Source: an optimization exercise on an open RTL-to-GDS flow (aim: small area). Production flows keep margins and buffers that such runs may drop.
In this exercise RTL edits were held to simulation tests only and were not proved equivalent to the original.
The series may have gaps, and a smaller design here may also do less where the tests do not look.
No driver is modelled on the clock port, so clocking that relies on it looks cheaper here than on a real chip.
Power and IR-drop figures of this design are not reliable: the tool's default activity estimate is inflated in some of its runs.

==> flow/design.v <==
module clmul_top (
    input  wire         clk,
    input  wire [63:0]  a,
    input  wire [63:0]  b,
    output wire [127:0] p
);
reg  [63:0]  a_q;
reg  [63:0]  b_q;
reg  [127:0] p_q;
wire [127:0] prod;
Multiplier #(.n(64)) u_mul (
    .A(a_q),
    .B(b_q),
    .result(prod)
);
always @(posedge clk) begin
    a_q <= a;
    b_q <= b;
    p_q <= prod;
end
assign p = p_q;
endmodule

module Multiplier #(
    parameter n = 64
)(
    input wire signed [n-1:0] A,
    input wire signed [n-1:0] B,
    output wire signed [2*n-1:0] result
);
wire w128 = A[0] ^ A[32];
wire w129 = A[1] ^ A[33];
wire w130 = A[2] ^ A[34];
wire w131 = A[3] ^ A[35];
wire w132 = A[4] ^ A[36];
wire w133 = A[5] ^ A[37];
wire w134 = A[6] ^ A[38];
wire w135 = A[7] ^ A[39];
wire w136 = A[8] ^ A[40];
wire w137 = A[9] ^ A[41];
wire w138 = A[10] ^ A[42];
wire w139 = A[11] ^ A[43];
wire w140 = A[12] ^ A[44];
wire w141 = A[13] ^ A[45];
wire w142 = A[14] ^ A[46];
wire w143 = A[15] ^ A[47];
wire w144 = A[16] ^ A[48];
wire w145 = A[17] ^ A[49];
wire w146 = A[18] ^ A[50];
wire w147 = A[19] ^ A[51];
wire w148 = A[20] ^ A[52];
wire w149 = A[21] ^ A[53];
wire w150 = A[22] ^ A[54];
wire w151 = A[23] ^ A[55];
wire w152 = A[24] ^ A[56];
wire w153 = A[25] ^ A[57];
wire w154 = A[26] ^ A[58];
wire w155 = A[27] ^ A[59];
wire w156 = A[28] ^ A[60];
wire w157 = A[29] ^ A[61];
wire w158 = A[30] ^ A[62];
wire w159 = A[31] ^ A[63];
wire w160 = A[0] ^ A[16];
wire w161 = A[1] ^ A[17];
wire w162 = A[2] ^ A[18];
wire w163 = A[3] ^ A[19];
wire w164 = A[4] ^ A[20];
wire w165 = A[5] ^ A[21];
wire w166 = A[6] ^ A[22];
wire w167 = A[7] ^ A[23];
wire w168 = A[8] ^ A[24];
wire w169 = A[9] ^ A[25];
wire w170 = A[10] ^ A[26];
wire w171 = A[11] ^ A[27];
wire w172 = A[12] ^ A[28];
wire w173 = A[13] ^ A[29];
wire w174 = A[14] ^ A[30];
wire w175 = A[15] ^ A[31];
wire w176 = A[0] ^ A[8];
wire w177 = A[1] ^ A[9];
wire w178 = A[2] ^ A[10];
wire w179 = A[3] ^ A[11];
wire w180 = A[4] ^ A[12];
wire w181 = A[5] ^ A[13];
wire w182 = A[6] ^ A[14];
wire w183 = A[7] ^ A[15];
wire w184 = A[0] ^ A[4];
wire w185 = A[1] ^ A[5];
wire w186 = A[2] ^ A[6];
wire w187 = A[3] ^ A[7];
wire w188 = w176 ^ w180;
wire w189 = w177 ^ w181;
wire w190 = w178 ^ w182;
wire w191 = w179 ^ w183;
wire w192 = A[8] ^ A[12];
wire w193 = A[9] ^ A[13];
wire w194 = A[10] ^ A[14];
wire w195 = A[11] ^ A[15];
wire w196 = w160 ^ w168;
wire w197 = w161 ^ w169;
wire w198 = w162 ^ w170;
wire w199 = w163 ^ w171;
wire w200 = w164 ^ w172;
wire w201 = w165 ^ w173;
wire w202 = w166 ^ w174;
wire w203 = w167 ^ w175;
wire w204 = w160 ^ w164;
wire w205 = w161 ^ w165;
wire w206 = w162 ^ w166;
wire w207 = w163 ^ w167;
wire w208 = w196 ^ w200;
wire w209 = w197 ^ w201;
wire w210 = w198 ^ w202;
wire w211 = w199 ^ w203;
wire w212 = w168 ^ w172;
wire w213 = w169 ^ w173;
wire w214 = w170 ^ w174;
wire w215 = w171 ^ w175;
wire w216 = A[16] ^ A[24];
wire w217 = A[17] ^ A[25];
wire w218 = A[18] ^ A[26];
wire w219 = A[19] ^ A[27];
wire w220 = A[20] ^ A[28];
wire w221 = A[21] ^ A[29];
wire w222 = A[22] ^ A[30];
wire w223 = A[23] ^ A[31];
wire w224 = A[16] ^ A[20];
wire w225 = A[17] ^ A[21];
wire w226 = A[18] ^ A[22];
wire w227 = A[19] ^ A[23];
wire w228 = w216 ^ w220;
wire w229 = w217 ^ w221;
wire w230 = w218 ^ w222;
wire w231 = w219 ^ w223;
wire w232 = A[24] ^ A[28];
wire w233 = A[25] ^ A[29];
wire w234 = A[26] ^ A[30];
wire w235 = A[27] ^ A[31];
wire w236 = w128 ^ w144;
wire w237 = w129 ^ w145;
wire w238 = w130 ^ w146;
wire w239 = w131 ^ w147;
wire w240 = w132 ^ w148;
wire w241 = w133 ^ w149;
wire w242 = w134 ^ w150;
wire w243 = w135 ^ w151;
wire w244 = w136 ^ w152;
wire w245 = w137 ^ w153;
wire w246 = w138 ^ w154;
wire w247 = w139 ^ w155;
wire w248 = w140 ^ w156;
wire w249 = w141 ^ w157;
wire w250 = w142 ^ w158;
wire w251 = w143 ^ w159;
wire w252 = w128 ^ w136;
wire w253 = w129 ^ w137;
wire w254 = w130 ^ w138;
wire w255 = w131 ^ w139;
wire w256 = w132 ^ w140;
wire w257 = w133 ^ w141;
wire w258 = w134 ^ w142;
wire w259 = w135 ^ w143;
wire w260 = w128 ^ w132;
wire w261 = w129 ^ w133;
wire w262 = w130 ^ w134;
wire w263 = w131 ^ w135;
wire w264 = w252 ^ w256;
wire w265 = w253 ^ w257;
wire w266 = w254 ^ w258;
wire w267 = w255 ^ w259;
wire w268 = w136 ^ w140;
wire w269 = w137 ^ w141;
wire w270 = w138 ^ w142;
wire w271 = w139 ^ w143;
wire w272 = w236 ^ w244;
wire w273 = w237 ^ w245;
wire w274 = w238 ^ w246;
wire w275 = w239 ^ w247;
wire w276 = w240 ^ w248;
wire w277 = w241 ^ w249;
wire w278 = w242 ^ w250;
wire w279 = w243 ^ w251;
wire w280 = w236 ^ w240;
wire w281 = w237 ^ w241;
wire w282 = w238 ^ w242;
wire w283 = w239 ^ w243;
wire w284 = w272 ^ w276;
wire w285 = w273 ^ w277;
wire w286 = w274 ^ w278;
wire w287 = w275 ^ w279;
wire w288 = w244 ^ w248;
wire w289 = w245 ^ w249;
wire w290 = w246 ^ w250;
wire w291 = w247 ^ w251;
wire w292 = w144 ^ w152;
wire w293 = w145 ^ w153;
wire w294 = w146 ^ w154;
wire w295 = w147 ^ w155;
wire w296 = w148 ^ w156;
wire w297 = w149 ^ w157;
wire w298 = w150 ^ w158;
wire w299 = w151 ^ w159;
wire w300 = w144 ^ w148;
wire w301 = w145 ^ w149;
wire w302 = w146 ^ w150;
wire w303 = w147 ^ w151;
wire w304 = w292 ^ w296;
wire w305 = w293 ^ w297;
wire w306 = w294 ^ w298;
wire w307 = w295 ^ w299;
wire w308 = w152 ^ w156;
wire w309 = w153 ^ w157;
wire w310 = w154 ^ w158;
wire w311 = w155 ^ w159;
wire w312 = A[32] ^ A[48];
wire w313 = A[33] ^ A[49];
wire w314 = A[34] ^ A[50];
wire w315 = A[35] ^ A[51];
wire w316 = A[36] ^ A[52];
wire w317 = A[37] ^ A[53];
wire w318 = A[38] ^ A[54];
wire w319 = A[39] ^ A[55];
wire w320 = A[40] ^ A[56];
wire w321 = A[41] ^ A[57];
wire w322 = A[42] ^ A[58];
wire w323 = A[43] ^ A[59];
wire w324 = A[44] ^ A[60];
wire w325 = A[45] ^ A[61];
wire w326 = A[46] ^ A[62];
wire w327 = A[47] ^ A[63];
wire w328 = A[32] ^ A[40];
wire w329 = A[33] ^ A[41];
wire w330 = A[34] ^ A[42];
wire w331 = A[35] ^ A[43];
wire w332 = A[36] ^ A[44];
wire w333 = A[37] ^ A[45];
wire w334 = A[38] ^ A[46];
wire w335 = A[39] ^ A[47];
wire w336 = A[32] ^ A[36];
wire w337 = A[33] ^ A[37];
wire w338 = A[34] ^ A[38];
wire w339 = A[35] ^ A[39];
wire w340 = w328 ^ w332;
wire w341 = w329 ^ w333;
wire w342 = w330 ^ w334;
wire w343 = w331 ^ w335;
wire w344 = A[40] ^ A[44];
wire w345 = A[41] ^ A[45];
wire w346 = A[42] ^ A[46];
wire w347 = A[43] ^ A[47];
wire w348 = w312 ^ w320;
wire w349 = w313 ^ w321;
wire w350 = w314 ^ w322;
wire w351 = w315 ^ w323;
wire w352 = w316 ^ w324;
wire w353 = w317 ^ w325;
wire w354 = w318 ^ w326;
wire w355 = w319 ^ w327;
wire w356 = w312 ^ w316;
wire w357 = w313 ^ w317;
wire w358 = w314 ^ w318;
wire w359 = w315 ^ w319;
wire w360 = w348 ^ w352;
wire w361 = w349 ^ w353;
wire w362 = w350 ^ w354;
wire w363 = w351 ^ w355;
wire w364 = w320 ^ w324;
wire w365 = w321 ^ w325;
wire w366 = w322 ^ w326;
wire w367 = w323 ^ w327;
wire w368 = A[48] ^ A[56];
wire w369 = A[49] ^ A[57];
wire w370 = A[50] ^ A[58];
wire w371 = A[51] ^ A[59];
wire w372 = A[52] ^ A[60];
wire w373 = A[53] ^ A[61];
wire w374 = A[54] ^ A[62];
wire w375 = A[55] ^ A[63];
wire w376 = A[48] ^ A[52];
wire w377 = A[49] ^ A[53];
wire w378 = A[50] ^ A[54];
wire w379 = A[51] ^ A[55];
wire w380 = w368 ^ w372;
wire w381 = w369 ^ w373;
wire w382 = w370 ^ w374;
wire w383 = w371 ^ w375;
wire w384 = A[56] ^ A[60];
wire w385 = A[57] ^ A[61];
wire w386 = A[58] ^ A[62];
wire w387 = A[59] ^ A[63];
wire w388 = B[0] ^ B[32];
wire w389 = B[1] ^ B[33];
wire w390 = B[2] ^ B[34];
wire w391 = B[3] ^ B[35];
wire w392 = B[4] ^ B[36];
wire w393 = B[5] ^ B[37];
wire w394 = B[6] ^ B[38];
wire w395 = B[7] ^ B[39];
wire w396 = B[8] ^ B[40];
wire w397 = B[9] ^ B[41];
wire w398 = B[10] ^ B[42];
wire w399 = B[11] ^ B[43];
wire w400 = B[12] ^ B[44];
wire w401 = B[13] ^ B[45];
wire w402 = B[14] ^ B[46];
wire w403 = B[15] ^ B[47];
wire w404 = B[16] ^ B[48];
wire w405 = B[17] ^ B[49];
wire w406 = B[18] ^ B[50];
wire w407 = B[19] ^ B[51];
wire w408 = B[20] ^ B[52];
wire w409 = B[21] ^ B[53];
wire w410 = B[22] ^ B[54];
wire w411 = B[23] ^ B[55];
wire w412 = B[24] ^ B[56];
wire w413 = B[25] ^ B[57];
wire w414 = B[26] ^ B[58];
wire w415 = B[27] ^ B[59];
wire w416 = B[28] ^ B[60];
wire w417 = B[29] ^ B[61];
wire w418 = B[30] ^ B[62];
wire w419 = B[31] ^ B[63];
wire w420 = B[0] ^ B[16];
wire w421 = B[1] ^ B[17];
wire w422 = B[2] ^ B[18];
wire w423 = B[3] ^ B[19];
wire w424 = B[4] ^ B[20];
wire w425 = B[5] ^ B[21];
wire w426 = B[6] ^ B[22];
wire w427 = B[7] ^ B[23];
wire w428 = B[8] ^ B[24];
wire w429 = B[9] ^ B[25];
wire w430 = B[10] ^ B[26];
wire w431 = B[11] ^ B[27];
wire w432 = B[12] ^ B[28];
wire w433 = B[13] ^ B[29];
wire w434 = B[14] ^ B[30];
wire w435 = B[15] ^ B[31];
wire w436 = B[0] ^ B[8];
wire w437 = B[1] ^ B[9];
wire w438 = B[2] ^ B[10];
wire w439 = B[3] ^ B[11];
wire w440 = B[4] ^ B[12];
wire w441 = B[5] ^ B[13];
wire w442 = B[6] ^ B[14];
wire w443 = B[7] ^ B[15];
wire w444 = B[0] ^ B[4];
wire w445 = B[1] ^ B[5];
wire w446 = B[2] ^ B[6];
wire w447 = B[3] ^ B[7];
wire w448 = w436 ^ w440;
wire w449 = w437 ^ w441;
wire w450 = w438 ^ w442;
wire w451 = w439 ^ w443;
wire w452 = B[8] ^ B[12];
wire w453 = B[9] ^ B[13];
wire w454 = B[10] ^ B[14];
wire w455 = B[11] ^ B[15];
wire w456 = w420 ^ w428;
wire w457 = w421 ^ w429;
wire w458 = w422 ^ w430;
wire w459 = w423 ^ w431;
wire w460 = w424 ^ w432;
wire w461 = w425 ^ w433;
wire w462 = w426 ^ w434;
wire w463 = w427 ^ w435;
wire w464 = w420 ^ w424;
wire w465 = w421 ^ w425;
wire w466 = w422 ^ w426;
wire w467 = w423 ^ w427;
wire w468 = w456 ^ w460;
wire w469 = w457 ^ w461;
wire w470 = w458 ^ w462;
wire w471 = w459 ^ w463;
wire w472 = w428 ^ w432;
wire w473 = w429 ^ w433;
wire w474 = w430 ^ w434;
wire w475 = w431 ^ w435;
wire w476 = B[16] ^ B[24];
wire w477 = B[17] ^ B[25];
wire w478 = B[18] ^ B[26];
wire w479 = B[19] ^ B[27];
wire w480 = B[20] ^ B[28];
wire w481 = B[21] ^ B[29];
wire w482 = B[22] ^ B[30];
wire w483 = B[23] ^ B[31];
wire w484 = B[16] ^ B[20];
wire w485 = B[17] ^ B[21];
wire w486 = B[18] ^ B[22];
wire w487 = B[19] ^ B[23];
wire w488 = w476 ^ w480;
wire w489 = w477 ^ w481;
wire w490 = w478 ^ w482;
wire w491 = w479 ^ w483;
wire w492 = B[24] ^ B[28];
wire w493 = B[25] ^ B[29];
wire w494 = B[26] ^ B[30];
wire w495 = B[27] ^ B[31];
wire w496 = w388 ^ w404;
wire w497 = w389 ^ w405;
wire w498 = w390 ^ w406;
wire w499 = w391 ^ w407;
wire w500 = w392 ^ w408;
wire w501 = w393 ^ w409;
wire w502 = w394 ^ w410;
wire w503 = w395 ^ w411;
wire w504 = w396 ^ w412;
wire w505 = w397 ^ w413;
wire w506 = w398 ^ w414;
wire w507 = w399 ^ w415;
wire w508 = w400 ^ w416;
wire w509 = w401 ^ w417;
wire w510 = w402 ^ w418;
wire w511 = w403 ^ w419;
wire w512 = w388 ^ w396;
wire w513 = w389 ^ w397;
wire w514 = w390 ^ w398;
wire w515 = w391 ^ w399;
wire w516 = w392 ^ w400;
wire w517 = w393 ^ w401;
wire w518 = w394 ^ w402;
wire w519 = w395 ^ w403;
wire w520 = w388 ^ w392;
wire w521 = w389 ^ w393;
wire w522 = w390 ^ w394;
wire w523 = w391 ^ w395;
wire w524 = w512 ^ w516;
wire w525 = w513 ^ w517;
wire w526 = w514 ^ w518;
wire w527 = w515 ^ w519;
wire w528 = w396 ^ w400;
wire w529 = w397 ^ w401;
wire w530 = w398 ^ w402;
wire w531 = w399 ^ w403;
wire w532 = w496 ^ w504;
wire w533 = w497 ^ w505;
wire w534 = w498 ^ w506;
wire w535 = w499 ^ w507;
wire w536 = w500 ^ w508;
wire w537 = w501 ^ w509;
wire w538 = w502 ^ w510;
wire w539 = w503 ^ w511;
wire w540 = w496 ^ w500;
wire w541 = w497 ^ w501;
wire w542 = w498 ^ w502;
wire w543 = w499 ^ w503;
wire w544 = w532 ^ w536;
wire w545 = w533 ^ w537;
wire w546 = w534 ^ w538;
wire w547 = w535 ^ w539;
wire w548 = w504 ^ w508;
wire w549 = w505 ^ w509;
wire w550 = w506 ^ w510;
wire w551 = w507 ^ w511;
wire w552 = w404 ^ w412;
wire w553 = w405 ^ w413;
wire w554 = w406 ^ w414;
wire w555 = w407 ^ w415;
wire w556 = w408 ^ w416;
wire w557 = w409 ^ w417;
wire w558 = w410 ^ w418;
wire w559 = w411 ^ w419;
wire w560 = w404 ^ w408;
wire w561 = w405 ^ w409;
wire w562 = w406 ^ w410;
wire w563 = w407 ^ w411;
wire w564 = w552 ^ w556;
wire w565 = w553 ^ w557;
wire w566 = w554 ^ w558;
wire w567 = w555 ^ w559;
wire w568 = w412 ^ w416;
wire w569 = w413 ^ w417;
wire w570 = w414 ^ w418;
wire w571 = w415 ^ w419;
wire w572 = B[32] ^ B[48];
wire w573 = B[33] ^ B[49];
wire w574 = B[34] ^ B[50];
wire w575 = B[35] ^ B[51];
wire w576 = B[36] ^ B[52];
wire w577 = B[37] ^ B[53];
wire w578 = B[38] ^ B[54];
wire w579 = B[39] ^ B[55];
wire w580 = B[40] ^ B[56];
wire w581 = B[41] ^ B[57];
wire w582 = B[42] ^ B[58];
wire w583 = B[43] ^ B[59];
wire w584 = B[44] ^ B[60];
wire w585 = B[45] ^ B[61];
wire w586 = B[46] ^ B[62];
wire w587 = B[47] ^ B[63];
wire w588 = B[32] ^ B[40];
wire w589 = B[33] ^ B[41];
wire w590 = B[34] ^ B[42];
wire w591 = B[35] ^ B[43];
wire w592 = B[36] ^ B[44];
wire w593 = B[37] ^ B[45];
wire w594 = B[38] ^ B[46];
wire w595 = B[39] ^ B[47];
wire w596 = B[32] ^ B[36];
wire w597 = B[33] ^ B[37];
wire w598 = B[34] ^ B[38];
wire w599 = B[35] ^ B[39];
wire w600 = w588 ^ w592;
wire w601 = w589 ^ w593;
wire w602 = w590 ^ w594;
wire w603 = w591 ^ w595;
wire w604 = B[40] ^ B[44];
wire w605 = B[41] ^ B[45];
wire w606 = B[42] ^ B[46];
wire w607 = B[43] ^ B[47];
wire w608 = w572 ^ w580;
wire w609 = w573 ^ w581;
wire w610 = w574 ^ w582;
wire w611 = w575 ^ w583;
wire w612 = w576 ^ w584;
wire w613 = w577 ^ w585;
wire w614 = w578 ^ w586;
wire w615 = w579 ^ w587;
wire w616 = w572 ^ w576;
wire w617 = w573 ^ w577;
wire w618 = w574 ^ w578;
wire w619 = w575 ^ w579;
wire w620 = w608 ^ w612;
wire w621 = w609 ^ w613;
wire w622 = w610 ^ w614;
wire w623 = w611 ^ w615;
wire w624 = w580 ^ w584;
wire w625 = w581 ^ w585;
wire w626 = w582 ^ w586;
wire w627 = w583 ^ w587;
wire w628 = B[48] ^ B[56];
wire w629 = B[49] ^ B[57];
wire w630 = B[50] ^ B[58];
wire w631 = B[51] ^ B[59];
wire w632 = B[52] ^ B[60];
wire w633 = B[53] ^ B[61];
wire w634 = B[54] ^ B[62];
wire w635 = B[55] ^ B[63];
wire w636 = B[48] ^ B[52];
wire w637 = B[49] ^ B[53];
wire w638 = B[50] ^ B[54];
wire w639 = B[51] ^ B[55];
wire w640 = w628 ^ w632;
wire w641 = w629 ^ w633;
wire w642 = w630 ^ w634;
wire w643 = w631 ^ w635;
wire w644 = B[56] ^ B[60];
wire w645 = B[57] ^ B[61];
wire w646 = B[58] ^ B[62];
wire w647 = B[59] ^ B[63];
wire w648 = A[0] & B[0];
wire w649 = A[0] & B[1];
wire w650 = A[1] & B[0];
wire w651 = w649 ^ w650;
wire w652 = A[0] & B[2];
wire w653 = A[1] & B[1];
wire w654 = A[2] & B[0];
wire w655 = w652 ^ w653;
wire w656 = w655 ^ w654;
wire w657 = A[0] & B[3];
wire w658 = A[1] & B[2];
wire w659 = A[2] & B[1];
wire w660 = A[3] & B[0];
wire w661 = w657 ^ w658;
wire w662 = w659 ^ w660;
wire w663 = w661 ^ w662;
wire w664 = A[1] & B[3];
wire w665 = A[2] & B[2];
wire w666 = A[3] & B[1];
wire w667 = w664 ^ w665;
wire w668 = w667 ^ w666;
wire w669 = A[2] & B[3];
wire w670 = A[3] & B[2];
wire w671 = w669 ^ w670;
wire w672 = A[3] & B[3];
wire w673 = w184 & w444;
wire w674 = w184 & w445;
wire w675 = w185 & w444;
wire w676 = w674 ^ w675;
wire w677 = w184 & w446;
wire w678 = w185 & w445;
wire w679 = w186 & w444;
wire w680 = w677 ^ w678;
wire w681 = w680 ^ w679;
wire w682 = w184 & w447;
wire w683 = w185 & w446;
wire w684 = w186 & w445;
wire w685 = w187 & w444;
wire w686 = w682 ^ w683;
wire w687 = w684 ^ w685;
wire w688 = w686 ^ w687;
wire w689 = w185 & w447;
wire w690 = w186 & w446;
wire w691 = w187 & w445;
wire w692 = w689 ^ w690;
wire w693 = w692 ^ w691;
wire w694 = w186 & w447;
wire w695 = w187 & w446;
wire w696 = w694 ^ w695;
wire w697 = w187 & w447;
wire w698 = A[4] & B[4];
wire w699 = A[4] & B[5];
wire w700 = A[5] & B[4];
wire w701 = w699 ^ w700;
wire w702 = A[4] & B[6];
wire w703 = A[5] & B[5];
wire w704 = A[6] & B[4];
wire w705 = w702 ^ w703;
wire w706 = w705 ^ w704;
wire w707 = A[4] & B[7];
wire w708 = A[5] & B[6];
wire w709 = A[6] & B[5];
wire w710 = A[7] & B[4];
wire w711 = w707 ^ w708;
wire w712 = w709 ^ w710;
wire w713 = w711 ^ w712;
wire w714 = A[5] & B[7];
wire w715 = A[6] & B[6];
wire w716 = A[7] & B[5];
wire w717 = w714 ^ w715;
wire w718 = w717 ^ w716;
wire w719 = A[6] & B[7];
wire w720 = A[7] & B[6];
wire w721 = w719 ^ w720;
wire w722 = A[7] & B[7];
wire w723 = w176 & w436;
wire w724 = w176 & w437;
wire w725 = w177 & w436;
wire w726 = w724 ^ w725;
wire w727 = w176 & w438;
wire w728 = w177 & w437;
wire w729 = w178 & w436;
wire w730 = w727 ^ w728;
wire w731 = w730 ^ w729;
wire w732 = w176 & w439;
wire w733 = w177 & w438;
wire w734 = w178 & w437;
wire w735 = w179 & w436;
wire w736 = w732 ^ w733;
wire w737 = w734 ^ w735;
wire w738 = w736 ^ w737;
wire w739 = w177 & w439;
wire w740 = w178 & w438;
wire w741 = w179 & w437;
wire w742 = w739 ^ w740;
wire w743 = w742 ^ w741;
wire w744 = w178 & w439;
wire w745 = w179 & w438;
wire w746 = w744 ^ w745;
wire w747 = w179 & w439;
wire w748 = w188 & w448;
wire w749 = w188 & w449;
wire w750 = w189 & w448;
wire w751 = w749 ^ w750;
wire w752 = w188 & w450;
wire w753 = w189 & w449;
wire w754 = w190 & w448;
wire w755 = w752 ^ w753;
wire w756 = w755 ^ w754;
wire w757 = w188 & w451;
wire w758 = w189 & w450;
wire w759 = w190 & w449;
wire w760 = w191 & w448;
wire w761 = w757 ^ w758;
wire w762 = w759 ^ w760;
wire w763 = w761 ^ w762;
wire w764 = w189 & w451;
wire w765 = w190 & w450;
wire w766 = w191 & w449;
wire w767 = w764 ^ w765;
wire w768 = w767 ^ w766;
wire w769 = w190 & w451;
wire w770 = w191 & w450;
wire w771 = w769 ^ w770;
wire w772 = w191 & w451;
wire w773 = w180 & w440;
wire w774 = w180 & w441;
wire w775 = w181 & w440;
wire w776 = w774 ^ w775;
wire w777 = w180 & w442;
wire w778 = w181 & w441;
wire w779 = w182 & w440;
wire w780 = w777 ^ w778;
wire w781 = w780 ^ w779;
wire w782 = w180 & w443;
wire w783 = w181 & w442;
wire w784 = w182 & w441;
wire w785 = w183 & w440;
wire w786 = w782 ^ w783;
wire w787 = w784 ^ w785;
wire w788 = w786 ^ w787;
wire w789 = w181 & w443;
wire w790 = w182 & w442;
wire w791 = w183 & w441;
wire w792 = w789 ^ w790;
wire w793 = w792 ^ w791;
wire w794 = w182 & w443;
wire w795 = w183 & w442;
wire w796 = w794 ^ w795;
wire w797 = w183 & w443;
wire w798 = A[8] & B[8];
wire w799 = A[8] & B[9];
wire w800 = A[9] & B[8];
wire w801 = w799 ^ w800;
wire w802 = A[8] & B[10];
wire w803 = A[9] & B[9];
wire w804 = A[10] & B[8];
wire w805 = w802 ^ w803;
wire w806 = w805 ^ w804;
wire w807 = A[8] & B[11];
wire w808 = A[9] & B[10];
wire w809 = A[10] & B[9];
wire w810 = A[11] & B[8];
wire w811 = w807 ^ w808;
wire w812 = w809 ^ w810;
wire w813 = w811 ^ w812;
wire w814 = A[9] & B[11];
wire w815 = A[10] & B[10];
wire w816 = A[11] & B[9];
wire w817 = w814 ^ w815;
wire w818 = w817 ^ w816;
wire w819 = A[10] & B[11];
wire w820 = A[11] & B[10];
wire w821 = w819 ^ w820;
wire w822 = A[11] & B[11];
wire w823 = w192 & w452;
wire w824 = w192 & w453;
wire w825 = w193 & w452;
wire w826 = w824 ^ w825;
wire w827 = w192 & w454;
wire w828 = w193 & w453;
wire w829 = w194 & w452;
wire w830 = w827 ^ w828;
wire w831 = w830 ^ w829;
wire w832 = w192 & w455;
wire w833 = w193 & w454;
wire w834 = w194 & w453;
wire w835 = w195 & w452;
wire w836 = w832 ^ w833;
wire w837 = w834 ^ w835;
wire w838 = w836 ^ w837;
wire w839 = w193 & w455;
wire w840 = w194 & w454;
wire w841 = w195 & w453;
wire w842 = w839 ^ w840;
wire w843 = w842 ^ w841;
wire w844 = w194 & w455;
wire w845 = w195 & w454;
wire w846 = w844 ^ w845;
wire w847 = w195 & w455;
wire w848 = A[12] & B[12];
wire w849 = A[12] & B[13];
wire w850 = A[13] & B[12];
wire w851 = w849 ^ w850;
wire w852 = A[12] & B[14];
wire w853 = A[13] & B[13];
wire w854 = A[14] & B[12];
wire w855 = w852 ^ w853;
wire w856 = w855 ^ w854;
wire w857 = A[12] & B[15];
wire w858 = A[13] & B[14];
wire w859 = A[14] & B[13];
wire w860 = A[15] & B[12];
wire w861 = w857 ^ w858;
wire w862 = w859 ^ w860;
wire w863 = w861 ^ w862;
wire w864 = A[13] & B[15];
wire w865 = A[14] & B[14];
wire w866 = A[15] & B[13];
wire w867 = w864 ^ w865;
wire w868 = w867 ^ w866;
wire w869 = A[14] & B[15];
wire w870 = A[15] & B[14];
wire w871 = w869 ^ w870;
wire w872 = A[15] & B[15];
wire w873 = w160 & w420;
wire w874 = w160 & w421;
wire w875 = w161 & w420;
wire w876 = w874 ^ w875;
wire w877 = w160 & w422;
wire w878 = w161 & w421;
wire w879 = w162 & w420;
wire w880 = w877 ^ w878;
wire w881 = w880 ^ w879;
wire w882 = w160 & w423;
wire w883 = w161 & w422;
wire w884 = w162 & w421;
wire w885 = w163 & w420;
wire w886 = w882 ^ w883;
wire w887 = w884 ^ w885;
wire w888 = w886 ^ w887;
wire w889 = w161 & w423;
wire w890 = w162 & w422;
wire w891 = w163 & w421;
wire w892 = w889 ^ w890;
wire w893 = w892 ^ w891;
wire w894 = w162 & w423;
wire w895 = w163 & w422;
wire w896 = w894 ^ w895;
wire w897 = w163 & w423;
wire w898 = w204 & w464;
wire w899 = w204 & w465;
wire w900 = w205 & w464;
wire w901 = w899 ^ w900;
wire w902 = w204 & w466;
wire w903 = w205 & w465;
wire w904 = w206 & w464;
wire w905 = w902 ^ w903;
wire w906 = w905 ^ w904;
wire w907 = w204 & w467;
wire w908 = w205 & w466;
wire w909 = w206 & w465;
wire w910 = w207 & w464;
wire w911 = w907 ^ w908;
wire w912 = w909 ^ w910;
wire w913 = w911 ^ w912;
wire w914 = w205 & w467;
wire w915 = w206 & w466;
wire w916 = w207 & w465;
wire w917 = w914 ^ w915;
wire w918 = w917 ^ w916;
wire w919 = w206 & w467;
wire w920 = w207 & w466;
wire w921 = w919 ^ w920;
wire w922 = w207 & w467;
wire w923 = w164 & w424;
wire w924 = w164 & w425;
wire w925 = w165 & w424;
wire w926 = w924 ^ w925;
wire w927 = w164 & w426;
wire w928 = w165 & w425;
wire w929 = w166 & w424;
wire w930 = w927 ^ w928;
wire w931 = w930 ^ w929;
wire w932 = w164 & w427;
wire w933 = w165 & w426;
wire w934 = w166 & w425;
wire w935 = w167 & w424;
wire w936 = w932 ^ w933;
wire w937 = w934 ^ w935;
wire w938 = w936 ^ w937;
wire w939 = w165 & w427;
wire w940 = w166 & w426;
wire w941 = w167 & w425;
wire w942 = w939 ^ w940;
wire w943 = w942 ^ w941;
wire w944 = w166 & w427;
wire w945 = w167 & w426;
wire w946 = w944 ^ w945;
wire w947 = w167 & w427;
wire w948 = w196 & w456;
wire w949 = w196 & w457;
wire w950 = w197 & w456;
wire w951 = w949 ^ w950;
wire w952 = w196 & w458;
wire w953 = w197 & w457;
wire w954 = w198 & w456;
wire w955 = w952 ^ w953;
wire w956 = w955 ^ w954;
wire w957 = w196 & w459;
wire w958 = w197 & w458;
wire w959 = w198 & w457;
wire w960 = w199 & w456;
wire w961 = w957 ^ w958;
wire w962 = w959 ^ w960;
wire w963 = w961 ^ w962;
wire w964 = w197 & w459;
wire w965 = w198 & w458;
wire w966 = w199 & w457;
wire w967 = w964 ^ w965;
wire w968 = w967 ^ w966;
wire w969 = w198 & w459;
wire w970 = w199 & w458;
wire w971 = w969 ^ w970;
wire w972 = w199 & w459;
wire w973 = w208 & w468;
wire w974 = w208 & w469;
wire w975 = w209 & w468;
wire w976 = w974 ^ w975;
wire w977 = w208 & w470;
wire w978 = w209 & w469;
wire w979 = w210 & w468;
wire w980 = w977 ^ w978;
wire w981 = w980 ^ w979;
wire w982 = w208 & w471;
wire w983 = w209 & w470;
wire w984 = w210 & w469;
wire w985 = w211 & w468;
wire w986 = w982 ^ w983;
wire w987 = w984 ^ w985;
wire w988 = w986 ^ w987;
wire w989 = w209 & w471;
wire w990 = w210 & w470;
wire w991 = w211 & w469;
wire w992 = w989 ^ w990;
wire w993 = w992 ^ w991;
wire w994 = w210 & w471;
wire w995 = w211 & w470;
wire w996 = w994 ^ w995;
wire w997 = w211 & w471;
wire w998 = w200 & w460;
wire w999 = w200 & w461;
wire w1000 = w201 & w460;
wire w1001 = w999 ^ w1000;
wire w1002 = w200 & w462;
wire w1003 = w201 & w461;
wire w1004 = w202 & w460;
wire w1005 = w1002 ^ w1003;
wire w1006 = w1005 ^ w1004;
wire w1007 = w200 & w463;
wire w1008 = w201 & w462;
wire w1009 = w202 & w461;
wire w1010 = w203 & w460;
wire w1011 = w1007 ^ w1008;
wire w1012 = w1009 ^ w1010;
wire w1013 = w1011 ^ w1012;
wire w1014 = w201 & w463;
wire w1015 = w202 & w462;
wire w1016 = w203 & w461;
wire w1017 = w1014 ^ w1015;
wire w1018 = w1017 ^ w1016;
wire w1019 = w202 & w463;
wire w1020 = w203 & w462;
wire w1021 = w1019 ^ w1020;
wire w1022 = w203 & w463;
wire w1023 = w168 & w428;
wire w1024 = w168 & w429;
wire w1025 = w169 & w428;
wire w1026 = w1024 ^ w1025;
wire w1027 = w168 & w430;
wire w1028 = w169 & w429;
wire w1029 = w170 & w428;
wire w1030 = w1027 ^ w1028;
wire w1031 = w1030 ^ w1029;
wire w1032 = w168 & w431;
wire w1033 = w169 & w430;
wire w1034 = w170 & w429;
wire w1035 = w171 & w428;
wire w1036 = w1032 ^ w1033;
wire w1037 = w1034 ^ w1035;
wire w1038 = w1036 ^ w1037;
wire w1039 = w169 & w431;
wire w1040 = w170 & w430;
wire w1041 = w171 & w429;
wire w1042 = w1039 ^ w1040;
wire w1043 = w1042 ^ w1041;
wire w1044 = w170 & w431;
wire w1045 = w171 & w430;
wire w1046 = w1044 ^ w1045;
wire w1047 = w171 & w431;
wire w1048 = w212 & w472;
wire w1049 = w212 & w473;
wire w1050 = w213 & w472;
wire w1051 = w1049 ^ w1050;
wire w1052 = w212 & w474;
wire w1053 = w213 & w473;
wire w1054 = w214 & w472;
wire w1055 = w1052 ^ w1053;
wire w1056 = w1055 ^ w1054;
wire w1057 = w212 & w475;
wire w1058 = w213 & w474;
wire w1059 = w214 & w473;
wire w1060 = w215 & w472;
wire w1061 = w1057 ^ w1058;
wire w1062 = w1059 ^ w1060;
wire w1063 = w1061 ^ w1062;
wire w1064 = w213 & w475;
wire w1065 = w214 & w474;
wire w1066 = w215 & w473;
wire w1067 = w1064 ^ w1065;
wire w1068 = w1067 ^ w1066;
wire w1069 = w214 & w475;
wire w1070 = w215 & w474;
wire w1071 = w1069 ^ w1070;
wire w1072 = w215 & w475;
wire w1073 = w172 & w432;
wire w1074 = w172 & w433;
wire w1075 = w173 & w432;
wire w1076 = w1074 ^ w1075;
wire w1077 = w172 & w434;
wire w1078 = w173 & w433;
wire w1079 = w174 & w432;
wire w1080 = w1077 ^ w1078;
wire w1081 = w1080 ^ w1079;
wire w1082 = w172 & w435;
wire w1083 = w173 & w434;
wire w1084 = w174 & w433;
wire w1085 = w175 & w432;
wire w1086 = w1082 ^ w1083;
wire w1087 = w1084 ^ w1085;
wire w1088 = w1086 ^ w1087;
wire w1089 = w173 & w435;
wire w1090 = w174 & w434;
wire w1091 = w175 & w433;
wire w1092 = w1089 ^ w1090;
wire w1093 = w1092 ^ w1091;
wire w1094 = w174 & w435;
wire w1095 = w175 & w434;
wire w1096 = w1094 ^ w1095;
wire w1097 = w175 & w435;
wire w1098 = A[16] & B[16];
wire w1099 = A[16] & B[17];
wire w1100 = A[17] & B[16];
wire w1101 = w1099 ^ w1100;
wire w1102 = A[16] & B[18];
wire w1103 = A[17] & B[17];
wire w1104 = A[18] & B[16];
wire w1105 = w1102 ^ w1103;
wire w1106 = w1105 ^ w1104;
wire w1107 = A[16] & B[19];
wire w1108 = A[17] & B[18];
wire w1109 = A[18] & B[17];
wire w1110 = A[19] & B[16];
wire w1111 = w1107 ^ w1108;
wire w1112 = w1109 ^ w1110;
wire w1113 = w1111 ^ w1112;
wire w1114 = A[17] & B[19];
wire w1115 = A[18] & B[18];
wire w1116 = A[19] & B[17];
wire w1117 = w1114 ^ w1115;
wire w1118 = w1117 ^ w1116;
wire w1119 = A[18] & B[19];
wire w1120 = A[19] & B[18];
wire w1121 = w1119 ^ w1120;
wire w1122 = A[19] & B[19];
wire w1123 = w224 & w484;
wire w1124 = w224 & w485;
wire w1125 = w225 & w484;
wire w1126 = w1124 ^ w1125;
wire w1127 = w224 & w486;
wire w1128 = w225 & w485;
wire w1129 = w226 & w484;
wire w1130 = w1127 ^ w1128;
wire w1131 = w1130 ^ w1129;
wire w1132 = w224 & w487;
wire w1133 = w225 & w486;
wire w1134 = w226 & w485;
wire w1135 = w227 & w484;
wire w1136 = w1132 ^ w1133;
wire w1137 = w1134 ^ w1135;
wire w1138 = w1136 ^ w1137;
wire w1139 = w225 & w487;
wire w1140 = w226 & w486;
wire w1141 = w227 & w485;
wire w1142 = w1139 ^ w1140;
wire w1143 = w1142 ^ w1141;
wire w1144 = w226 & w487;
wire w1145 = w227 & w486;
wire w1146 = w1144 ^ w1145;
wire w1147 = w227 & w487;
wire w1148 = A[20] & B[20];
wire w1149 = A[20] & B[21];
wire w1150 = A[21] & B[20];
wire w1151 = w1149 ^ w1150;
wire w1152 = A[20] & B[22];
wire w1153 = A[21] & B[21];
wire w1154 = A[22] & B[20];
wire w1155 = w1152 ^ w1153;
wire w1156 = w1155 ^ w1154;
wire w1157 = A[20] & B[23];
wire w1158 = A[21] & B[22];
wire w1159 = A[22] & B[21];
wire w1160 = A[23] & B[20];
wire w1161 = w1157 ^ w1158;
wire w1162 = w1159 ^ w1160;
wire w1163 = w1161 ^ w1162;
wire w1164 = A[21] & B[23];
wire w1165 = A[22] & B[22];
wire w1166 = A[23] & B[21];
wire w1167 = w1164 ^ w1165;
wire w1168 = w1167 ^ w1166;
wire w1169 = A[22] & B[23];
wire w1170 = A[23] & B[22];
wire w1171 = w1169 ^ w1170;
wire w1172 = A[23] & B[23];
wire w1173 = w216 & w476;
wire w1174 = w216 & w477;
wire w1175 = w217 & w476;
wire w1176 = w1174 ^ w1175;
wire w1177 = w216 & w478;
wire w1178 = w217 & w477;
wire w1179 = w218 & w476;
wire w1180 = w1177 ^ w1178;
wire w1181 = w1180 ^ w1179;
wire w1182 = w216 & w479;
wire w1183 = w217 & w478;
wire w1184 = w218 & w477;
wire w1185 = w219 & w476;
wire w1186 = w1182 ^ w1183;
wire w1187 = w1184 ^ w1185;
wire w1188 = w1186 ^ w1187;
wire w1189 = w217 & w479;
wire w1190 = w218 & w478;
wire w1191 = w219 & w477;
wire w1192 = w1189 ^ w1190;
wire w1193 = w1192 ^ w1191;
wire w1194 = w218 & w479;
wire w1195 = w219 & w478;
wire w1196 = w1194 ^ w1195;
wire w1197 = w219 & w479;
wire w1198 = w228 & w488;
wire w1199 = w228 & w489;
wire w1200 = w229 & w488;
wire w1201 = w1199 ^ w1200;
wire w1202 = w228 & w490;
wire w1203 = w229 & w489;
wire w1204 = w230 & w488;
wire w1205 = w1202 ^ w1203;
wire w1206 = w1205 ^ w1204;
wire w1207 = w228 & w491;
wire w1208 = w229 & w490;
wire w1209 = w230 & w489;
wire w1210 = w231 & w488;
wire w1211 = w1207 ^ w1208;
wire w1212 = w1209 ^ w1210;
wire w1213 = w1211 ^ w1212;
wire w1214 = w229 & w491;
wire w1215 = w230 & w490;
wire w1216 = w231 & w489;
wire w1217 = w1214 ^ w1215;
wire w1218 = w1217 ^ w1216;
wire w1219 = w230 & w491;
wire w1220 = w231 & w490;
wire w1221 = w1219 ^ w1220;
wire w1222 = w231 & w491;
wire w1223 = w220 & w480;
wire w1224 = w220 & w481;
wire w1225 = w221 & w480;
wire w1226 = w1224 ^ w1225;
wire w1227 = w220 & w482;
wire w1228 = w221 & w481;
wire w1229 = w222 & w480;
wire w1230 = w1227 ^ w1228;
wire w1231 = w1230 ^ w1229;
wire w1232 = w220 & w483;
wire w1233 = w221 & w482;
wire w1234 = w222 & w481;
wire w1235 = w223 & w480;
wire w1236 = w1232 ^ w1233;
wire w1237 = w1234 ^ w1235;
wire w1238 = w1236 ^ w1237;
wire w1239 = w221 & w483;
wire w1240 = w222 & w482;
wire w1241 = w223 & w481;
wire w1242 = w1239 ^ w1240;
wire w1243 = w1242 ^ w1241;
wire w1244 = w222 & w483;
wire w1245 = w223 & w482;
wire w1246 = w1244 ^ w1245;
wire w1247 = w223 & w483;
wire w1248 = A[24] & B[24];
wire w1249 = A[24] & B[25];
wire w1250 = A[25] & B[24];
wire w1251 = w1249 ^ w1250;
wire w1252 = A[24] & B[26];
wire w1253 = A[25] & B[25];
wire w1254 = A[26] & B[24];
wire w1255 = w1252 ^ w1253;
wire w1256 = w1255 ^ w1254;
wire w1257 = A[24] & B[27];
wire w1258 = A[25] & B[26];
wire w1259 = A[26] & B[25];
wire w1260 = A[27] & B[24];
wire w1261 = w1257 ^ w1258;
wire w1262 = w1259 ^ w1260;
wire w1263 = w1261 ^ w1262;
wire w1264 = A[25] & B[27];
wire w1265 = A[26] & B[26];
wire w1266 = A[27] & B[25];
wire w1267 = w1264 ^ w1265;
wire w1268 = w1267 ^ w1266;
wire w1269 = A[26] & B[27];
wire w1270 = A[27] & B[26];
wire w1271 = w1269 ^ w1270;
wire w1272 = A[27] & B[27];
wire w1273 = w232 & w492;
wire w1274 = w232 & w493;
wire w1275 = w233 & w492;
wire w1276 = w1274 ^ w1275;
wire w1277 = w232 & w494;
wire w1278 = w233 & w493;
wire w1279 = w234 & w492;
wire w1280 = w1277 ^ w1278;
wire w1281 = w1280 ^ w1279;
wire w1282 = w232 & w495;
wire w1283 = w233 & w494;
wire w1284 = w234 & w493;
wire w1285 = w235 & w492;
wire w1286 = w1282 ^ w1283;
wire w1287 = w1284 ^ w1285;
wire w1288 = w1286 ^ w1287;
wire w1289 = w233 & w495;
wire w1290 = w234 & w494;
wire w1291 = w235 & w493;
wire w1292 = w1289 ^ w1290;
wire w1293 = w1292 ^ w1291;
wire w1294 = w234 & w495;
wire w1295 = w235 & w494;
wire w1296 = w1294 ^ w1295;
wire w1297 = w235 & w495;
wire w1298 = A[28] & B[28];
wire w1299 = A[28] & B[29];
wire w1300 = A[29] & B[28];
wire w1301 = w1299 ^ w1300;
wire w1302 = A[28] & B[30];
wire w1303 = A[29] & B[29];
wire w1304 = A[30] & B[28];
wire w1305 = w1302 ^ w1303;
wire w1306 = w1305 ^ w1304;
wire w1307 = A[28] & B[31];
wire w1308 = A[29] & B[30];
wire w1309 = A[30] & B[29];
wire w1310 = A[31] & B[28];
wire w1311 = w1307 ^ w1308;
wire w1312 = w1309 ^ w1310;
wire w1313 = w1311 ^ w1312;
wire w1314 = A[29] & B[31];
wire w1315 = A[30] & B[30];
wire w1316 = A[31] & B[29];
wire w1317 = w1314 ^ w1315;
wire w1318 = w1317 ^ w1316;
wire w1319 = A[30] & B[31];
wire w1320 = A[31] & B[30];
wire w1321 = w1319 ^ w1320;
wire w1322 = A[31] & B[31];
wire w1323 = w128 & w388;
wire w1324 = w128 & w389;
wire w1325 = w129 & w388;
wire w1326 = w1324 ^ w1325;
wire w1327 = w128 & w390;
wire w1328 = w129 & w389;
wire w1329 = w130 & w388;
wire w1330 = w1327 ^ w1328;
wire w1331 = w1330 ^ w1329;
wire w1332 = w128 & w391;
wire w1333 = w129 & w390;
wire w1334 = w130 & w389;
wire w1335 = w131 & w388;
wire w1336 = w1332 ^ w1333;
wire w1337 = w1334 ^ w1335;
wire w1338 = w1336 ^ w1337;
wire w1339 = w129 & w391;
wire w1340 = w130 & w390;
wire w1341 = w131 & w389;
wire w1342 = w1339 ^ w1340;
wire w1343 = w1342 ^ w1341;
wire w1344 = w130 & w391;
wire w1345 = w131 & w390;
wire w1346 = w1344 ^ w1345;
wire w1347 = w131 & w391;
wire w1348 = w260 & w520;
wire w1349 = w260 & w521;
wire w1350 = w261 & w520;
wire w1351 = w1349 ^ w1350;
wire w1352 = w260 & w522;
wire w1353 = w261 & w521;
wire w1354 = w262 & w520;
wire w1355 = w1352 ^ w1353;
wire w1356 = w1355 ^ w1354;
wire w1357 = w260 & w523;
wire w1358 = w261 & w522;
wire w1359 = w262 & w521;
wire w1360 = w263 & w520;
wire w1361 = w1357 ^ w1358;
wire w1362 = w1359 ^ w1360;
wire w1363 = w1361 ^ w1362;
wire w1364 = w261 & w523;
wire w1365 = w262 & w522;
wire w1366 = w263 & w521;
wire w1367 = w1364 ^ w1365;
wire w1368 = w1367 ^ w1366;
wire w1369 = w262 & w523;
wire w1370 = w263 & w522;
wire w1371 = w1369 ^ w1370;
wire w1372 = w263 & w523;
wire w1373 = w132 & w392;
wire w1374 = w132 & w393;
wire w1375 = w133 & w392;
wire w1376 = w1374 ^ w1375;
wire w1377 = w132 & w394;
wire w1378 = w133 & w393;
wire w1379 = w134 & w392;
wire w1380 = w1377 ^ w1378;
wire w1381 = w1380 ^ w1379;
wire w1382 = w132 & w395;
wire w1383 = w133 & w394;
wire w1384 = w134 & w393;
wire w1385 = w135 & w392;
wire w1386 = w1382 ^ w1383;
wire w1387 = w1384 ^ w1385;
wire w1388 = w1386 ^ w1387;
wire w1389 = w133 & w395;
wire w1390 = w134 & w394;
wire w1391 = w135 & w393;
wire w1392 = w1389 ^ w1390;
wire w1393 = w1392 ^ w1391;
wire w1394 = w134 & w395;
wire w1395 = w135 & w394;
wire w1396 = w1394 ^ w1395;
wire w1397 = w135 & w395;
wire w1398 = w252 & w512;
wire w1399 = w252 & w513;
wire w1400 = w253 & w512;
wire w1401 = w1399 ^ w1400;
wire w1402 = w252 & w514;
wire w1403 = w253 & w513;
wire w1404 = w254 & w512;
wire w1405 = w1402 ^ w1403;
wire w1406 = w1405 ^ w1404;
wire w1407 = w252 & w515;
wire w1408 = w253 & w514;
wire w1409 = w254 & w513;
wire w1410 = w255 & w512;
wire w1411 = w1407 ^ w1408;
wire w1412 = w1409 ^ w1410;
wire w1413 = w1411 ^ w1412;
wire w1414 = w253 & w515;
wire w1415 = w254 & w514;
wire w1416 = w255 & w513;
wire w1417 = w1414 ^ w1415;
wire w1418 = w1417 ^ w1416;
wire w1419 = w254 & w515;
wire w1420 = w255 & w514;
wire w1421 = w1419 ^ w1420;
wire w1422 = w255 & w515;
wire w1423 = w264 & w524;
wire w1424 = w264 & w525;
wire w1425 = w265 & w524;
wire w1426 = w1424 ^ w1425;
wire w1427 = w264 & w526;
wire w1428 = w265 & w525;
wire w1429 = w266 & w524;
wire w1430 = w1427 ^ w1428;
wire w1431 = w1430 ^ w1429;
wire w1432 = w264 & w527;
wire w1433 = w265 & w526;
wire w1434 = w266 & w525;
wire w1435 = w267 & w524;
wire w1436 = w1432 ^ w1433;
wire w1437 = w1434 ^ w1435;
wire w1438 = w1436 ^ w1437;
wire w1439 = w265 & w527;
wire w1440 = w266 & w526;
wire w1441 = w267 & w525;
wire w1442 = w1439 ^ w1440;
wire w1443 = w1442 ^ w1441;
wire w1444 = w266 & w527;
wire w1445 = w267 & w526;
wire w1446 = w1444 ^ w1445;
wire w1447 = w267 & w527;
wire w1448 = w256 & w516;
wire w1449 = w256 & w517;
wire w1450 = w257 & w516;
wire w1451 = w1449 ^ w1450;
wire w1452 = w256 & w518;
wire w1453 = w257 & w517;
wire w1454 = w258 & w516;
wire w1455 = w1452 ^ w1453;
wire w1456 = w1455 ^ w1454;
wire w1457 = w256 & w519;
wire w1458 = w257 & w518;
wire w1459 = w258 & w517;
wire w1460 = w259 & w516;
wire w1461 = w1457 ^ w1458;
wire w1462 = w1459 ^ w1460;
wire w1463 = w1461 ^ w1462;
wire w1464 = w257 & w519;
wire w1465 = w258 & w518;
wire w1466 = w259 & w517;
wire w1467 = w1464 ^ w1465;
wire w1468 = w1467 ^ w1466;
wire w1469 = w258 & w519;
wire w1470 = w259 & w518;
wire w1471 = w1469 ^ w1470;
wire w1472 = w259 & w519;
wire w1473 = w136 & w396;
wire w1474 = w136 & w397;
wire w1475 = w137 & w396;
wire w1476 = w1474 ^ w1475;
wire w1477 = w136 & w398;
wire w1478 = w137 & w397;
wire w1479 = w138 & w396;
wire w1480 = w1477 ^ w1478;
wire w1481 = w1480 ^ w1479;
wire w1482 = w136 & w399;
wire w1483 = w137 & w398;
wire w1484 = w138 & w397;
wire w1485 = w139 & w396;
wire w1486 = w1482 ^ w1483;
wire w1487 = w1484 ^ w1485;
wire w1488 = w1486 ^ w1487;
wire w1489 = w137 & w399;
wire w1490 = w138 & w398;
wire w1491 = w139 & w397;
wire w1492 = w1489 ^ w1490;
wire w1493 = w1492 ^ w1491;
wire w1494 = w138 & w399;
wire w1495 = w139 & w398;
wire w1496 = w1494 ^ w1495;
wire w1497 = w139 & w399;
wire w1498 = w268 & w528;
wire w1499 = w268 & w529;
wire w1500 = w269 & w528;
wire w1501 = w1499 ^ w1500;
wire w1502 = w268 & w530;
wire w1503 = w269 & w529;
wire w1504 = w270 & w528;
wire w1505 = w1502 ^ w1503;
wire w1506 = w1505 ^ w1504;
wire w1507 = w268 & w531;
wire w1508 = w269 & w530;
wire w1509 = w270 & w529;
wire w1510 = w271 & w528;
wire w1511 = w1507 ^ w1508;
wire w1512 = w1509 ^ w1510;
wire w1513 = w1511 ^ w1512;
wire w1514 = w269 & w531;
wire w1515 = w270 & w530;
wire w1516 = w271 & w529;
wire w1517 = w1514 ^ w1515;
wire w1518 = w1517 ^ w1516;
wire w1519 = w270 & w531;
wire w1520 = w271 & w530;
wire w1521 = w1519 ^ w1520;
wire w1522 = w271 & w531;
wire w1523 = w140 & w400;
wire w1524 = w140 & w401;
wire w1525 = w141 & w400;
wire w1526 = w1524 ^ w1525;
wire w1527 = w140 & w402;
wire w1528 = w141 & w401;
wire w1529 = w142 & w400;
wire w1530 = w1527 ^ w1528;
wire w1531 = w1530 ^ w1529;
wire w1532 = w140 & w403;
wire w1533 = w141 & w402;
wire w1534 = w142 & w401;
wire w1535 = w143 & w400;
wire w1536 = w1532 ^ w1533;
wire w1537 = w1534 ^ w1535;
wire w1538 = w1536 ^ w1537;
wire w1539 = w141 & w403;
wire w1540 = w142 & w402;
wire w1541 = w143 & w401;
wire w1542 = w1539 ^ w1540;
wire w1543 = w1542 ^ w1541;
wire w1544 = w142 & w403;
wire w1545 = w143 & w402;
wire w1546 = w1544 ^ w1545;
wire w1547 = w143 & w403;
wire w1548 = w236 & w496;
wire w1549 = w236 & w497;
wire w1550 = w237 & w496;
wire w1551 = w1549 ^ w1550;
wire w1552 = w236 & w498;
wire w1553 = w237 & w497;
wire w1554 = w238 & w496;
wire w1555 = w1552 ^ w1553;
wire w1556 = w1555 ^ w1554;
wire w1557 = w236 & w499;
wire w1558 = w237 & w498;
wire w1559 = w238 & w497;
wire w1560 = w239 & w496;
wire w1561 = w1557 ^ w1558;
wire w1562 = w1559 ^ w1560;
wire w1563 = w1561 ^ w1562;
wire w1564 = w237 & w499;
wire w1565 = w238 & w498;
wire w1566 = w239 & w497;
wire w1567 = w1564 ^ w1565;
wire w1568 = w1567 ^ w1566;
wire w1569 = w238 & w499;
wire w1570 = w239 & w498;
wire w1571 = w1569 ^ w1570;
wire w1572 = w239 & w499;
wire w1573 = w280 & w540;
wire w1574 = w280 & w541;
wire w1575 = w281 & w540;
wire w1576 = w1574 ^ w1575;
wire w1577 = w280 & w542;
wire w1578 = w281 & w541;
wire w1579 = w282 & w540;
wire w1580 = w1577 ^ w1578;
wire w1581 = w1580 ^ w1579;
wire w1582 = w280 & w543;
wire w1583 = w281 & w542;
wire w1584 = w282 & w541;
wire w1585 = w283 & w540;
wire w1586 = w1582 ^ w1583;
wire w1587 = w1584 ^ w1585;
wire w1588 = w1586 ^ w1587;
wire w1589 = w281 & w543;
wire w1590 = w282 & w542;
wire w1591 = w283 & w541;
wire w1592 = w1589 ^ w1590;
wire w1593 = w1592 ^ w1591;
wire w1594 = w282 & w543;
wire w1595 = w283 & w542;
wire w1596 = w1594 ^ w1595;
wire w1597 = w283 & w543;
wire w1598 = w240 & w500;
wire w1599 = w240 & w501;
wire w1600 = w241 & w500;
wire w1601 = w1599 ^ w1600;
wire w1602 = w240 & w502;
wire w1603 = w241 & w501;
wire w1604 = w242 & w500;
wire w1605 = w1602 ^ w1603;
wire w1606 = w1605 ^ w1604;
wire w1607 = w240 & w503;
wire w1608 = w241 & w502;
wire w1609 = w242 & w501;
wire w1610 = w243 & w500;
wire w1611 = w1607 ^ w1608;
wire w1612 = w1609 ^ w1610;
wire w1613 = w1611 ^ w1612;
wire w1614 = w241 & w503;
wire w1615 = w242 & w502;
wire w1616 = w243 & w501;
wire w1617 = w1614 ^ w1615;
wire w1618 = w1617 ^ w1616;
wire w1619 = w242 & w503;
wire w1620 = w243 & w502;
wire w1621 = w1619 ^ w1620;
wire w1622 = w243 & w503;
wire w1623 = w272 & w532;
wire w1624 = w272 & w533;
wire w1625 = w273 & w532;
wire w1626 = w1624 ^ w1625;
wire w1627 = w272 & w534;
wire w1628 = w273 & w533;
wire w1629 = w274 & w532;
wire w1630 = w1627 ^ w1628;
wire w1631 = w1630 ^ w1629;
wire w1632 = w272 & w535;
wire w1633 = w273 & w534;
wire w1634 = w274 & w533;
wire w1635 = w275 & w532;
wire w1636 = w1632 ^ w1633;
wire w1637 = w1634 ^ w1635;
wire w1638 = w1636 ^ w1637;
wire w1639 = w273 & w535;
wire w1640 = w274 & w534;
wire w1641 = w275 & w533;
wire w1642 = w1639 ^ w1640;
wire w1643 = w1642 ^ w1641;
wire w1644 = w274 & w535;
wire w1645 = w275 & w534;
wire w1646 = w1644 ^ w1645;
wire w1647 = w275 & w535;
wire w1648 = w284 & w544;
wire w1649 = w284 & w545;
wire w1650 = w285 & w544;
wire w1651 = w1649 ^ w1650;
wire w1652 = w284 & w546;
wire w1653 = w285 & w545;
wire w1654 = w286 & w544;
wire w1655 = w1652 ^ w1653;
wire w1656 = w1655 ^ w1654;
wire w1657 = w284 & w547;
wire w1658 = w285 & w546;
wire w1659 = w286 & w545;
wire w1660 = w287 & w544;
wire w1661 = w1657 ^ w1658;
wire w1662 = w1659 ^ w1660;
wire w1663 = w1661 ^ w1662;
wire w1664 = w285 & w547;
wire w1665 = w286 & w546;
wire w1666 = w287 & w545;
wire w1667 = w1664 ^ w1665;
wire w1668 = w1667 ^ w1666;
wire w1669 = w286 & w547;
wire w1670 = w287 & w546;
wire w1671 = w1669 ^ w1670;
wire w1672 = w287 & w547;
wire w1673 = w276 & w536;
wire w1674 = w276 & w537;
wire w1675 = w277 & w536;
wire w1676 = w1674 ^ w1675;
wire w1677 = w276 & w538;
wire w1678 = w277 & w537;
wire w1679 = w278 & w536;
wire w1680 = w1677 ^ w1678;
wire w1681 = w1680 ^ w1679;
wire w1682 = w276 & w539;
wire w1683 = w277 & w538;
wire w1684 = w278 & w537;
wire w1685 = w279 & w536;
wire w1686 = w1682 ^ w1683;
wire w1687 = w1684 ^ w1685;
wire w1688 = w1686 ^ w1687;
wire w1689 = w277 & w539;
wire w1690 = w278 & w538;
wire w1691 = w279 & w537;
wire w1692 = w1689 ^ w1690;
wire w1693 = w1692 ^ w1691;
wire w1694 = w278 & w539;
wire w1695 = w279 & w538;
wire w1696 = w1694 ^ w1695;
wire w1697 = w279 & w539;
wire w1698 = w244 & w504;
wire w1699 = w244 & w505;
wire w1700 = w245 & w504;
wire w1701 = w1699 ^ w1700;
wire w1702 = w244 & w506;
wire w1703 = w245 & w505;
wire w1704 = w246 & w504;
wire w1705 = w1702 ^ w1703;
wire w1706 = w1705 ^ w1704;
wire w1707 = w244 & w507;
wire w1708 = w245 & w506;
wire w1709 = w246 & w505;
wire w1710 = w247 & w504;
wire w1711 = w1707 ^ w1708;
wire w1712 = w1709 ^ w1710;
wire w1713 = w1711 ^ w1712;
wire w1714 = w245 & w507;
wire w1715 = w246 & w506;
wire w1716 = w247 & w505;
wire w1717 = w1714 ^ w1715;
wire w1718 = w1717 ^ w1716;
wire w1719 = w246 & w507;
wire w1720 = w247 & w506;
wire w1721 = w1719 ^ w1720;
wire w1722 = w247 & w507;
wire w1723 = w288 & w548;
wire w1724 = w288 & w549;
wire w1725 = w289 & w548;
wire w1726 = w1724 ^ w1725;
wire w1727 = w288 & w550;
wire w1728 = w289 & w549;
wire w1729 = w290 & w548;
wire w1730 = w1727 ^ w1728;
wire w1731 = w1730 ^ w1729;
wire w1732 = w288 & w551;
wire w1733 = w289 & w550;
wire w1734 = w290 & w549;
wire w1735 = w291 & w548;
wire w1736 = w1732 ^ w1733;
wire w1737 = w1734 ^ w1735;
wire w1738 = w1736 ^ w1737;
wire w1739 = w289 & w551;
wire w1740 = w290 & w550;
wire w1741 = w291 & w549;
wire w1742 = w1739 ^ w1740;
wire w1743 = w1742 ^ w1741;
wire w1744 = w290 & w551;
wire w1745 = w291 & w550;
wire w1746 = w1744 ^ w1745;
wire w1747 = w291 & w551;
wire w1748 = w248 & w508;
wire w1749 = w248 & w509;
wire w1750 = w249 & w508;
wire w1751 = w1749 ^ w1750;
wire w1752 = w248 & w510;
wire w1753 = w249 & w509;
wire w1754 = w250 & w508;
wire w1755 = w1752 ^ w1753;
wire w1756 = w1755 ^ w1754;
wire w1757 = w248 & w511;
wire w1758 = w249 & w510;
wire w1759 = w250 & w509;
wire w1760 = w251 & w508;
wire w1761 = w1757 ^ w1758;
wire w1762 = w1759 ^ w1760;
wire w1763 = w1761 ^ w1762;
wire w1764 = w249 & w511;
wire w1765 = w250 & w510;
wire w1766 = w251 & w509;
wire w1767 = w1764 ^ w1765;
wire w1768 = w1767 ^ w1766;
wire w1769 = w250 & w511;
wire w1770 = w251 & w510;
wire w1771 = w1769 ^ w1770;
wire w1772 = w251 & w511;
wire w1773 = w144 & w404;
wire w1774 = w144 & w405;
wire w1775 = w145 & w404;
wire w1776 = w1774 ^ w1775;
wire w1777 = w144 & w406;
wire w1778 = w145 & w405;
wire w1779 = w146 & w404;
wire w1780 = w1777 ^ w1778;
wire w1781 = w1780 ^ w1779;
wire w1782 = w144 & w407;
wire w1783 = w145 & w406;
wire w1784 = w146 & w405;
wire w1785 = w147 & w404;
wire w1786 = w1782 ^ w1783;
wire w1787 = w1784 ^ w1785;
wire w1788 = w1786 ^ w1787;
wire w1789 = w145 & w407;
wire w1790 = w146 & w406;
wire w1791 = w147 & w405;
wire w1792 = w1789 ^ w1790;
wire w1793 = w1792 ^ w1791;
wire w1794 = w146 & w407;
wire w1795 = w147 & w406;
wire w1796 = w1794 ^ w1795;
wire w1797 = w147 & w407;
wire w1798 = w300 & w560;
wire w1799 = w300 & w561;
wire w1800 = w301 & w560;
wire w1801 = w1799 ^ w1800;
wire w1802 = w300 & w562;
wire w1803 = w301 & w561;
wire w1804 = w302 & w560;
wire w1805 = w1802 ^ w1803;
wire w1806 = w1805 ^ w1804;
wire w1807 = w300 & w563;
wire w1808 = w301 & w562;
wire w1809 = w302 & w561;
wire w1810 = w303 & w560;
wire w1811 = w1807 ^ w1808;
wire w1812 = w1809 ^ w1810;
wire w1813 = w1811 ^ w1812;
wire w1814 = w301 & w563;
wire w1815 = w302 & w562;
wire w1816 = w303 & w561;
wire w1817 = w1814 ^ w1815;
wire w1818 = w1817 ^ w1816;
wire w1819 = w302 & w563;
wire w1820 = w303 & w562;
wire w1821 = w1819 ^ w1820;
wire w1822 = w303 & w563;
wire w1823 = w148 & w408;
wire w1824 = w148 & w409;
wire w1825 = w149 & w408;
wire w1826 = w1824 ^ w1825;
wire w1827 = w148 & w410;
wire w1828 = w149 & w409;
wire w1829 = w150 & w408;
wire w1830 = w1827 ^ w1828;
wire w1831 = w1830 ^ w1829;
wire w1832 = w148 & w411;
wire w1833 = w149 & w410;
wire w1834 = w150 & w409;
wire w1835 = w151 & w408;
wire w1836 = w1832 ^ w1833;
wire w1837 = w1834 ^ w1835;
wire w1838 = w1836 ^ w1837;
wire w1839 = w149 & w411;
wire w1840 = w150 & w410;
wire w1841 = w151 & w409;
wire w1842 = w1839 ^ w1840;
wire w1843 = w1842 ^ w1841;
wire w1844 = w150 & w411;
wire w1845 = w151 & w410;
wire w1846 = w1844 ^ w1845;
wire w1847 = w151 & w411;
wire w1848 = w292 & w552;
wire w1849 = w292 & w553;
wire w1850 = w293 & w552;
wire w1851 = w1849 ^ w1850;
wire w1852 = w292 & w554;
wire w1853 = w293 & w553;
wire w1854 = w294 & w552;
wire w1855 = w1852 ^ w1853;
wire w1856 = w1855 ^ w1854;
wire w1857 = w292 & w555;
wire w1858 = w293 & w554;
wire w1859 = w294 & w553;
wire w1860 = w295 & w552;
wire w1861 = w1857 ^ w1858;
wire w1862 = w1859 ^ w1860;
wire w1863 = w1861 ^ w1862;
wire w1864 = w293 & w555;
wire w1865 = w294 & w554;
wire w1866 = w295 & w553;
wire w1867 = w1864 ^ w1865;
wire w1868 = w1867 ^ w1866;
wire w1869 = w294 & w555;
wire w1870 = w295 & w554;
wire w1871 = w1869 ^ w1870;
wire w1872 = w295 & w555;
wire w1873 = w304 & w564;
wire w1874 = w304 & w565;
wire w1875 = w305 & w564;
wire w1876 = w1874 ^ w1875;
wire w1877 = w304 & w566;
wire w1878 = w305 & w565;
wire w1879 = w306 & w564;
wire w1880 = w1877 ^ w1878;
wire w1881 = w1880 ^ w1879;
wire w1882 = w304 & w567;
wire w1883 = w305 & w566;
wire w1884 = w306 & w565;
wire w1885 = w307 & w564;
wire w1886 = w1882 ^ w1883;
wire w1887 = w1884 ^ w1885;
wire w1888 = w1886 ^ w1887;
wire w1889 = w305 & w567;
wire w1890 = w306 & w566;
wire w1891 = w307 & w565;
wire w1892 = w1889 ^ w1890;
wire w1893 = w1892 ^ w1891;
wire w1894 = w306 & w567;
wire w1895 = w307 & w566;
wire w1896 = w1894 ^ w1895;
wire w1897 = w307 & w567;
wire w1898 = w296 & w556;
wire w1899 = w296 & w557;
wire w1900 = w297 & w556;
wire w1901 = w1899 ^ w1900;
wire w1902 = w296 & w558;
wire w1903 = w297 & w557;
wire w1904 = w298 & w556;
wire w1905 = w1902 ^ w1903;
wire w1906 = w1905 ^ w1904;
wire w1907 = w296 & w559;
wire w1908 = w297 & w558;
wire w1909 = w298 & w557;
wire w1910 = w299 & w556;
wire w1911 = w1907 ^ w1908;
wire w1912 = w1909 ^ w1910;
wire w1913 = w1911 ^ w1912;
wire w1914 = w297 & w559;
wire w1915 = w298 & w558;
wire w1916 = w299 & w557;
wire w1917 = w1914 ^ w1915;
wire w1918 = w1917 ^ w1916;
wire w1919 = w298 & w559;
wire w1920 = w299 & w558;
wire w1921 = w1919 ^ w1920;
wire w1922 = w299 & w559;
wire w1923 = w152 & w412;
wire w1924 = w152 & w413;
wire w1925 = w153 & w412;
wire w1926 = w1924 ^ w1925;
wire w1927 = w152 & w414;
wire w1928 = w153 & w413;
wire w1929 = w154 & w412;
wire w1930 = w1927 ^ w1928;
wire w1931 = w1930 ^ w1929;
wire w1932 = w152 & w415;
wire w1933 = w153 & w414;
wire w1934 = w154 & w413;
wire w1935 = w155 & w412;
wire w1936 = w1932 ^ w1933;
wire w1937 = w1934 ^ w1935;
wire w1938 = w1936 ^ w1937;
wire w1939 = w153 & w415;
wire w1940 = w154 & w414;
wire w1941 = w155 & w413;
wire w1942 = w1939 ^ w1940;
wire w1943 = w1942 ^ w1941;
wire w1944 = w154 & w415;
wire w1945 = w155 & w414;
wire w1946 = w1944 ^ w1945;
wire w1947 = w155 & w415;
wire w1948 = w308 & w568;
wire w1949 = w308 & w569;
wire w1950 = w309 & w568;
wire w1951 = w1949 ^ w1950;
wire w1952 = w308 & w570;
wire w1953 = w309 & w569;
wire w1954 = w310 & w568;
wire w1955 = w1952 ^ w1953;
wire w1956 = w1955 ^ w1954;
wire w1957 = w308 & w571;
wire w1958 = w309 & w570;
wire w1959 = w310 & w569;
wire w1960 = w311 & w568;
wire w1961 = w1957 ^ w1958;
wire w1962 = w1959 ^ w1960;
wire w1963 = w1961 ^ w1962;
wire w1964 = w309 & w571;
wire w1965 = w310 & w570;
wire w1966 = w311 & w569;
wire w1967 = w1964 ^ w1965;
wire w1968 = w1967 ^ w1966;
wire w1969 = w310 & w571;
wire w1970 = w311 & w570;
wire w1971 = w1969 ^ w1970;
wire w1972 = w311 & w571;
wire w1973 = w156 & w416;
wire w1974 = w156 & w417;
wire w1975 = w157 & w416;
wire w1976 = w1974 ^ w1975;
wire w1977 = w156 & w418;
wire w1978 = w157 & w417;
wire w1979 = w158 & w416;
wire w1980 = w1977 ^ w1978;
wire w1981 = w1980 ^ w1979;
wire w1982 = w156 & w419;
wire w1983 = w157 & w418;
wire w1984 = w158 & w417;
wire w1985 = w159 & w416;
wire w1986 = w1982 ^ w1983;
wire w1987 = w1984 ^ w1985;
wire w1988 = w1986 ^ w1987;
wire w1989 = w157 & w419;
wire w1990 = w158 & w418;
wire w1991 = w159 & w417;
wire w1992 = w1989 ^ w1990;
wire w1993 = w1992 ^ w1991;
wire w1994 = w158 & w419;
wire w1995 = w159 & w418;
wire w1996 = w1994 ^ w1995;
wire w1997 = w159 & w419;
wire w1998 = A[32] & B[32];
wire w1999 = A[32] & B[33];
wire w2000 = A[33] & B[32];
wire w2001 = w1999 ^ w2000;
wire w2002 = A[32] & B[34];
wire w2003 = A[33] & B[33];
wire w2004 = A[34] & B[32];
wire w2005 = w2002 ^ w2003;
wire w2006 = w2005 ^ w2004;
wire w2007 = A[32] & B[35];
wire w2008 = A[33] & B[34];
wire w2009 = A[34] & B[33];
wire w2010 = A[35] & B[32];
wire w2011 = w2007 ^ w2008;
wire w2012 = w2009 ^ w2010;
wire w2013 = w2011 ^ w2012;
wire w2014 = A[33] & B[35];
wire w2015 = A[34] & B[34];
wire w2016 = A[35] & B[33];
wire w2017 = w2014 ^ w2015;
wire w2018 = w2017 ^ w2016;
wire w2019 = A[34] & B[35];
wire w2020 = A[35] & B[34];
wire w2021 = w2019 ^ w2020;
wire w2022 = A[35] & B[35];
wire w2023 = w336 & w596;
wire w2024 = w336 & w597;
wire w2025 = w337 & w596;
wire w2026 = w2024 ^ w2025;
wire w2027 = w336 & w598;
wire w2028 = w337 & w597;
wire w2029 = w338 & w596;
wire w2030 = w2027 ^ w2028;
wire w2031 = w2030 ^ w2029;
wire w2032 = w336 & w599;
wire w2033 = w337 & w598;
wire w2034 = w338 & w597;
wire w2035 = w339 & w596;
wire w2036 = w2032 ^ w2033;
wire w2037 = w2034 ^ w2035;
wire w2038 = w2036 ^ w2037;
wire w2039 = w337 & w599;
wire w2040 = w338 & w598;
wire w2041 = w339 & w597;
wire w2042 = w2039 ^ w2040;
wire w2043 = w2042 ^ w2041;
wire w2044 = w338 & w599;
wire w2045 = w339 & w598;
wire w2046 = w2044 ^ w2045;
wire w2047 = w339 & w599;
wire w2048 = A[36] & B[36];
wire w2049 = A[36] & B[37];
wire w2050 = A[37] & B[36];
wire w2051 = w2049 ^ w2050;
wire w2052 = A[36] & B[38];
wire w2053 = A[37] & B[37];
wire w2054 = A[38] & B[36];
wire w2055 = w2052 ^ w2053;
wire w2056 = w2055 ^ w2054;
wire w2057 = A[36] & B[39];
wire w2058 = A[37] & B[38];
wire w2059 = A[38] & B[37];
wire w2060 = A[39] & B[36];
wire w2061 = w2057 ^ w2058;
wire w2062 = w2059 ^ w2060;
wire w2063 = w2061 ^ w2062;
wire w2064 = A[37] & B[39];
wire w2065 = A[38] & B[38];
wire w2066 = A[39] & B[37];
wire w2067 = w2064 ^ w2065;
wire w2068 = w2067 ^ w2066;
wire w2069 = A[38] & B[39];
wire w2070 = A[39] & B[38];
wire w2071 = w2069 ^ w2070;
wire w2072 = A[39] & B[39];
wire w2073 = w328 & w588;
wire w2074 = w328 & w589;
wire w2075 = w329 & w588;
wire w2076 = w2074 ^ w2075;
wire w2077 = w328 & w590;
wire w2078 = w329 & w589;
wire w2079 = w330 & w588;
wire w2080 = w2077 ^ w2078;
wire w2081 = w2080 ^ w2079;
wire w2082 = w328 & w591;
wire w2083 = w329 & w590;
wire w2084 = w330 & w589;
wire w2085 = w331 & w588;
wire w2086 = w2082 ^ w2083;
wire w2087 = w2084 ^ w2085;
wire w2088 = w2086 ^ w2087;
wire w2089 = w329 & w591;
wire w2090 = w330 & w590;
wire w2091 = w331 & w589;
wire w2092 = w2089 ^ w2090;
wire w2093 = w2092 ^ w2091;
wire w2094 = w330 & w591;
wire w2095 = w331 & w590;
wire w2096 = w2094 ^ w2095;
wire w2097 = w331 & w591;
wire w2098 = w340 & w600;
wire w2099 = w340 & w601;
wire w2100 = w341 & w600;
wire w2101 = w2099 ^ w2100;
wire w2102 = w340 & w602;
wire w2103 = w341 & w601;
wire w2104 = w342 & w600;
wire w2105 = w2102 ^ w2103;
wire w2106 = w2105 ^ w2104;
wire w2107 = w340 & w603;
wire w2108 = w341 & w602;
wire w2109 = w342 & w601;
wire w2110 = w343 & w600;
wire w2111 = w2107 ^ w2108;
wire w2112 = w2109 ^ w2110;
wire w2113 = w2111 ^ w2112;
wire w2114 = w341 & w603;
wire w2115 = w342 & w602;
wire w2116 = w343 & w601;
wire w2117 = w2114 ^ w2115;
wire w2118 = w2117 ^ w2116;
wire w2119 = w342 & w603;
wire w2120 = w343 & w602;
wire w2121 = w2119 ^ w2120;
wire w2122 = w343 & w603;
wire w2123 = w332 & w592;
wire w2124 = w332 & w593;
wire w2125 = w333 & w592;
wire w2126 = w2124 ^ w2125;
wire w2127 = w332 & w594;
wire w2128 = w333 & w593;
wire w2129 = w334 & w592;
wire w2130 = w2127 ^ w2128;
wire w2131 = w2130 ^ w2129;
wire w2132 = w332 & w595;
wire w2133 = w333 & w594;
wire w2134 = w334 & w593;
wire w2135 = w335 & w592;
wire w2136 = w2132 ^ w2133;
wire w2137 = w2134 ^ w2135;
wire w2138 = w2136 ^ w2137;
wire w2139 = w333 & w595;
wire w2140 = w334 & w594;
wire w2141 = w335 & w593;
wire w2142 = w2139 ^ w2140;
wire w2143 = w2142 ^ w2141;
wire w2144 = w334 & w595;
wire w2145 = w335 & w594;
wire w2146 = w2144 ^ w2145;
wire w2147 = w335 & w595;
wire w2148 = A[40] & B[40];
wire w2149 = A[40] & B[41];
wire w2150 = A[41] & B[40];
wire w2151 = w2149 ^ w2150;
wire w2152 = A[40] & B[42];
wire w2153 = A[41] & B[41];
wire w2154 = A[42] & B[40];
wire w2155 = w2152 ^ w2153;
wire w2156 = w2155 ^ w2154;
wire w2157 = A[40] & B[43];
wire w2158 = A[41] & B[42];
wire w2159 = A[42] & B[41];
wire w2160 = A[43] & B[40];
wire w2161 = w2157 ^ w2158;
wire w2162 = w2159 ^ w2160;
wire w2163 = w2161 ^ w2162;
wire w2164 = A[41] & B[43];
wire w2165 = A[42] & B[42];
wire w2166 = A[43] & B[41];
wire w2167 = w2164 ^ w2165;
wire w2168 = w2167 ^ w2166;
wire w2169 = A[42] & B[43];
wire w2170 = A[43] & B[42];
wire w2171 = w2169 ^ w2170;
wire w2172 = A[43] & B[43];
wire w2173 = w344 & w604;
wire w2174 = w344 & w605;
wire w2175 = w345 & w604;
wire w2176 = w2174 ^ w2175;
wire w2177 = w344 & w606;
wire w2178 = w345 & w605;
wire w2179 = w346 & w604;
wire w2180 = w2177 ^ w2178;
wire w2181 = w2180 ^ w2179;
wire w2182 = w344 & w607;
wire w2183 = w345 & w606;
wire w2184 = w346 & w605;
wire w2185 = w347 & w604;
wire w2186 = w2182 ^ w2183;
wire w2187 = w2184 ^ w2185;
wire w2188 = w2186 ^ w2187;
wire w2189 = w345 & w607;
wire w2190 = w346 & w606;
wire w2191 = w347 & w605;
wire w2192 = w2189 ^ w2190;
wire w2193 = w2192 ^ w2191;
wire w2194 = w346 & w607;
wire w2195 = w347 & w606;
wire w2196 = w2194 ^ w2195;
wire w2197 = w347 & w607;
wire w2198 = A[44] & B[44];
wire w2199 = A[44] & B[45];
wire w2200 = A[45] & B[44];
wire w2201 = w2199 ^ w2200;
wire w2202 = A[44] & B[46];
wire w2203 = A[45] & B[45];
wire w2204 = A[46] & B[44];
wire w2205 = w2202 ^ w2203;
wire w2206 = w2205 ^ w2204;
wire w2207 = A[44] & B[47];
wire w2208 = A[45] & B[46];
wire w2209 = A[46] & B[45];
wire w2210 = A[47] & B[44];
wire w2211 = w2207 ^ w2208;
wire w2212 = w2209 ^ w2210;
wire w2213 = w2211 ^ w2212;
wire w2214 = A[45] & B[47];
wire w2215 = A[46] & B[46];
wire w2216 = A[47] & B[45];
wire w2217 = w2214 ^ w2215;
wire w2218 = w2217 ^ w2216;
wire w2219 = A[46] & B[47];
wire w2220 = A[47] & B[46];
wire w2221 = w2219 ^ w2220;
wire w2222 = A[47] & B[47];
wire w2223 = w312 & w572;
wire w2224 = w312 & w573;
wire w2225 = w313 & w572;
wire w2226 = w2224 ^ w2225;
wire w2227 = w312 & w574;
wire w2228 = w313 & w573;
wire w2229 = w314 & w572;
wire w2230 = w2227 ^ w2228;
wire w2231 = w2230 ^ w2229;
wire w2232 = w312 & w575;
wire w2233 = w313 & w574;
wire w2234 = w314 & w573;
wire w2235 = w315 & w572;
wire w2236 = w2232 ^ w2233;
wire w2237 = w2234 ^ w2235;
wire w2238 = w2236 ^ w2237;
wire w2239 = w313 & w575;
wire w2240 = w314 & w574;
wire w2241 = w315 & w573;
wire w2242 = w2239 ^ w2240;
wire w2243 = w2242 ^ w2241;
wire w2244 = w314 & w575;
wire w2245 = w315 & w574;
wire w2246 = w2244 ^ w2245;
wire w2247 = w315 & w575;
wire w2248 = w356 & w616;
wire w2249 = w356 & w617;
wire w2250 = w357 & w616;
wire w2251 = w2249 ^ w2250;
wire w2252 = w356 & w618;
wire w2253 = w357 & w617;
wire w2254 = w358 & w616;
wire w2255 = w2252 ^ w2253;
wire w2256 = w2255 ^ w2254;
wire w2257 = w356 & w619;
wire w2258 = w357 & w618;
wire w2259 = w358 & w617;
wire w2260 = w359 & w616;
wire w2261 = w2257 ^ w2258;
wire w2262 = w2259 ^ w2260;
wire w2263 = w2261 ^ w2262;
wire w2264 = w357 & w619;
wire w2265 = w358 & w618;
wire w2266 = w359 & w617;
wire w2267 = w2264 ^ w2265;
wire w2268 = w2267 ^ w2266;
wire w2269 = w358 & w619;
wire w2270 = w359 & w618;
wire w2271 = w2269 ^ w2270;
wire w2272 = w359 & w619;
wire w2273 = w316 & w576;
wire w2274 = w316 & w577;
wire w2275 = w317 & w576;
wire w2276 = w2274 ^ w2275;
wire w2277 = w316 & w578;
wire w2278 = w317 & w577;
wire w2279 = w318 & w576;
wire w2280 = w2277 ^ w2278;
wire w2281 = w2280 ^ w2279;
wire w2282 = w316 & w579;
wire w2283 = w317 & w578;
wire w2284 = w318 & w577;
wire w2285 = w319 & w576;
wire w2286 = w2282 ^ w2283;
wire w2287 = w2284 ^ w2285;
wire w2288 = w2286 ^ w2287;
wire w2289 = w317 & w579;
wire w2290 = w318 & w578;
wire w2291 = w319 & w577;
wire w2292 = w2289 ^ w2290;
wire w2293 = w2292 ^ w2291;
wire w2294 = w318 & w579;
wire w2295 = w319 & w578;
wire w2296 = w2294 ^ w2295;
wire w2297 = w319 & w579;
wire w2298 = w348 & w608;
wire w2299 = w348 & w609;
wire w2300 = w349 & w608;
wire w2301 = w2299 ^ w2300;
wire w2302 = w348 & w610;
wire w2303 = w349 & w609;
wire w2304 = w350 & w608;
wire w2305 = w2302 ^ w2303;
wire w2306 = w2305 ^ w2304;
wire w2307 = w348 & w611;
wire w2308 = w349 & w610;
wire w2309 = w350 & w609;
wire w2310 = w351 & w608;
wire w2311 = w2307 ^ w2308;
wire w2312 = w2309 ^ w2310;
wire w2313 = w2311 ^ w2312;
wire w2314 = w349 & w611;
wire w2315 = w350 & w610;
wire w2316 = w351 & w609;
wire w2317 = w2314 ^ w2315;
wire w2318 = w2317 ^ w2316;
wire w2319 = w350 & w611;
wire w2320 = w351 & w610;
wire w2321 = w2319 ^ w2320;
wire w2322 = w351 & w611;
wire w2323 = w360 & w620;
wire w2324 = w360 & w621;
wire w2325 = w361 & w620;
wire w2326 = w2324 ^ w2325;
wire w2327 = w360 & w622;
wire w2328 = w361 & w621;
wire w2329 = w362 & w620;
wire w2330 = w2327 ^ w2328;
wire w2331 = w2330 ^ w2329;
wire w2332 = w360 & w623;
wire w2333 = w361 & w622;
wire w2334 = w362 & w621;
wire w2335 = w363 & w620;
wire w2336 = w2332 ^ w2333;
wire w2337 = w2334 ^ w2335;
wire w2338 = w2336 ^ w2337;
wire w2339 = w361 & w623;
wire w2340 = w362 & w622;
wire w2341 = w363 & w621;
wire w2342 = w2339 ^ w2340;
wire w2343 = w2342 ^ w2341;
wire w2344 = w362 & w623;
wire w2345 = w363 & w622;
wire w2346 = w2344 ^ w2345;
wire w2347 = w363 & w623;
wire w2348 = w352 & w612;
wire w2349 = w352 & w613;
wire w2350 = w353 & w612;
wire w2351 = w2349 ^ w2350;
wire w2352 = w352 & w614;
wire w2353 = w353 & w613;
wire w2354 = w354 & w612;
wire w2355 = w2352 ^ w2353;
wire w2356 = w2355 ^ w2354;
wire w2357 = w352 & w615;
wire w2358 = w353 & w614;
wire w2359 = w354 & w613;
wire w2360 = w355 & w612;
wire w2361 = w2357 ^ w2358;
wire w2362 = w2359 ^ w2360;
wire w2363 = w2361 ^ w2362;
wire w2364 = w353 & w615;
wire w2365 = w354 & w614;
wire w2366 = w355 & w613;
wire w2367 = w2364 ^ w2365;
wire w2368 = w2367 ^ w2366;
wire w2369 = w354 & w615;
wire w2370 = w355 & w614;
wire w2371 = w2369 ^ w2370;
wire w2372 = w355 & w615;
wire w2373 = w320 & w580;
wire w2374 = w320 & w581;
wire w2375 = w321 & w580;
wire w2376 = w2374 ^ w2375;
wire w2377 = w320 & w582;
wire w2378 = w321 & w581;
wire w2379 = w322 & w580;
wire w2380 = w2377 ^ w2378;
wire w2381 = w2380 ^ w2379;
wire w2382 = w320 & w583;
wire w2383 = w321 & w582;
wire w2384 = w322 & w581;
wire w2385 = w323 & w580;
wire w2386 = w2382 ^ w2383;
wire w2387 = w2384 ^ w2385;
wire w2388 = w2386 ^ w2387;
wire w2389 = w321 & w583;
wire w2390 = w322 & w582;
wire w2391 = w323 & w581;
wire w2392 = w2389 ^ w2390;
wire w2393 = w2392 ^ w2391;
wire w2394 = w322 & w583;
wire w2395 = w323 & w582;
wire w2396 = w2394 ^ w2395;
wire w2397 = w323 & w583;
wire w2398 = w364 & w624;
wire w2399 = w364 & w625;
wire w2400 = w365 & w624;
wire w2401 = w2399 ^ w2400;
wire w2402 = w364 & w626;
wire w2403 = w365 & w625;
wire w2404 = w366 & w624;
wire w2405 = w2402 ^ w2403;
wire w2406 = w2405 ^ w2404;
wire w2407 = w364 & w627;
wire w2408 = w365 & w626;
wire w2409 = w366 & w625;
wire w2410 = w367 & w624;
wire w2411 = w2407 ^ w2408;
wire w2412 = w2409 ^ w2410;
wire w2413 = w2411 ^ w2412;
wire w2414 = w365 & w627;
wire w2415 = w366 & w626;
wire w2416 = w367 & w625;
wire w2417 = w2414 ^ w2415;
wire w2418 = w2417 ^ w2416;
wire w2419 = w366 & w627;
wire w2420 = w367 & w626;
wire w2421 = w2419 ^ w2420;
wire w2422 = w367 & w627;
wire w2423 = w324 & w584;
wire w2424 = w324 & w585;
wire w2425 = w325 & w584;
wire w2426 = w2424 ^ w2425;
wire w2427 = w324 & w586;
wire w2428 = w325 & w585;
wire w2429 = w326 & w584;
wire w2430 = w2427 ^ w2428;
wire w2431 = w2430 ^ w2429;
wire w2432 = w324 & w587;
wire w2433 = w325 & w586;
wire w2434 = w326 & w585;
wire w2435 = w327 & w584;
wire w2436 = w2432 ^ w2433;
wire w2437 = w2434 ^ w2435;
wire w2438 = w2436 ^ w2437;
wire w2439 = w325 & w587;
wire w2440 = w326 & w586;
wire w2441 = w327 & w585;
wire w2442 = w2439 ^ w2440;
wire w2443 = w2442 ^ w2441;
wire w2444 = w326 & w587;
wire w2445 = w327 & w586;
wire w2446 = w2444 ^ w2445;
wire w2447 = w327 & w587;
wire w2448 = A[48] & B[48];
wire w2449 = A[48] & B[49];
wire w2450 = A[49] & B[48];
wire w2451 = w2449 ^ w2450;
wire w2452 = A[48] & B[50];
wire w2453 = A[49] & B[49];
wire w2454 = A[50] & B[48];
wire w2455 = w2452 ^ w2453;
wire w2456 = w2455 ^ w2454;
wire w2457 = A[48] & B[51];
wire w2458 = A[49] & B[50];
wire w2459 = A[50] & B[49];
wire w2460 = A[51] & B[48];
wire w2461 = w2457 ^ w2458;
wire w2462 = w2459 ^ w2460;
wire w2463 = w2461 ^ w2462;
wire w2464 = A[49] & B[51];
wire w2465 = A[50] & B[50];
wire w2466 = A[51] & B[49];
wire w2467 = w2464 ^ w2465;
wire w2468 = w2467 ^ w2466;
wire w2469 = A[50] & B[51];
wire w2470 = A[51] & B[50];
wire w2471 = w2469 ^ w2470;
wire w2472 = A[51] & B[51];
wire w2473 = w376 & w636;
wire w2474 = w376 & w637;
wire w2475 = w377 & w636;
wire w2476 = w2474 ^ w2475;
wire w2477 = w376 & w638;
wire w2478 = w377 & w637;
wire w2479 = w378 & w636;
wire w2480 = w2477 ^ w2478;
wire w2481 = w2480 ^ w2479;
wire w2482 = w376 & w639;
wire w2483 = w377 & w638;
wire w2484 = w378 & w637;
wire w2485 = w379 & w636;
wire w2486 = w2482 ^ w2483;
wire w2487 = w2484 ^ w2485;
wire w2488 = w2486 ^ w2487;
wire w2489 = w377 & w639;
wire w2490 = w378 & w638;
wire w2491 = w379 & w637;
wire w2492 = w2489 ^ w2490;
wire w2493 = w2492 ^ w2491;
wire w2494 = w378 & w639;
wire w2495 = w379 & w638;
wire w2496 = w2494 ^ w2495;
wire w2497 = w379 & w639;
wire w2498 = A[52] & B[52];
wire w2499 = A[52] & B[53];
wire w2500 = A[53] & B[52];
wire w2501 = w2499 ^ w2500;
wire w2502 = A[52] & B[54];
wire w2503 = A[53] & B[53];
wire w2504 = A[54] & B[52];
wire w2505 = w2502 ^ w2503;
wire w2506 = w2505 ^ w2504;
wire w2507 = A[52] & B[55];
wire w2508 = A[53] & B[54];
wire w2509 = A[54] & B[53];
wire w2510 = A[55] & B[52];
wire w2511 = w2507 ^ w2508;
wire w2512 = w2509 ^ w2510;
wire w2513 = w2511 ^ w2512;
wire w2514 = A[53] & B[55];
wire w2515 = A[54] & B[54];
wire w2516 = A[55] & B[53];
wire w2517 = w2514 ^ w2515;
wire w2518 = w2517 ^ w2516;
wire w2519 = A[54] & B[55];
wire w2520 = A[55] & B[54];
wire w2521 = w2519 ^ w2520;
wire w2522 = A[55] & B[55];
wire w2523 = w368 & w628;
wire w2524 = w368 & w629;
wire w2525 = w369 & w628;
wire w2526 = w2524 ^ w2525;
wire w2527 = w368 & w630;
wire w2528 = w369 & w629;
wire w2529 = w370 & w628;
wire w2530 = w2527 ^ w2528;
wire w2531 = w2530 ^ w2529;
wire w2532 = w368 & w631;
wire w2533 = w369 & w630;
wire w2534 = w370 & w629;
wire w2535 = w371 & w628;
wire w2536 = w2532 ^ w2533;
wire w2537 = w2534 ^ w2535;
wire w2538 = w2536 ^ w2537;
wire w2539 = w369 & w631;
wire w2540 = w370 & w630;
wire w2541 = w371 & w629;
wire w2542 = w2539 ^ w2540;
wire w2543 = w2542 ^ w2541;
wire w2544 = w370 & w631;
wire w2545 = w371 & w630;
wire w2546 = w2544 ^ w2545;
wire w2547 = w371 & w631;
wire w2548 = w380 & w640;
wire w2549 = w380 & w641;
wire w2550 = w381 & w640;
wire w2551 = w2549 ^ w2550;
wire w2552 = w380 & w642;
wire w2553 = w381 & w641;
wire w2554 = w382 & w640;
wire w2555 = w2552 ^ w2553;
wire w2556 = w2555 ^ w2554;
wire w2557 = w380 & w643;
wire w2558 = w381 & w642;
wire w2559 = w382 & w641;
wire w2560 = w383 & w640;
wire w2561 = w2557 ^ w2558;
wire w2562 = w2559 ^ w2560;
wire w2563 = w2561 ^ w2562;
wire w2564 = w381 & w643;
wire w2565 = w382 & w642;
wire w2566 = w383 & w641;
wire w2567 = w2564 ^ w2565;
wire w2568 = w2567 ^ w2566;
wire w2569 = w382 & w643;
wire w2570 = w383 & w642;
wire w2571 = w2569 ^ w2570;
wire w2572 = w383 & w643;
wire w2573 = w372 & w632;
wire w2574 = w372 & w633;
wire w2575 = w373 & w632;
wire w2576 = w2574 ^ w2575;
wire w2577 = w372 & w634;
wire w2578 = w373 & w633;
wire w2579 = w374 & w632;
wire w2580 = w2577 ^ w2578;
wire w2581 = w2580 ^ w2579;
wire w2582 = w372 & w635;
wire w2583 = w373 & w634;
wire w2584 = w374 & w633;
wire w2585 = w375 & w632;
wire w2586 = w2582 ^ w2583;
wire w2587 = w2584 ^ w2585;
wire w2588 = w2586 ^ w2587;
wire w2589 = w373 & w635;
wire w2590 = w374 & w634;
wire w2591 = w375 & w633;
wire w2592 = w2589 ^ w2590;
wire w2593 = w2592 ^ w2591;
wire w2594 = w374 & w635;
wire w2595 = w375 & w634;
wire w2596 = w2594 ^ w2595;
wire w2597 = w375 & w635;
wire w2598 = A[56] & B[56];
wire w2599 = A[56] & B[57];
wire w2600 = A[57] & B[56];
wire w2601 = w2599 ^ w2600;
wire w2602 = A[56] & B[58];
wire w2603 = A[57] & B[57];
wire w2604 = A[58] & B[56];
wire w2605 = w2602 ^ w2603;
wire w2606 = w2605 ^ w2604;
wire w2607 = A[56] & B[59];
wire w2608 = A[57] & B[58];
wire w2609 = A[58] & B[57];
wire w2610 = A[59] & B[56];
wire w2611 = w2607 ^ w2608;
wire w2612 = w2609 ^ w2610;
wire w2613 = w2611 ^ w2612;
wire w2614 = A[57] & B[59];
wire w2615 = A[58] & B[58];
wire w2616 = A[59] & B[57];
wire w2617 = w2614 ^ w2615;
wire w2618 = w2617 ^ w2616;
wire w2619 = A[58] & B[59];
wire w2620 = A[59] & B[58];
wire w2621 = w2619 ^ w2620;
wire w2622 = A[59] & B[59];
wire w2623 = w384 & w644;
wire w2624 = w384 & w645;
wire w2625 = w385 & w644;
wire w2626 = w2624 ^ w2625;
wire w2627 = w384 & w646;
wire w2628 = w385 & w645;
wire w2629 = w386 & w644;
wire w2630 = w2627 ^ w2628;
wire w2631 = w2630 ^ w2629;
wire w2632 = w384 & w647;
wire w2633 = w385 & w646;
wire w2634 = w386 & w645;
wire w2635 = w387 & w644;
wire w2636 = w2632 ^ w2633;
wire w2637 = w2634 ^ w2635;
wire w2638 = w2636 ^ w2637;
wire w2639 = w385 & w647;
wire w2640 = w386 & w646;
wire w2641 = w387 & w645;
wire w2642 = w2639 ^ w2640;
wire w2643 = w2642 ^ w2641;
wire w2644 = w386 & w647;
wire w2645 = w387 & w646;
wire w2646 = w2644 ^ w2645;
wire w2647 = w387 & w647;
wire w2648 = A[60] & B[60];
wire w2649 = A[60] & B[61];
wire w2650 = A[61] & B[60];
wire w2651 = w2649 ^ w2650;
wire w2652 = A[60] & B[62];
wire w2653 = A[61] & B[61];
wire w2654 = A[62] & B[60];
wire w2655 = w2652 ^ w2653;
wire w2656 = w2655 ^ w2654;
wire w2657 = A[60] & B[63];
wire w2658 = A[61] & B[62];
wire w2659 = A[62] & B[61];
wire w2660 = A[63] & B[60];
wire w2661 = w2657 ^ w2658;
wire w2662 = w2659 ^ w2660;
wire w2663 = w2661 ^ w2662;
wire w2664 = A[61] & B[63];
wire w2665 = A[62] & B[62];
wire w2666 = A[63] & B[61];
wire w2667 = w2664 ^ w2665;
wire w2668 = w2667 ^ w2666;
wire w2669 = A[62] & B[63];
wire w2670 = A[63] & B[62];
wire w2671 = w2669 ^ w2670;
wire w2672 = A[63] & B[63];
wire w2673 = w668 ^ w698;
wire w2674 = w671 ^ w701;
wire w2675 = w672 ^ w706;
wire w2676 = w718 ^ w798;
wire w2677 = w721 ^ w801;
wire w2678 = w722 ^ w806;
wire w2679 = w818 ^ w848;
wire w2680 = w821 ^ w851;
wire w2681 = w822 ^ w856;
wire w2682 = w868 ^ w1098;
wire w2683 = w871 ^ w1101;
wire w2684 = w872 ^ w1106;
wire w2685 = w1118 ^ w1148;
wire w2686 = w1121 ^ w1151;
wire w2687 = w1122 ^ w1156;
wire w2688 = w1168 ^ w1248;
wire w2689 = w1171 ^ w1251;
wire w2690 = w1172 ^ w1256;
wire w2691 = w1268 ^ w1298;
wire w2692 = w1271 ^ w1301;
wire w2693 = w1272 ^ w1306;
wire w2694 = w1318 ^ w1998;
wire w2695 = w1321 ^ w2001;
wire w2696 = w1322 ^ w2006;
wire w2697 = w2018 ^ w2048;
wire w2698 = w2021 ^ w2051;
wire w2699 = w2022 ^ w2056;
wire w2700 = w2068 ^ w2148;
wire w2701 = w2071 ^ w2151;
wire w2702 = w2072 ^ w2156;
wire w2703 = w2168 ^ w2198;
wire w2704 = w2171 ^ w2201;
wire w2705 = w2172 ^ w2206;
wire w2706 = w2218 ^ w2448;
wire w2707 = w2221 ^ w2451;
wire w2708 = w2222 ^ w2456;
wire w2709 = w2468 ^ w2498;
wire w2710 = w2471 ^ w2501;
wire w2711 = w2472 ^ w2506;
wire w2712 = w2518 ^ w2598;
wire w2713 = w2521 ^ w2601;
wire w2714 = w2522 ^ w2606;
wire w2715 = w2618 ^ w2648;
wire w2716 = w2621 ^ w2651;
wire w2717 = w2622 ^ w2656;
wire w2718 = w743 ^ w773;
wire w2719 = w746 ^ w776;
wire w2720 = w747 ^ w781;
wire w2721 = w1193 ^ w1223;
wire w2722 = w1196 ^ w1226;
wire w2723 = w1197 ^ w1231;
wire w2724 = w2093 ^ w2123;
wire w2725 = w2096 ^ w2126;
wire w2726 = w2097 ^ w2131;
wire w2727 = w2543 ^ w2573;
wire w2728 = w2546 ^ w2576;
wire w2729 = w2547 ^ w2581;
wire w2730 = w893 ^ w923;
wire w2731 = w896 ^ w926;
wire w2732 = w897 ^ w931;
wire w2733 = w943 ^ w1023;
wire w2734 = w946 ^ w1026;
wire w2735 = w947 ^ w1031;
wire w2736 = w1043 ^ w1073;
wire w2737 = w1046 ^ w1076;
wire w2738 = w1047 ^ w1081;
wire w2739 = w2243 ^ w2273;
wire w2740 = w2246 ^ w2276;
wire w2741 = w2247 ^ w2281;
wire w2742 = w2293 ^ w2373;
wire w2743 = w2296 ^ w2376;
wire w2744 = w2297 ^ w2381;
wire w2745 = w2393 ^ w2423;
wire w2746 = w2396 ^ w2426;
wire w2747 = w2397 ^ w2431;
wire w2748 = w968 ^ w998;
wire w2749 = w971 ^ w1001;
wire w2750 = w972 ^ w1006;
wire w2751 = w2318 ^ w2348;
wire w2752 = w2321 ^ w2351;
wire w2753 = w2322 ^ w2356;
wire w2754 = w1343 ^ w1373;
wire w2755 = w1346 ^ w1376;
wire w2756 = w1347 ^ w1381;
wire w2757 = w1393 ^ w1473;
wire w2758 = w1396 ^ w1476;
wire w2759 = w1397 ^ w1481;
wire w2760 = w1493 ^ w1523;
wire w2761 = w1496 ^ w1526;
wire w2762 = w1497 ^ w1531;
wire w2763 = w1543 ^ w1773;
wire w2764 = w1546 ^ w1776;
wire w2765 = w1547 ^ w1781;
wire w2766 = w1793 ^ w1823;
wire w2767 = w1796 ^ w1826;
wire w2768 = w1797 ^ w1831;
wire w2769 = w1843 ^ w1923;
wire w2770 = w1846 ^ w1926;
wire w2771 = w1847 ^ w1931;
wire w2772 = w1943 ^ w1973;
wire w2773 = w1946 ^ w1976;
wire w2774 = w1947 ^ w1981;
wire w2775 = w1418 ^ w1448;
wire w2776 = w1421 ^ w1451;
wire w2777 = w1422 ^ w1456;
wire w2778 = w1868 ^ w1898;
wire w2779 = w1871 ^ w1901;
wire w2780 = w1872 ^ w1906;
wire w2781 = w1568 ^ w1598;
wire w2782 = w1571 ^ w1601;
wire w2783 = w1572 ^ w1606;
wire w2784 = w1618 ^ w1698;
wire w2785 = w1621 ^ w1701;
wire w2786 = w1622 ^ w1706;
wire w2787 = w1718 ^ w1748;
wire w2788 = w1721 ^ w1751;
wire w2789 = w1722 ^ w1756;
wire w2790 = w1643 ^ w1673;
wire w2791 = w1646 ^ w1676;
wire w2792 = w1647 ^ w1681;
wire w2793 = w2673 ^ w648;
wire w2794 = w2674 ^ w651;
wire w2795 = w2675 ^ w656;
wire w2796 = w713 ^ w663;
wire w2797 = w2676 ^ w2673;
wire w2798 = w2677 ^ w2674;
wire w2799 = w2678 ^ w2675;
wire w2800 = w813 ^ w713;
wire w2801 = w2679 ^ w2676;
wire w2802 = w2680 ^ w2677;
wire w2803 = w2681 ^ w2678;
wire w2804 = w863 ^ w813;
wire w2805 = w2682 ^ w2679;
wire w2806 = w2683 ^ w2680;
wire w2807 = w2684 ^ w2681;
wire w2808 = w1113 ^ w863;
wire w2809 = w2685 ^ w2682;
wire w2810 = w2686 ^ w2683;
wire w2811 = w2687 ^ w2684;
wire w2812 = w1163 ^ w1113;
wire w2813 = w2688 ^ w2685;
wire w2814 = w2689 ^ w2686;
wire w2815 = w2690 ^ w2687;
wire w2816 = w1263 ^ w1163;
wire w2817 = w2691 ^ w2688;
wire w2818 = w2692 ^ w2689;
wire w2819 = w2693 ^ w2690;
wire w2820 = w1313 ^ w1263;
wire w2821 = w2694 ^ w2691;
wire w2822 = w2695 ^ w2692;
wire w2823 = w2696 ^ w2693;
wire w2824 = w2013 ^ w1313;
wire w2825 = w2697 ^ w2694;
wire w2826 = w2698 ^ w2695;
wire w2827 = w2699 ^ w2696;
wire w2828 = w2063 ^ w2013;
wire w2829 = w2700 ^ w2697;
wire w2830 = w2701 ^ w2698;
wire w2831 = w2702 ^ w2699;
wire w2832 = w2163 ^ w2063;
wire w2833 = w2703 ^ w2700;
wire w2834 = w2704 ^ w2701;
wire w2835 = w2705 ^ w2702;
wire w2836 = w2213 ^ w2163;
wire w2837 = w2706 ^ w2703;
wire w2838 = w2707 ^ w2704;
wire w2839 = w2708 ^ w2705;
wire w2840 = w2463 ^ w2213;
wire w2841 = w2709 ^ w2706;
wire w2842 = w2710 ^ w2707;
wire w2843 = w2711 ^ w2708;
wire w2844 = w2513 ^ w2463;
wire w2845 = w2712 ^ w2709;
wire w2846 = w2713 ^ w2710;
wire w2847 = w2714 ^ w2711;
wire w2848 = w2613 ^ w2513;
wire w2849 = w2715 ^ w2712;
wire w2850 = w2716 ^ w2713;
wire w2851 = w2717 ^ w2714;
wire w2852 = w2663 ^ w2613;
wire w2853 = w2668 ^ w2715;
wire w2854 = w2671 ^ w2716;
wire w2855 = w2672 ^ w2717;
wire w2856 = w2793 ^ w673;
wire w2857 = w2794 ^ w676;
wire w2858 = w2795 ^ w681;
wire w2859 = w2796 ^ w688;
wire w2860 = w2797 ^ w693;
wire w2861 = w2798 ^ w696;
wire w2862 = w2799 ^ w697;
wire w2863 = w2801 ^ w823;
wire w2864 = w2802 ^ w826;
wire w2865 = w2803 ^ w831;
wire w2866 = w2804 ^ w838;
wire w2867 = w2805 ^ w843;
wire w2868 = w2806 ^ w846;
wire w2869 = w2807 ^ w847;
wire w2870 = w2809 ^ w1123;
wire w2871 = w2810 ^ w1126;
wire w2872 = w2811 ^ w1131;
wire w2873 = w2812 ^ w1138;
wire w2874 = w2813 ^ w1143;
wire w2875 = w2814 ^ w1146;
wire w2876 = w2815 ^ w1147;
wire w2877 = w2817 ^ w1273;
wire w2878 = w2818 ^ w1276;
wire w2879 = w2819 ^ w1281;
wire w2880 = w2820 ^ w1288;
wire w2881 = w2821 ^ w1293;
wire w2882 = w2822 ^ w1296;
wire w2883 = w2823 ^ w1297;
wire w2884 = w2825 ^ w2023;
wire w2885 = w2826 ^ w2026;
wire w2886 = w2827 ^ w2031;
wire w2887 = w2828 ^ w2038;
wire w2888 = w2829 ^ w2043;
wire w2889 = w2830 ^ w2046;
wire w2890 = w2831 ^ w2047;
wire w2891 = w2833 ^ w2173;
wire w2892 = w2834 ^ w2176;
wire w2893 = w2835 ^ w2181;
wire w2894 = w2836 ^ w2188;
wire w2895 = w2837 ^ w2193;
wire w2896 = w2838 ^ w2196;
wire w2897 = w2839 ^ w2197;
wire w2898 = w2841 ^ w2473;
wire w2899 = w2842 ^ w2476;
wire w2900 = w2843 ^ w2481;
wire w2901 = w2844 ^ w2488;
wire w2902 = w2845 ^ w2493;
wire w2903 = w2846 ^ w2496;
wire w2904 = w2847 ^ w2497;
wire w2905 = w2849 ^ w2623;
wire w2906 = w2850 ^ w2626;
wire w2907 = w2851 ^ w2631;
wire w2908 = w2852 ^ w2638;
wire w2909 = w2853 ^ w2643;
wire w2910 = w2854 ^ w2646;
wire w2911 = w2855 ^ w2647;
wire w2912 = w2718 ^ w723;
wire w2913 = w2719 ^ w726;
wire w2914 = w2720 ^ w731;
wire w2915 = w788 ^ w738;
wire w2916 = w793 ^ w2718;
wire w2917 = w796 ^ w2719;
wire w2918 = w797 ^ w2720;
wire w2919 = w2721 ^ w1173;
wire w2920 = w2722 ^ w1176;
wire w2921 = w2723 ^ w1181;
wire w2922 = w1238 ^ w1188;
wire w2923 = w1243 ^ w2721;
wire w2924 = w1246 ^ w2722;
wire w2925 = w1247 ^ w2723;
wire w2926 = w2724 ^ w2073;
wire w2927 = w2725 ^ w2076;
wire w2928 = w2726 ^ w2081;
wire w2929 = w2138 ^ w2088;
wire w2930 = w2143 ^ w2724;
wire w2931 = w2146 ^ w2725;
wire w2932 = w2147 ^ w2726;
wire w2933 = w2727 ^ w2523;
wire w2934 = w2728 ^ w2526;
wire w2935 = w2729 ^ w2531;
wire w2936 = w2588 ^ w2538;
wire w2937 = w2593 ^ w2727;
wire w2938 = w2596 ^ w2728;
wire w2939 = w2597 ^ w2729;
wire w2940 = w2912 ^ w748;
wire w2941 = w2913 ^ w751;
wire w2942 = w2914 ^ w756;
wire w2943 = w2915 ^ w763;
wire w2944 = w2916 ^ w768;
wire w2945 = w2917 ^ w771;
wire w2946 = w2918 ^ w772;
wire w2947 = w2919 ^ w1198;
wire w2948 = w2920 ^ w1201;
wire w2949 = w2921 ^ w1206;
wire w2950 = w2922 ^ w1213;
wire w2951 = w2923 ^ w1218;
wire w2952 = w2924 ^ w1221;
wire w2953 = w2925 ^ w1222;
wire w2954 = w2926 ^ w2098;
wire w2955 = w2927 ^ w2101;
wire w2956 = w2928 ^ w2106;
wire w2957 = w2929 ^ w2113;
wire w2958 = w2930 ^ w2118;
wire w2959 = w2931 ^ w2121;
wire w2960 = w2932 ^ w2122;
wire w2961 = w2933 ^ w2548;
wire w2962 = w2934 ^ w2551;
wire w2963 = w2935 ^ w2556;
wire w2964 = w2936 ^ w2563;
wire w2965 = w2937 ^ w2568;
wire w2966 = w2938 ^ w2571;
wire w2967 = w2939 ^ w2572;
wire w2968 = w2860 ^ w648;
wire w2969 = w2861 ^ w651;
wire w2970 = w2862 ^ w656;
wire w2971 = w2800 ^ w663;
wire w2972 = w2863 ^ w2856;
wire w2973 = w2864 ^ w2857;
wire w2974 = w2865 ^ w2858;
wire w2975 = w2866 ^ w2859;
wire w2976 = w2867 ^ w2860;
wire w2977 = w2868 ^ w2861;
wire w2978 = w2869 ^ w2862;
wire w2979 = w2808 ^ w2800;
wire w2980 = w2870 ^ w2863;
wire w2981 = w2871 ^ w2864;
wire w2982 = w2872 ^ w2865;
wire w2983 = w2873 ^ w2866;
wire w2984 = w2874 ^ w2867;
wire w2985 = w2875 ^ w2868;
wire w2986 = w2876 ^ w2869;
wire w2987 = w2816 ^ w2808;
wire w2988 = w2877 ^ w2870;
wire w2989 = w2878 ^ w2871;
wire w2990 = w2879 ^ w2872;
wire w2991 = w2880 ^ w2873;
wire w2992 = w2881 ^ w2874;
wire w2993 = w2882 ^ w2875;
wire w2994 = w2883 ^ w2876;
wire w2995 = w2824 ^ w2816;
wire w2996 = w2884 ^ w2877;
wire w2997 = w2885 ^ w2878;
wire w2998 = w2886 ^ w2879;
wire w2999 = w2887 ^ w2880;
wire w3000 = w2888 ^ w2881;
wire w3001 = w2889 ^ w2882;
wire w3002 = w2890 ^ w2883;
wire w3003 = w2832 ^ w2824;
wire w3004 = w2891 ^ w2884;
wire w3005 = w2892 ^ w2885;
wire w3006 = w2893 ^ w2886;
wire w3007 = w2894 ^ w2887;
wire w3008 = w2895 ^ w2888;
wire w3009 = w2896 ^ w2889;
wire w3010 = w2897 ^ w2890;
wire w3011 = w2840 ^ w2832;
wire w3012 = w2898 ^ w2891;
wire w3013 = w2899 ^ w2892;
wire w3014 = w2900 ^ w2893;
wire w3015 = w2901 ^ w2894;
wire w3016 = w2902 ^ w2895;
wire w3017 = w2903 ^ w2896;
wire w3018 = w2904 ^ w2897;
wire w3019 = w2848 ^ w2840;
wire w3020 = w2905 ^ w2898;
wire w3021 = w2906 ^ w2899;
wire w3022 = w2907 ^ w2900;
wire w3023 = w2908 ^ w2901;
wire w3024 = w2909 ^ w2902;
wire w3025 = w2910 ^ w2903;
wire w3026 = w2911 ^ w2904;
wire w3027 = w2663 ^ w2848;
wire w3028 = w2668 ^ w2905;
wire w3029 = w2671 ^ w2906;
wire w3030 = w2672 ^ w2907;
wire w3031 = w2968 ^ w723;
wire w3032 = w2969 ^ w726;
wire w3033 = w2970 ^ w731;
wire w3034 = w2971 ^ w738;
wire w3035 = w2972 ^ w2940;
wire w3036 = w2973 ^ w2941;
wire w3037 = w2974 ^ w2942;
wire w3038 = w2975 ^ w2943;
wire w3039 = w2976 ^ w2944;
wire w3040 = w2977 ^ w2945;
wire w3041 = w2978 ^ w2946;
wire w3042 = w2979 ^ w788;
wire w3043 = w2980 ^ w793;
wire w3044 = w2981 ^ w796;
wire w3045 = w2982 ^ w797;
wire w3046 = w2984 ^ w1173;
wire w3047 = w2985 ^ w1176;
wire w3048 = w2986 ^ w1181;
wire w3049 = w2987 ^ w1188;
wire w3050 = w2988 ^ w2947;
wire w3051 = w2989 ^ w2948;
wire w3052 = w2990 ^ w2949;
wire w3053 = w2991 ^ w2950;
wire w3054 = w2992 ^ w2951;
wire w3055 = w2993 ^ w2952;
wire w3056 = w2994 ^ w2953;
wire w3057 = w2995 ^ w1238;
wire w3058 = w2996 ^ w1243;
wire w3059 = w2997 ^ w1246;
wire w3060 = w2998 ^ w1247;
wire w3061 = w3000 ^ w2073;
wire w3062 = w3001 ^ w2076;
wire w3063 = w3002 ^ w2081;
wire w3064 = w3003 ^ w2088;
wire w3065 = w3004 ^ w2954;
wire w3066 = w3005 ^ w2955;
wire w3067 = w3006 ^ w2956;
wire w3068 = w3007 ^ w2957;
wire w3069 = w3008 ^ w2958;
wire w3070 = w3009 ^ w2959;
wire w3071 = w3010 ^ w2960;
wire w3072 = w3011 ^ w2138;
wire w3073 = w3012 ^ w2143;
wire w3074 = w3013 ^ w2146;
wire w3075 = w3014 ^ w2147;
wire w3076 = w3016 ^ w2523;
wire w3077 = w3017 ^ w2526;
wire w3078 = w3018 ^ w2531;
wire w3079 = w3019 ^ w2538;
wire w3080 = w3020 ^ w2961;
wire w3081 = w3021 ^ w2962;
wire w3082 = w3022 ^ w2963;
wire w3083 = w3023 ^ w2964;
wire w3084 = w3024 ^ w2965;
wire w3085 = w3025 ^ w2966;
wire w3086 = w3026 ^ w2967;
wire w3087 = w3027 ^ w2588;
wire w3088 = w3028 ^ w2593;
wire w3089 = w3029 ^ w2596;
wire w3090 = w3030 ^ w2597;
wire w3091 = w2730 ^ w873;
wire w3092 = w2731 ^ w876;
wire w3093 = w2732 ^ w881;
wire w3094 = w938 ^ w888;
wire w3095 = w2733 ^ w2730;
wire w3096 = w2734 ^ w2731;
wire w3097 = w2735 ^ w2732;
wire w3098 = w1038 ^ w938;
wire w3099 = w2736 ^ w2733;
wire w3100 = w2737 ^ w2734;
wire w3101 = w2738 ^ w2735;
wire w3102 = w1088 ^ w1038;
wire w3103 = w1093 ^ w2736;
wire w3104 = w1096 ^ w2737;
wire w3105 = w1097 ^ w2738;
wire w3106 = w2739 ^ w2223;
wire w3107 = w2740 ^ w2226;
wire w3108 = w2741 ^ w2231;
wire w3109 = w2288 ^ w2238;
wire w3110 = w2742 ^ w2739;
wire w3111 = w2743 ^ w2740;
wire w3112 = w2744 ^ w2741;
wire w3113 = w2388 ^ w2288;
wire w3114 = w2745 ^ w2742;
wire w3115 = w2746 ^ w2743;
wire w3116 = w2747 ^ w2744;
wire w3117 = w2438 ^ w2388;
wire w3118 = w2443 ^ w2745;
wire w3119 = w2446 ^ w2746;
wire w3120 = w2447 ^ w2747;
wire w3121 = w3091 ^ w898;
wire w3122 = w3092 ^ w901;
wire w3123 = w3093 ^ w906;
wire w3124 = w3094 ^ w913;
wire w3125 = w3095 ^ w918;
wire w3126 = w3096 ^ w921;
wire w3127 = w3097 ^ w922;
wire w3128 = w3099 ^ w1048;
wire w3129 = w3100 ^ w1051;
wire w3130 = w3101 ^ w1056;
wire w3131 = w3102 ^ w1063;
wire w3132 = w3103 ^ w1068;
wire w3133 = w3104 ^ w1071;
wire w3134 = w3105 ^ w1072;
wire w3135 = w3106 ^ w2248;
wire w3136 = w3107 ^ w2251;
wire w3137 = w3108 ^ w2256;
wire w3138 = w3109 ^ w2263;
wire w3139 = w3110 ^ w2268;
wire w3140 = w3111 ^ w2271;
wire w3141 = w3112 ^ w2272;
wire w3142 = w3114 ^ w2398;
wire w3143 = w3115 ^ w2401;
wire w3144 = w3116 ^ w2406;
wire w3145 = w3117 ^ w2413;
wire w3146 = w3118 ^ w2418;
wire w3147 = w3119 ^ w2421;
wire w3148 = w3120 ^ w2422;
wire w3149 = w2748 ^ w948;
wire w3150 = w2749 ^ w951;
wire w3151 = w2750 ^ w956;
wire w3152 = w1013 ^ w963;
wire w3153 = w1018 ^ w2748;
wire w3154 = w1021 ^ w2749;
wire w3155 = w1022 ^ w2750;
wire w3156 = w2751 ^ w2298;
wire w3157 = w2752 ^ w2301;
wire w3158 = w2753 ^ w2306;
wire w3159 = w2363 ^ w2313;
wire w3160 = w2368 ^ w2751;
wire w3161 = w2371 ^ w2752;
wire w3162 = w2372 ^ w2753;
wire w3163 = w3149 ^ w973;
wire w3164 = w3150 ^ w976;
wire w3165 = w3151 ^ w981;
wire w3166 = w3152 ^ w988;
wire w3167 = w3153 ^ w993;
wire w3168 = w3154 ^ w996;
wire w3169 = w3155 ^ w997;
wire w3170 = w3156 ^ w2323;
wire w3171 = w3157 ^ w2326;
wire w3172 = w3158 ^ w2331;
wire w3173 = w3159 ^ w2338;
wire w3174 = w3160 ^ w2343;
wire w3175 = w3161 ^ w2346;
wire w3176 = w3162 ^ w2347;
wire w3177 = w3125 ^ w873;
wire w3178 = w3126 ^ w876;
wire w3179 = w3127 ^ w881;
wire w3180 = w3098 ^ w888;
wire w3181 = w3128 ^ w3121;
wire w3182 = w3129 ^ w3122;
wire w3183 = w3130 ^ w3123;
wire w3184 = w3131 ^ w3124;
wire w3185 = w3132 ^ w3125;
wire w3186 = w3133 ^ w3126;
wire w3187 = w3134 ^ w3127;
wire w3188 = w1088 ^ w3098;
wire w3189 = w1093 ^ w3128;
wire w3190 = w1096 ^ w3129;
wire w3191 = w1097 ^ w3130;
wire w3192 = w3139 ^ w2223;
wire w3193 = w3140 ^ w2226;
wire w3194 = w3141 ^ w2231;
wire w3195 = w3113 ^ w2238;
wire w3196 = w3142 ^ w3135;
wire w3197 = w3143 ^ w3136;
wire w3198 = w3144 ^ w3137;
wire w3199 = w3145 ^ w3138;
wire w3200 = w3146 ^ w3139;
wire w3201 = w3147 ^ w3140;
wire w3202 = w3148 ^ w3141;
wire w3203 = w2438 ^ w3113;
wire w3204 = w2443 ^ w3142;
wire w3205 = w2446 ^ w3143;
wire w3206 = w2447 ^ w3144;
wire w3207 = w3177 ^ w948;
wire w3208 = w3178 ^ w951;
wire w3209 = w3179 ^ w956;
wire w3210 = w3180 ^ w963;
wire w3211 = w3181 ^ w3163;
wire w3212 = w3182 ^ w3164;
wire w3213 = w3183 ^ w3165;
wire w3214 = w3184 ^ w3166;
wire w3215 = w3185 ^ w3167;
wire w3216 = w3186 ^ w3168;
wire w3217 = w3187 ^ w3169;
wire w3218 = w3188 ^ w1013;
wire w3219 = w3189 ^ w1018;
wire w3220 = w3190 ^ w1021;
wire w3221 = w3191 ^ w1022;
wire w3222 = w3192 ^ w2298;
wire w3223 = w3193 ^ w2301;
wire w3224 = w3194 ^ w2306;
wire w3225 = w3195 ^ w2313;
wire w3226 = w3196 ^ w3170;
wire w3227 = w3197 ^ w3171;
wire w3228 = w3198 ^ w3172;
wire w3229 = w3199 ^ w3173;
wire w3230 = w3200 ^ w3174;
wire w3231 = w3201 ^ w3175;
wire w3232 = w3202 ^ w3176;
wire w3233 = w3203 ^ w2363;
wire w3234 = w3204 ^ w2368;
wire w3235 = w3205 ^ w2371;
wire w3236 = w3206 ^ w2372;
wire w3237 = w3039 ^ w648;
wire w3238 = w3040 ^ w651;
wire w3239 = w3041 ^ w656;
wire w3240 = w3042 ^ w663;
wire w3241 = w3043 ^ w2856;
wire w3242 = w3044 ^ w2857;
wire w3243 = w3045 ^ w2858;
wire w3244 = w2983 ^ w2859;
wire w3245 = w3046 ^ w3031;
wire w3246 = w3047 ^ w3032;
wire w3247 = w3048 ^ w3033;
wire w3248 = w3049 ^ w3034;
wire w3249 = w3050 ^ w3035;
wire w3250 = w3051 ^ w3036;
wire w3251 = w3052 ^ w3037;
wire w3252 = w3053 ^ w3038;
wire w3253 = w3054 ^ w3039;
wire w3254 = w3055 ^ w3040;
wire w3255 = w3056 ^ w3041;
wire w3256 = w3057 ^ w3042;
wire w3257 = w3058 ^ w3043;
wire w3258 = w3059 ^ w3044;
wire w3259 = w3060 ^ w3045;
wire w3260 = w2999 ^ w2983;
wire w3261 = w3061 ^ w3046;
wire w3262 = w3062 ^ w3047;
wire w3263 = w3063 ^ w3048;
wire w3264 = w3064 ^ w3049;
wire w3265 = w3065 ^ w3050;
wire w3266 = w3066 ^ w3051;
wire w3267 = w3067 ^ w3052;
wire w3268 = w3068 ^ w3053;
wire w3269 = w3069 ^ w3054;
wire w3270 = w3070 ^ w3055;
wire w3271 = w3071 ^ w3056;
wire w3272 = w3072 ^ w3057;
wire w3273 = w3073 ^ w3058;
wire w3274 = w3074 ^ w3059;
wire w3275 = w3075 ^ w3060;
wire w3276 = w3015 ^ w2999;
wire w3277 = w3076 ^ w3061;
wire w3278 = w3077 ^ w3062;
wire w3279 = w3078 ^ w3063;
wire w3280 = w3079 ^ w3064;
wire w3281 = w3080 ^ w3065;
wire w3282 = w3081 ^ w3066;
wire w3283 = w3082 ^ w3067;
wire w3284 = w3083 ^ w3068;
wire w3285 = w3084 ^ w3069;
wire w3286 = w3085 ^ w3070;
wire w3287 = w3086 ^ w3071;
wire w3288 = w3087 ^ w3072;
wire w3289 = w3088 ^ w3073;
wire w3290 = w3089 ^ w3074;
wire w3291 = w3090 ^ w3075;
wire w3292 = w2908 ^ w3015;
wire w3293 = w2909 ^ w3076;
wire w3294 = w2910 ^ w3077;
wire w3295 = w2911 ^ w3078;
wire w3296 = w2663 ^ w3079;
wire w3297 = w2668 ^ w3080;
wire w3298 = w2671 ^ w3081;
wire w3299 = w2672 ^ w3082;
wire w3300 = w3237 ^ w873;
wire w3301 = w3238 ^ w876;
wire w3302 = w3239 ^ w881;
wire w3303 = w3240 ^ w888;
wire w3304 = w3241 ^ w3121;
wire w3305 = w3242 ^ w3122;
wire w3306 = w3243 ^ w3123;
wire w3307 = w3244 ^ w3124;
wire w3308 = w3245 ^ w3207;
wire w3309 = w3246 ^ w3208;
wire w3310 = w3247 ^ w3209;
wire w3311 = w3248 ^ w3210;
wire w3312 = w3249 ^ w3211;
wire w3313 = w3250 ^ w3212;
wire w3314 = w3251 ^ w3213;
wire w3315 = w3252 ^ w3214;
wire w3316 = w3253 ^ w3215;
wire w3317 = w3254 ^ w3216;
wire w3318 = w3255 ^ w3217;
wire w3319 = w3256 ^ w3218;
wire w3320 = w3257 ^ w3219;
wire w3321 = w3258 ^ w3220;
wire w3322 = w3259 ^ w3221;
wire w3323 = w3260 ^ w3131;
wire w3324 = w3261 ^ w3132;
wire w3325 = w3262 ^ w3133;
wire w3326 = w3263 ^ w3134;
wire w3327 = w3264 ^ w1088;
wire w3328 = w3265 ^ w1093;
wire w3329 = w3266 ^ w1096;
wire w3330 = w3267 ^ w1097;
wire w3331 = w3269 ^ w2223;
wire w3332 = w3270 ^ w2226;
wire w3333 = w3271 ^ w2231;
wire w3334 = w3272 ^ w2238;
wire w3335 = w3273 ^ w3135;
wire w3336 = w3274 ^ w3136;
wire w3337 = w3275 ^ w3137;
wire w3338 = w3276 ^ w3138;
wire w3339 = w3277 ^ w3222;
wire w3340 = w3278 ^ w3223;
wire w3341 = w3279 ^ w3224;
wire w3342 = w3280 ^ w3225;
wire w3343 = w3281 ^ w3226;
wire w3344 = w3282 ^ w3227;
wire w3345 = w3283 ^ w3228;
wire w3346 = w3284 ^ w3229;
wire w3347 = w3285 ^ w3230;
wire w3348 = w3286 ^ w3231;
wire w3349 = w3287 ^ w3232;
wire w3350 = w3288 ^ w3233;
wire w3351 = w3289 ^ w3234;
wire w3352 = w3290 ^ w3235;
wire w3353 = w3291 ^ w3236;
wire w3354 = w3292 ^ w3145;
wire w3355 = w3293 ^ w3146;
wire w3356 = w3294 ^ w3147;
wire w3357 = w3295 ^ w3148;
wire w3358 = w3296 ^ w2438;
wire w3359 = w3297 ^ w2443;
wire w3360 = w3298 ^ w2446;
wire w3361 = w3299 ^ w2447;
wire w3362 = w2754 ^ w1323;
wire w3363 = w2755 ^ w1326;
wire w3364 = w2756 ^ w1331;
wire w3365 = w1388 ^ w1338;
wire w3366 = w2757 ^ w2754;
wire w3367 = w2758 ^ w2755;
wire w3368 = w2759 ^ w2756;
wire w3369 = w1488 ^ w1388;
wire w3370 = w2760 ^ w2757;
wire w3371 = w2761 ^ w2758;
wire w3372 = w2762 ^ w2759;
wire w3373 = w1538 ^ w1488;
wire w3374 = w2763 ^ w2760;
wire w3375 = w2764 ^ w2761;
wire w3376 = w2765 ^ w2762;
wire w3377 = w1788 ^ w1538;
wire w3378 = w2766 ^ w2763;
wire w3379 = w2767 ^ w2764;
wire w3380 = w2768 ^ w2765;
wire w3381 = w1838 ^ w1788;
wire w3382 = w2769 ^ w2766;
wire w3383 = w2770 ^ w2767;
wire w3384 = w2771 ^ w2768;
wire w3385 = w1938 ^ w1838;
wire w3386 = w2772 ^ w2769;
wire w3387 = w2773 ^ w2770;
wire w3388 = w2774 ^ w2771;
wire w3389 = w1988 ^ w1938;
wire w3390 = w1993 ^ w2772;
wire w3391 = w1996 ^ w2773;
wire w3392 = w1997 ^ w2774;
wire w3393 = w3362 ^ w1348;
wire w3394 = w3363 ^ w1351;
wire w3395 = w3364 ^ w1356;
wire w3396 = w3365 ^ w1363;
wire w3397 = w3366 ^ w1368;
wire w3398 = w3367 ^ w1371;
wire w3399 = w3368 ^ w1372;
wire w3400 = w3370 ^ w1498;
wire w3401 = w3371 ^ w1501;
wire w3402 = w3372 ^ w1506;
wire w3403 = w3373 ^ w1513;
wire w3404 = w3374 ^ w1518;
wire w3405 = w3375 ^ w1521;
wire w3406 = w3376 ^ w1522;
wire w3407 = w3378 ^ w1798;
wire w3408 = w3379 ^ w1801;
wire w3409 = w3380 ^ w1806;
wire w3410 = w3381 ^ w1813;
wire w3411 = w3382 ^ w1818;
wire w3412 = w3383 ^ w1821;
wire w3413 = w3384 ^ w1822;
wire w3414 = w3386 ^ w1948;
wire w3415 = w3387 ^ w1951;
wire w3416 = w3388 ^ w1956;
wire w3417 = w3389 ^ w1963;
wire w3418 = w3390 ^ w1968;
wire w3419 = w3391 ^ w1971;
wire w3420 = w3392 ^ w1972;
wire w3421 = w2775 ^ w1398;
wire w3422 = w2776 ^ w1401;
wire w3423 = w2777 ^ w1406;
wire w3424 = w1463 ^ w1413;
wire w3425 = w1468 ^ w2775;
wire w3426 = w1471 ^ w2776;
wire w3427 = w1472 ^ w2777;
wire w3428 = w2778 ^ w1848;
wire w3429 = w2779 ^ w1851;
wire w3430 = w2780 ^ w1856;
wire w3431 = w1913 ^ w1863;
wire w3432 = w1918 ^ w2778;
wire w3433 = w1921 ^ w2779;
wire w3434 = w1922 ^ w2780;
wire w3435 = w3421 ^ w1423;
wire w3436 = w3422 ^ w1426;
wire w3437 = w3423 ^ w1431;
wire w3438 = w3424 ^ w1438;
wire w3439 = w3425 ^ w1443;
wire w3440 = w3426 ^ w1446;
wire w3441 = w3427 ^ w1447;
wire w3442 = w3428 ^ w1873;
wire w3443 = w3429 ^ w1876;
wire w3444 = w3430 ^ w1881;
wire w3445 = w3431 ^ w1888;
wire w3446 = w3432 ^ w1893;
wire w3447 = w3433 ^ w1896;
wire w3448 = w3434 ^ w1897;
wire w3449 = w3397 ^ w1323;
wire w3450 = w3398 ^ w1326;
wire w3451 = w3399 ^ w1331;
wire w3452 = w3369 ^ w1338;
wire w3453 = w3400 ^ w3393;
wire w3454 = w3401 ^ w3394;
wire w3455 = w3402 ^ w3395;
wire w3456 = w3403 ^ w3396;
wire w3457 = w3404 ^ w3397;
wire w3458 = w3405 ^ w3398;
wire w3459 = w3406 ^ w3399;
wire w3460 = w3377 ^ w3369;
wire w3461 = w3407 ^ w3400;
wire w3462 = w3408 ^ w3401;
wire w3463 = w3409 ^ w3402;
wire w3464 = w3410 ^ w3403;
wire w3465 = w3411 ^ w3404;
wire w3466 = w3412 ^ w3405;
wire w3467 = w3413 ^ w3406;
wire w3468 = w3385 ^ w3377;
wire w3469 = w3414 ^ w3407;
wire w3470 = w3415 ^ w3408;
wire w3471 = w3416 ^ w3409;
wire w3472 = w3417 ^ w3410;
wire w3473 = w3418 ^ w3411;
wire w3474 = w3419 ^ w3412;
wire w3475 = w3420 ^ w3413;
wire w3476 = w1988 ^ w3385;
wire w3477 = w1993 ^ w3414;
wire w3478 = w1996 ^ w3415;
wire w3479 = w1997 ^ w3416;
wire w3480 = w3449 ^ w1398;
wire w3481 = w3450 ^ w1401;
wire w3482 = w3451 ^ w1406;
wire w3483 = w3452 ^ w1413;
wire w3484 = w3453 ^ w3435;
wire w3485 = w3454 ^ w3436;
wire w3486 = w3455 ^ w3437;
wire w3487 = w3456 ^ w3438;
wire w3488 = w3457 ^ w3439;
wire w3489 = w3458 ^ w3440;
wire w3490 = w3459 ^ w3441;
wire w3491 = w3460 ^ w1463;
wire w3492 = w3461 ^ w1468;
wire w3493 = w3462 ^ w1471;
wire w3494 = w3463 ^ w1472;
wire w3495 = w3465 ^ w1848;
wire w3496 = w3466 ^ w1851;
wire w3497 = w3467 ^ w1856;
wire w3498 = w3468 ^ w1863;
wire w3499 = w3469 ^ w3442;
wire w3500 = w3470 ^ w3443;
wire w3501 = w3471 ^ w3444;
wire w3502 = w3472 ^ w3445;
wire w3503 = w3473 ^ w3446;
wire w3504 = w3474 ^ w3447;
wire w3505 = w3475 ^ w3448;
wire w3506 = w3476 ^ w1913;
wire w3507 = w3477 ^ w1918;
wire w3508 = w3478 ^ w1921;
wire w3509 = w3479 ^ w1922;
wire w3510 = w2781 ^ w1548;
wire w3511 = w2782 ^ w1551;
wire w3512 = w2783 ^ w1556;
wire w3513 = w1613 ^ w1563;
wire w3514 = w2784 ^ w2781;
wire w3515 = w2785 ^ w2782;
wire w3516 = w2786 ^ w2783;
wire w3517 = w1713 ^ w1613;
wire w3518 = w2787 ^ w2784;
wire w3519 = w2788 ^ w2785;
wire w3520 = w2789 ^ w2786;
wire w3521 = w1763 ^ w1713;
wire w3522 = w1768 ^ w2787;
wire w3523 = w1771 ^ w2788;
wire w3524 = w1772 ^ w2789;
wire w3525 = w3510 ^ w1573;
wire w3526 = w3511 ^ w1576;
wire w3527 = w3512 ^ w1581;
wire w3528 = w3513 ^ w1588;
wire w3529 = w3514 ^ w1593;
wire w3530 = w3515 ^ w1596;
wire w3531 = w3516 ^ w1597;
wire w3532 = w3518 ^ w1723;
wire w3533 = w3519 ^ w1726;
wire w3534 = w3520 ^ w1731;
wire w3535 = w3521 ^ w1738;
wire w3536 = w3522 ^ w1743;
wire w3537 = w3523 ^ w1746;
wire w3538 = w3524 ^ w1747;
wire w3539 = w2790 ^ w1623;
wire w3540 = w2791 ^ w1626;
wire w3541 = w2792 ^ w1631;
wire w3542 = w1688 ^ w1638;
wire w3543 = w1693 ^ w2790;
wire w3544 = w1696 ^ w2791;
wire w3545 = w1697 ^ w2792;
wire w3546 = w3539 ^ w1648;
wire w3547 = w3540 ^ w1651;
wire w3548 = w3541 ^ w1656;
wire w3549 = w3542 ^ w1663;
wire w3550 = w3543 ^ w1668;
wire w3551 = w3544 ^ w1671;
wire w3552 = w3545 ^ w1672;
wire w3553 = w3529 ^ w1548;
wire w3554 = w3530 ^ w1551;
wire w3555 = w3531 ^ w1556;
wire w3556 = w3517 ^ w1563;
wire w3557 = w3532 ^ w3525;
wire w3558 = w3533 ^ w3526;
wire w3559 = w3534 ^ w3527;
wire w3560 = w3535 ^ w3528;
wire w3561 = w3536 ^ w3529;
wire w3562 = w3537 ^ w3530;
wire w3563 = w3538 ^ w3531;
wire w3564 = w1763 ^ w3517;
wire w3565 = w1768 ^ w3532;
wire w3566 = w1771 ^ w3533;
wire w3567 = w1772 ^ w3534;
wire w3568 = w3553 ^ w1623;
wire w3569 = w3554 ^ w1626;
wire w3570 = w3555 ^ w1631;
wire w3571 = w3556 ^ w1638;
wire w3572 = w3557 ^ w3546;
wire w3573 = w3558 ^ w3547;
wire w3574 = w3559 ^ w3548;
wire w3575 = w3560 ^ w3549;
wire w3576 = w3561 ^ w3550;
wire w3577 = w3562 ^ w3551;
wire w3578 = w3563 ^ w3552;
wire w3579 = w3564 ^ w1688;
wire w3580 = w3565 ^ w1693;
wire w3581 = w3566 ^ w1696;
wire w3582 = w3567 ^ w1697;
wire w3583 = w3488 ^ w1323;
wire w3584 = w3489 ^ w1326;
wire w3585 = w3490 ^ w1331;
wire w3586 = w3491 ^ w1338;
wire w3587 = w3492 ^ w3393;
wire w3588 = w3493 ^ w3394;
wire w3589 = w3494 ^ w3395;
wire w3590 = w3464 ^ w3396;
wire w3591 = w3495 ^ w3480;
wire w3592 = w3496 ^ w3481;
wire w3593 = w3497 ^ w3482;
wire w3594 = w3498 ^ w3483;
wire w3595 = w3499 ^ w3484;
wire w3596 = w3500 ^ w3485;
wire w3597 = w3501 ^ w3486;
wire w3598 = w3502 ^ w3487;
wire w3599 = w3503 ^ w3488;
wire w3600 = w3504 ^ w3489;
wire w3601 = w3505 ^ w3490;
wire w3602 = w3506 ^ w3491;
wire w3603 = w3507 ^ w3492;
wire w3604 = w3508 ^ w3493;
wire w3605 = w3509 ^ w3494;
wire w3606 = w3417 ^ w3464;
wire w3607 = w3418 ^ w3495;
wire w3608 = w3419 ^ w3496;
wire w3609 = w3420 ^ w3497;
wire w3610 = w1988 ^ w3498;
wire w3611 = w1993 ^ w3499;
wire w3612 = w1996 ^ w3500;
wire w3613 = w1997 ^ w3501;
wire w3614 = w3583 ^ w1548;
wire w3615 = w3584 ^ w1551;
wire w3616 = w3585 ^ w1556;
wire w3617 = w3586 ^ w1563;
wire w3618 = w3587 ^ w3525;
wire w3619 = w3588 ^ w3526;
wire w3620 = w3589 ^ w3527;
wire w3621 = w3590 ^ w3528;
wire w3622 = w3591 ^ w3568;
wire w3623 = w3592 ^ w3569;
wire w3624 = w3593 ^ w3570;
wire w3625 = w3594 ^ w3571;
wire w3626 = w3595 ^ w3572;
wire w3627 = w3596 ^ w3573;
wire w3628 = w3597 ^ w3574;
wire w3629 = w3598 ^ w3575;
wire w3630 = w3599 ^ w3576;
wire w3631 = w3600 ^ w3577;
wire w3632 = w3601 ^ w3578;
wire w3633 = w3602 ^ w3579;
wire w3634 = w3603 ^ w3580;
wire w3635 = w3604 ^ w3581;
wire w3636 = w3605 ^ w3582;
wire w3637 = w3606 ^ w3535;
wire w3638 = w3607 ^ w3536;
wire w3639 = w3608 ^ w3537;
wire w3640 = w3609 ^ w3538;
wire w3641 = w3610 ^ w1763;
wire w3642 = w3611 ^ w1768;
wire w3643 = w3612 ^ w1771;
wire w3644 = w3613 ^ w1772;
wire w3645 = w3316 ^ w648;
wire w3646 = w3317 ^ w651;
wire w3647 = w3318 ^ w656;
wire w3648 = w3319 ^ w663;
wire w3649 = w3320 ^ w2856;
wire w3650 = w3321 ^ w2857;
wire w3651 = w3322 ^ w2858;
wire w3652 = w3323 ^ w2859;
wire w3653 = w3324 ^ w3031;
wire w3654 = w3325 ^ w3032;
wire w3655 = w3326 ^ w3033;
wire w3656 = w3327 ^ w3034;
wire w3657 = w3328 ^ w3035;
wire w3658 = w3329 ^ w3036;
wire w3659 = w3330 ^ w3037;
wire w3660 = w3268 ^ w3038;
wire w3661 = w3331 ^ w3300;
wire w3662 = w3332 ^ w3301;
wire w3663 = w3333 ^ w3302;
wire w3664 = w3334 ^ w3303;
wire w3665 = w3335 ^ w3304;
wire w3666 = w3336 ^ w3305;
wire w3667 = w3337 ^ w3306;
wire w3668 = w3338 ^ w3307;
wire w3669 = w3339 ^ w3308;
wire w3670 = w3340 ^ w3309;
wire w3671 = w3341 ^ w3310;
wire w3672 = w3342 ^ w3311;
wire w3673 = w3343 ^ w3312;
wire w3674 = w3344 ^ w3313;
wire w3675 = w3345 ^ w3314;
wire w3676 = w3346 ^ w3315;
wire w3677 = w3347 ^ w3316;
wire w3678 = w3348 ^ w3317;
wire w3679 = w3349 ^ w3318;
wire w3680 = w3350 ^ w3319;
wire w3681 = w3351 ^ w3320;
wire w3682 = w3352 ^ w3321;
wire w3683 = w3353 ^ w3322;
wire w3684 = w3354 ^ w3323;
wire w3685 = w3355 ^ w3324;
wire w3686 = w3356 ^ w3325;
wire w3687 = w3357 ^ w3326;
wire w3688 = w3358 ^ w3327;
wire w3689 = w3359 ^ w3328;
wire w3690 = w3360 ^ w3329;
wire w3691 = w3361 ^ w3330;
wire w3692 = w3083 ^ w3268;
wire w3693 = w3084 ^ w3331;
wire w3694 = w3085 ^ w3332;
wire w3695 = w3086 ^ w3333;
wire w3696 = w3087 ^ w3334;
wire w3697 = w3088 ^ w3335;
wire w3698 = w3089 ^ w3336;
wire w3699 = w3090 ^ w3337;
wire w3700 = w2908 ^ w3338;
wire w3701 = w2909 ^ w3339;
wire w3702 = w2910 ^ w3340;
wire w3703 = w2911 ^ w3341;
wire w3704 = w2663 ^ w3342;
wire w3705 = w2668 ^ w3343;
wire w3706 = w2671 ^ w3344;
wire w3707 = w2672 ^ w3345;
wire w3708 = w3645 ^ w1323;
wire w3709 = w3646 ^ w1326;
wire w3710 = w3647 ^ w1331;
wire w3711 = w3648 ^ w1338;
wire w3712 = w3649 ^ w3393;
wire w3713 = w3650 ^ w3394;
wire w3714 = w3651 ^ w3395;
wire w3715 = w3652 ^ w3396;
wire w3716 = w3653 ^ w3480;
wire w3717 = w3654 ^ w3481;
wire w3718 = w3655 ^ w3482;
wire w3719 = w3656 ^ w3483;
wire w3720 = w3657 ^ w3484;
wire w3721 = w3658 ^ w3485;
wire w3722 = w3659 ^ w3486;
wire w3723 = w3660 ^ w3487;
wire w3724 = w3661 ^ w3614;
wire w3725 = w3662 ^ w3615;
wire w3726 = w3663 ^ w3616;
wire w3727 = w3664 ^ w3617;
wire w3728 = w3665 ^ w3618;
wire w3729 = w3666 ^ w3619;
wire w3730 = w3667 ^ w3620;
wire w3731 = w3668 ^ w3621;
wire w3732 = w3669 ^ w3622;
wire w3733 = w3670 ^ w3623;
wire w3734 = w3671 ^ w3624;
wire w3735 = w3672 ^ w3625;
wire w3736 = w3673 ^ w3626;
wire w3737 = w3674 ^ w3627;
wire w3738 = w3675 ^ w3628;
wire w3739 = w3676 ^ w3629;
wire w3740 = w3677 ^ w3630;
wire w3741 = w3678 ^ w3631;
wire w3742 = w3679 ^ w3632;
wire w3743 = w3680 ^ w3633;
wire w3744 = w3681 ^ w3634;
wire w3745 = w3682 ^ w3635;
wire w3746 = w3683 ^ w3636;
wire w3747 = w3684 ^ w3637;
wire w3748 = w3685 ^ w3638;
wire w3749 = w3686 ^ w3639;
wire w3750 = w3687 ^ w3640;
wire w3751 = w3688 ^ w3641;
wire w3752 = w3689 ^ w3642;
wire w3753 = w3690 ^ w3643;
wire w3754 = w3691 ^ w3644;
wire w3755 = w3692 ^ w3502;
wire w3756 = w3693 ^ w3503;
wire w3757 = w3694 ^ w3504;
wire w3758 = w3695 ^ w3505;
wire w3759 = w3696 ^ w3506;
wire w3760 = w3697 ^ w3507;
wire w3761 = w3698 ^ w3508;
wire w3762 = w3699 ^ w3509;
wire w3763 = w3700 ^ w3417;
wire w3764 = w3701 ^ w3418;
wire w3765 = w3702 ^ w3419;
wire w3766 = w3703 ^ w3420;
wire w3767 = w3704 ^ w1988;
wire w3768 = w3705 ^ w1993;
wire w3769 = w3706 ^ w1996;
wire w3770 = w3707 ^ w1997;
assign result[0] = w648;
assign result[1] = w651;
assign result[2] = w656;
assign result[3] = w663;
assign result[4] = w2856;
assign result[5] = w2857;
assign result[6] = w2858;
assign result[7] = w2859;
assign result[8] = w3031;
assign result[9] = w3032;
assign result[10] = w3033;
assign result[11] = w3034;
assign result[12] = w3035;
assign result[13] = w3036;
assign result[14] = w3037;
assign result[15] = w3038;
assign result[16] = w3300;
assign result[17] = w3301;
assign result[18] = w3302;
assign result[19] = w3303;
assign result[20] = w3304;
assign result[21] = w3305;
assign result[22] = w3306;
assign result[23] = w3307;
assign result[24] = w3308;
assign result[25] = w3309;
assign result[26] = w3310;
assign result[27] = w3311;
assign result[28] = w3312;
assign result[29] = w3313;
assign result[30] = w3314;
assign result[31] = w3315;
assign result[32] = w3708;
assign result[33] = w3709;
assign result[34] = w3710;
assign result[35] = w3711;
assign result[36] = w3712;
assign result[37] = w3713;
assign result[38] = w3714;
assign result[39] = w3715;
assign result[40] = w3716;
assign result[41] = w3717;
assign result[42] = w3718;
assign result[43] = w3719;
assign result[44] = w3720;
assign result[45] = w3721;
assign result[46] = w3722;
assign result[47] = w3723;
assign result[48] = w3724;
assign result[49] = w3725;
assign result[50] = w3726;
assign result[51] = w3727;
assign result[52] = w3728;
assign result[53] = w3729;
assign result[54] = w3730;
assign result[55] = w3731;
assign result[56] = w3732;
assign result[57] = w3733;
assign result[58] = w3734;
assign result[59] = w3735;
assign result[60] = w3736;
assign result[61] = w3737;
assign result[62] = w3738;
assign result[63] = w3739;
assign result[64] = w3740;
assign result[65] = w3741;
assign result[66] = w3742;
assign result[67] = w3743;
assign result[68] = w3744;
assign result[69] = w3745;
assign result[70] = w3746;
assign result[71] = w3747;
assign result[72] = w3748;
assign result[73] = w3749;
assign result[74] = w3750;
assign result[75] = w3751;
assign result[76] = w3752;
assign result[77] = w3753;
assign result[78] = w3754;
assign result[79] = w3755;
assign result[80] = w3756;
assign result[81] = w3757;
assign result[82] = w3758;
assign result[83] = w3759;
assign result[84] = w3760;
assign result[85] = w3761;
assign result[86] = w3762;
assign result[87] = w3763;
assign result[88] = w3764;
assign result[89] = w3765;
assign result[90] = w3766;
assign result[91] = w3767;
assign result[92] = w3768;
assign result[93] = w3769;
assign result[94] = w3770;
assign result[95] = w3346;
assign result[96] = w3347;
assign result[97] = w3348;
assign result[98] = w3349;
assign result[99] = w3350;
assign result[100] = w3351;
assign result[101] = w3352;
assign result[102] = w3353;
assign result[103] = w3354;
assign result[104] = w3355;
assign result[105] = w3356;
assign result[106] = w3357;
assign result[107] = w3358;
assign result[108] = w3359;
assign result[109] = w3360;
assign result[110] = w3361;
assign result[111] = w3083;
assign result[112] = w3084;
assign result[113] = w3085;
assign result[114] = w3086;
assign result[115] = w3087;
assign result[116] = w3088;
assign result[117] = w3089;
assign result[118] = w3090;
assign result[119] = w2908;
assign result[120] = w2909;
assign result[121] = w2910;
assign result[122] = w2911;
assign result[123] = w2663;
assign result[124] = w2668;
assign result[125] = w2671;
assign result[126] = w2672;
assign result[127] = 1'b0;
endmodule
==> flow/run.sh <==
#!/bin/bash
# synth_recipe.tcl (not shown) runs the flow's synth.tcl, then flattens the netlist and writes it again
# the make line also repeats each setting of config.mk as NAME=value (left out here)
make -C /OpenROAD-flow-scripts/flow DESIGN_CONFIG=/design/flow/config.mk WORK_HOME=/design/flow/orfs CLKGATE_MAP_FILE= SYNTH_SCRIPT=/design/flow/synth_recipe.tcl finish
==> flow/config.mk <==
export PLATFORM = sky130hd
export DESIGN_NAME = clmul_top
export DESIGN_NICKNAME = clmul_top
export VERILOG_FILES = /design/flow/design.v
export SDC_FILE = /design/flow/constraint.sdc
export NUM_CORES = 4
export LEC_CHECK = 0
export CAP_MARGIN = 20
export CORE_MARGIN = 2
export CORE_UTILIZATION = 45
export SLEW_MARGIN = 20
==> flow/constraint.sdc <==
create_clock -name core_clock -period 5.0 [get_ports {clk}]
set_input_delay 1.0000 -clock core_clock [delete_from_list [all_inputs] [get_ports {clk}]]
set_output_delay 1.0000 -clock core_clock [all_outputs]
set_load 0.01 [all_outputs]
Fig. 1: run 1, routed metal per tile
Scale: 1.5 px per µm. 28 x 28 tiles, from dark blue (low) to red (high), scaled to the fullest tile. Values are wire area over tile area, all layers added.
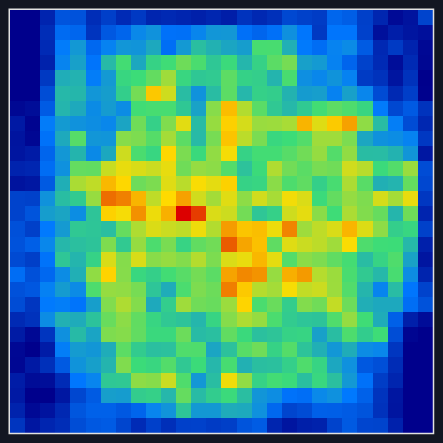
nearly empty tiles	5.1%
fullest tile	0.80
tiles over half the peak	36%
mean over tiles	0.31
densest ninth of the die	centre

Fig. 2: run 1, where the registers sit
Scale: 2 px per µm.
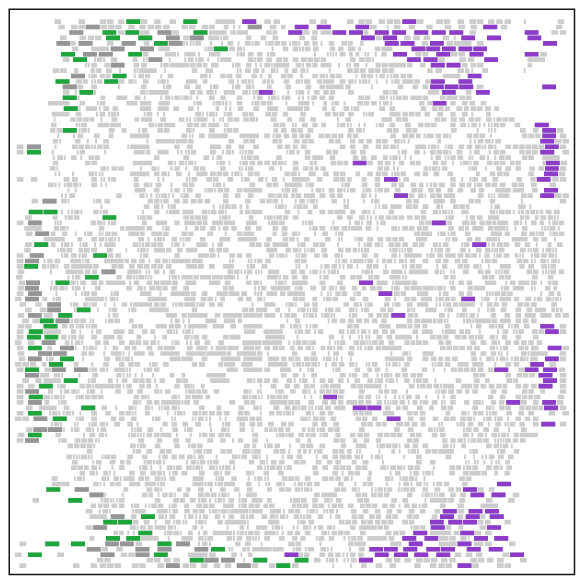
colour	name in the netlist	placed flops
green	a_q	64
purple	p_q	127
not coloured	64

==> results.ini, run 1 <==
[run_status]
outcome = timing/DRC/antenna clean

[die]
fp.coreArea_um2 = 76200
io_pins = 257
die_h_um = 282

[sta]
tightest_slew_ns = 1.13
fin_skew_ns = 0.0249
period_needed_ns = 4.71
finalSetupTns_ns = 0
timing.hold.ws_ns = 0.727
setup_violations = 0
drv_slew = 0
hold_viol = 0
period_share_pct = 94.2

[global_routing]
grt_usage_pct = 35.9
grt_pass1_wl_um = 202000
antenna_found_initial = 2
globalRouteOverflowTotal = 0
grt_start_max_net_pins = 15
met3_usage_pct = 5.99

[clocking]
clk_pin_slew_ns = 0.07
cts_tree = done
cts_max_level = 1
clk_latency_ns = 0.63
clock_sinks = 255
numCtsBuffers = 30

[synth]
synth_edf_count = 0
syn-num-nets = 4255
synthXorXnorAreaFrac_pct = 65.6
postSynthAreaPerCell_um2 = 8.42
yosysWarnings = 1
synthAdderAreaFrac_pct = 0
synthSimpleGateAreaFrac_pct = 14.8
syn_area_um2 = 34700
seq_area_frac_synth_pct = 14.7
async_reset_ff_share_pct = 0
muxShareOfSynthArea_pct = 0.803

[final_layout]
nFillCells = 7314
mostFrequentLayoutCells = xnor2_1 (1707), nor2_1 (997), xor2_1 (365)
post-route-cell-area_um2 = 40000

[placement]
io_buffer_count = 255
gp_congestion = 1.06
dp_slack_ns = 0.0987

[route]
vias = 28900
vias_per_cell = 5.23
drtAntennaViolNets = 0
wl_per_cell_um = 26.5
wirelength_um = 146000
first_iter_violations = 3759

[critical_path]
startpoint_type = register
endpoint_kind = register
crit_fanout = 8
critPathRequiredTime_ns = 5.49
path_class = register to register

[job]
max_cap_violations = 0

Fig. 3: run 1, static IR drop
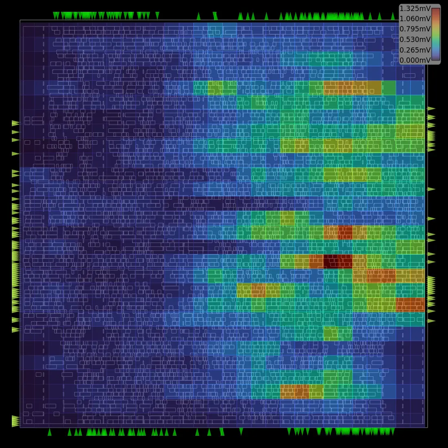

Fig. 4: run 1, placed cells, one colour a class
Scale: 2 px per µm. Fill, decap, tap and diode cells in grey.
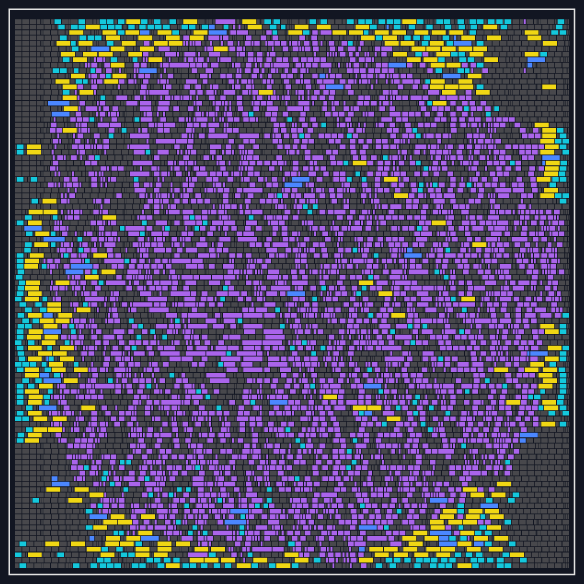
colour	class	cells	share of their area
blue	clock drivers and dummy loads	55	2.8%
purple	remaining logic cells	3738	74%
cyan	remaining buffers and delay cells	442	10%
yellow	sequential cells	255	13%

==> run 1: final timing paths <==
| kind | start | end | slack [ns] | cells after the start |
|---|---|---|---|---|
| worst max-delay path | b_q[49] | p_q[64] | 0.29 | 11 |
| worst min-delay path | a_q[63] | p_q[126] | 0.73 | 3 |
| worst max register to register | b_q[49] | p_q[64] | 0.29 | 11 |
| worst min register to register | a_q[63] | p_q[126] | 0.73 | 3 |
==> run 1: layout make-up <==
type	instances	area, µm²	share of cell area, %
clock buffers	40	860	2.15
well taps	1030	1290	3.22
inverters	11	41.3	0.103
clock inverters	15	234	0.584
repair buffers	442	3960	9.88
flip-flops and latches	255	5100	12.8
multi-input cells	3727	28600	71.3
diodes	1	2.50	0.00625
==> run 1: cells in the mapped netlist, types with 2 or more instances <==
cell	instances	area (µm²)
xnor2_4	50	1380
buf_4	90	676
o21ai_0	5	25.0
xnor3_1	11	248
a21oi_1	16	80.1
inv_1	10	37.5
mux2_2	23	259
buf_2	16	80.1
nor2_1	997	3740
nor2b_1	27	169
dfxtp_1	255	5100
xnor2_1	1708	15000
nand2_1	278	1040
xnor2_2	180	2930
buf_6	27	304
mux2i_1	2	20.0
nand3b_1	2	15.0
nand2b_1	16	100
xor2_2	3	48.8
nor3b_1	3	22.5
a211oi_1	2	15.0
a31oi_1	2	12.5
nor2_2	3	18.8
o31ai_1	2	15.0
a22oi_1	2	15.0
xor2_1	365	3200
nor3_1	2	10.0
o22ai_1	11	68.8
o32ai_1	12	105
==> run 1: metal layers <==
| metal | part of all wire, % | vias to the layer above |
|---|---|---|
| met4 | 6.8 | 2 |
| met1 | 41 | 13700 |
| met2 | 43 | 1626 |
| met3 | 9.2 | 378 |
| li1 | - | 13200 |
| met5 | 0.0089 | - |
==> run 1: state kept, by name, indices dropped and copies added (netlist names) <==
signal  count
b_q        64
p_q       127
a_q        64
==> run 1: kinds of logic after synthesis <==
kind of cell	after synthesis
XOR/XNOR	2318
buffers and inverters	144
flip-flops	255
AO/OA/AOI/OAI	54
other	1
AND/OR/NAND/NOR	1329
multiplexers	25
==> run 1: critical path, stage by stage, from the launching register on <==
cell and delay, ns:
dfxtp_1 0.59, xnor2_1 0.84, nor2_1 0.13, xor2_1 0.20
xnor2_1 0.15, xnor2_1 0.56, xnor2_1 0.20, xnor2_2 0.59
xnor2_1 0.25, xnor2_1 0.56, xnor2_1 0.30, xnor2_1 0.19
==> run 1: timing repair <==
action                     CTS  global route
setup endpoints to repair    0             1
buffers inserted             0             0
resized for setup            0             1
Fig. 5: run 1, supply network
Scale: 1.5 px per µm. Pins as bars on the die edge. Tap cells in grey.
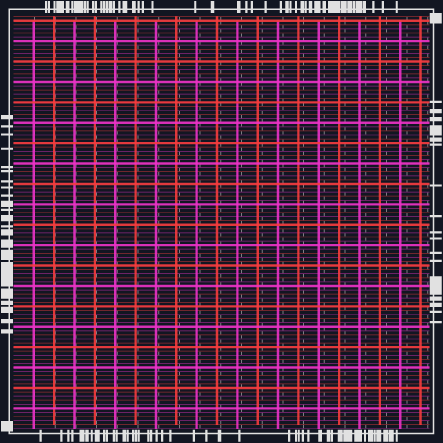

==> inputs of run 2 (changes only) <==
==> flow/flow/run.sh (new file) <==
#!/bin/bash
# Standard synthesis, then every gate set back to its smallest drive strength
# (the layout's timing repair upsizes only what it must), then the standard
# layout with the ports buffered by buf_1 cells.
set -euo pipefail
bash standard.sh synth > synth.log 2>&1
openroad -no_init -exit flow/downsize.tcl > downsize.log 2>&1
export BUFFER_PORTS_ARGS="-buffer_cell sky130_fd_sc_hd__buf_1"
bash standard.sh > layout.log 2>&1
==> flow/flow/downsize.tcl (new file) <==
# Set every combinational gate of the synthesized netlist to drive strength 1
# and remove the synthesis buffers. Registers keep their cells.
set res orfs/results/$::env(FLOW_PLATFORM)/clmul_top/base
read_liberty $::env(FLOW_HOME)/platforms/sky130hd/lib/sky130_fd_sc_hd__tt_025C_1v80.lib
read_db $res/1_synth.odb
set bufs {}
foreach inst [get_cells *] {
  set m [get_property $inst ref_name]
  if {[regexp {^sky130_fd_sc_hd__(buf|clkbuf)_\d+$} $m]} { lappend bufs $inst }
}
puts "removing [llength $bufs] buffers"
remove_buffers $bufs
set n 0
foreach inst [get_cells *] {
  set m [get_property $inst ref_name]
  if {[regexp {^(sky130_fd_sc_hd__\w+)_(\d+)$} $m -> base sz] && $sz > 1
      && ![string match *df* $base] && ![string match *conb* $base]} {
    set lc [get_lib_cells -quiet ${base}_1]
    if {$lc ne ""} {
      replace_cell $inst $lc
      incr n
    }
  }
}
puts "downsized $n cells"
write_db $res/1_synth.odb
==> flow/standard.sh (new file) <==
#!/bin/bash
# synth_recipe.tcl (not shown) runs the flow's synth.tcl, then flattens the netlist and writes it again
# the make line also repeats each setting of config.mk as NAME=value (left out here)
make -C /OpenROAD-flow-scripts/flow DESIGN_CONFIG=/design/flow/config.mk WORK_HOME=/design/flow/orfs CLKGATE_MAP_FILE= SYNTH_SCRIPT=/design/flow/synth_recipe.tcl "${@:-finish}"
removed: flow/run.sh
Fig. 6: run 2, supply network
Scale: 2 px per µm. Pins as bars on the die edge. Tap cells in grey.
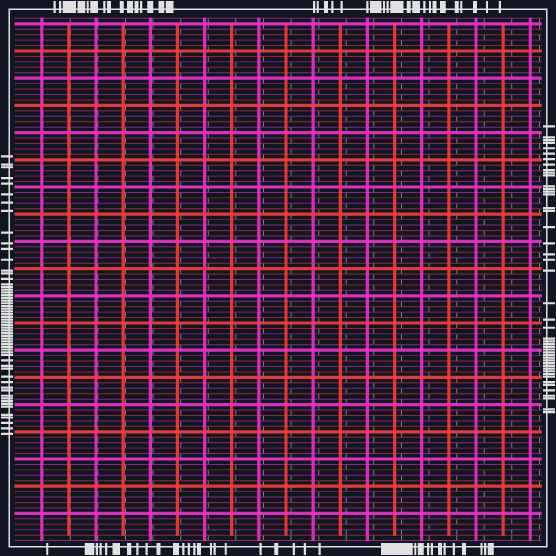
colour	net
red	VDD
magenta	VSS
met4 straps	19
met1 rails	97
rows	96

Fig. 7: run 2, static IR drop
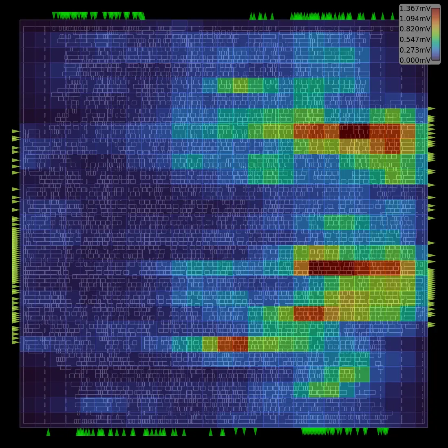

==> run 2 against run 1 <==
Net effect:
- sequential share of layout area increased by 1.3 points
- register-to-register slack improved by 0.18 ns
- final area decreased by 9.1%
- critical path type unchanged
- largest cell class unchanged
==> results.ini, run 2 <==
[run_status]
outcome = timing/DRC/antenna clean

[global_routing]
met3_usage_pct = 5.93
grt_usage_pct = 37.2

[critical_path]
startpoint_type = register
crit_fanout = 8
cpPeakStageDelay_ns = 0.95
crit_buf_inv = 1

[final_layout]
largest_reg_flops = 127
nFillCells = 6756
post-route-cell-area_um2 = 36400

[synth]
syn_area_um2 = 31400
syn-num-nets = 4122

[placement]
io_buffer_count = 255

[hold_path]
whs_path_depth = 1
whs_endpoint = a_q[35]

[clocking]
clock_sinks = 255
cts_max_level = 1
clk_latency_ns = 0.62

[sta]
setup_violations = 0
drv_slew = 0
period_needed_ns = 4.53
tightest_slew_ns = 1.17
finalSetupTns_ns = 0

[route]
first_iter_violations = 3503
wirelength_um = 137000

[die]
fp.coreArea_um2 = 68800

run 2: per-layer routing:
layer	vias up	part of all wire, %
met5	-	0
met1	13300	41
met3	370	10
li1	13300	-
met2	1763	42
met4	0	7.0
run 2: stage by stage:
step / setup slack, ns / hold WS, ns
CTS: 0.685 / 0.448
finish: 0.468 / 0.478
global route: 0.440 / 0.463
detailed placement: 0.692 / 0.716
global placement: 0.707 / 0.716
floorplan: 1.69 / 0.608
run 2: layout make-up:
class	instances	area, µm²	share of cell area (%)
clock inverters	20	189	0.519
repair buffers	513	2890	7.96
flip-flops and latches	255	5100	14.0
clock buffers	33	761	2.09
multi-input cells	3727	26200	72.1
well taps	931	1160	3.20
inverters	11	41.3	0.114
run 2: worst reg2reg max path, delay by kind of cell, from the launching register on:
family	cells	cell delay (ns)
xor+xnor	9	3.63
flops	1	0.52
buf+inv	1	0.17
simple gates	1	0.12
run 2: worst max path at each step:
stage	start	end	slack, ns	depth (start not counted)
2_1_floorplan	a_q[0]	p_q[63]	1.69	10
3_3_place_gp	a_q[55]	p_q[63]	0.71	11
3_5_place_dp	b_q[30]	p_q[63]	0.69	11
4_1_cts	b_q[30]	p_q[63]	0.69	11
5_1_grt	a_q[16]	p_q[63]	0.44	11
6_report	b_q[30]	p_q[63]	0.47	11
Fig. 8: run 2, where the registers sit
Scale: 2 px per µm.
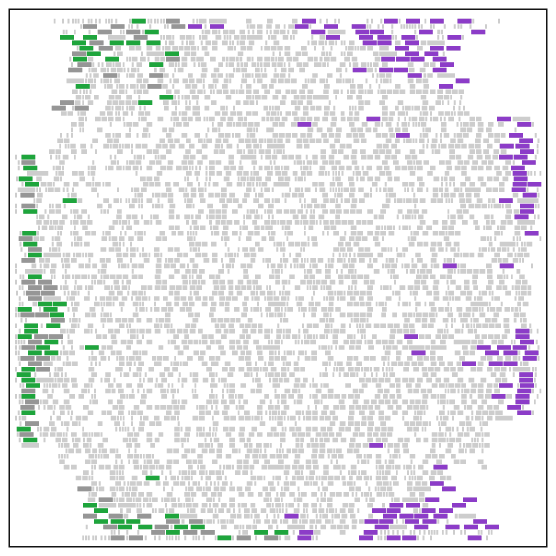

==> inputs of run 3 (changes only) <==
--- a/flow/config.mk
+++ b/flow/config.mk
@@ -8,4 +8,7 @@
 export CAP_MARGIN = 20
 export CORE_MARGIN = 2
 export CORE_UTILIZATION = 45
+export CTS_BUF_LIST = sky130_fd_sc_hd__clkbuf_4
+export GPL_TIMING_DRIVEN = 0
+export SETUP_SLACK_MARGIN = 0.4
 export SLEW_MARGIN = 20
Fig. 9: run 3, where the registers sit
Scale: 2 px per µm.
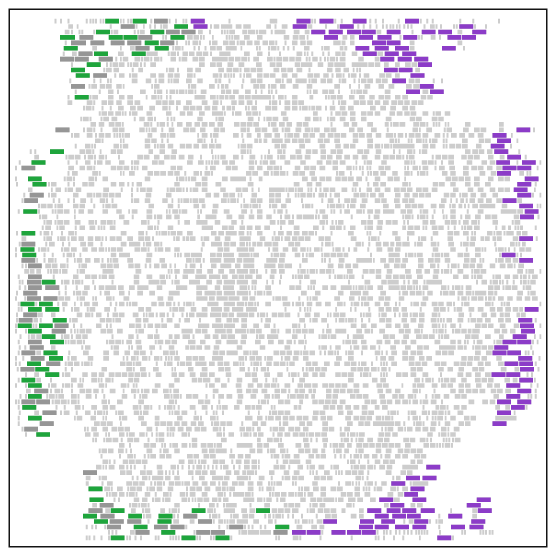
colour	name in the netlist	placed flops
green	a_q	64
purple	p_q	127

Fig. 10: run 3, routed metal per tile
Scale: 1.5 px per µm. 27 x 27 tiles, from dark blue (low) to red (high), scaled to the fullest tile. Values are wire area over tile area, all layers added.
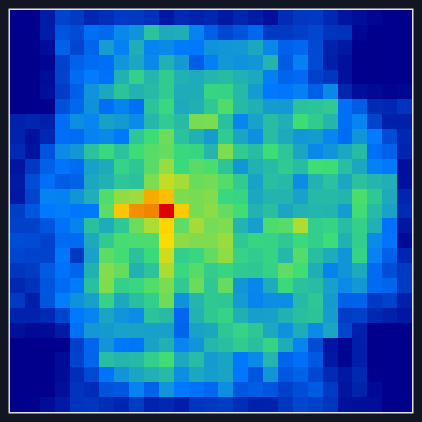
mean over tiles	0.32
nearly empty tiles	9.6%
densest ninth of the die	centre
fullest tile	1.1

==> run 3 against run 2 <==
Net effect:
- critical path depth unchanged
- highest routed layer is now met5
- global-route usage down 1.8 points
- die area unchanged
- worst hold slack worse by 0.25 ns
- register-to-register slack worse by 0.27 ns
- via count down 2.0%
- sequential share of layout area up 0.51 points
- synthesized cell count unchanged
- still clean
- first-iteration DRC count down 11%
==> results.ini, run 3 <==
[run_status]
outcome = timing/DRC/antenna clean

[die]
fp.coreArea_um2 = 68800
die_h_um = 268
row_count = 96
io_pins = 257

[critical_path]
critPathRequiredTime_ns = 5.70
path_cells = xnor2_1 -> xnor2_1 -> xnor2_1 -> nor2_1 -> xnor2_1 -> xnor2_1 -> xnor2_1 -> xnor2_1 -> xnor2_1 -> xnor2_1 -> xnor2_1
startpoint = b_q[52]
rr_startpoint = b_q[52]
crit_buf_inv = 0
cp.depth = 11
cp_top_family = XOR/XNOR gates
crit_end = p_q[66]
cpPeakStageDelay_ns = 0.99
endpoint_kind = register
rrSetupSlack_ns = 0.20
crit_top_cell = xnor2_1
crit_fanout = 9
ff2ff_path_depth = 11
critPathSlowestCell = xnor2_1
r2r_end = p_q[66]

[final_layout]
post-route-cell-area_um2 = 35100
top_register = p_q
layout_commonest_cell = xnor2_1
largest_reg_flops = 127
mostFrequentLayoutCells = xnor2_1 (1846), nor2_1 (1000), xor2_1 (366)
nFillCells = 6886
largestRegisters = p_q: 127 flops, a_q: 64 flops, b_q: 64 flops

[global_routing]
grt_start_max_net_pins = 14
antenna_found_initial = 3

[clocking]
clock_sinks = 255
numCtsBuffers = 66
clk_latency_ns = 0.86
cts_max_level = 3
cts_setup_buffers = 0

[route]
vias = 28100
drtAntennaViolNets = 0
wirelength_um = 130000

[sta]
period_share_pct = 95.9
hold_viol = 0
period_needed_ns = 4.80
finalSetupTns_ns = 0
fin_skew_ns = 0.0452
setup_violations = 0
drv_slew = 0
tightest_slew_ns = 1.16
timing.hold.ws_ns = 0.230

[hold_path]
hold_start = a[58]

[synth]
syn_area_um2 = 31400
syn-num-nets = 4122
postSynthAreaPerCell_um2 = 7.86

[job]
max_cap_violations = 0

[placement]
gp_congestion = 1.08
io_buffer_count = 255

run 3: cell types whose count changed in the layout (fill, tap and decap cells not counted), sizes merged:
cell      previous run  this run
buf                513       262
clkbuf              33        91
diode                0         5
clkinvlp             5         1
clkinv               9        12
inv                 15        12
bufinv               2         3
run 3: timing repair:
| action | in CTS | in global routing |
|---|---|---|
| gates resized for setup | 23 | 42 |
| hold buffers | 0 | 0 |
| endpoints found under the hold margin | 0 | 0 |
| setup endpoints to repair | 18 | 14 |
run 3: how the worst min path moves through the flow:
stage | to | depth (start not counted) | slack [ns]
2_1_floorplan | p_q[126] | 2 | 0.61
3_3_place_gp | p_q[126] | 2 | 0.75
3_5_place_dp | p_q[126] | 2 | 0.75
4_1_cts | b_q[31] | 1 | 0.19
5_1_grt | a_q[3] | 1 | 0.21
6_report | a_q[58] | 1 | 0.23
run 3: routing by layer:
metal	GRT usage [%]	up-vias	part of all wire, %
met5	0	-	0.041
met4	23.4	2	7.6
met3	8.04	427	11
met2	51.7	1657	41
met1	46.6	13100	40
li1	-	12900	-
run 3: metrics by stage:
| stage | cells | setup slack (ns) |
|---|---|---|
| after detailed placement | 5186 | -0.213 |
| after global routing | 5298 | 0.322 |
| after CTS | 5294 | 0.194 |
| after global placement | 5179 | -0.449 |
| final | 5299 | 0.203 |
| after floorplan | 3993 | 1.69 |
run 3: area by class of cell:
type / instances / area (µm²) / share of cell area (%)
Timing Repair Buffer: 262 / 1030 / 2.94
Multi-Input combinational cell: 3727 / 26900 / 76.7
Sequential cell: 255 / 5110 / 14.5
Antenna cell: 5 / 12.5 / 0.0356
Clock buffer: 91 / 683 / 1.94
Tap cell: 931 / 1160 / 3.32
Inverter: 11 / 41.3 / 0.118
Clock inverter: 17 / 149 / 0.424
run 3: worst register-to-register path, stage by stage (launching register included):
cell	delay, ns
dfxtp_1	0.78
xnor2_1	0.43
xnor2_1	0.99
xnor2_1	0.39
nor2_1	0.25
xnor2_1	0.13
xnor2_1	0.31
xnor2_1	0.22
xnor2_1	0.35
xnor2_1	0.13
xnor2_1	0.55
xnor2_1	0.14
Fig. 11: run 3, static IR drop
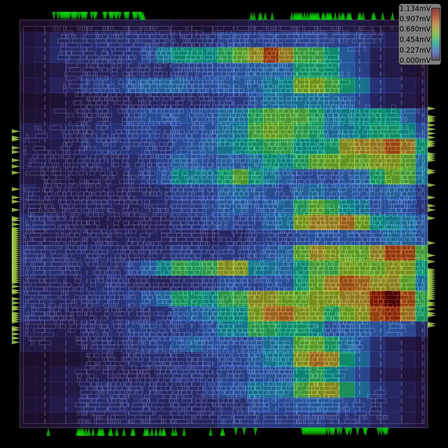

==> inputs of run 4 (changes only) <==
==> flow/flow/run.sh (replaced) <==
#!/bin/bash
# Own flow: the standard synthesis script, except that the gates are mapped
# one to one onto sky130 cells (no ABC restructuring), inverters folded into
# XOR/XNOR gates, every gate at drive strength 1; then the standard layout
# with the ports buffered by buf_1 cells. Each tool's output goes to its own
# log here.
set -euo pipefail
W=$PWD
R=$W/orfs/results/$FLOW_PLATFORM/clmul_top/base
{ cat flow/synth_pre.tcl; sed '1s/-noshare /-noshare -noabc /' synth_recipe.tcl; } > my_synth.tcl
grep -q -- '-noshare -noabc' my_synth.tcl
sed "s#SYNTH_SCRIPT=[^ ]*#SYNTH_SCRIPT=$W/my_synth.tcl#" standard.sh > my_standard.sh
grep -q "SYNTH_SCRIPT=$W/my_synth.tcl" my_standard.sh
export FLOW_GATES_MAP=$W/flow/gates_map.v
bash my_standard.sh "$R/1_2_yosys.v" > synth.log 2>&1
python3 flow/absorb_inv.py "$R/1_2_yosys.v" "$W/absorbed.v" > absorb.log 2>&1
cp "$W/absorbed.v" "$R/1_2_yosys.v"
export BUFFER_PORTS_ARGS="-buffer_cell sky130_fd_sc_hd__buf_1"
bash my_standard.sh > layout.log 2>&1
==> flow/flow/absorb_inv.py (new file) <==
#!/usr/bin/env python3
"""Remove inverters from a mapped netlist by absorbing them into XOR/XNOR
gates: an inverter fed by an XOR/XNOR that drives nothing else flips that
gate (xor2 <-> xnor2); an inverter that drives only XOR/XNOR inputs flips
those gates instead. Usage: absorb_inv.py IN.v OUT.v"""
import re, sys
from collections import defaultdict

P = 'sky130_fd_sc_hd__'
FLIP = {P + 'xor2_1': (P + 'xnor2_1', 'Y'), P + 'xnor2_1': (P + 'xor2_1', 'X')}
OUTPIN = {P + 'xor2_1': 'X', P + 'xnor2_1': 'Y', P + 'inv_1': 'Y'}

src = open(sys.argv[1]).read()
inst_re = re.compile(r'^(\s*)(' + P + r'\w+)\s+(\S+)\s*\((.*?)\);\n', re.M | re.S)
pin_re = re.compile(r'\.(\w+)\(\s*((?:\\\S+ )|[^()\s]+)\s*\)')

cells = {}   # name -> [type, {pin: net}, span]
order = []
for m in inst_re.finditer(src):
    pins = dict((p, n.strip()) for p, n in pin_re.findall(m.group(4)))
    cells[m.group(3)] = [m.group(2), pins]
    order.append((m.start(), m.end(), m.group(3)))

rest = inst_re.sub('', src)
ext = set()
for line in re.findall(r'^\s*(?:input|output|inout|assign)\b[^;]*;', rest, re.M):
    for tok in re.findall(r'(\\\S+ |[A-Za-z_][\w$]*(?:\[\d+\])?)', line):
        ext.add(tok.strip())
def is_ext(n):
    return n in ext or n.split('[')[0] in ext

def build():
    drv = {}; loads = defaultdict(list)
    for c, (t, pins) in cells.items():
        for p, n in pins.items():
            if t in OUTPIN and p == OUTPIN[t] or (t not in OUTPIN and p in ('X', 'Y', 'Q', 'HI', 'LO', 'COUT', 'SUM')):
                drv[n] = (c, p)
            else:
                loads[n].append((c, p))
    return drv, loads

def flip(c):
    t, pins = cells[c]
    nt, nout = FLIP[t]
    out = pins.pop(OUTPIN[t])
    pins[nout] = out
    cells[c][0] = nt

removed = 0
changed = True
while changed:
    changed = False
    drv, loads = build()
    for c in list(cells):
        if c not in cells or cells[c][0] != P + 'inv_1': continue
        a = cells[c][1]['A']; y = cells[c][1]['Y']
        d = drv.get(a)
        # rule 1: driver is an XOR/XNOR whose only load is this inverter
        if d and cells[d[0]][0] in FLIP and len(loads[a]) == 1 and not is_ext(a):
            g = d[0]
            flip(g)
            cells[g][1][OUTPIN[cells[g][0]]] = y
            del cells[c]; removed += 1; changed = True
            break
        # rule 2: every load of the inverter is an XOR/XNOR input
        ls = loads[y]
        if ls and not is_ext(y) and all(cells[l][0] in FLIP and p in ('A', 'B') for l, p in ls):
            for l, p in ls:
                cells[l][1][p] = a
                flip(l)
            del cells[c]; removed += 1; changed = True
            break

def fmt(c):
    t, pins = cells[c]
    body = ',\n'.join('    .%s(%s)' % (p, n + (' ' if n.startswith('\\') else '')) for p, n in pins.items())
    return '  %s %s (\n%s\n  );\n' % (t, c, body)

out = []; pos = 0
for s, e, c in order:
    out.append(src[pos:s]); pos = e
    if c in cells: out.append(fmt(c))
out.append(src[pos:])
open(sys.argv[2], 'w').write(''.join(out))
left = sum(1 for t, _ in cells.values() if t == P + 'inv_1')
print('absorbed %d inverters, %d left' % (removed, left))
==> flow/flow/gates_map.v (new file) <==
// One sky130 cell per Yosys gate, no restructuring. AND and OR come out as
// NAND/NOR plus an inverter; absorb_inv.py later folds inverters into XORs.
module \$_NOT_ (input A, output Y);
  sky130_fd_sc_hd__inv_1 _TECHMAP_REPLACE_ (.A(A), .Y(Y));
endmodule
module \$_BUF_ (input A, output Y);
  sky130_fd_sc_hd__buf_1 _TECHMAP_REPLACE_ (.A(A), .X(Y));
endmodule
module \$_NAND_ (input A, B, output Y);
  sky130_fd_sc_hd__nand2_1 _TECHMAP_REPLACE_ (.A(A), .B(B), .Y(Y));
endmodule
module \$_NOR_ (input A, B, output Y);
  sky130_fd_sc_hd__nor2_1 _TECHMAP_REPLACE_ (.A(A), .B(B), .Y(Y));
endmodule
module \$_AND_ (input A, B, output Y);
  wire n;
  sky130_fd_sc_hd__nand2_1 g (.A(A), .B(B), .Y(n));
  sky130_fd_sc_hd__inv_1 i (.A(n), .Y(Y));
endmodule
module \$_OR_ (input A, B, output Y);
  wire n;
  sky130_fd_sc_hd__nor2_1 g (.A(A), .B(B), .Y(n));
  sky130_fd_sc_hd__inv_1 i (.A(n), .Y(Y));
endmodule
module \$_ANDNOT_ (input A, B, output Y);
  sky130_fd_sc_hd__and2b_1 _TECHMAP_REPLACE_ (.A_N(B), .B(A), .X(Y));
endmodule
module \$_ORNOT_ (input A, B, output Y);
  sky130_fd_sc_hd__or2b_1 _TECHMAP_REPLACE_ (.A(A), .B_N(B), .X(Y));
endmodule
module \$_XOR_ (input A, B, output Y);
  sky130_fd_sc_hd__xor2_1 _TECHMAP_REPLACE_ (.A(A), .B(B), .X(Y));
endmodule
module \$_XNOR_ (input A, B, output Y);
  sky130_fd_sc_hd__xnor2_1 _TECHMAP_REPLACE_ (.A(A), .B(B), .Y(Y));
endmodule
module \$_MUX_ (input A, B, S, output Y);
  sky130_fd_sc_hd__mux2_1 _TECHMAP_REPLACE_ (.A0(A), .A1(B), .S(S), .X(Y));
endmodule
==> flow/flow/synth_pre.tcl (new file) <==
# Prepended to synth_recipe.tcl: Yosys's synth runs without its own ABC pass,
# and ORFS's ABC mapping step is replaced by a one-to-one gate mapping, so the
# netlist keeps the gate structure the RTL spells out.
proc abc {args} {
  yosys techmap -map $::env(FLOW_GATES_MAP)
  yosys opt_clean
}
--- a/flow/config.mk
+++ b/flow/config.mk
@@ -9,6 +9,9 @@
 export CORE_MARGIN = 2
 export CORE_UTILIZATION = 45
 export CTS_BUF_LIST = sky130_fd_sc_hd__clkbuf_4
+export CTS_CLUSTER_DIAMETER = 70
+export CTS_CLUSTER_SIZE = 10
 export GPL_TIMING_DRIVEN = 0
+export PLACE_DENSITY = 0.8
 export SETUP_SLACK_MARGIN = 0.4
 export SLEW_MARGIN = 20
removed: flow/flow/downsize.tcl
Fig. 12: run 4, static IR drop
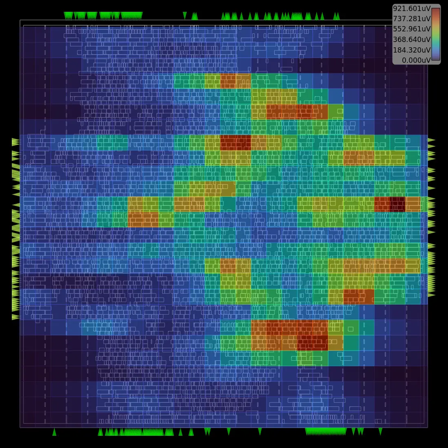

==> run 4 against run 3 <==
Net effect:
- register-to-register slack gained 0.02 ns
- critical endpoint is now p_q[63]
- non-clock buffer count shrank 5
- still clean on timing, DRC and antenna
- worst hold slack gained 0.015 ns
- synthesized cell count shrank 2.3%
- critical path type unchanged
- first-iteration DRC count grew 12%
==> results.ini, run 4 <==
[placement]
gp_congestion = 1.09
io_buffer_count = 255

[sta]
setup_violations = 0
fin_skew_ns = 0.0779
hold_viol = 0
timing.hold.ws_ns = 0.245
finalSetupTns_ns = 0
tightest_slew_ns = 1.19
fin_ws_ns = 0.227

[final_layout]
top_register = p_q
multi_input_comb_area_um2 = 26500
largest_reg_flops = 127

[route]
wirelength_um = 116000
first_iter_violations = 3465
vias_per_cell = 5.35

[clocking]
cts_max_level = 1
clk_pin_slew_ns = 0.11
cts_tree = done

[critical_path]
rrSetupSlack_ns = 0.23
startpoint_type = register
critPathRequiredTime_ns = 5.75
crit_end = p_q[63]
startpoint = b_q[63]

[die]
fp.coreArea_um2 = 67200

[run_status]
outcome = timing/DRC/antenna clean

Fig. 13: run 4, placed cells, one colour a class
Scale: 2 px per µm. Fill, decap, tap and diode cells in grey.
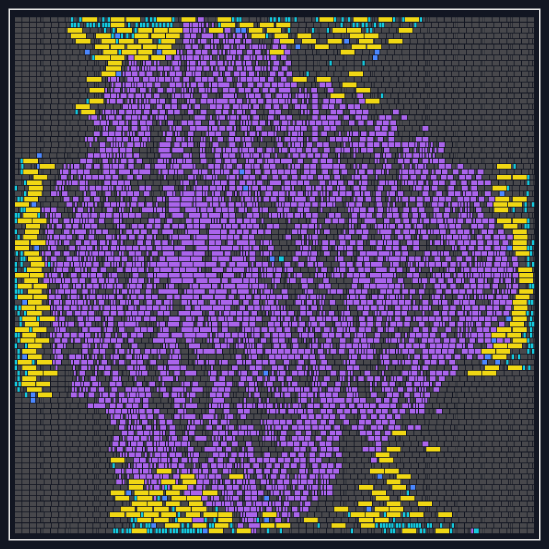
colour	class	cells	share of their area
yellow	sequential cells	255	16%
blue	clock drivers and dummy loads	38	0.86%
purple	remaining logic cells	3646	81%
cyan	remaining buffers and delay cells	257	3.0%

## run 4: metrics by stage
stage,cells,cell area [µm²]
2_1_floorplan,3902,30500
3_5_place_dp,5031,32600
3_3_place_gp,5030,32600
5_1_grt,5070,34000
4_1_cts,5069,33100
6_report,5076,34100
## run 4: area by class of cell
cell class,instances,area share [%]
Multi-Input combinational cell,3644,77.9
Sequential cell,255,15.2
Timing Repair Buffer,256,2.83
Clock buffer,36,0.794
Clock inverter,2,0.0367
Inverter,2,0.0220
Buffer,1,0.0220
Antenna cell,7,0.0514
Tap cell,873,3.21
## run 4: worst max-delay path, cell delays in order (launching register included)
cell and delay (ns):
dfxtp_1 0.69, nand2_1 0.19, xor2_1 0.33, xor2_2 0.52
xor2_1 0.28, xor2_1 0.68, xor2_1 0.31, xor2_2 0.41
xor2_1 0.28, xor2_2 0.36, xor2_2 0.49, xor2_1 0.19
## run 4: how the worst min path moves through the flow
stage / start / end / slack [ns]
after floorplan: a_q[0] / p_q[0] / 0.61
after global placement: a_q[63] / p_q[126] / 0.83
after detailed placement: a_q[63] / p_q[126] / 0.84
after CTS: b[60] / b_q[60] / 0.15
after global routing: a[63] / a_q[63] / 0.17
final: b[18] / b_q[18] / 0.24
## run 4: repair_timing
| action | CTS | global route |
|---|---|---|
| gates resized for setup | 35 | 155 |
| setup endpoints to repair | 13 | 34 |
| hold buffers | 0 | 0 |
## run 4: metal layers
layer	vias up	wire length, µm	global-route usage [%]
met1	12700	43400	39.4
li1	12200	-	-
met5	-	72	0.416
met3	399	14100	9.76
met4	8	7740	18.8
met2	1791	50200	48.5
Fig. 14: run 4, supply network
Scale: 2 px per µm. Pins as bars on the die edge. Tap cells in grey.
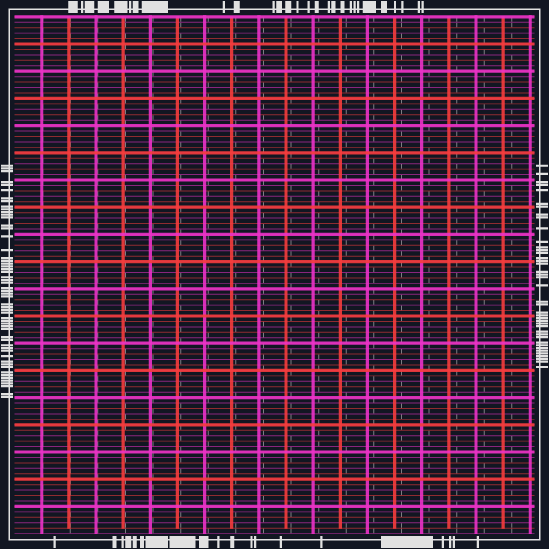

==> inputs of run 5 (changes only) <==
--- a/flow/config.mk
+++ b/flow/config.mk
@@ -7,7 +7,7 @@
 export LEC_CHECK = 0
 export CAP_MARGIN = 20
 export CORE_MARGIN = 2
-export CORE_UTILIZATION = 45
+export CORE_UTILIZATION = 60
 export CTS_BUF_LIST = sky130_fd_sc_hd__clkbuf_4
 export CTS_CLUSTER_DIAMETER = 70
 export CTS_CLUSTER_SIZE = 10
Fig. 15: run 5, supply network
Scale: 2 px per µm. Pins as bars on the die edge. Tap cells in grey.
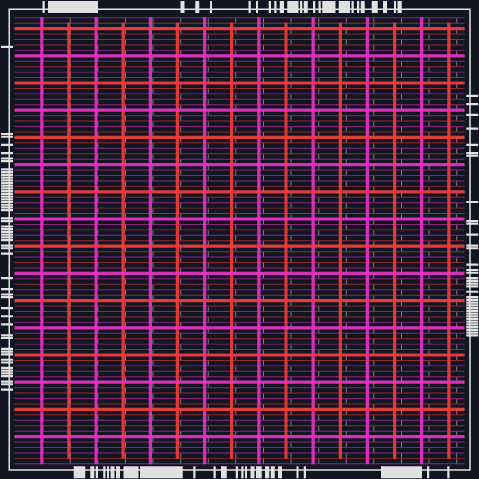
colour	net
magenta	VSS
red	VDD
signal pins	257
met5 straps	16
met1 rails	83

==> run 5 against run 4 <==
Net effect:
- worst setup slack worse by 0.024 ns
- area after synthesis stayed put
- sequential share of layout area is 0.16 points higher
- worst hold slack better by 0.022 ns
- sequential cell count stayed put
- critical path depth is 2 lower
- count of clock-buffer cells in the layout is 5 lower
- clock skew is 0.030 ns lower
- global-route usage is 8.7 points higher
==> results.ini, run 5 <==
[global_routing]
globalRouteOverflowTotal = 0

[critical_path]
critPathRequiredTime_ns = 5.63
cpPeakStageDelay_ns = 0.92
crit_top_cell = xor2_1
crit_fanout = 8
startpoint = a_q[2]

[clocking]
cts_max_level = 1
clk_latency_ns = 0.81
cts_hold_repair.buffers = 0
numCtsBuffers = 29
cts_tree = done

[route]
wirelength_um = 111000
wl_per_cell_um = 22.9

[final_layout]
layout_commonest_cell = xor2_1
multi_input_comb_area_um2 = 26200
top_register = p_q

[sta]
finalSetupTns_ns = 0
fin_skew_ns = 0.0482
setup_violations = 0

[run_status]
outcome = timing/DRC/antenna clean

[hold_path]
hold_start = a[18]

[placement]
io_buffer_count = 255
gp_congestion = 1.11

[die]
die_h_um = 230

Fig. 16: run 5, where the registers sit
Scale: 3 px per µm.
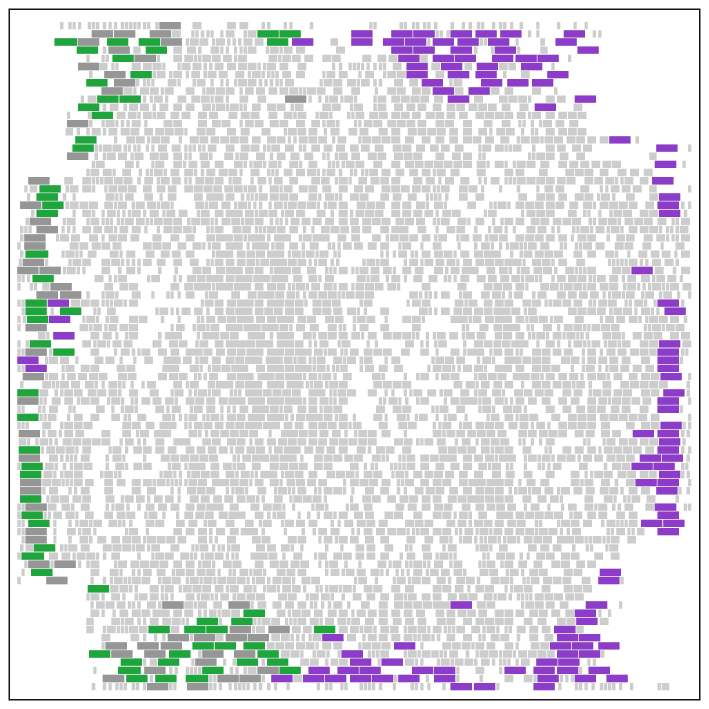
colour	name in the netlist	placed flops
green	a_q	64
purple	p_q	127

-- run 5: stage by stage --
step,area (µm²),util (%),instances,hold slack (ns)
final,33400,66.5,4863,0.267
after CTS,32700,65.2,4862,0.184
after global placement,32300,64.5,4829,0.789
after floorplan,30500,-,3902,0.612
after global routing,33400,66.5,4863,0.209
after detailed placement,32300,64.5,4829,0.801
-- run 5: cell type report --
cell class                      count  area share (%)
Clock buffer                       31           0.697
Sequential cell                   255            15.3
Antenna cell                        1         0.00750
Buffer                              1          0.0225
Inverter                            2          0.0225
Clock inverter                      2          0.0375
Tap cell                          672            2.52
Timing Repair Buffer              255            2.87
Multi-Input combinational cell   3644            78.5
-- run 5: critical path, delay by kind of cell, from the launching register on --
kind             cells  cell delay, ns
AND/OR/NAND/NOR      1            0.13
flip-flops           1            0.73
XOR/XNOR             8            3.74
-- run 5: final timing paths --
path,cells past startpoint,end
max,9,p_q[59]
min,1,a_q[18]
max reg2reg,9,p_q[59]
min reg2reg,2,p_q[126]
-- run 5: metal layers --
layer / part of all wire (%) / vias up / GRT usage (%)
met5: 0.012 / - / 0
met4: 8.7 / 2 / 26.1
met3: 13 / 543 / 9.97
met2: 42 / 2038 / 61.3
met1: 37 / 12500 / 51.4
li1: - / 12200 / -
-- run 5: repair_timing --
| action | CTS | global route |
|---|---|---|
| resized for setup | 15 | 93 |
| pin swaps | 0 | 0 |
| buffers inserted | 0 | 0 |
| endpoints found under the setup margin | 5 | 36 |
Fig. 17: run 5, routed metal per tile
Scale: 1.5 px per µm. 23 x 23 tiles, from dark blue (low) to red (high), scaled to the fullest tile. Values are wire area over tile area, all layers added.
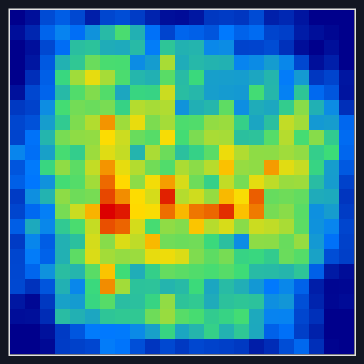

## Run 6: large edit since run 5, in outline
flow/design.v: 3802 -> 3802 lines; modules unchanged: 1
  Multiplier: edited, 3779 -> 3779 lines
--- a/flow/config.mk
+++ b/flow/config.mk
@@ -14,4 +14,4 @@
 export GPL_TIMING_DRIVEN = 0
 export PLACE_DENSITY = 0.8
-export SETUP_SLACK_MARGIN = 0.4
+export SETUP_SLACK_MARGIN = 0.3
 export SLEW_MARGIN = 20
Fig. 18: run 6, routed metal per tile
Scale: 1.5 px per µm. 23 x 23 tiles, from dark blue (low) to red (high), scaled to the fullest tile. Values are wire area over tile area, all layers added.
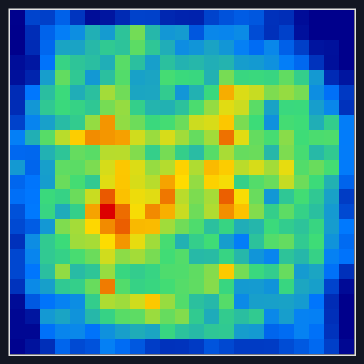
nearly empty tiles	3.6%
tiles over half the peak	35%
fullest tile	0.93
densest ninth of the die	centre
mean over tiles	0.38

==> run 6 against run 5 <==
Net effect:
- still clean
- via count is 0.73% lower
- cell count hardly changed
- non-clock buffer count stayed put
- final area is 0.41% lower
- count of clock-buffer cells in the layout stayed put
- largest cell class unchanged
- highest routed layer unchanged
==> results.ini, run 6 <==
[critical_path]
rrSetupSlack_ns = 0.27
critPathRequiredTime_ns = 5.73
crit_fanout = 8
startpoint = b_q[35]
ff2ff_path_depth = 11
path_class = register to register
endpoint_kind = register

[sta]
period_needed_ns = 4.73
fin_skew_ns = 0.0777
timing.hold.ws_ns = 0.233

[global_routing]
grt_usage_pct = 41.5
antenna_found_initial = 4
grt_pass1_wl_um = 163000
globalRouteOverflowTotal = 0
grt_start_max_net_pins = 16

[final_layout]
mostFrequentLayoutCells = xor2_1 (1994), nand2_1 (1296), xnor2_1 (285)
largest_reg_flops = 127
final_cells = 4866
post-route-cell-area_um2 = 33200
top_register = p_q
multi_input_comb_area_um2 = 26000

[clocking]
cts_tree = done
clk_latency_ns = 0.85
numCtsBuffers = 30
cts_hold_repair.buffers = 0
clock_sinks = 255
clk_pin_slew_ns = 0.11

[die]
fp.coreArea_um2 = 50200

[placement]
dp_slack_ns = -0.0203
gp_congestion = 1.08

[synth]
syn-num-nets = 4031

[run_status]
outcome = timing/DRC/antenna clean

[route]
wirelength_um = 113000
drtAntennaViolNets = 0
first_iter_violations = 3455

[job]
max_cap_violations = 0

Fig. 19: run 6, static IR drop
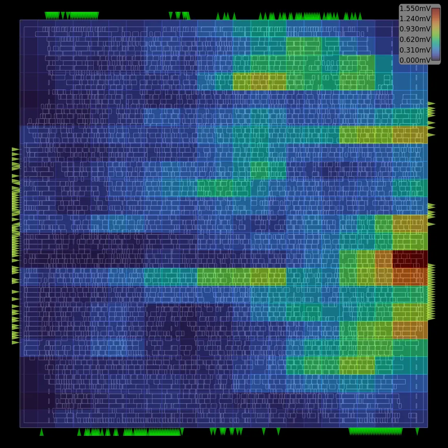

run 6: how the worst min path moves through the flow:
stage | from | endpoint | cells past startpoint | slack (ns)
3_3_place_gp | a_q[0] | p_q[0] | 2 | 0.85
4_1_cts | a[0] | a_q[0] | 1 | 0.20
5_1_grt | b[38] | b_q[38] | 1 | 0.20
2_1_floorplan | a_q[63] | p_q[126] | 2 | 0.61
6_report | a[0] | a_q[0] | 1 | 0.23
3_5_place_dp | a_q[0] | p_q[0] | 2 | 0.85
run 6: per-stage QoR:
step / util, %
finish: 66.3
global placement: 64.5
global route: 66.3
CTS: 65.4
detailed placement: 64.5
floorplan: -
run 6: repair_timing:
item                       in CTS  in global routing
setup endpoints to repair       5                 10
gates resized for setup        12                 56
setup buffers                   0                  0
run 6: metal layers:
metal	global-route usage (%)	wire, µm
met1	53.0	43700
met5	0	79
met4	25.9	8400
met3	11.8	14100
met2	61.3	47100
run 6: cell type report:
class / instances / share of cell area, %
diodes: 1 / 0.00753
plain buffers: 1 / 0.0226
clock buffers: 31 / 0.700
clock inverters: 5 / 0.301
inverters: 2 / 0.0226
multi-input cells: 3644 / 78.2
flip-flops and latches: 255 / 15.4
well taps: 672 / 2.53
repair buffers: 255 / 2.88
run 6: worst max-delay path, stage by stage (launching register included):
cell and delay [ns]:
dfxtp_1 0.70, xor2_1 0.87, xor2_1 0.57, xor2_1 0.50, nand2_1 0.13, xor2_1 0.21, xor2_1 0.40, xor2_1 0.27
xor2_1 0.40, xor2_1 0.22, xor2_1 0.20, xor2_1 0.14
Fig. 20: run 6, placed cells, one colour a class
Scale: 2 px per µm. Fill, decap, tap and diode cells in grey.
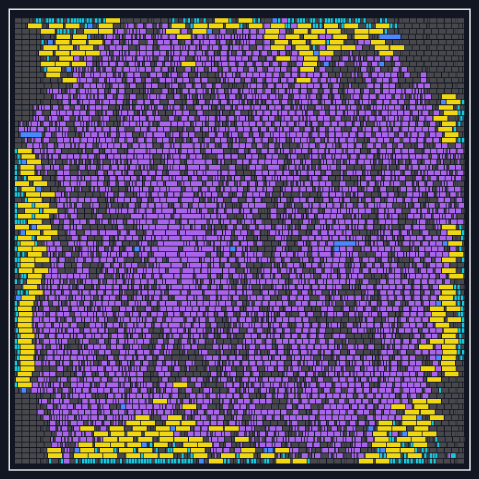

==> inputs of run 7 (changes only) <==
--- a/flow/config.mk
+++ b/flow/config.mk
@@ -13,5 +13,5 @@
 export CTS_CLUSTER_SIZE = 10
 export GPL_TIMING_DRIVEN = 0
 export PLACE_DENSITY = 0.8
-export SETUP_SLACK_MARGIN = 0.3
+export SETUP_SLACK_MARGIN = 0.4
 export SLEW_MARGIN = 20
Fig. 21: run 7, placed cells, one colour a class
Scale: 2 px per µm. Fill, decap, tap and diode cells in grey.
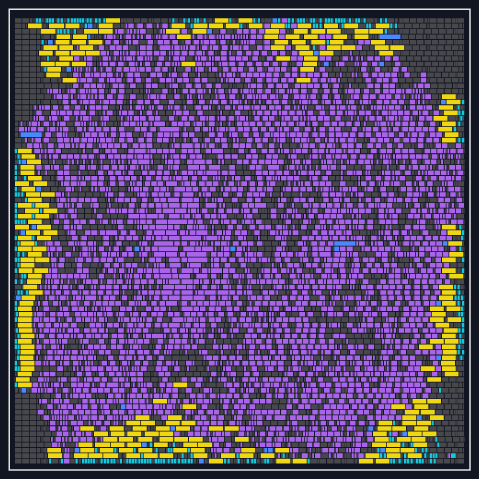
colour	class	cells	share of their area
purple	remaining logic cells	3646	80%
yellow	sequential cells	255	16%
cyan	remaining buffers and delay cells	256	3.0%
blue	clock drivers and dummy loads	36	1.0%

Fig. 22: run 7, static IR drop
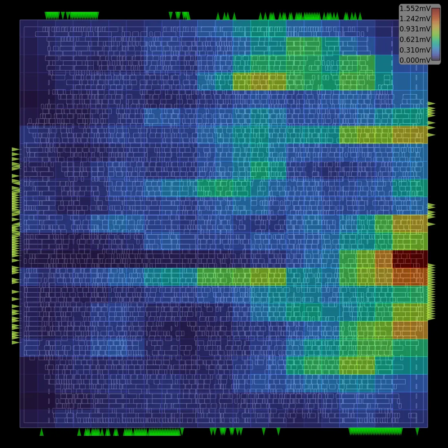

==> run 7 against run 6 <==
Net effect:
- final area rose by 0.19%
- via count fell by 0.21%
- first-iteration DRC count rose by 5.8%
- synthesized cell count did not move
- cell count did not move
- highest routed layer unchanged
- still clean on timing, DRC and antenna
- fmax rose by 1.8%
- critical path depth did not move
- register-to-register slack improved by 0.08 ns
- die area did not move
==> results.ini, run 7 <==
[sta]
tightest_slew_ns = 1.23
setup_violations = 0
timing.hold.ws_ns = 0.248
period_share_pct = 93.0

[clocking]
cts_tree = done
cts_max_level = 1
clk_latency_ns = 0.84
cts_setup_buffers = 0

[placement]
gp_congestion = 1.08

[die]
fp.coreArea_um2 = 50200
die_h_um = 230
row_count = 82

[synth]
yosysWarnings = 1
syn-num-nets = 4031

[critical_path]
path_cells = xor2_1 -> xor2_1 -> xor2_1 -> nand2_1 -> xor2_1 -> xor2_1 -> xor2_1 -> xor2_1 -> xor2_1 -> xor2_1 -> xor2_1
crit_fanout = 8
path_class = register to register
crit_top_cell = xor2_1

[route]
vias = 27100
wl_per_cell_um = 23.3

[run_status]
outcome = timing/DRC/antenna clean

[global_routing]
grt_pass1_wl_um = 164000
globalRouteOverflowTotal = 0
grt_start_max_net_pins = 16

[final_layout]
layout_commonest_cell = xor2_1
top_register = p_q

==> run 7: worst paths after layout <==
check | startpoint | endpoint | slack, ns | depth (start not counted)
max reg2reg | b_q[35] | p_q[63] | 0.35 | 11
max | b_q[35] | p_q[63] | 0.35 | 11
min | a[0] | a_q[0] | 0.25 | 1
min reg2reg | a_q[0] | p_q[0] | 0.97 | 2
==> run 7: routing by layer <==
layer | global-route usage [%] | share of wire [%] | vias up
li1 | - | - | 12300
met1 | 53.0 | 38 | 12600
met2 | 61.8 | 42 | 1817
met3 | 12.2 | 13 | 415
met4 | 25.2 | 7.2 | 2
met5 | 0 | 0.011 | -
==> run 7: worst max-delay path, delay by kind of cell, from the launching register on <==
family	cells	cell delay (ns)
flops	1	0.68
xor+xnor	10	3.72
simple gates	1	0.13
==> run 7: cell type report <==
cell class	instances	area [µm²]
Antenna cell	1	2.50
Buffer	1	7.51
Clock buffer	31	233
Clock inverter	5	100
Fill cell	4465	16900
Inverter	2	7.51
Multi-Input combinational cell	3644	26100
Sequential cell	255	5110
Tap cell	672	841
Timing Repair Buffer	255	957
==> run 7: repair_timing <==
action	in CTS	in global routing
hold buffers	0	0
endpoints found under the setup margin	6	15
resized for setup	28	52
gates cloned	0	0
==> run 7: per-stage QoR <==
| step | std cells | setup slack, ns |
|---|---|---|
| 2_1_floorplan | 3902 | 1.79 |
| 3_3_place_gp | 4829 | -0.325 |
| 3_5_place_dp | 4829 | -0.0203 |
| 4_1_cts | 4865 | 0.180 |
| 5_1_grt | 4866 | 0.266 |
| 6_report | 4866 | 0.350 |
Fig. 23: run 7, where the registers sit
Scale: 3 px per µm.
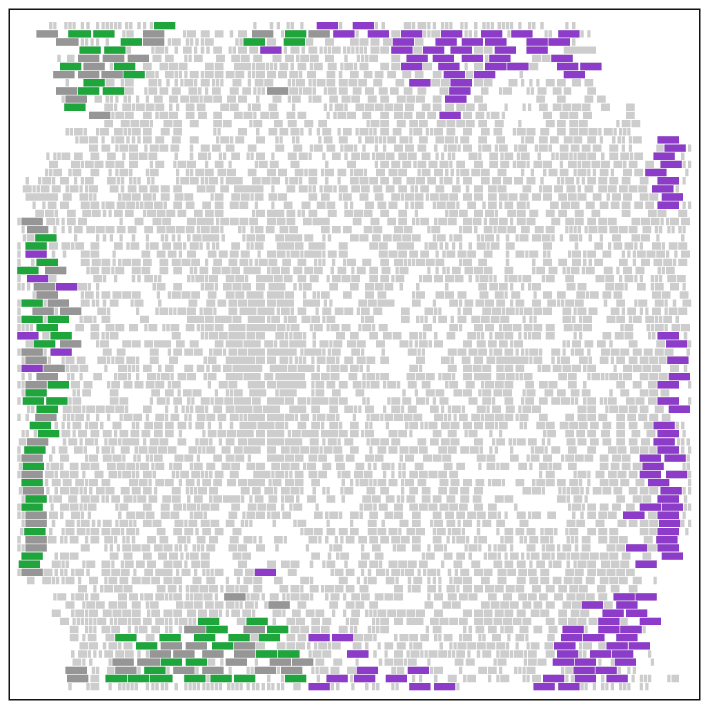

==> inputs of run 8 (changes only) <==
--- a/flow/flow/run.sh
+++ b/flow/flow/run.sh
@@ -2,7 +2,7 @@
 # Own flow: the standard synthesis script, except that the gates are mapped
 # one to one onto sky130 cells (no ABC restructuring), inverters folded into
 # XOR/XNOR gates, every gate at drive strength 1; then the standard layout
-# with the ports buffered by buf_1 cells. Each tool's output goes to its own
+# with the ports buffered by buf_1 cells and no CTS dummy loads. Each tool's output goes to its own
 # log here.
 set -euo pipefail
 W=$PWD
@@ -16,4 +16,7 @@
 python3 flow/absorb_inv.py "$R/1_2_yosys.v" "$W/absorbed.v" > absorb.log 2>&1
 cp "$W/absorbed.v" "$R/1_2_yosys.v"
 export BUFFER_PORTS_ARGS="-buffer_cell sky130_fd_sc_hd__buf_1"
+# CTS as ORFS runs it with the settings in config.mk, but without the dummy
+# load cells that CTS adds to even out the leaf capacitances.
+export CTS_ARGS="-sink_clustering_enable -repair_clock_nets -sink_clustering_size 10 -sink_clustering_max_diameter 70 -buf_list sky130_fd_sc_hd__clkbuf_4 -dont_use_dummy_load"
 bash my_standard.sh > layout.log 2>&1
Fig. 24: run 8, where the registers sit
Scale: 3 px per µm.
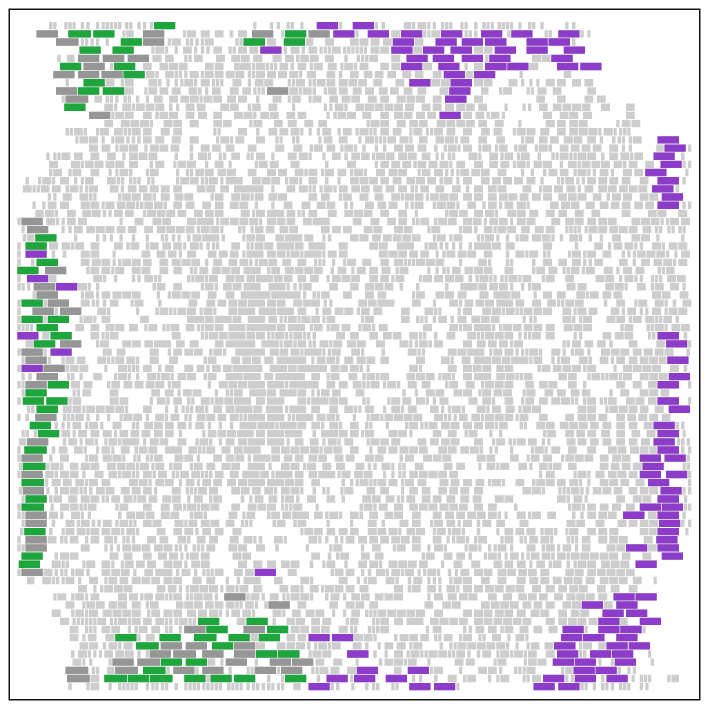
colour	name in the netlist	placed flops
purple	p_q	127
green	a_q	64
not coloured	64

==> run 8 against run 7 <==
Net effect:
- area after synthesis stayed put
- sequential share of layout area hardly changed
- utilization is 0.17 points higher
- fmax hardly changed
- wire length is 0.47% higher
- cell count is 0.10% lower
- count of clock-buffer cells in the layout is 1 lower
- critical path depth stayed put
- highest routed layer unchanged
==> results.ini, run 8 <==
[sta]
period_share_pct = 92.9
fin_skew_ns = 0.115
drv_slew = 0
hold_viol = 0

[route]
vias_per_cell = 5.57
wl_per_cell_um = 23.4

[global_routing]
grt_pass1_wl_um = 163000
globalRouteOverflowTotal = 0
grt_usage_pct = 41.6

[die]
row_count = 82

[clocking]
ctsResizeCount = 32
cts_max_level = 1

[synth]
yosysWarnings = 1
syn-num-nets = 4031

[critical_path]
rrSetupSlack_ns = 0.35
ff2ff_path_depth = 11
rr_startpoint = a_q[31]
crit_top_cell = xor2_1
endpoint_kind = register

[final_layout]
final_cells = 4861
nFillCells = 4437
top_register = p_q
layout_commonest_cell = xor2_1
fin_util_pct = 66.6

[placement]
dp_cells = 4829

[run_status]
outcome = timing/DRC/antenna clean

Fig. 25: run 8, placed cells, one colour a class
Scale: 2 px per µm. Fill, decap, tap and diode cells in grey.
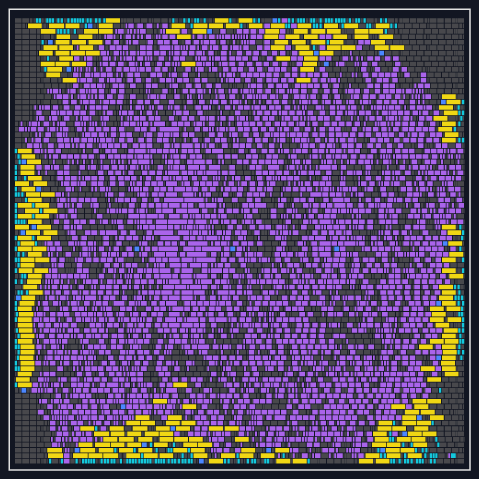
colour	class	cells	share of their area
blue	clock-net drivers	30	0.69%
cyan	remaining buffers and delay cells	256	3.0%
yellow	sequential cells	255	16%
purple	remaining logic cells	3646	81%

run 8: cell type report:
class | count | share of cell area [%]
multi-input combinational | 3644 | 78.5
sequential | 255 | 15.4
timing repair buffer | 255 | 2.87
tap | 672 | 2.52
clock buffer | 30 | 0.674
buffer | 1 | 0.0225
inverter | 2 | 0.0225
antenna | 2 | 0.0150
run 8: worst min path at each step:
stage / from / end / slack [ns] / cells past startpoint
after CTS: a[0] / a_q[0] / 0.20 / 1
final: a[14] / a_q[14] / 0.24 / 1
after detailed placement: a_q[0] / p_q[0] / 0.85 / 2
after global placement: a_q[0] / p_q[0] / 0.85 / 2
after global routing: b[38] / b_q[38] / 0.21 / 1
after floorplan: a_q[63] / p_q[126] / 0.61 / 2
run 8: layer usage:
metal	track usage [%]	up-vias	share of wire (%)
met4	26.3	2	7.8
met2	61.2	1908	41
met3	12.4	476	13
li1	-	12300	-
met1	52.9	12400	38
met5	0	-	0.011
run 8: per-stage QoR:
stage	cell area, µm²	setup slack, ns	setup TNS (ns)
2_1_floorplan	30500	1.79	0
3_3_place_gp	32300	-0.325	-0.325
3_5_place_dp	32400	-0.0203	-0.0203
4_1_cts	32800	0.163	0
5_1_grt	33400	0.314	0
6_report	33400	0.354	0
Fig. 26: run 8, static IR drop
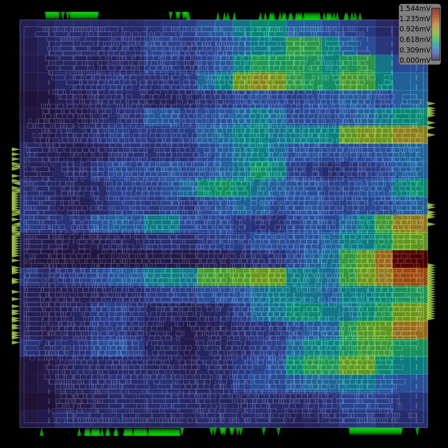

==> inputs of run 9 (changes only) <==
--- a/flow/config.mk
+++ b/flow/config.mk
@@ -13,5 +13,5 @@
 export CTS_CLUSTER_SIZE = 10
 export GPL_TIMING_DRIVEN = 0
 export PLACE_DENSITY = 0.8
-export SETUP_SLACK_MARGIN = 0.4
+export SETUP_SLACK_MARGIN = 0.2
 export SLEW_MARGIN = 20
Fig. 27: run 9, static IR drop
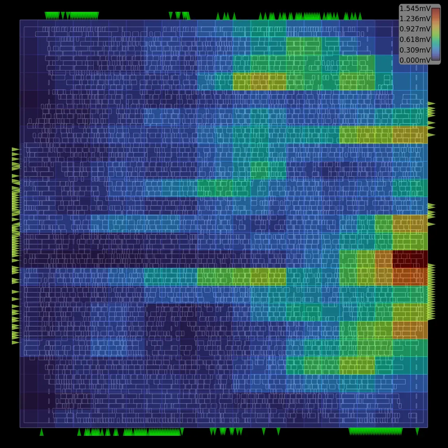

Fig. 28: run 9, where the registers sit
Scale: 3 px per µm.
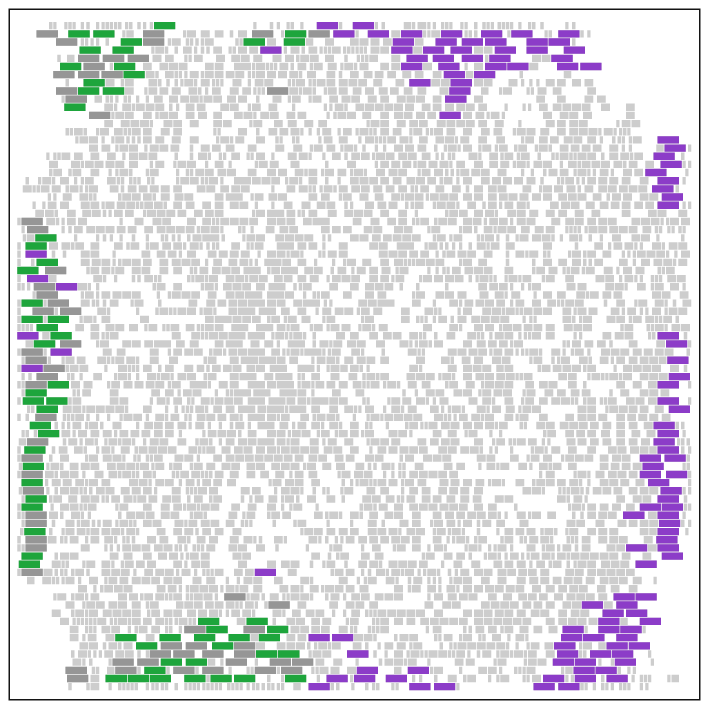
colour	name in the netlist	placed flops
purple	p_q	127
green	a_q	64
not coloured	64

==> run 9 against run 8 <==
Net effect:
- still clean on timing, DRC and antenna
- critical path depth did not move
- fmax fell by 5.4%
- utilization fell by 0.89 points
- first-iteration DRC count fell by 4.4%
- non-clock buffer count did not move
- area after synthesis did not move
- die area did not move
- wire length fell by 0.85%
- register-to-register slack got worse by 0.27 ns
- global-route usage fell by 0.18 points
- critical endpoint is now p_q[64]
- highest routed layer unchanged
==> results.ini, run 9 <==
[clocking]
numCtsBuffers = 30
clock_sinks = 255
cts_hold_repair.buffers = 0
clk_pin_slew_ns = 0.12
cts_setup_buffers = 0
cts_max_level = 1

[route]
drtAntennaViolNets = 0
wirelength_um = 113000
detail_route.first_pass.iterations = 9
first_iter_violations = 3480
vias_per_cell = 5.58
wl_per_cell_um = 23.2
vias = 27100

[sta]
tightest_slew_ns = 1.25
period_share_pct = 98.3
period_needed_ns = 4.91
finalSetupTns_ns = 0
hold_viol = 0
fin_skew_ns = 0.123
setup_violations = 0

[final_layout]
post-route-cell-area_um2 = 32900
largestRegisters = p_q: 127 flops, a_q: 64 flops, b_q: 64 flops
nFillCells = 4541
largest_reg_flops = 127
top_register = p_q
fin_util_pct = 65.7
layout_commonest_cell = xor2_1
final_cells = 4860

[global_routing]
antenna_found_initial = 3
globalRouteOverflowTotal = 0
grt_start_max_net_pins = 16
grt_usage_pct = 41.4
grt_pass1_wl_um = 163000

[critical_path]
endpoint_kind = register
critPathRequiredTime_ns = 5.68
startpoint = b_q[30]
crit_fanout = 8
path_class = register to register

[die]
fp.coreArea_um2 = 50200
io_pins = 257
die_h_um = 230

[hold_path]
hold_start = a[0]

[synth]
syn-num-nets = 4031
postSynthAreaPerCell_um2 = 7.83
syn_area_um2 = 30500
yosysWarnings = 1

[placement]
dpl_cell_area_um2 = 32400
gp_congestion = 1.08

[run_status]
outcome = timing/DRC/antenna clean

==> run 9: cell types whose count changed in the layout (fill, tap and decap cells not counted) <==
| cell | previous run | this run |
|---|---|---|
| xor2_1 | 1972 | 2012 |
| dfxtp_1 | 238 | 255 |
| xor2_4 | 11 | 0 |
| xor2_2 | 78 | 49 |
| dfxtp_2 | 17 | 0 |
| diode_2 | 2 | 1 |
==> run 9: per-stage QoR <==
step / setup WS (ns)
after floorplan: 1.79
after global placement: -0.325
after detailed placement: -0.0203
after CTS: 0.163
after global routing: -0.00210
final: 0.0860
==> run 9: area by class of cell <==
| class | instances | area [µm²] | area share, % |
|---|---|---|---|
| Antenna cell | 1 | 2.50 | 0.00760 |
| Buffer | 1 | 7.51 | 0.0228 |
| Clock buffer | 30 | 225 | 0.684 |
| Inverter | 2 | 7.51 | 0.0228 |
| Multi-Input combinational cell | 3644 | 25800 | 78.3 |
| Sequential cell | 255 | 5100 | 15.5 |
| Tap cell | 672 | 841 | 2.55 |
| Timing Repair Buffer | 255 | 957 | 2.91 |
==> run 9: path summary, 6_finish.rpt <==
check | cells after the start | slack, ns | endpoint
worst max-delay path | 11 | 0.09 | p_q[64]
worst min-delay path | 1 | 0.23 | a_q[0]
worst max register to register | 11 | 0.09 | p_q[64]
worst min register to register | 2 | 1.00 | p_q[0]
==> run 9: layer usage <==
layer	share of wire (%)	GRT usage, %	up-vias
met1	39	53.1	12500
met3	12	11.7	450
li1	-	-	12300
met2	42	61.1	1828
met4	7.6	25.8	2
met5	0.012	0	-
==> run 9: what timing repair did <==
action                                  in CTS  in global routing
endpoints found under the setup margin       2                  7
pin swaps                                    0                  0
gates resized for setup                      3                 37
==> run 9: worst max-delay path, stage by stage, from the launching register on <==
cell	delay [ns]
dfxtp_1	0.72
xor2_1	0.86
nand2_1	0.16
xor2_1	0.19
xnor2_1	0.60
xor2_1	0.23
xor2_1	0.60
xor2_1	0.23
xor2_1	0.50
xor2_1	0.22
xor2_1	0.23
xor2_1	0.21
Fig. 29: run 9, supply network
Scale: 2 px per µm. Pins as bars on the die edge. Tap cells in grey.
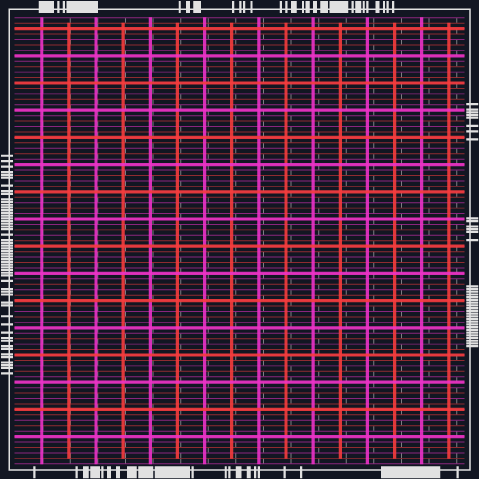

==> inputs of run 10 (changes only) <==
==> flow/flow/run.sh (replaced) <==
#!/bin/bash
set -euo pipefail
W=$PWD
R=$W/orfs/results/$FLOW_PLATFORM/clmul_top/base
{ cat flow/synth_pre.tcl; sed '1s/-noshare /-noshare -noabc /' synth_recipe.tcl; } > my_synth.tcl
grep -q -- '-noshare -noabc' my_synth.tcl
sed "s#SYNTH_SCRIPT=[^ ]*#SYNTH_SCRIPT=$W/my_synth.tcl#" standard.sh > my_standard.sh
grep -q "SYNTH_SCRIPT=$W/my_synth.tcl" my_standard.sh
export FLOW_GATES_MAP=$W/flow/gates_map.v
bash my_standard.sh "$R/1_2_yosys.v" > synth.log 2>&1
python3 flow/absorb_inv.py "$R/1_2_yosys.v" "$W/absorbed.v" > absorb.log 2>&1
python3 flow/skew_clk.py "$W/absorbed.v" "$W/skewed.v" sky130_fd_sc_hd__clkbuf_2 > skew.log 2>&1
cp "$W/skewed.v" "$R/1_2_yosys.v"
export BUFFER_PORTS_ARGS="-buffer_cell sky130_fd_sc_hd__buf_1"
export CTS_ARGS="-sink_clustering_enable -repair_clock_nets -sink_clustering_size 8 -sink_clustering_max_diameter 70 -buf_list sky130_fd_sc_hd__clkbuf_8 -root_buf sky130_fd_sc_hd__clkbuf_16 -no_insertion_delay -dont_use_dummy_load"
bash my_standard.sh > layout.log 2>&1
==> flow/flow/skew_clk.py (new file) <==
#!/usr/bin/env python3
"""Clock the product registers (p_q) through one delay cell, so their clock
arrives a little after the operand registers' (a_q, b_q): useful skew for the
register-to-register paths through the multiplier. The paths from the inputs
and to the outputs are not helped by it (the output paths lose the skew).
Usage: skew_clk.py IN.v OUT.v CELL"""
import re, sys
src = open(sys.argv[1]).read()
cell = sys.argv[3]
pat = re.compile(r'(sky130_fd_sc_hd__dfxtp_\d+ \\p_q\[\d+\]\$_DFF_P_ \(\s*\.CLK\()clk(\))')
src, n = pat.subn(r'\1clk_skew\2', src)
assert n > 0
src, m = re.subn(r'^(\s*wire clk;\n)', r'\1  wire clk_skew;\n', src, count=1, flags=re.M)
assert m == 1
inst = '  %s clk_skew_dly (\n    .A(clk),\n    .X(clk_skew)\n  );\nendmodule' % cell
i = src.rindex('endmodule')
src = src[:i] + inst + src[i + len('endmodule'):]
open(sys.argv[2], 'w').write(src)
print('moved %d registers to the skewed clock through %s' % (n, cell))
--- a/flow/config.mk
+++ b/flow/config.mk
@@ -13,5 +13,5 @@
 export CTS_CLUSTER_SIZE = 10
 export GPL_TIMING_DRIVEN = 0
 export PLACE_DENSITY = 0.8
-export SETUP_SLACK_MARGIN = 0.2
+export SETUP_SLACK_MARGIN = 0.3
 export SLEW_MARGIN = 20
Fig. 30: run 10, supply network
Scale: 2 px per µm. Pins as bars on the die edge. Tap cells in grey.
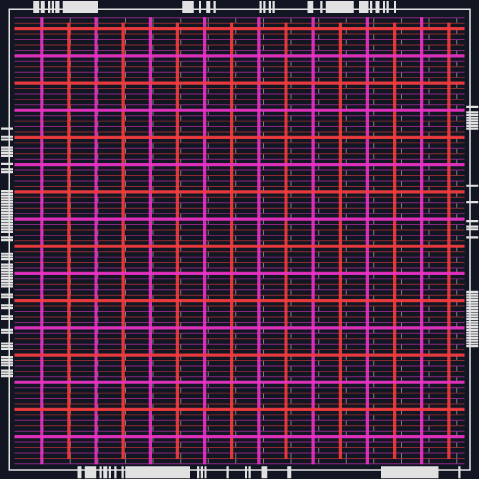
colour	net
magenta	VSS
red	VDD
rows	82
met4 straps	16
met1 rails	83
tap cells	672

==> run 10 against run 9 <==
Net effect:
- still clean
- fmax is 11% higher
- critical path depth stayed put
- utilization is 0.17 points lower
- critical endpoint is now p_q[63]
- largest cell class unchanged
==> results.ini, run 10 <==
[run_status]
outcome = timing/DRC/antenna clean

[critical_path]
endpoint_kind = register
startpoint_type = register
r2r_end = p_q[63]
path_class = register to register
critical_path_arrival_ns = 5.47
critPathRequiredTime_ns = 6.03
rr_startpoint = b_q[20]
rrSetupSlack_ns = 0.55

[clocking]
clk_latency_ns = 1.14
cts_hold_repair.buffers = 0
clk_pin_slew_ns = 0.08
cts_tree = done
ctsResizeCount = 0

[placement]
io_buffer_count = 255

[global_routing]
met3_usage_pct = 11.3
globalRouteOverflowTotal = 0
grt_start_max_net_pins = 17
antenna_found_initial = 1
grt_util_met1_pct = 55.0
grt_usage_pct = 42.4
grt_pass1_wl_um = 166000

[route]
first_iter_violations = 3607
drtAntennaViolNets = 0
vias_per_cell = 5.59
detail_route.first_pass.iterations = 7
wl_per_cell_um = 23.6
vias = 27200

[sta]
hold_viol = 0
period_share_pct = 88.9
drv_slew = 0
tightest_slew_ns = 1.27
setup_violations = 0
period_needed_ns = 4.45
fin_skew_ns = 0.782

[hold_path]
whs_path_depth = 2
hold_start = b_q[63]
whs_endpoint = p_q[126]

[final_layout]
nFillCells = 4528
top_register = p_q
largestRegisters = p_q: 127 flops, a_q: 64 flops, b_q: 64 flops
largest_reg_flops = 127
layout_commonest_cell = xor2_1
n_antenna_cell = 0
fin_util_pct = 65.5
mostFrequentLayoutCells = xor2_1 (2060), nand2_1 (1296), xnor2_1 (285)

[synth]
postSynthAreaPerCell_um2 = 7.83
yosysWarnings = 1
syn_area_um2 = 30500
syn-num-nets = 4032

[die]
row_count = 82
io_pins = 257

[job]
max_cap_violations = 0

Fig. 31: run 10, placed cells, one colour a class
Scale: 2 px per µm. Fill, decap, tap and diode cells in grey.
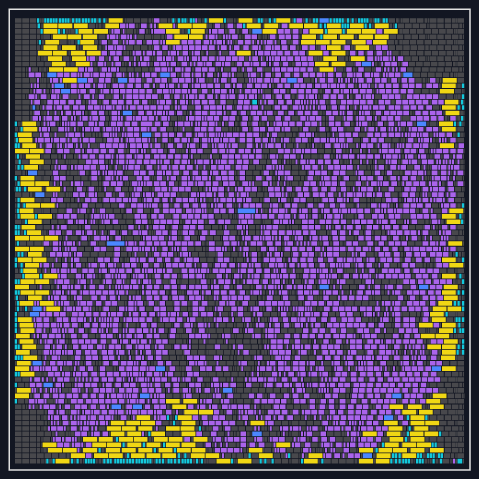
colour	class	cells	share of their area
yellow	sequential cells	255	16%
purple	remaining logic cells	3646	79%
cyan	remaining buffers and delay cells	257	3.0%
blue	clock-net drivers	35	1.5%

## run 10: changes by cell type in the layout (fill, tap and decap cells not counted), sizes merged
cell,change
buf,+1
clkbuf,+5
diode,-1
## run 10: worst max-delay path by stage
stage                  from       to  slack, ns  cells past startpoint
floorplan            b_q[3]  p_q[64]       1.79                     12
global placement    a_q[61]  p_q[64]      -0.37                     11
detailed placement  a_q[62]  p_q[64]       0.06                     11
CTS                 a_q[62]  p_q[64]       0.85                     11
global route        a_q[22]  p_q[63]       0.56                     11
finish              b_q[20]  p_q[63]       0.55                     11
## run 10: area by class of cell
class | instances | area (µm²) | area share (%)
Tap cell | 672 | 841 | 2.56
Timing Repair Buffer | 256 | 965 | 2.94
Multi-Input combinational cell | 3644 | 25400 | 77.4
Inverter | 2 | 7.51 | 0.0228
Sequential cell | 255 | 5100 | 15.5
Buffer | 2 | 12.5 | 0.0381
Clock buffer | 34 | 490 | 1.49
## run 10: critical path, stage by stage, from the launching register on
cell and delay [ns]:
dfxtp_1 0.81, xor2_1 1.05, xor2_1 0.62, xor2_1 0.50, nand2_1 0.15, xor2_1 0.20
xor2_1 0.47, xor2_1 0.22, xor2_1 0.36, xor2_1 0.32, xor2_1 0.21, xor2_1 0.16
## run 10: metal layers
layer  vias up  share of wire (%)
li1      12300                  -
met1     12700                 39
met2      1775                 42
met3       406                 12
met4         0                6.9
met5         -                  0
## run 10: per-stage QoR
| stage | std cells | setup WS, ns | hold slack (ns) | area, µm² | TNS [ns] |
|---|---|---|---|---|---|
| after CTS | 4864 | 0.854 | 0.104 | 32800 | 0 |
| after global placement | 4830 | -0.369 | 0.837 | 32300 | -0.475 |
| final | 4865 | 0.555 | 0.152 | 32900 | 0 |
| after detailed placement | 4830 | 0.0578 | 0.851 | 32400 | 0 |
| after floorplan | 3903 | 1.79 | 0.615 | 30500 | 0 |
| after global routing | 4865 | 0.555 | 0.179 | 32900 | 0 |
Fig. 32: run 10, where the registers sit
Scale: 3 px per µm.
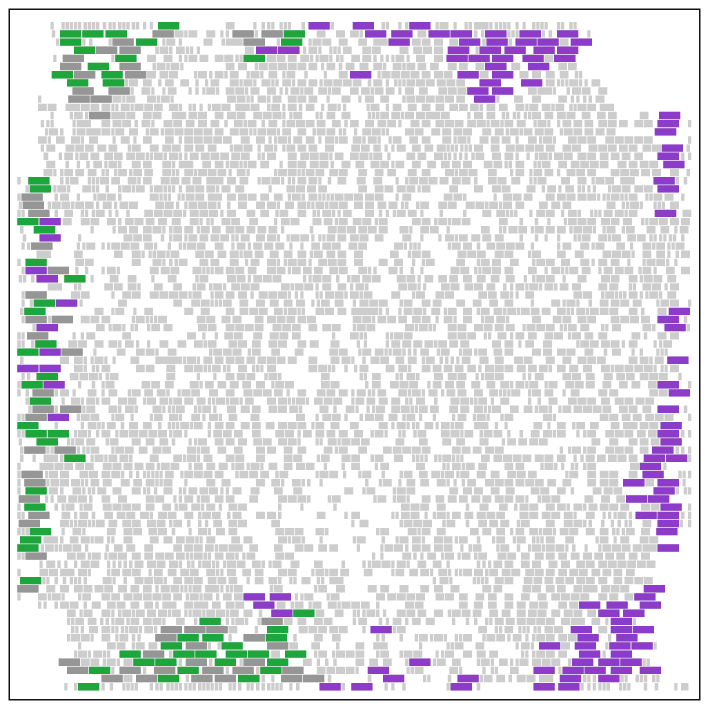

==> inputs of run 11 (changes only) <==
--- a/flow/config.mk
+++ b/flow/config.mk
@@ -7,11 +7,11 @@
 export LEC_CHECK = 0
 export CAP_MARGIN = 20
 export CORE_MARGIN = 2
-export CORE_UTILIZATION = 60
+export CORE_UTILIZATION = 66
 export CTS_BUF_LIST = sky130_fd_sc_hd__clkbuf_4
 export CTS_CLUSTER_DIAMETER = 70
 export CTS_CLUSTER_SIZE = 10
 export GPL_TIMING_DRIVEN = 0
-export PLACE_DENSITY = 0.8
+export PLACE_DENSITY = 0.86
 export SETUP_SLACK_MARGIN = 0.3
 export SLEW_MARGIN = 20
Fig. 33: run 11, where the registers sit
Scale: 3 px per µm.
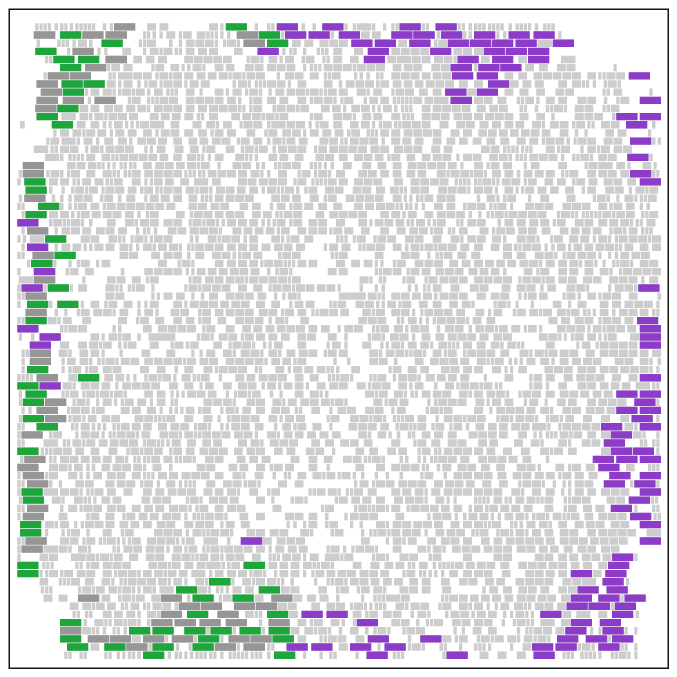
colour	name in the netlist	placed flops
purple	p_q	127
green	a_q	64

Fig. 34: run 11, supply network
Scale: 2 px per µm. Pins as bars on the die edge. Tap cells in grey.
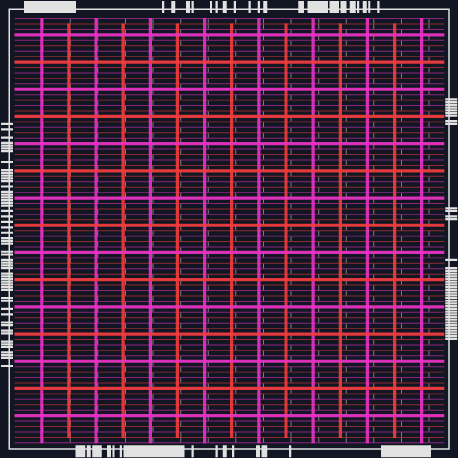
colour	net
magenta	VSS
red	VDD
met5 straps	15
met1 rails	79
met4 straps	15
signal pins	257

==> run 11 against run 10 <==
Net effect:
- largest cell class unchanged
- worst hold slack improved by 0.043 ns
- synthesized cell count unchanged
- still clean on timing, DRC and antenna
- sequential cell count unchanged
- critical path type unchanged
==> results.ini, run 11 <==
[run_status]
outcome = timing/DRC/antenna clean

[critical_path]
critical_path_arrival_ns = 5.57
crit_buf_inv = 0
path_class = register to register
cp_top_family = XOR/XNOR gates

[final_layout]
top_register = p_q
largestRegisters = p_q: 127 flops, a_q: 64 flops, b_q: 64 flops
largest_reg_flops = 127

[clocking]
clk_latency_ns = 1.12
clk_pin_slew_ns = 0.08
ctsResizeCount = 0
cts_setup_buffers = 0

[die]
fp.coreArea_um2 = 45600
io_pins = 257
die_h_um = 219

[synth]
syn-num-nets = 4032
postSynthAreaPerCell_um2 = 7.83

[route]
vias_per_cell = 5.70
first_iter_violations = 3679
vias = 27300
drtAntennaViolNets = 0
wirelength_um = 110000

[sta]
tightest_slew_ns = 1.30
drv_slew = 0

[job]
max_cap_violations = 0

[global_routing]
grt_pass1_wl_um = 160000
globalRouteOverflowTotal = 0
antenna_found_initial = 1

==> run 11: routing by layer <==
| layer | GRT usage [%] | vias up | part of all wire, % |
|---|---|---|---|
| met5 | 0 | - | 0 |
| met4 | 30.3 | 0 | 7.8 |
| met3 | 13.6 | 477 | 13 |
| met2 | 66.3 | 2023 | 41 |
| met1 | 57.0 | 12500 | 38 |
| li1 | - | 12300 | - |
==> run 11: final cells by class <==
cell class | instances | area (µm²)
flip-flops and latches | 255 | 5100
clock buffers | 34 | 490
inverters | 2 | 7.51
fillers | 3816 | 12800
plain buffers | 2 | 12.5
well taps | 600 | 751
multi-input cells | 3644 | 25400
repair buffers | 255 | 957
diodes | 1 | 2.50
==> run 11: worst paths after layout <==
check	from	to	slack, ns
min	a_q[63]	p_q[126]	0.20
max reg2reg	b_q[63]	p_q[64]	0.41
max	b_q[63]	p_q[64]	0.41
min reg2reg	a_q[63]	p_q[126]	0.20
==> run 11: tightest hold or removal path, stage by stage (launching register included) <==
cell	delay [ns]
dfxtp_1	0.45
nand2_1	0.12
inv_1	0.21
==> run 11: per-stage QoR <==
| step | instances | utilization, % | area (µm²) | setup slack, ns |
|---|---|---|---|---|
| after global routing | 4792 | 71.9 | 32700 | 0.465 |
| after detailed placement | 4758 | 70.8 | 32300 | 0.0780 |
| after floorplan | 3903 | - | 30500 | 1.79 |
| after global placement | 4758 | 70.8 | 32300 | 0.124 |
| after CTS | 4792 | 71.9 | 32700 | 0.819 |
| final | 4793 | 71.9 | 32800 | 0.414 |
Fig. 35: run 11, routed metal per tile
Scale: 1.5 px per µm. 22 x 22 tiles, from dark blue (low) to red (high), scaled to the fullest tile. Values are wire area over tile area, all layers added.
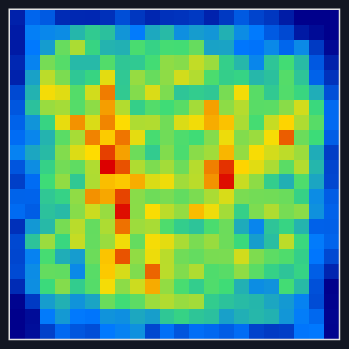

==> inputs of run 12 (changes only) <==
--- a/flow/flow/run.sh
+++ b/flow/flow/run.sh
@@ -11,6 +11,8 @@
 python3 flow/absorb_inv.py "$R/1_2_yosys.v" "$W/absorbed.v" > absorb.log 2>&1
 python3 flow/skew_clk.py "$W/absorbed.v" "$W/skewed.v" sky130_fd_sc_hd__clkbuf_2 > skew.log 2>&1
 cp "$W/skewed.v" "$R/1_2_yosys.v"
+# All p[*] pins on the bottom edge (flow/pins.tcl).
+export PRE_IO_PLACEMENT_TCL=$W/flow/pins.tcl
 export BUFFER_PORTS_ARGS="-buffer_cell sky130_fd_sc_hd__buf_1"
 export CTS_ARGS="-sink_clustering_enable -repair_clock_nets -sink_clustering_size 8 -sink_clustering_max_diameter 70 -buf_list sky130_fd_sc_hd__clkbuf_8 -root_buf sky130_fd_sc_hd__clkbuf_16 -no_insertion_delay -dont_use_dummy_load"
 bash my_standard.sh > layout.log 2>&1
==> flow/flow/pins.tcl (new file) <==
set names {}
for {set i 0} {$i < 128} {incr i} { lappend names "p\[$i\]" }
set_io_pin_constraint -region bottom:* -pin_names $names
--- a/flow/config.mk
+++ b/flow/config.mk
@@ -7,11 +7,11 @@
 export LEC_CHECK = 0
 export CAP_MARGIN = 20
 export CORE_MARGIN = 2
-export CORE_UTILIZATION = 66
+export CORE_UTILIZATION = 60
 export CTS_BUF_LIST = sky130_fd_sc_hd__clkbuf_4
 export CTS_CLUSTER_DIAMETER = 70
 export CTS_CLUSTER_SIZE = 10
 export GPL_TIMING_DRIVEN = 0
-export PLACE_DENSITY = 0.86
+export PLACE_DENSITY = 0.8
 export SETUP_SLACK_MARGIN = 0.3
 export SLEW_MARGIN = 20
Fig. 36: run 12, routed metal per tile
Scale: 1.5 px per µm. 23 x 23 tiles, from dark blue (low) to red (high), scaled to the fullest tile. Values are wire area over tile area, all layers added.
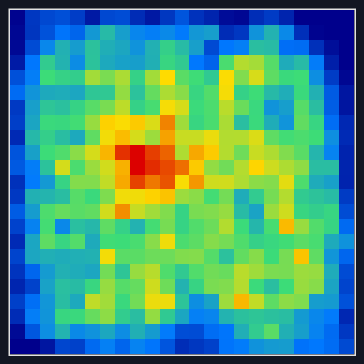
emptiest ninth of the die	upper right
densest ninth of the die	centre
fullest tile	0.97
tiles over half the peak	41%
mean over tiles	0.42

Fig. 37: run 12, placed cells, one colour a class
Scale: 2 px per µm. Fill, decap, tap and diode cells in grey.
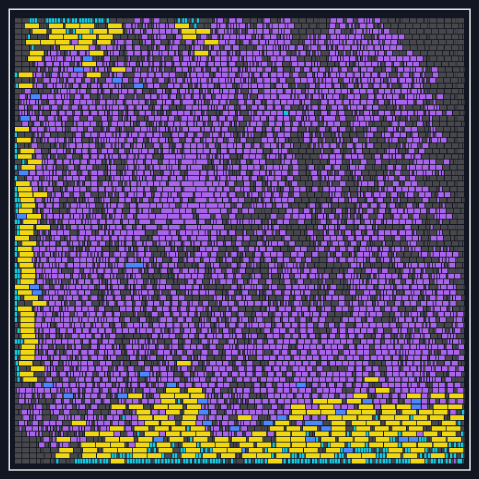
colour	class	cells	share of their area
purple	remaining logic cells	3646	80%
cyan	remaining buffers and delay cells	257	3.0%
yellow	sequential cells	255	16%
blue	clock-net drivers	35	1.5%

==> run 12 against run 11 <==
Net effect:
- utilization fell by 5.7 points
- non-clock buffer count rose by 1
- worst hold slack improved by 0.17 ns
- synthesized cell count did not move
- clock skew fell by 0.19 ns
==> results.ini, run 12 <==
[job]
max_cap_violations = 0

[critical_path]
critPathRequiredTime_ns = 5.85
rrSetupSlack_ns = 0.16
endpoint_kind = register
crit_end = p_q[64]
cpPeakStageDelay_ns = 0.94
startpoint = a_q[31]
crit_buf_inv = 0
critical_path_arrival_ns = 5.69

[synth]
yosysWarnings = 1

[global_routing]
grt_usage_pct = 44.8
grt_start_max_net_pins = 17

[final_layout]
post-route-cell-area_um2 = 33200
top_register = p_q
mostFrequentLayoutCells = xor2_1 (2019), nand2_1 (1296), xnor2_1 (284)

[route]
detail_route.first_pass.iterations = 9
vias = 27500
first_iter_violations = 3672
vias_per_cell = 5.66

[die]
io_pins = 257
fp.coreArea_um2 = 50200

[placement]
io_buffer_count = 255

[sta]
tightest_slew_ns = 1.29
fin_skew_ns = 0.576

[hold_path]
hold_start = b_q[0]

[run_status]
outcome = timing/DRC/antenna clean

## run 12: metal layers
| metal | wire, µm | track usage [%] | vias up |
|---|---|---|---|
| li1 | - | - | 12300 |
| met3 | 14300 | 10.9 | 521 |
| met4 | 11200 | 33.7 | 4 |
| met1 | 44100 | 53.9 | 12800 |
| met2 | 52200 | 69.1 | 1950 |
| met5 | 85 | 1.19 | - |
## run 12: how the worst min path moves through the flow
stage | end | cells after the start | slack, ns
floorplan | p_q[126] | 2 | 0.61
global placement | p_q[1] | 2 | 0.90
global route | p_q[0] | 2 | 0.35
detailed placement | p_q[0] | 2 | 0.89
CTS | p_q[0] | 2 | 0.33
finish | p_q[0] | 2 | 0.37
## run 12: timing repair
item,4_1_cts,5_1_grt
setup endpoints to repair,2,0
gates resized for setup,5,0
hold buffers,0,0
## run 12: final cells by class
type	count	area [µm²]
buffer	2	12.5
clock buffer	34	490
fill	4452	17000
inverter	2	7.51
multi-input combinational	3644	25800
sequential	255	5100
tap	672	841
timing repair buffer	256	965
## run 12: stage by stage
stage / util, % / worst slack [ns] / cells / setup TNS, ns
final: 66.1 / 0.164 / 4865 / 0
after global routing: 66.1 / 0.380 / 4865 / 0
after CTS: 65.9 / 0.332 / 4864 / 0
after detailed placement: 64.8 / -0.510 / 4830 / -0.844
after global placement: 64.5 / -0.474 / 4830 / -1.12
after floorplan: - / 1.79 / 3903 / 0
## run 12: worst min-delay path, delay by kind of cell, from the launching register on
family                 cells  cell delay, ns
DFF                        1            0.48
and+or+nand+nor            1            0.14
buffers and inverters      1            0.18
Fig. 38: run 12, static IR drop
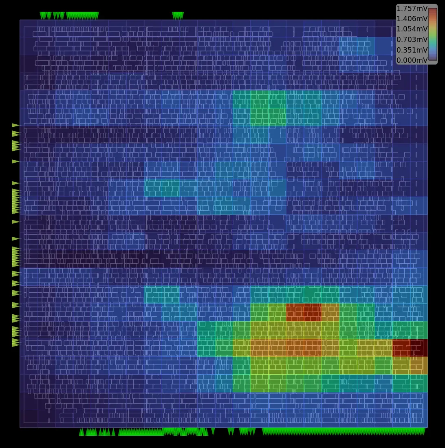

==> inputs of run 13 (changes only) <==
--- a/flow/flow/run.sh
+++ b/flow/flow/run.sh
@@ -11,8 +11,6 @@
 python3 flow/absorb_inv.py "$R/1_2_yosys.v" "$W/absorbed.v" > absorb.log 2>&1
 python3 flow/skew_clk.py "$W/absorbed.v" "$W/skewed.v" sky130_fd_sc_hd__clkbuf_2 > skew.log 2>&1
 cp "$W/skewed.v" "$R/1_2_yosys.v"
-# All p[*] pins on the bottom edge (flow/pins.tcl).
-export PRE_IO_PLACEMENT_TCL=$W/flow/pins.tcl
 export BUFFER_PORTS_ARGS="-buffer_cell sky130_fd_sc_hd__buf_1"
-export CTS_ARGS="-sink_clustering_enable -repair_clock_nets -sink_clustering_size 8 -sink_clustering_max_diameter 70 -buf_list sky130_fd_sc_hd__clkbuf_8 -root_buf sky130_fd_sc_hd__clkbuf_16 -no_insertion_delay -dont_use_dummy_load"
+export CTS_ARGS="-sink_clustering_enable -repair_clock_nets -sink_clustering_size 8 -sink_clustering_max_diameter 70 -buf_list {sky130_fd_sc_hd__clkbuf_4 sky130_fd_sc_hd__clkbuf_8} -sink_buffer_max_cap_derate 0.2 -root_buf sky130_fd_sc_hd__clkbuf_16 -no_insertion_delay -dont_use_dummy_load"
 bash my_standard.sh > layout.log 2>&1
removed: flow/flow/pins.tcl
Fig. 39: run 13, static IR drop
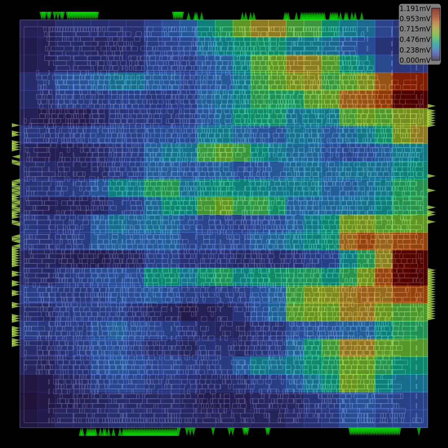

==> run 13 against run 12 <==
Net effect:
- critical path type unchanged
- highest routed layer is now met4
- wire length fell by 5.9%
- worst setup slack better by 0.39 ns
- still clean
- non-clock buffer count unchanged
- clock skew rose by 0.21 ns
==> results.ini, run 13 <==
[sta]
fin_skew_ns = 0.782
period_share_pct = 88.9
tightest_slew_ns = 1.27
setup_violations = 0

[critical_path]
r2r_end = p_q[63]
crit_end = p_q[63]
startpoint_type = register
rrSetupSlack_ns = 0.55

[route]
wl_per_cell_um = 23.6
vias_per_cell = 5.59
detail_route.first_pass.iterations = 7
first_iter_violations = 3607
vias = 27200

[final_layout]
largest_reg_flops = 127

[global_routing]
grt_pass1_wl_um = 166000
grt_start_max_net_pins = 17
globalRouteOverflowTotal = 0

[clocking]
ctsResizeCount = 0
clk_pin_slew_ns = 0.08
cts_tree = done

[placement]
dpl_cell_area_um2 = 32400
gp_congestion = 1.06

[run_status]
outcome = timing/DRC/antenna clean

[die]
row_count = 82
die_h_um = 230

[synth]
syn-num-nets = 4032

Fig. 40: run 13, routed metal per tile
Scale: 1.5 px per µm. 23 x 23 tiles, from dark blue (low) to red (high), scaled to the fullest tile. Values are wire area over tile area, all layers added.
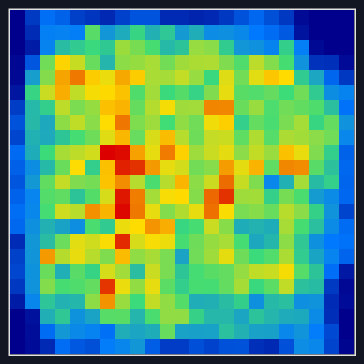
densest ninth of the die	centre
mean over tiles	0.38
nearly empty tiles	4.2%
fullest tile	0.82
tiles over half the peak	51%

-- run 13: changes by cell type in the layout (fill, tap and decap cells not counted) --
cell,delta
xnor2_1,+1
xor2_1,+41
buf_4,+1
xnor2_2,-1
clkbuf_4,-1
xor2_2,-41
-- run 13: through the flow --
stage               hold WS, ns  cells  TNS (ns)
floorplan                 0.615   3903         0
global placement          0.837   4830    -0.475
detailed placement        0.851   4830         0
CTS                       0.104   4864         0
global route              0.179   4865         0
finish                    0.152   4865         0
-- run 13: critical path, cell delays in order, from the launching register on --
cell	delay, ns
dfxtp_1	0.81
xor2_1	1.05
xor2_1	0.62
xor2_1	0.50
nand2_1	0.15
xor2_1	0.20
xor2_1	0.47
xor2_1	0.22
xor2_1	0.36
xor2_1	0.32
xor2_1	0.21
xor2_1	0.16
-- run 13: area by class of cell --
cell class,instances,area share (%)
Sequential cell,255,15.5
Multi-Input combinational cell,3644,77.4
Buffer,2,0.0381
Timing Repair Buffer,256,2.94
Tap cell,672,2.56
Inverter,2,0.0228
Clock buffer,34,1.49
-- run 13: how the worst min path moves through the flow --
stage                     cells past startpoint  startpoint        to  slack [ns]
after floorplan                               2     a_q[63]  p_q[126]        0.61
after global placement                        2     b_q[63]  p_q[126]        0.84
after detailed placement                      2     b_q[63]  p_q[126]        0.85
after CTS                                     2     b_q[63]  p_q[126]        0.10
after global routing                          2     b_q[63]  p_q[126]        0.18
final                                         2     b_q[63]  p_q[126]        0.15
-- run 13: metal layers --
metal	track usage, %	share of wire, %	vias to the layer above
met5	0	0	-
met4	25.7	6.9	0
met1	55.0	39	12700
met2	62.8	42	1775
li1	-	-	12300
met3	11.3	12	406
==> inputs of run 14 (changes only) <==
--- a/flow/flow/run.sh
+++ b/flow/flow/run.sh
@@ -12,5 +12,6 @@
 python3 flow/skew_clk.py "$W/absorbed.v" "$W/skewed.v" sky130_fd_sc_hd__clkbuf_2 > skew.log 2>&1
 cp "$W/skewed.v" "$R/1_2_yosys.v"
 export BUFFER_PORTS_ARGS="-buffer_cell sky130_fd_sc_hd__buf_1"
-export CTS_ARGS="-sink_clustering_enable -repair_clock_nets -sink_clustering_size 8 -sink_clustering_max_diameter 70 -buf_list {sky130_fd_sc_hd__clkbuf_4 sky130_fd_sc_hd__clkbuf_8} -sink_buffer_max_cap_derate 0.2 -root_buf sky130_fd_sc_hd__clkbuf_16 -no_insertion_delay -dont_use_dummy_load"
+export CTS_ARGS="-sink_clustering_enable -repair_clock_nets -sink_clustering_size 8 -sink_clustering_max_diameter 70 -buf_list sky130_fd_sc_hd__clkbuf_4 -root_buf sky130_fd_sc_hd__clkbuf_16 -no_insertion_delay -dont_use_dummy_load"
+export POST_CTS_TCL=$W/flow/clk_slew.tcl
 bash my_standard.sh > layout.log 2>&1
==> flow/flow/clk_slew.tcl (new file) <==
set_propagated_clock [all_clocks]
estimate_parasitics -placement
set n 0
foreach inst [get_cells *] {
  if {[get_property $inst ref_name] ne "sky130_fd_sc_hd__clkbuf_4"} { continue }
  set pin [get_pins -of_objects $inst -filter "direction == output"]
  set s [get_property $pin slew_max]
  if {$s > 0.085} {
    replace_cell $inst [get_lib_cells sky130_fd_sc_hd__clkbuf_8]
    incr n
  }
}
puts "clk_slew.tcl: upsized $n clock buffers to clkbuf_8"
detailed_placement
check_placement -verbose
Fig. 41: run 14, placed cells, one colour a class
Scale: 2 px per µm. Fill, decap, tap and diode cells in grey.
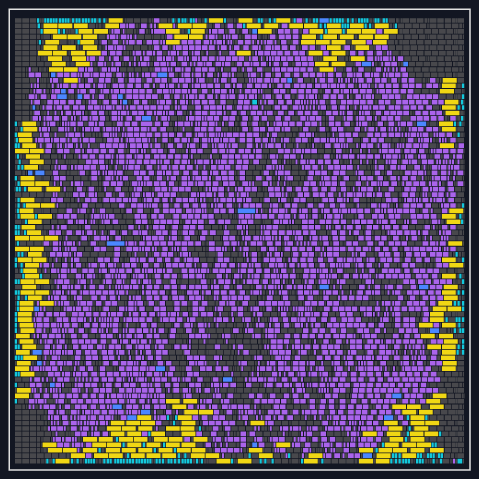
colour	class	cells	share of their area
blue	clock-net drivers	35	1.3%
cyan	remaining buffers and delay cells	257	3.0%
purple	remaining logic cells	3646	80%
yellow	sequential cells	255	16%

==> run 14 against run 13 <==
Net effect:
- still clean
- area after synthesis stayed put
- critical path depth unchanged
- final area down 0.24%
- count of clock-buffer cells in the layout unchanged
- die area unchanged
- register-to-register slack better by 0.04 ns
- worst hold slack better by 0.011 ns
- cell count is essentially flat
- critical path type unchanged
- largest cell class unchanged
- highest routed layer unchanged
==> results.ini, run 14 <==
[sta]
hold_viol = 0
period_needed_ns = 4.40
fin_skew_ns = 0.794

[critical_path]
ff2ff_path_depth = 11
critical_path_arrival_ns = 5.44
endpoint_kind = register
r2r_end = p_q[63]
startpoint_type = register
path_class = register to register
rrSetupSlack_ns = 0.60

[hold_path]
hold_start = b_q[63]

[synth]
syn-num-nets = 4032
syn_area_um2 = 30500

[final_layout]
layout_commonest_cell = xor2_1
post-route-cell-area_um2 = 32800
largest_reg_flops = 127

[global_routing]
antenna_found_initial = 1
globalRouteOverflowTotal = 0

[run_status]
outcome = timing/DRC/antenna clean

[clocking]
clk_latency_ns = 1.15

[route]
vias = 27200

[placement]
dpl_cell_area_um2 = 32400

Fig. 42: run 14, where the registers sit
Scale: 3 px per µm.
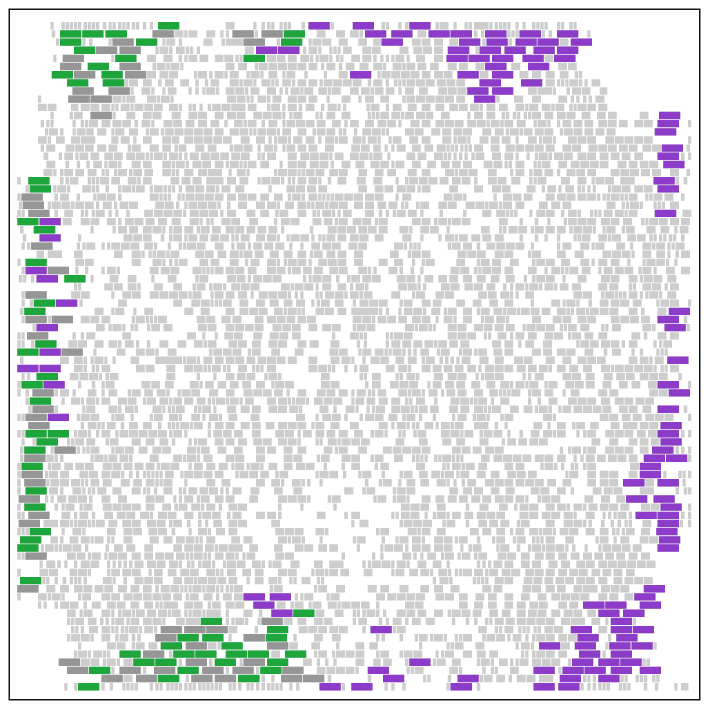
colour	name in the netlist	placed flops
purple	p_q	127
green	a_q	64
not coloured	64

## run 14: cell count changes in the layout (fill, tap and decap cells not counted)
cell and change:
clkbuf_4 +13, clkbuf_8 -13, diode_2 +1
## run 14: worst max-delay path, stage by stage, from the launching register on
cell and delay (ns):
dfxtp_1 0.77, xor2_1 1.01, xor2_1 0.64, xor2_1 0.51, nand2_1 0.15, xor2_1 0.21
xor2_1 0.47, xor2_1 0.22, xor2_1 0.35, xor2_1 0.34, xor2_1 0.21, xor2_1 0.16
## run 14: cell type report
| class | instances | area (µm²) | area share [%] |
|---|---|---|---|
| plain buffers | 2 | 12.5 | 0.0382 |
| repair buffers | 256 | 965 | 2.94 |
| multi-input cells | 3644 | 25400 | 77.6 |
| well taps | 672 | 841 | 2.56 |
| clock buffers | 34 | 409 | 1.25 |
| flip-flops and latches | 255 | 5100 | 15.6 |
| inverters | 2 | 7.51 | 0.0229 |
| diodes | 1 | 2.50 | 0.00763 |
## run 14: how the worst max path moves through the flow
stage | end | slack [ns] | startpoint | cells past startpoint
floorplan | p_q[64] | 1.79 | b_q[3] | 12
global placement | p_q[64] | -0.37 | a_q[61] | 11
detailed placement | p_q[64] | 0.06 | a_q[62] | 11
global route | p_q[63] | 0.59 | a_q[22] | 11
finish | p_q[63] | 0.60 | b_q[20] | 11
## run 14: per-layer routing
metal  track usage [%]  up-vias
li1                  -    12300
met1              55.3    12600
met2              62.7     1842
met3              10.6      422
met4              25.8        0
met5                 0        -
## run 14: stage by stage
step	hold WS [ns]	cells	utilization, %	setup slack [ns]
after floorplan	0.615	3903	-	1.79
after global placement	0.837	4830	64.5	-0.369
after detailed placement	0.851	4830	64.5	0.0578
after global routing	0.173	4865	65.3	0.586
final	0.163	4866	65.3	0.596

==> screenshots <==
Placed cells, one colour a class.
Scale: 2 px per µm. Fill, decap, tap and diode cells in grey.
panel A
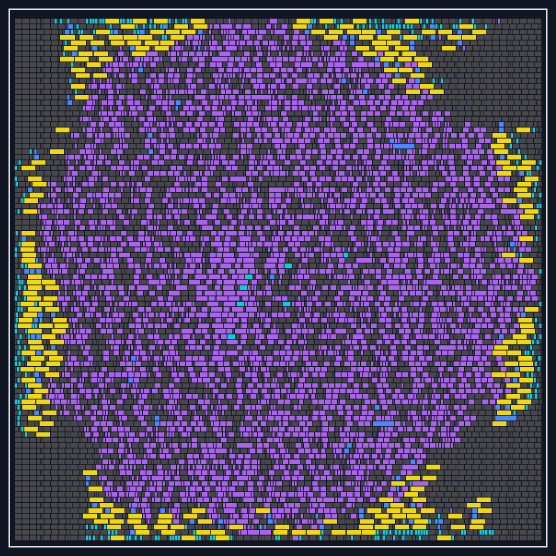
panel B
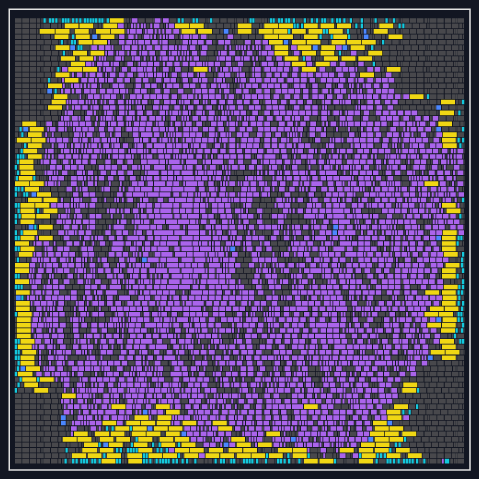
| from | picture |
|---|---|
| run 3 | panel A |
| run 5 | panel B |
- largest die: panel A

Key to panel B:
colour	class	cells	share of their area
blue	clock drivers and dummy loads	33	0.75%
cyan	remaining buffers and delay cells	256	3.0%
yellow	sequential cells	255	16%
purple	remaining logic cells	3646	81%


==> notes/layouts.md <==
Pictures saved along the way, in no particular order.

Routed metal per tile.
Plate I
Scale: 1.5 px per µm. 23 x 23 tiles, from dark blue (low) to red (high), scaled to the fullest tile. Values are wire area over tile area, all layers added.
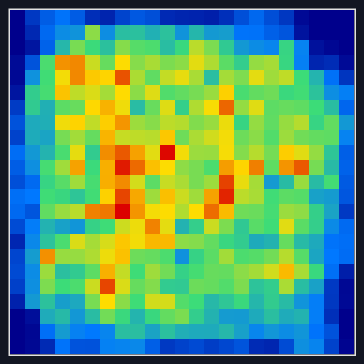
Plate II
Scale: 1.5 px per µm. 27 x 27 tiles, from dark blue (low) to red (high), scaled to the fullest tile. Values are wire area over tile area, all layers added.
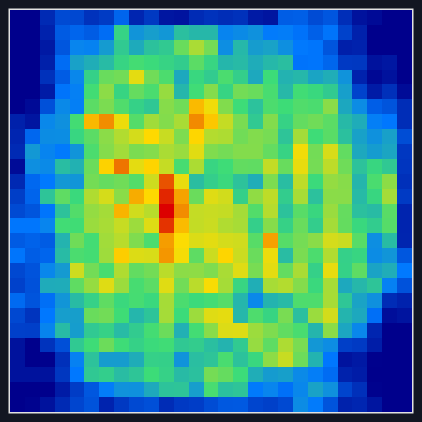
Plate III
Scale: 1.5 px per µm. 26 x 26 tiles, from dark blue (low) to red (high), scaled to the fullest tile. Values are wire area over tile area, all layers added.
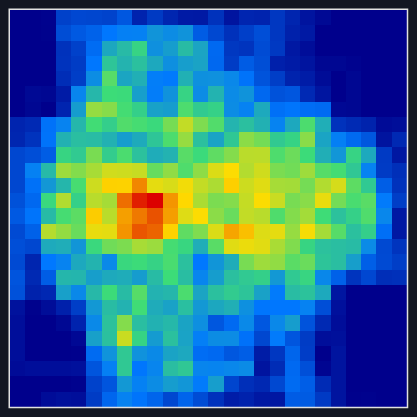
Plate IV
Scale: 1.5 px per µm. 23 x 23 tiles, from dark blue (low) to red (high), scaled to the fullest tile. Values are wire area over tile area, all layers added.
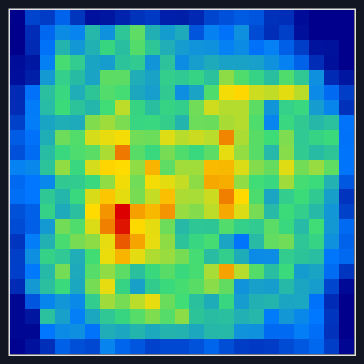
Plate I is run 14.
Plate IV is run 7.
Plate II is run 2.
Plate III is run 4.

==> separate check: timing with driven ports <==
The flow's constraints put no driver on any port. The routed layouts listed below were extracted and timed again, unchanged, in two steps. Step 1: set_driving_cell puts a clkbuf_16 on clk and a buf_2 on each other input, an assumption about the parent block. Step 2, shift: input delay + t, output delay - t, t = (earliest + latest rising clock arrival at the registers) / 2. This alone moves slack from input paths to output paths. a / b / c = no drivers / after step 1 / after step 2; a / b = the first two.
run	t (ns)	setup slack, ns	clock arrival spread, ns	pins driven straight from the clock port
run 1	0.689	0.290 / 0.290 / 0.290	0.028 / 0.027	1
run 2	0.670	0.468 / 0.468 / 0.468	0.024 / 0.024	1
run 3	0.905	0.203 / 0.203 / 0.203	0.046 / 0.045	1
run 4	0.853	0.227 / 0.227 / 0.227	0.083 / 0.082	1
run 5	0.847	0.203 / 0.203 / 0.203	0.049 / 0.049	1
run 6	0.864	0.266 / 0.266 / 0.266	0.078 / 0.078	1
run 7	0.851	0.350 / 0.350 / 0.350	0.069 / 0.069	1
run 8	0.832	0.354 / 0.354 / 0.354	0.116 / 0.115	1
run 9	0.839	0.086 / 0.086 / 0.086	0.123 / 0.123	1
run 10	0.801	0.555 / 0.555 / 0.555	0.783 / 0.782	1
run 11	0.783	0.414 / 0.414 / 0.414	0.773 / 0.773	1
run 12	0.702	0.164 / 0.164 / 0.164	0.577 / 0.577	1
run 13	0.801	0.555 / 0.555 / 0.555	0.783 / 0.782	1
run 14	0.803	0.596 / 0.596 / 0.596	0.794 / 0.794	1
In 5 of these runs the clock reaches the registers at very different times; t lies between them, and the last value is a rough guide only.
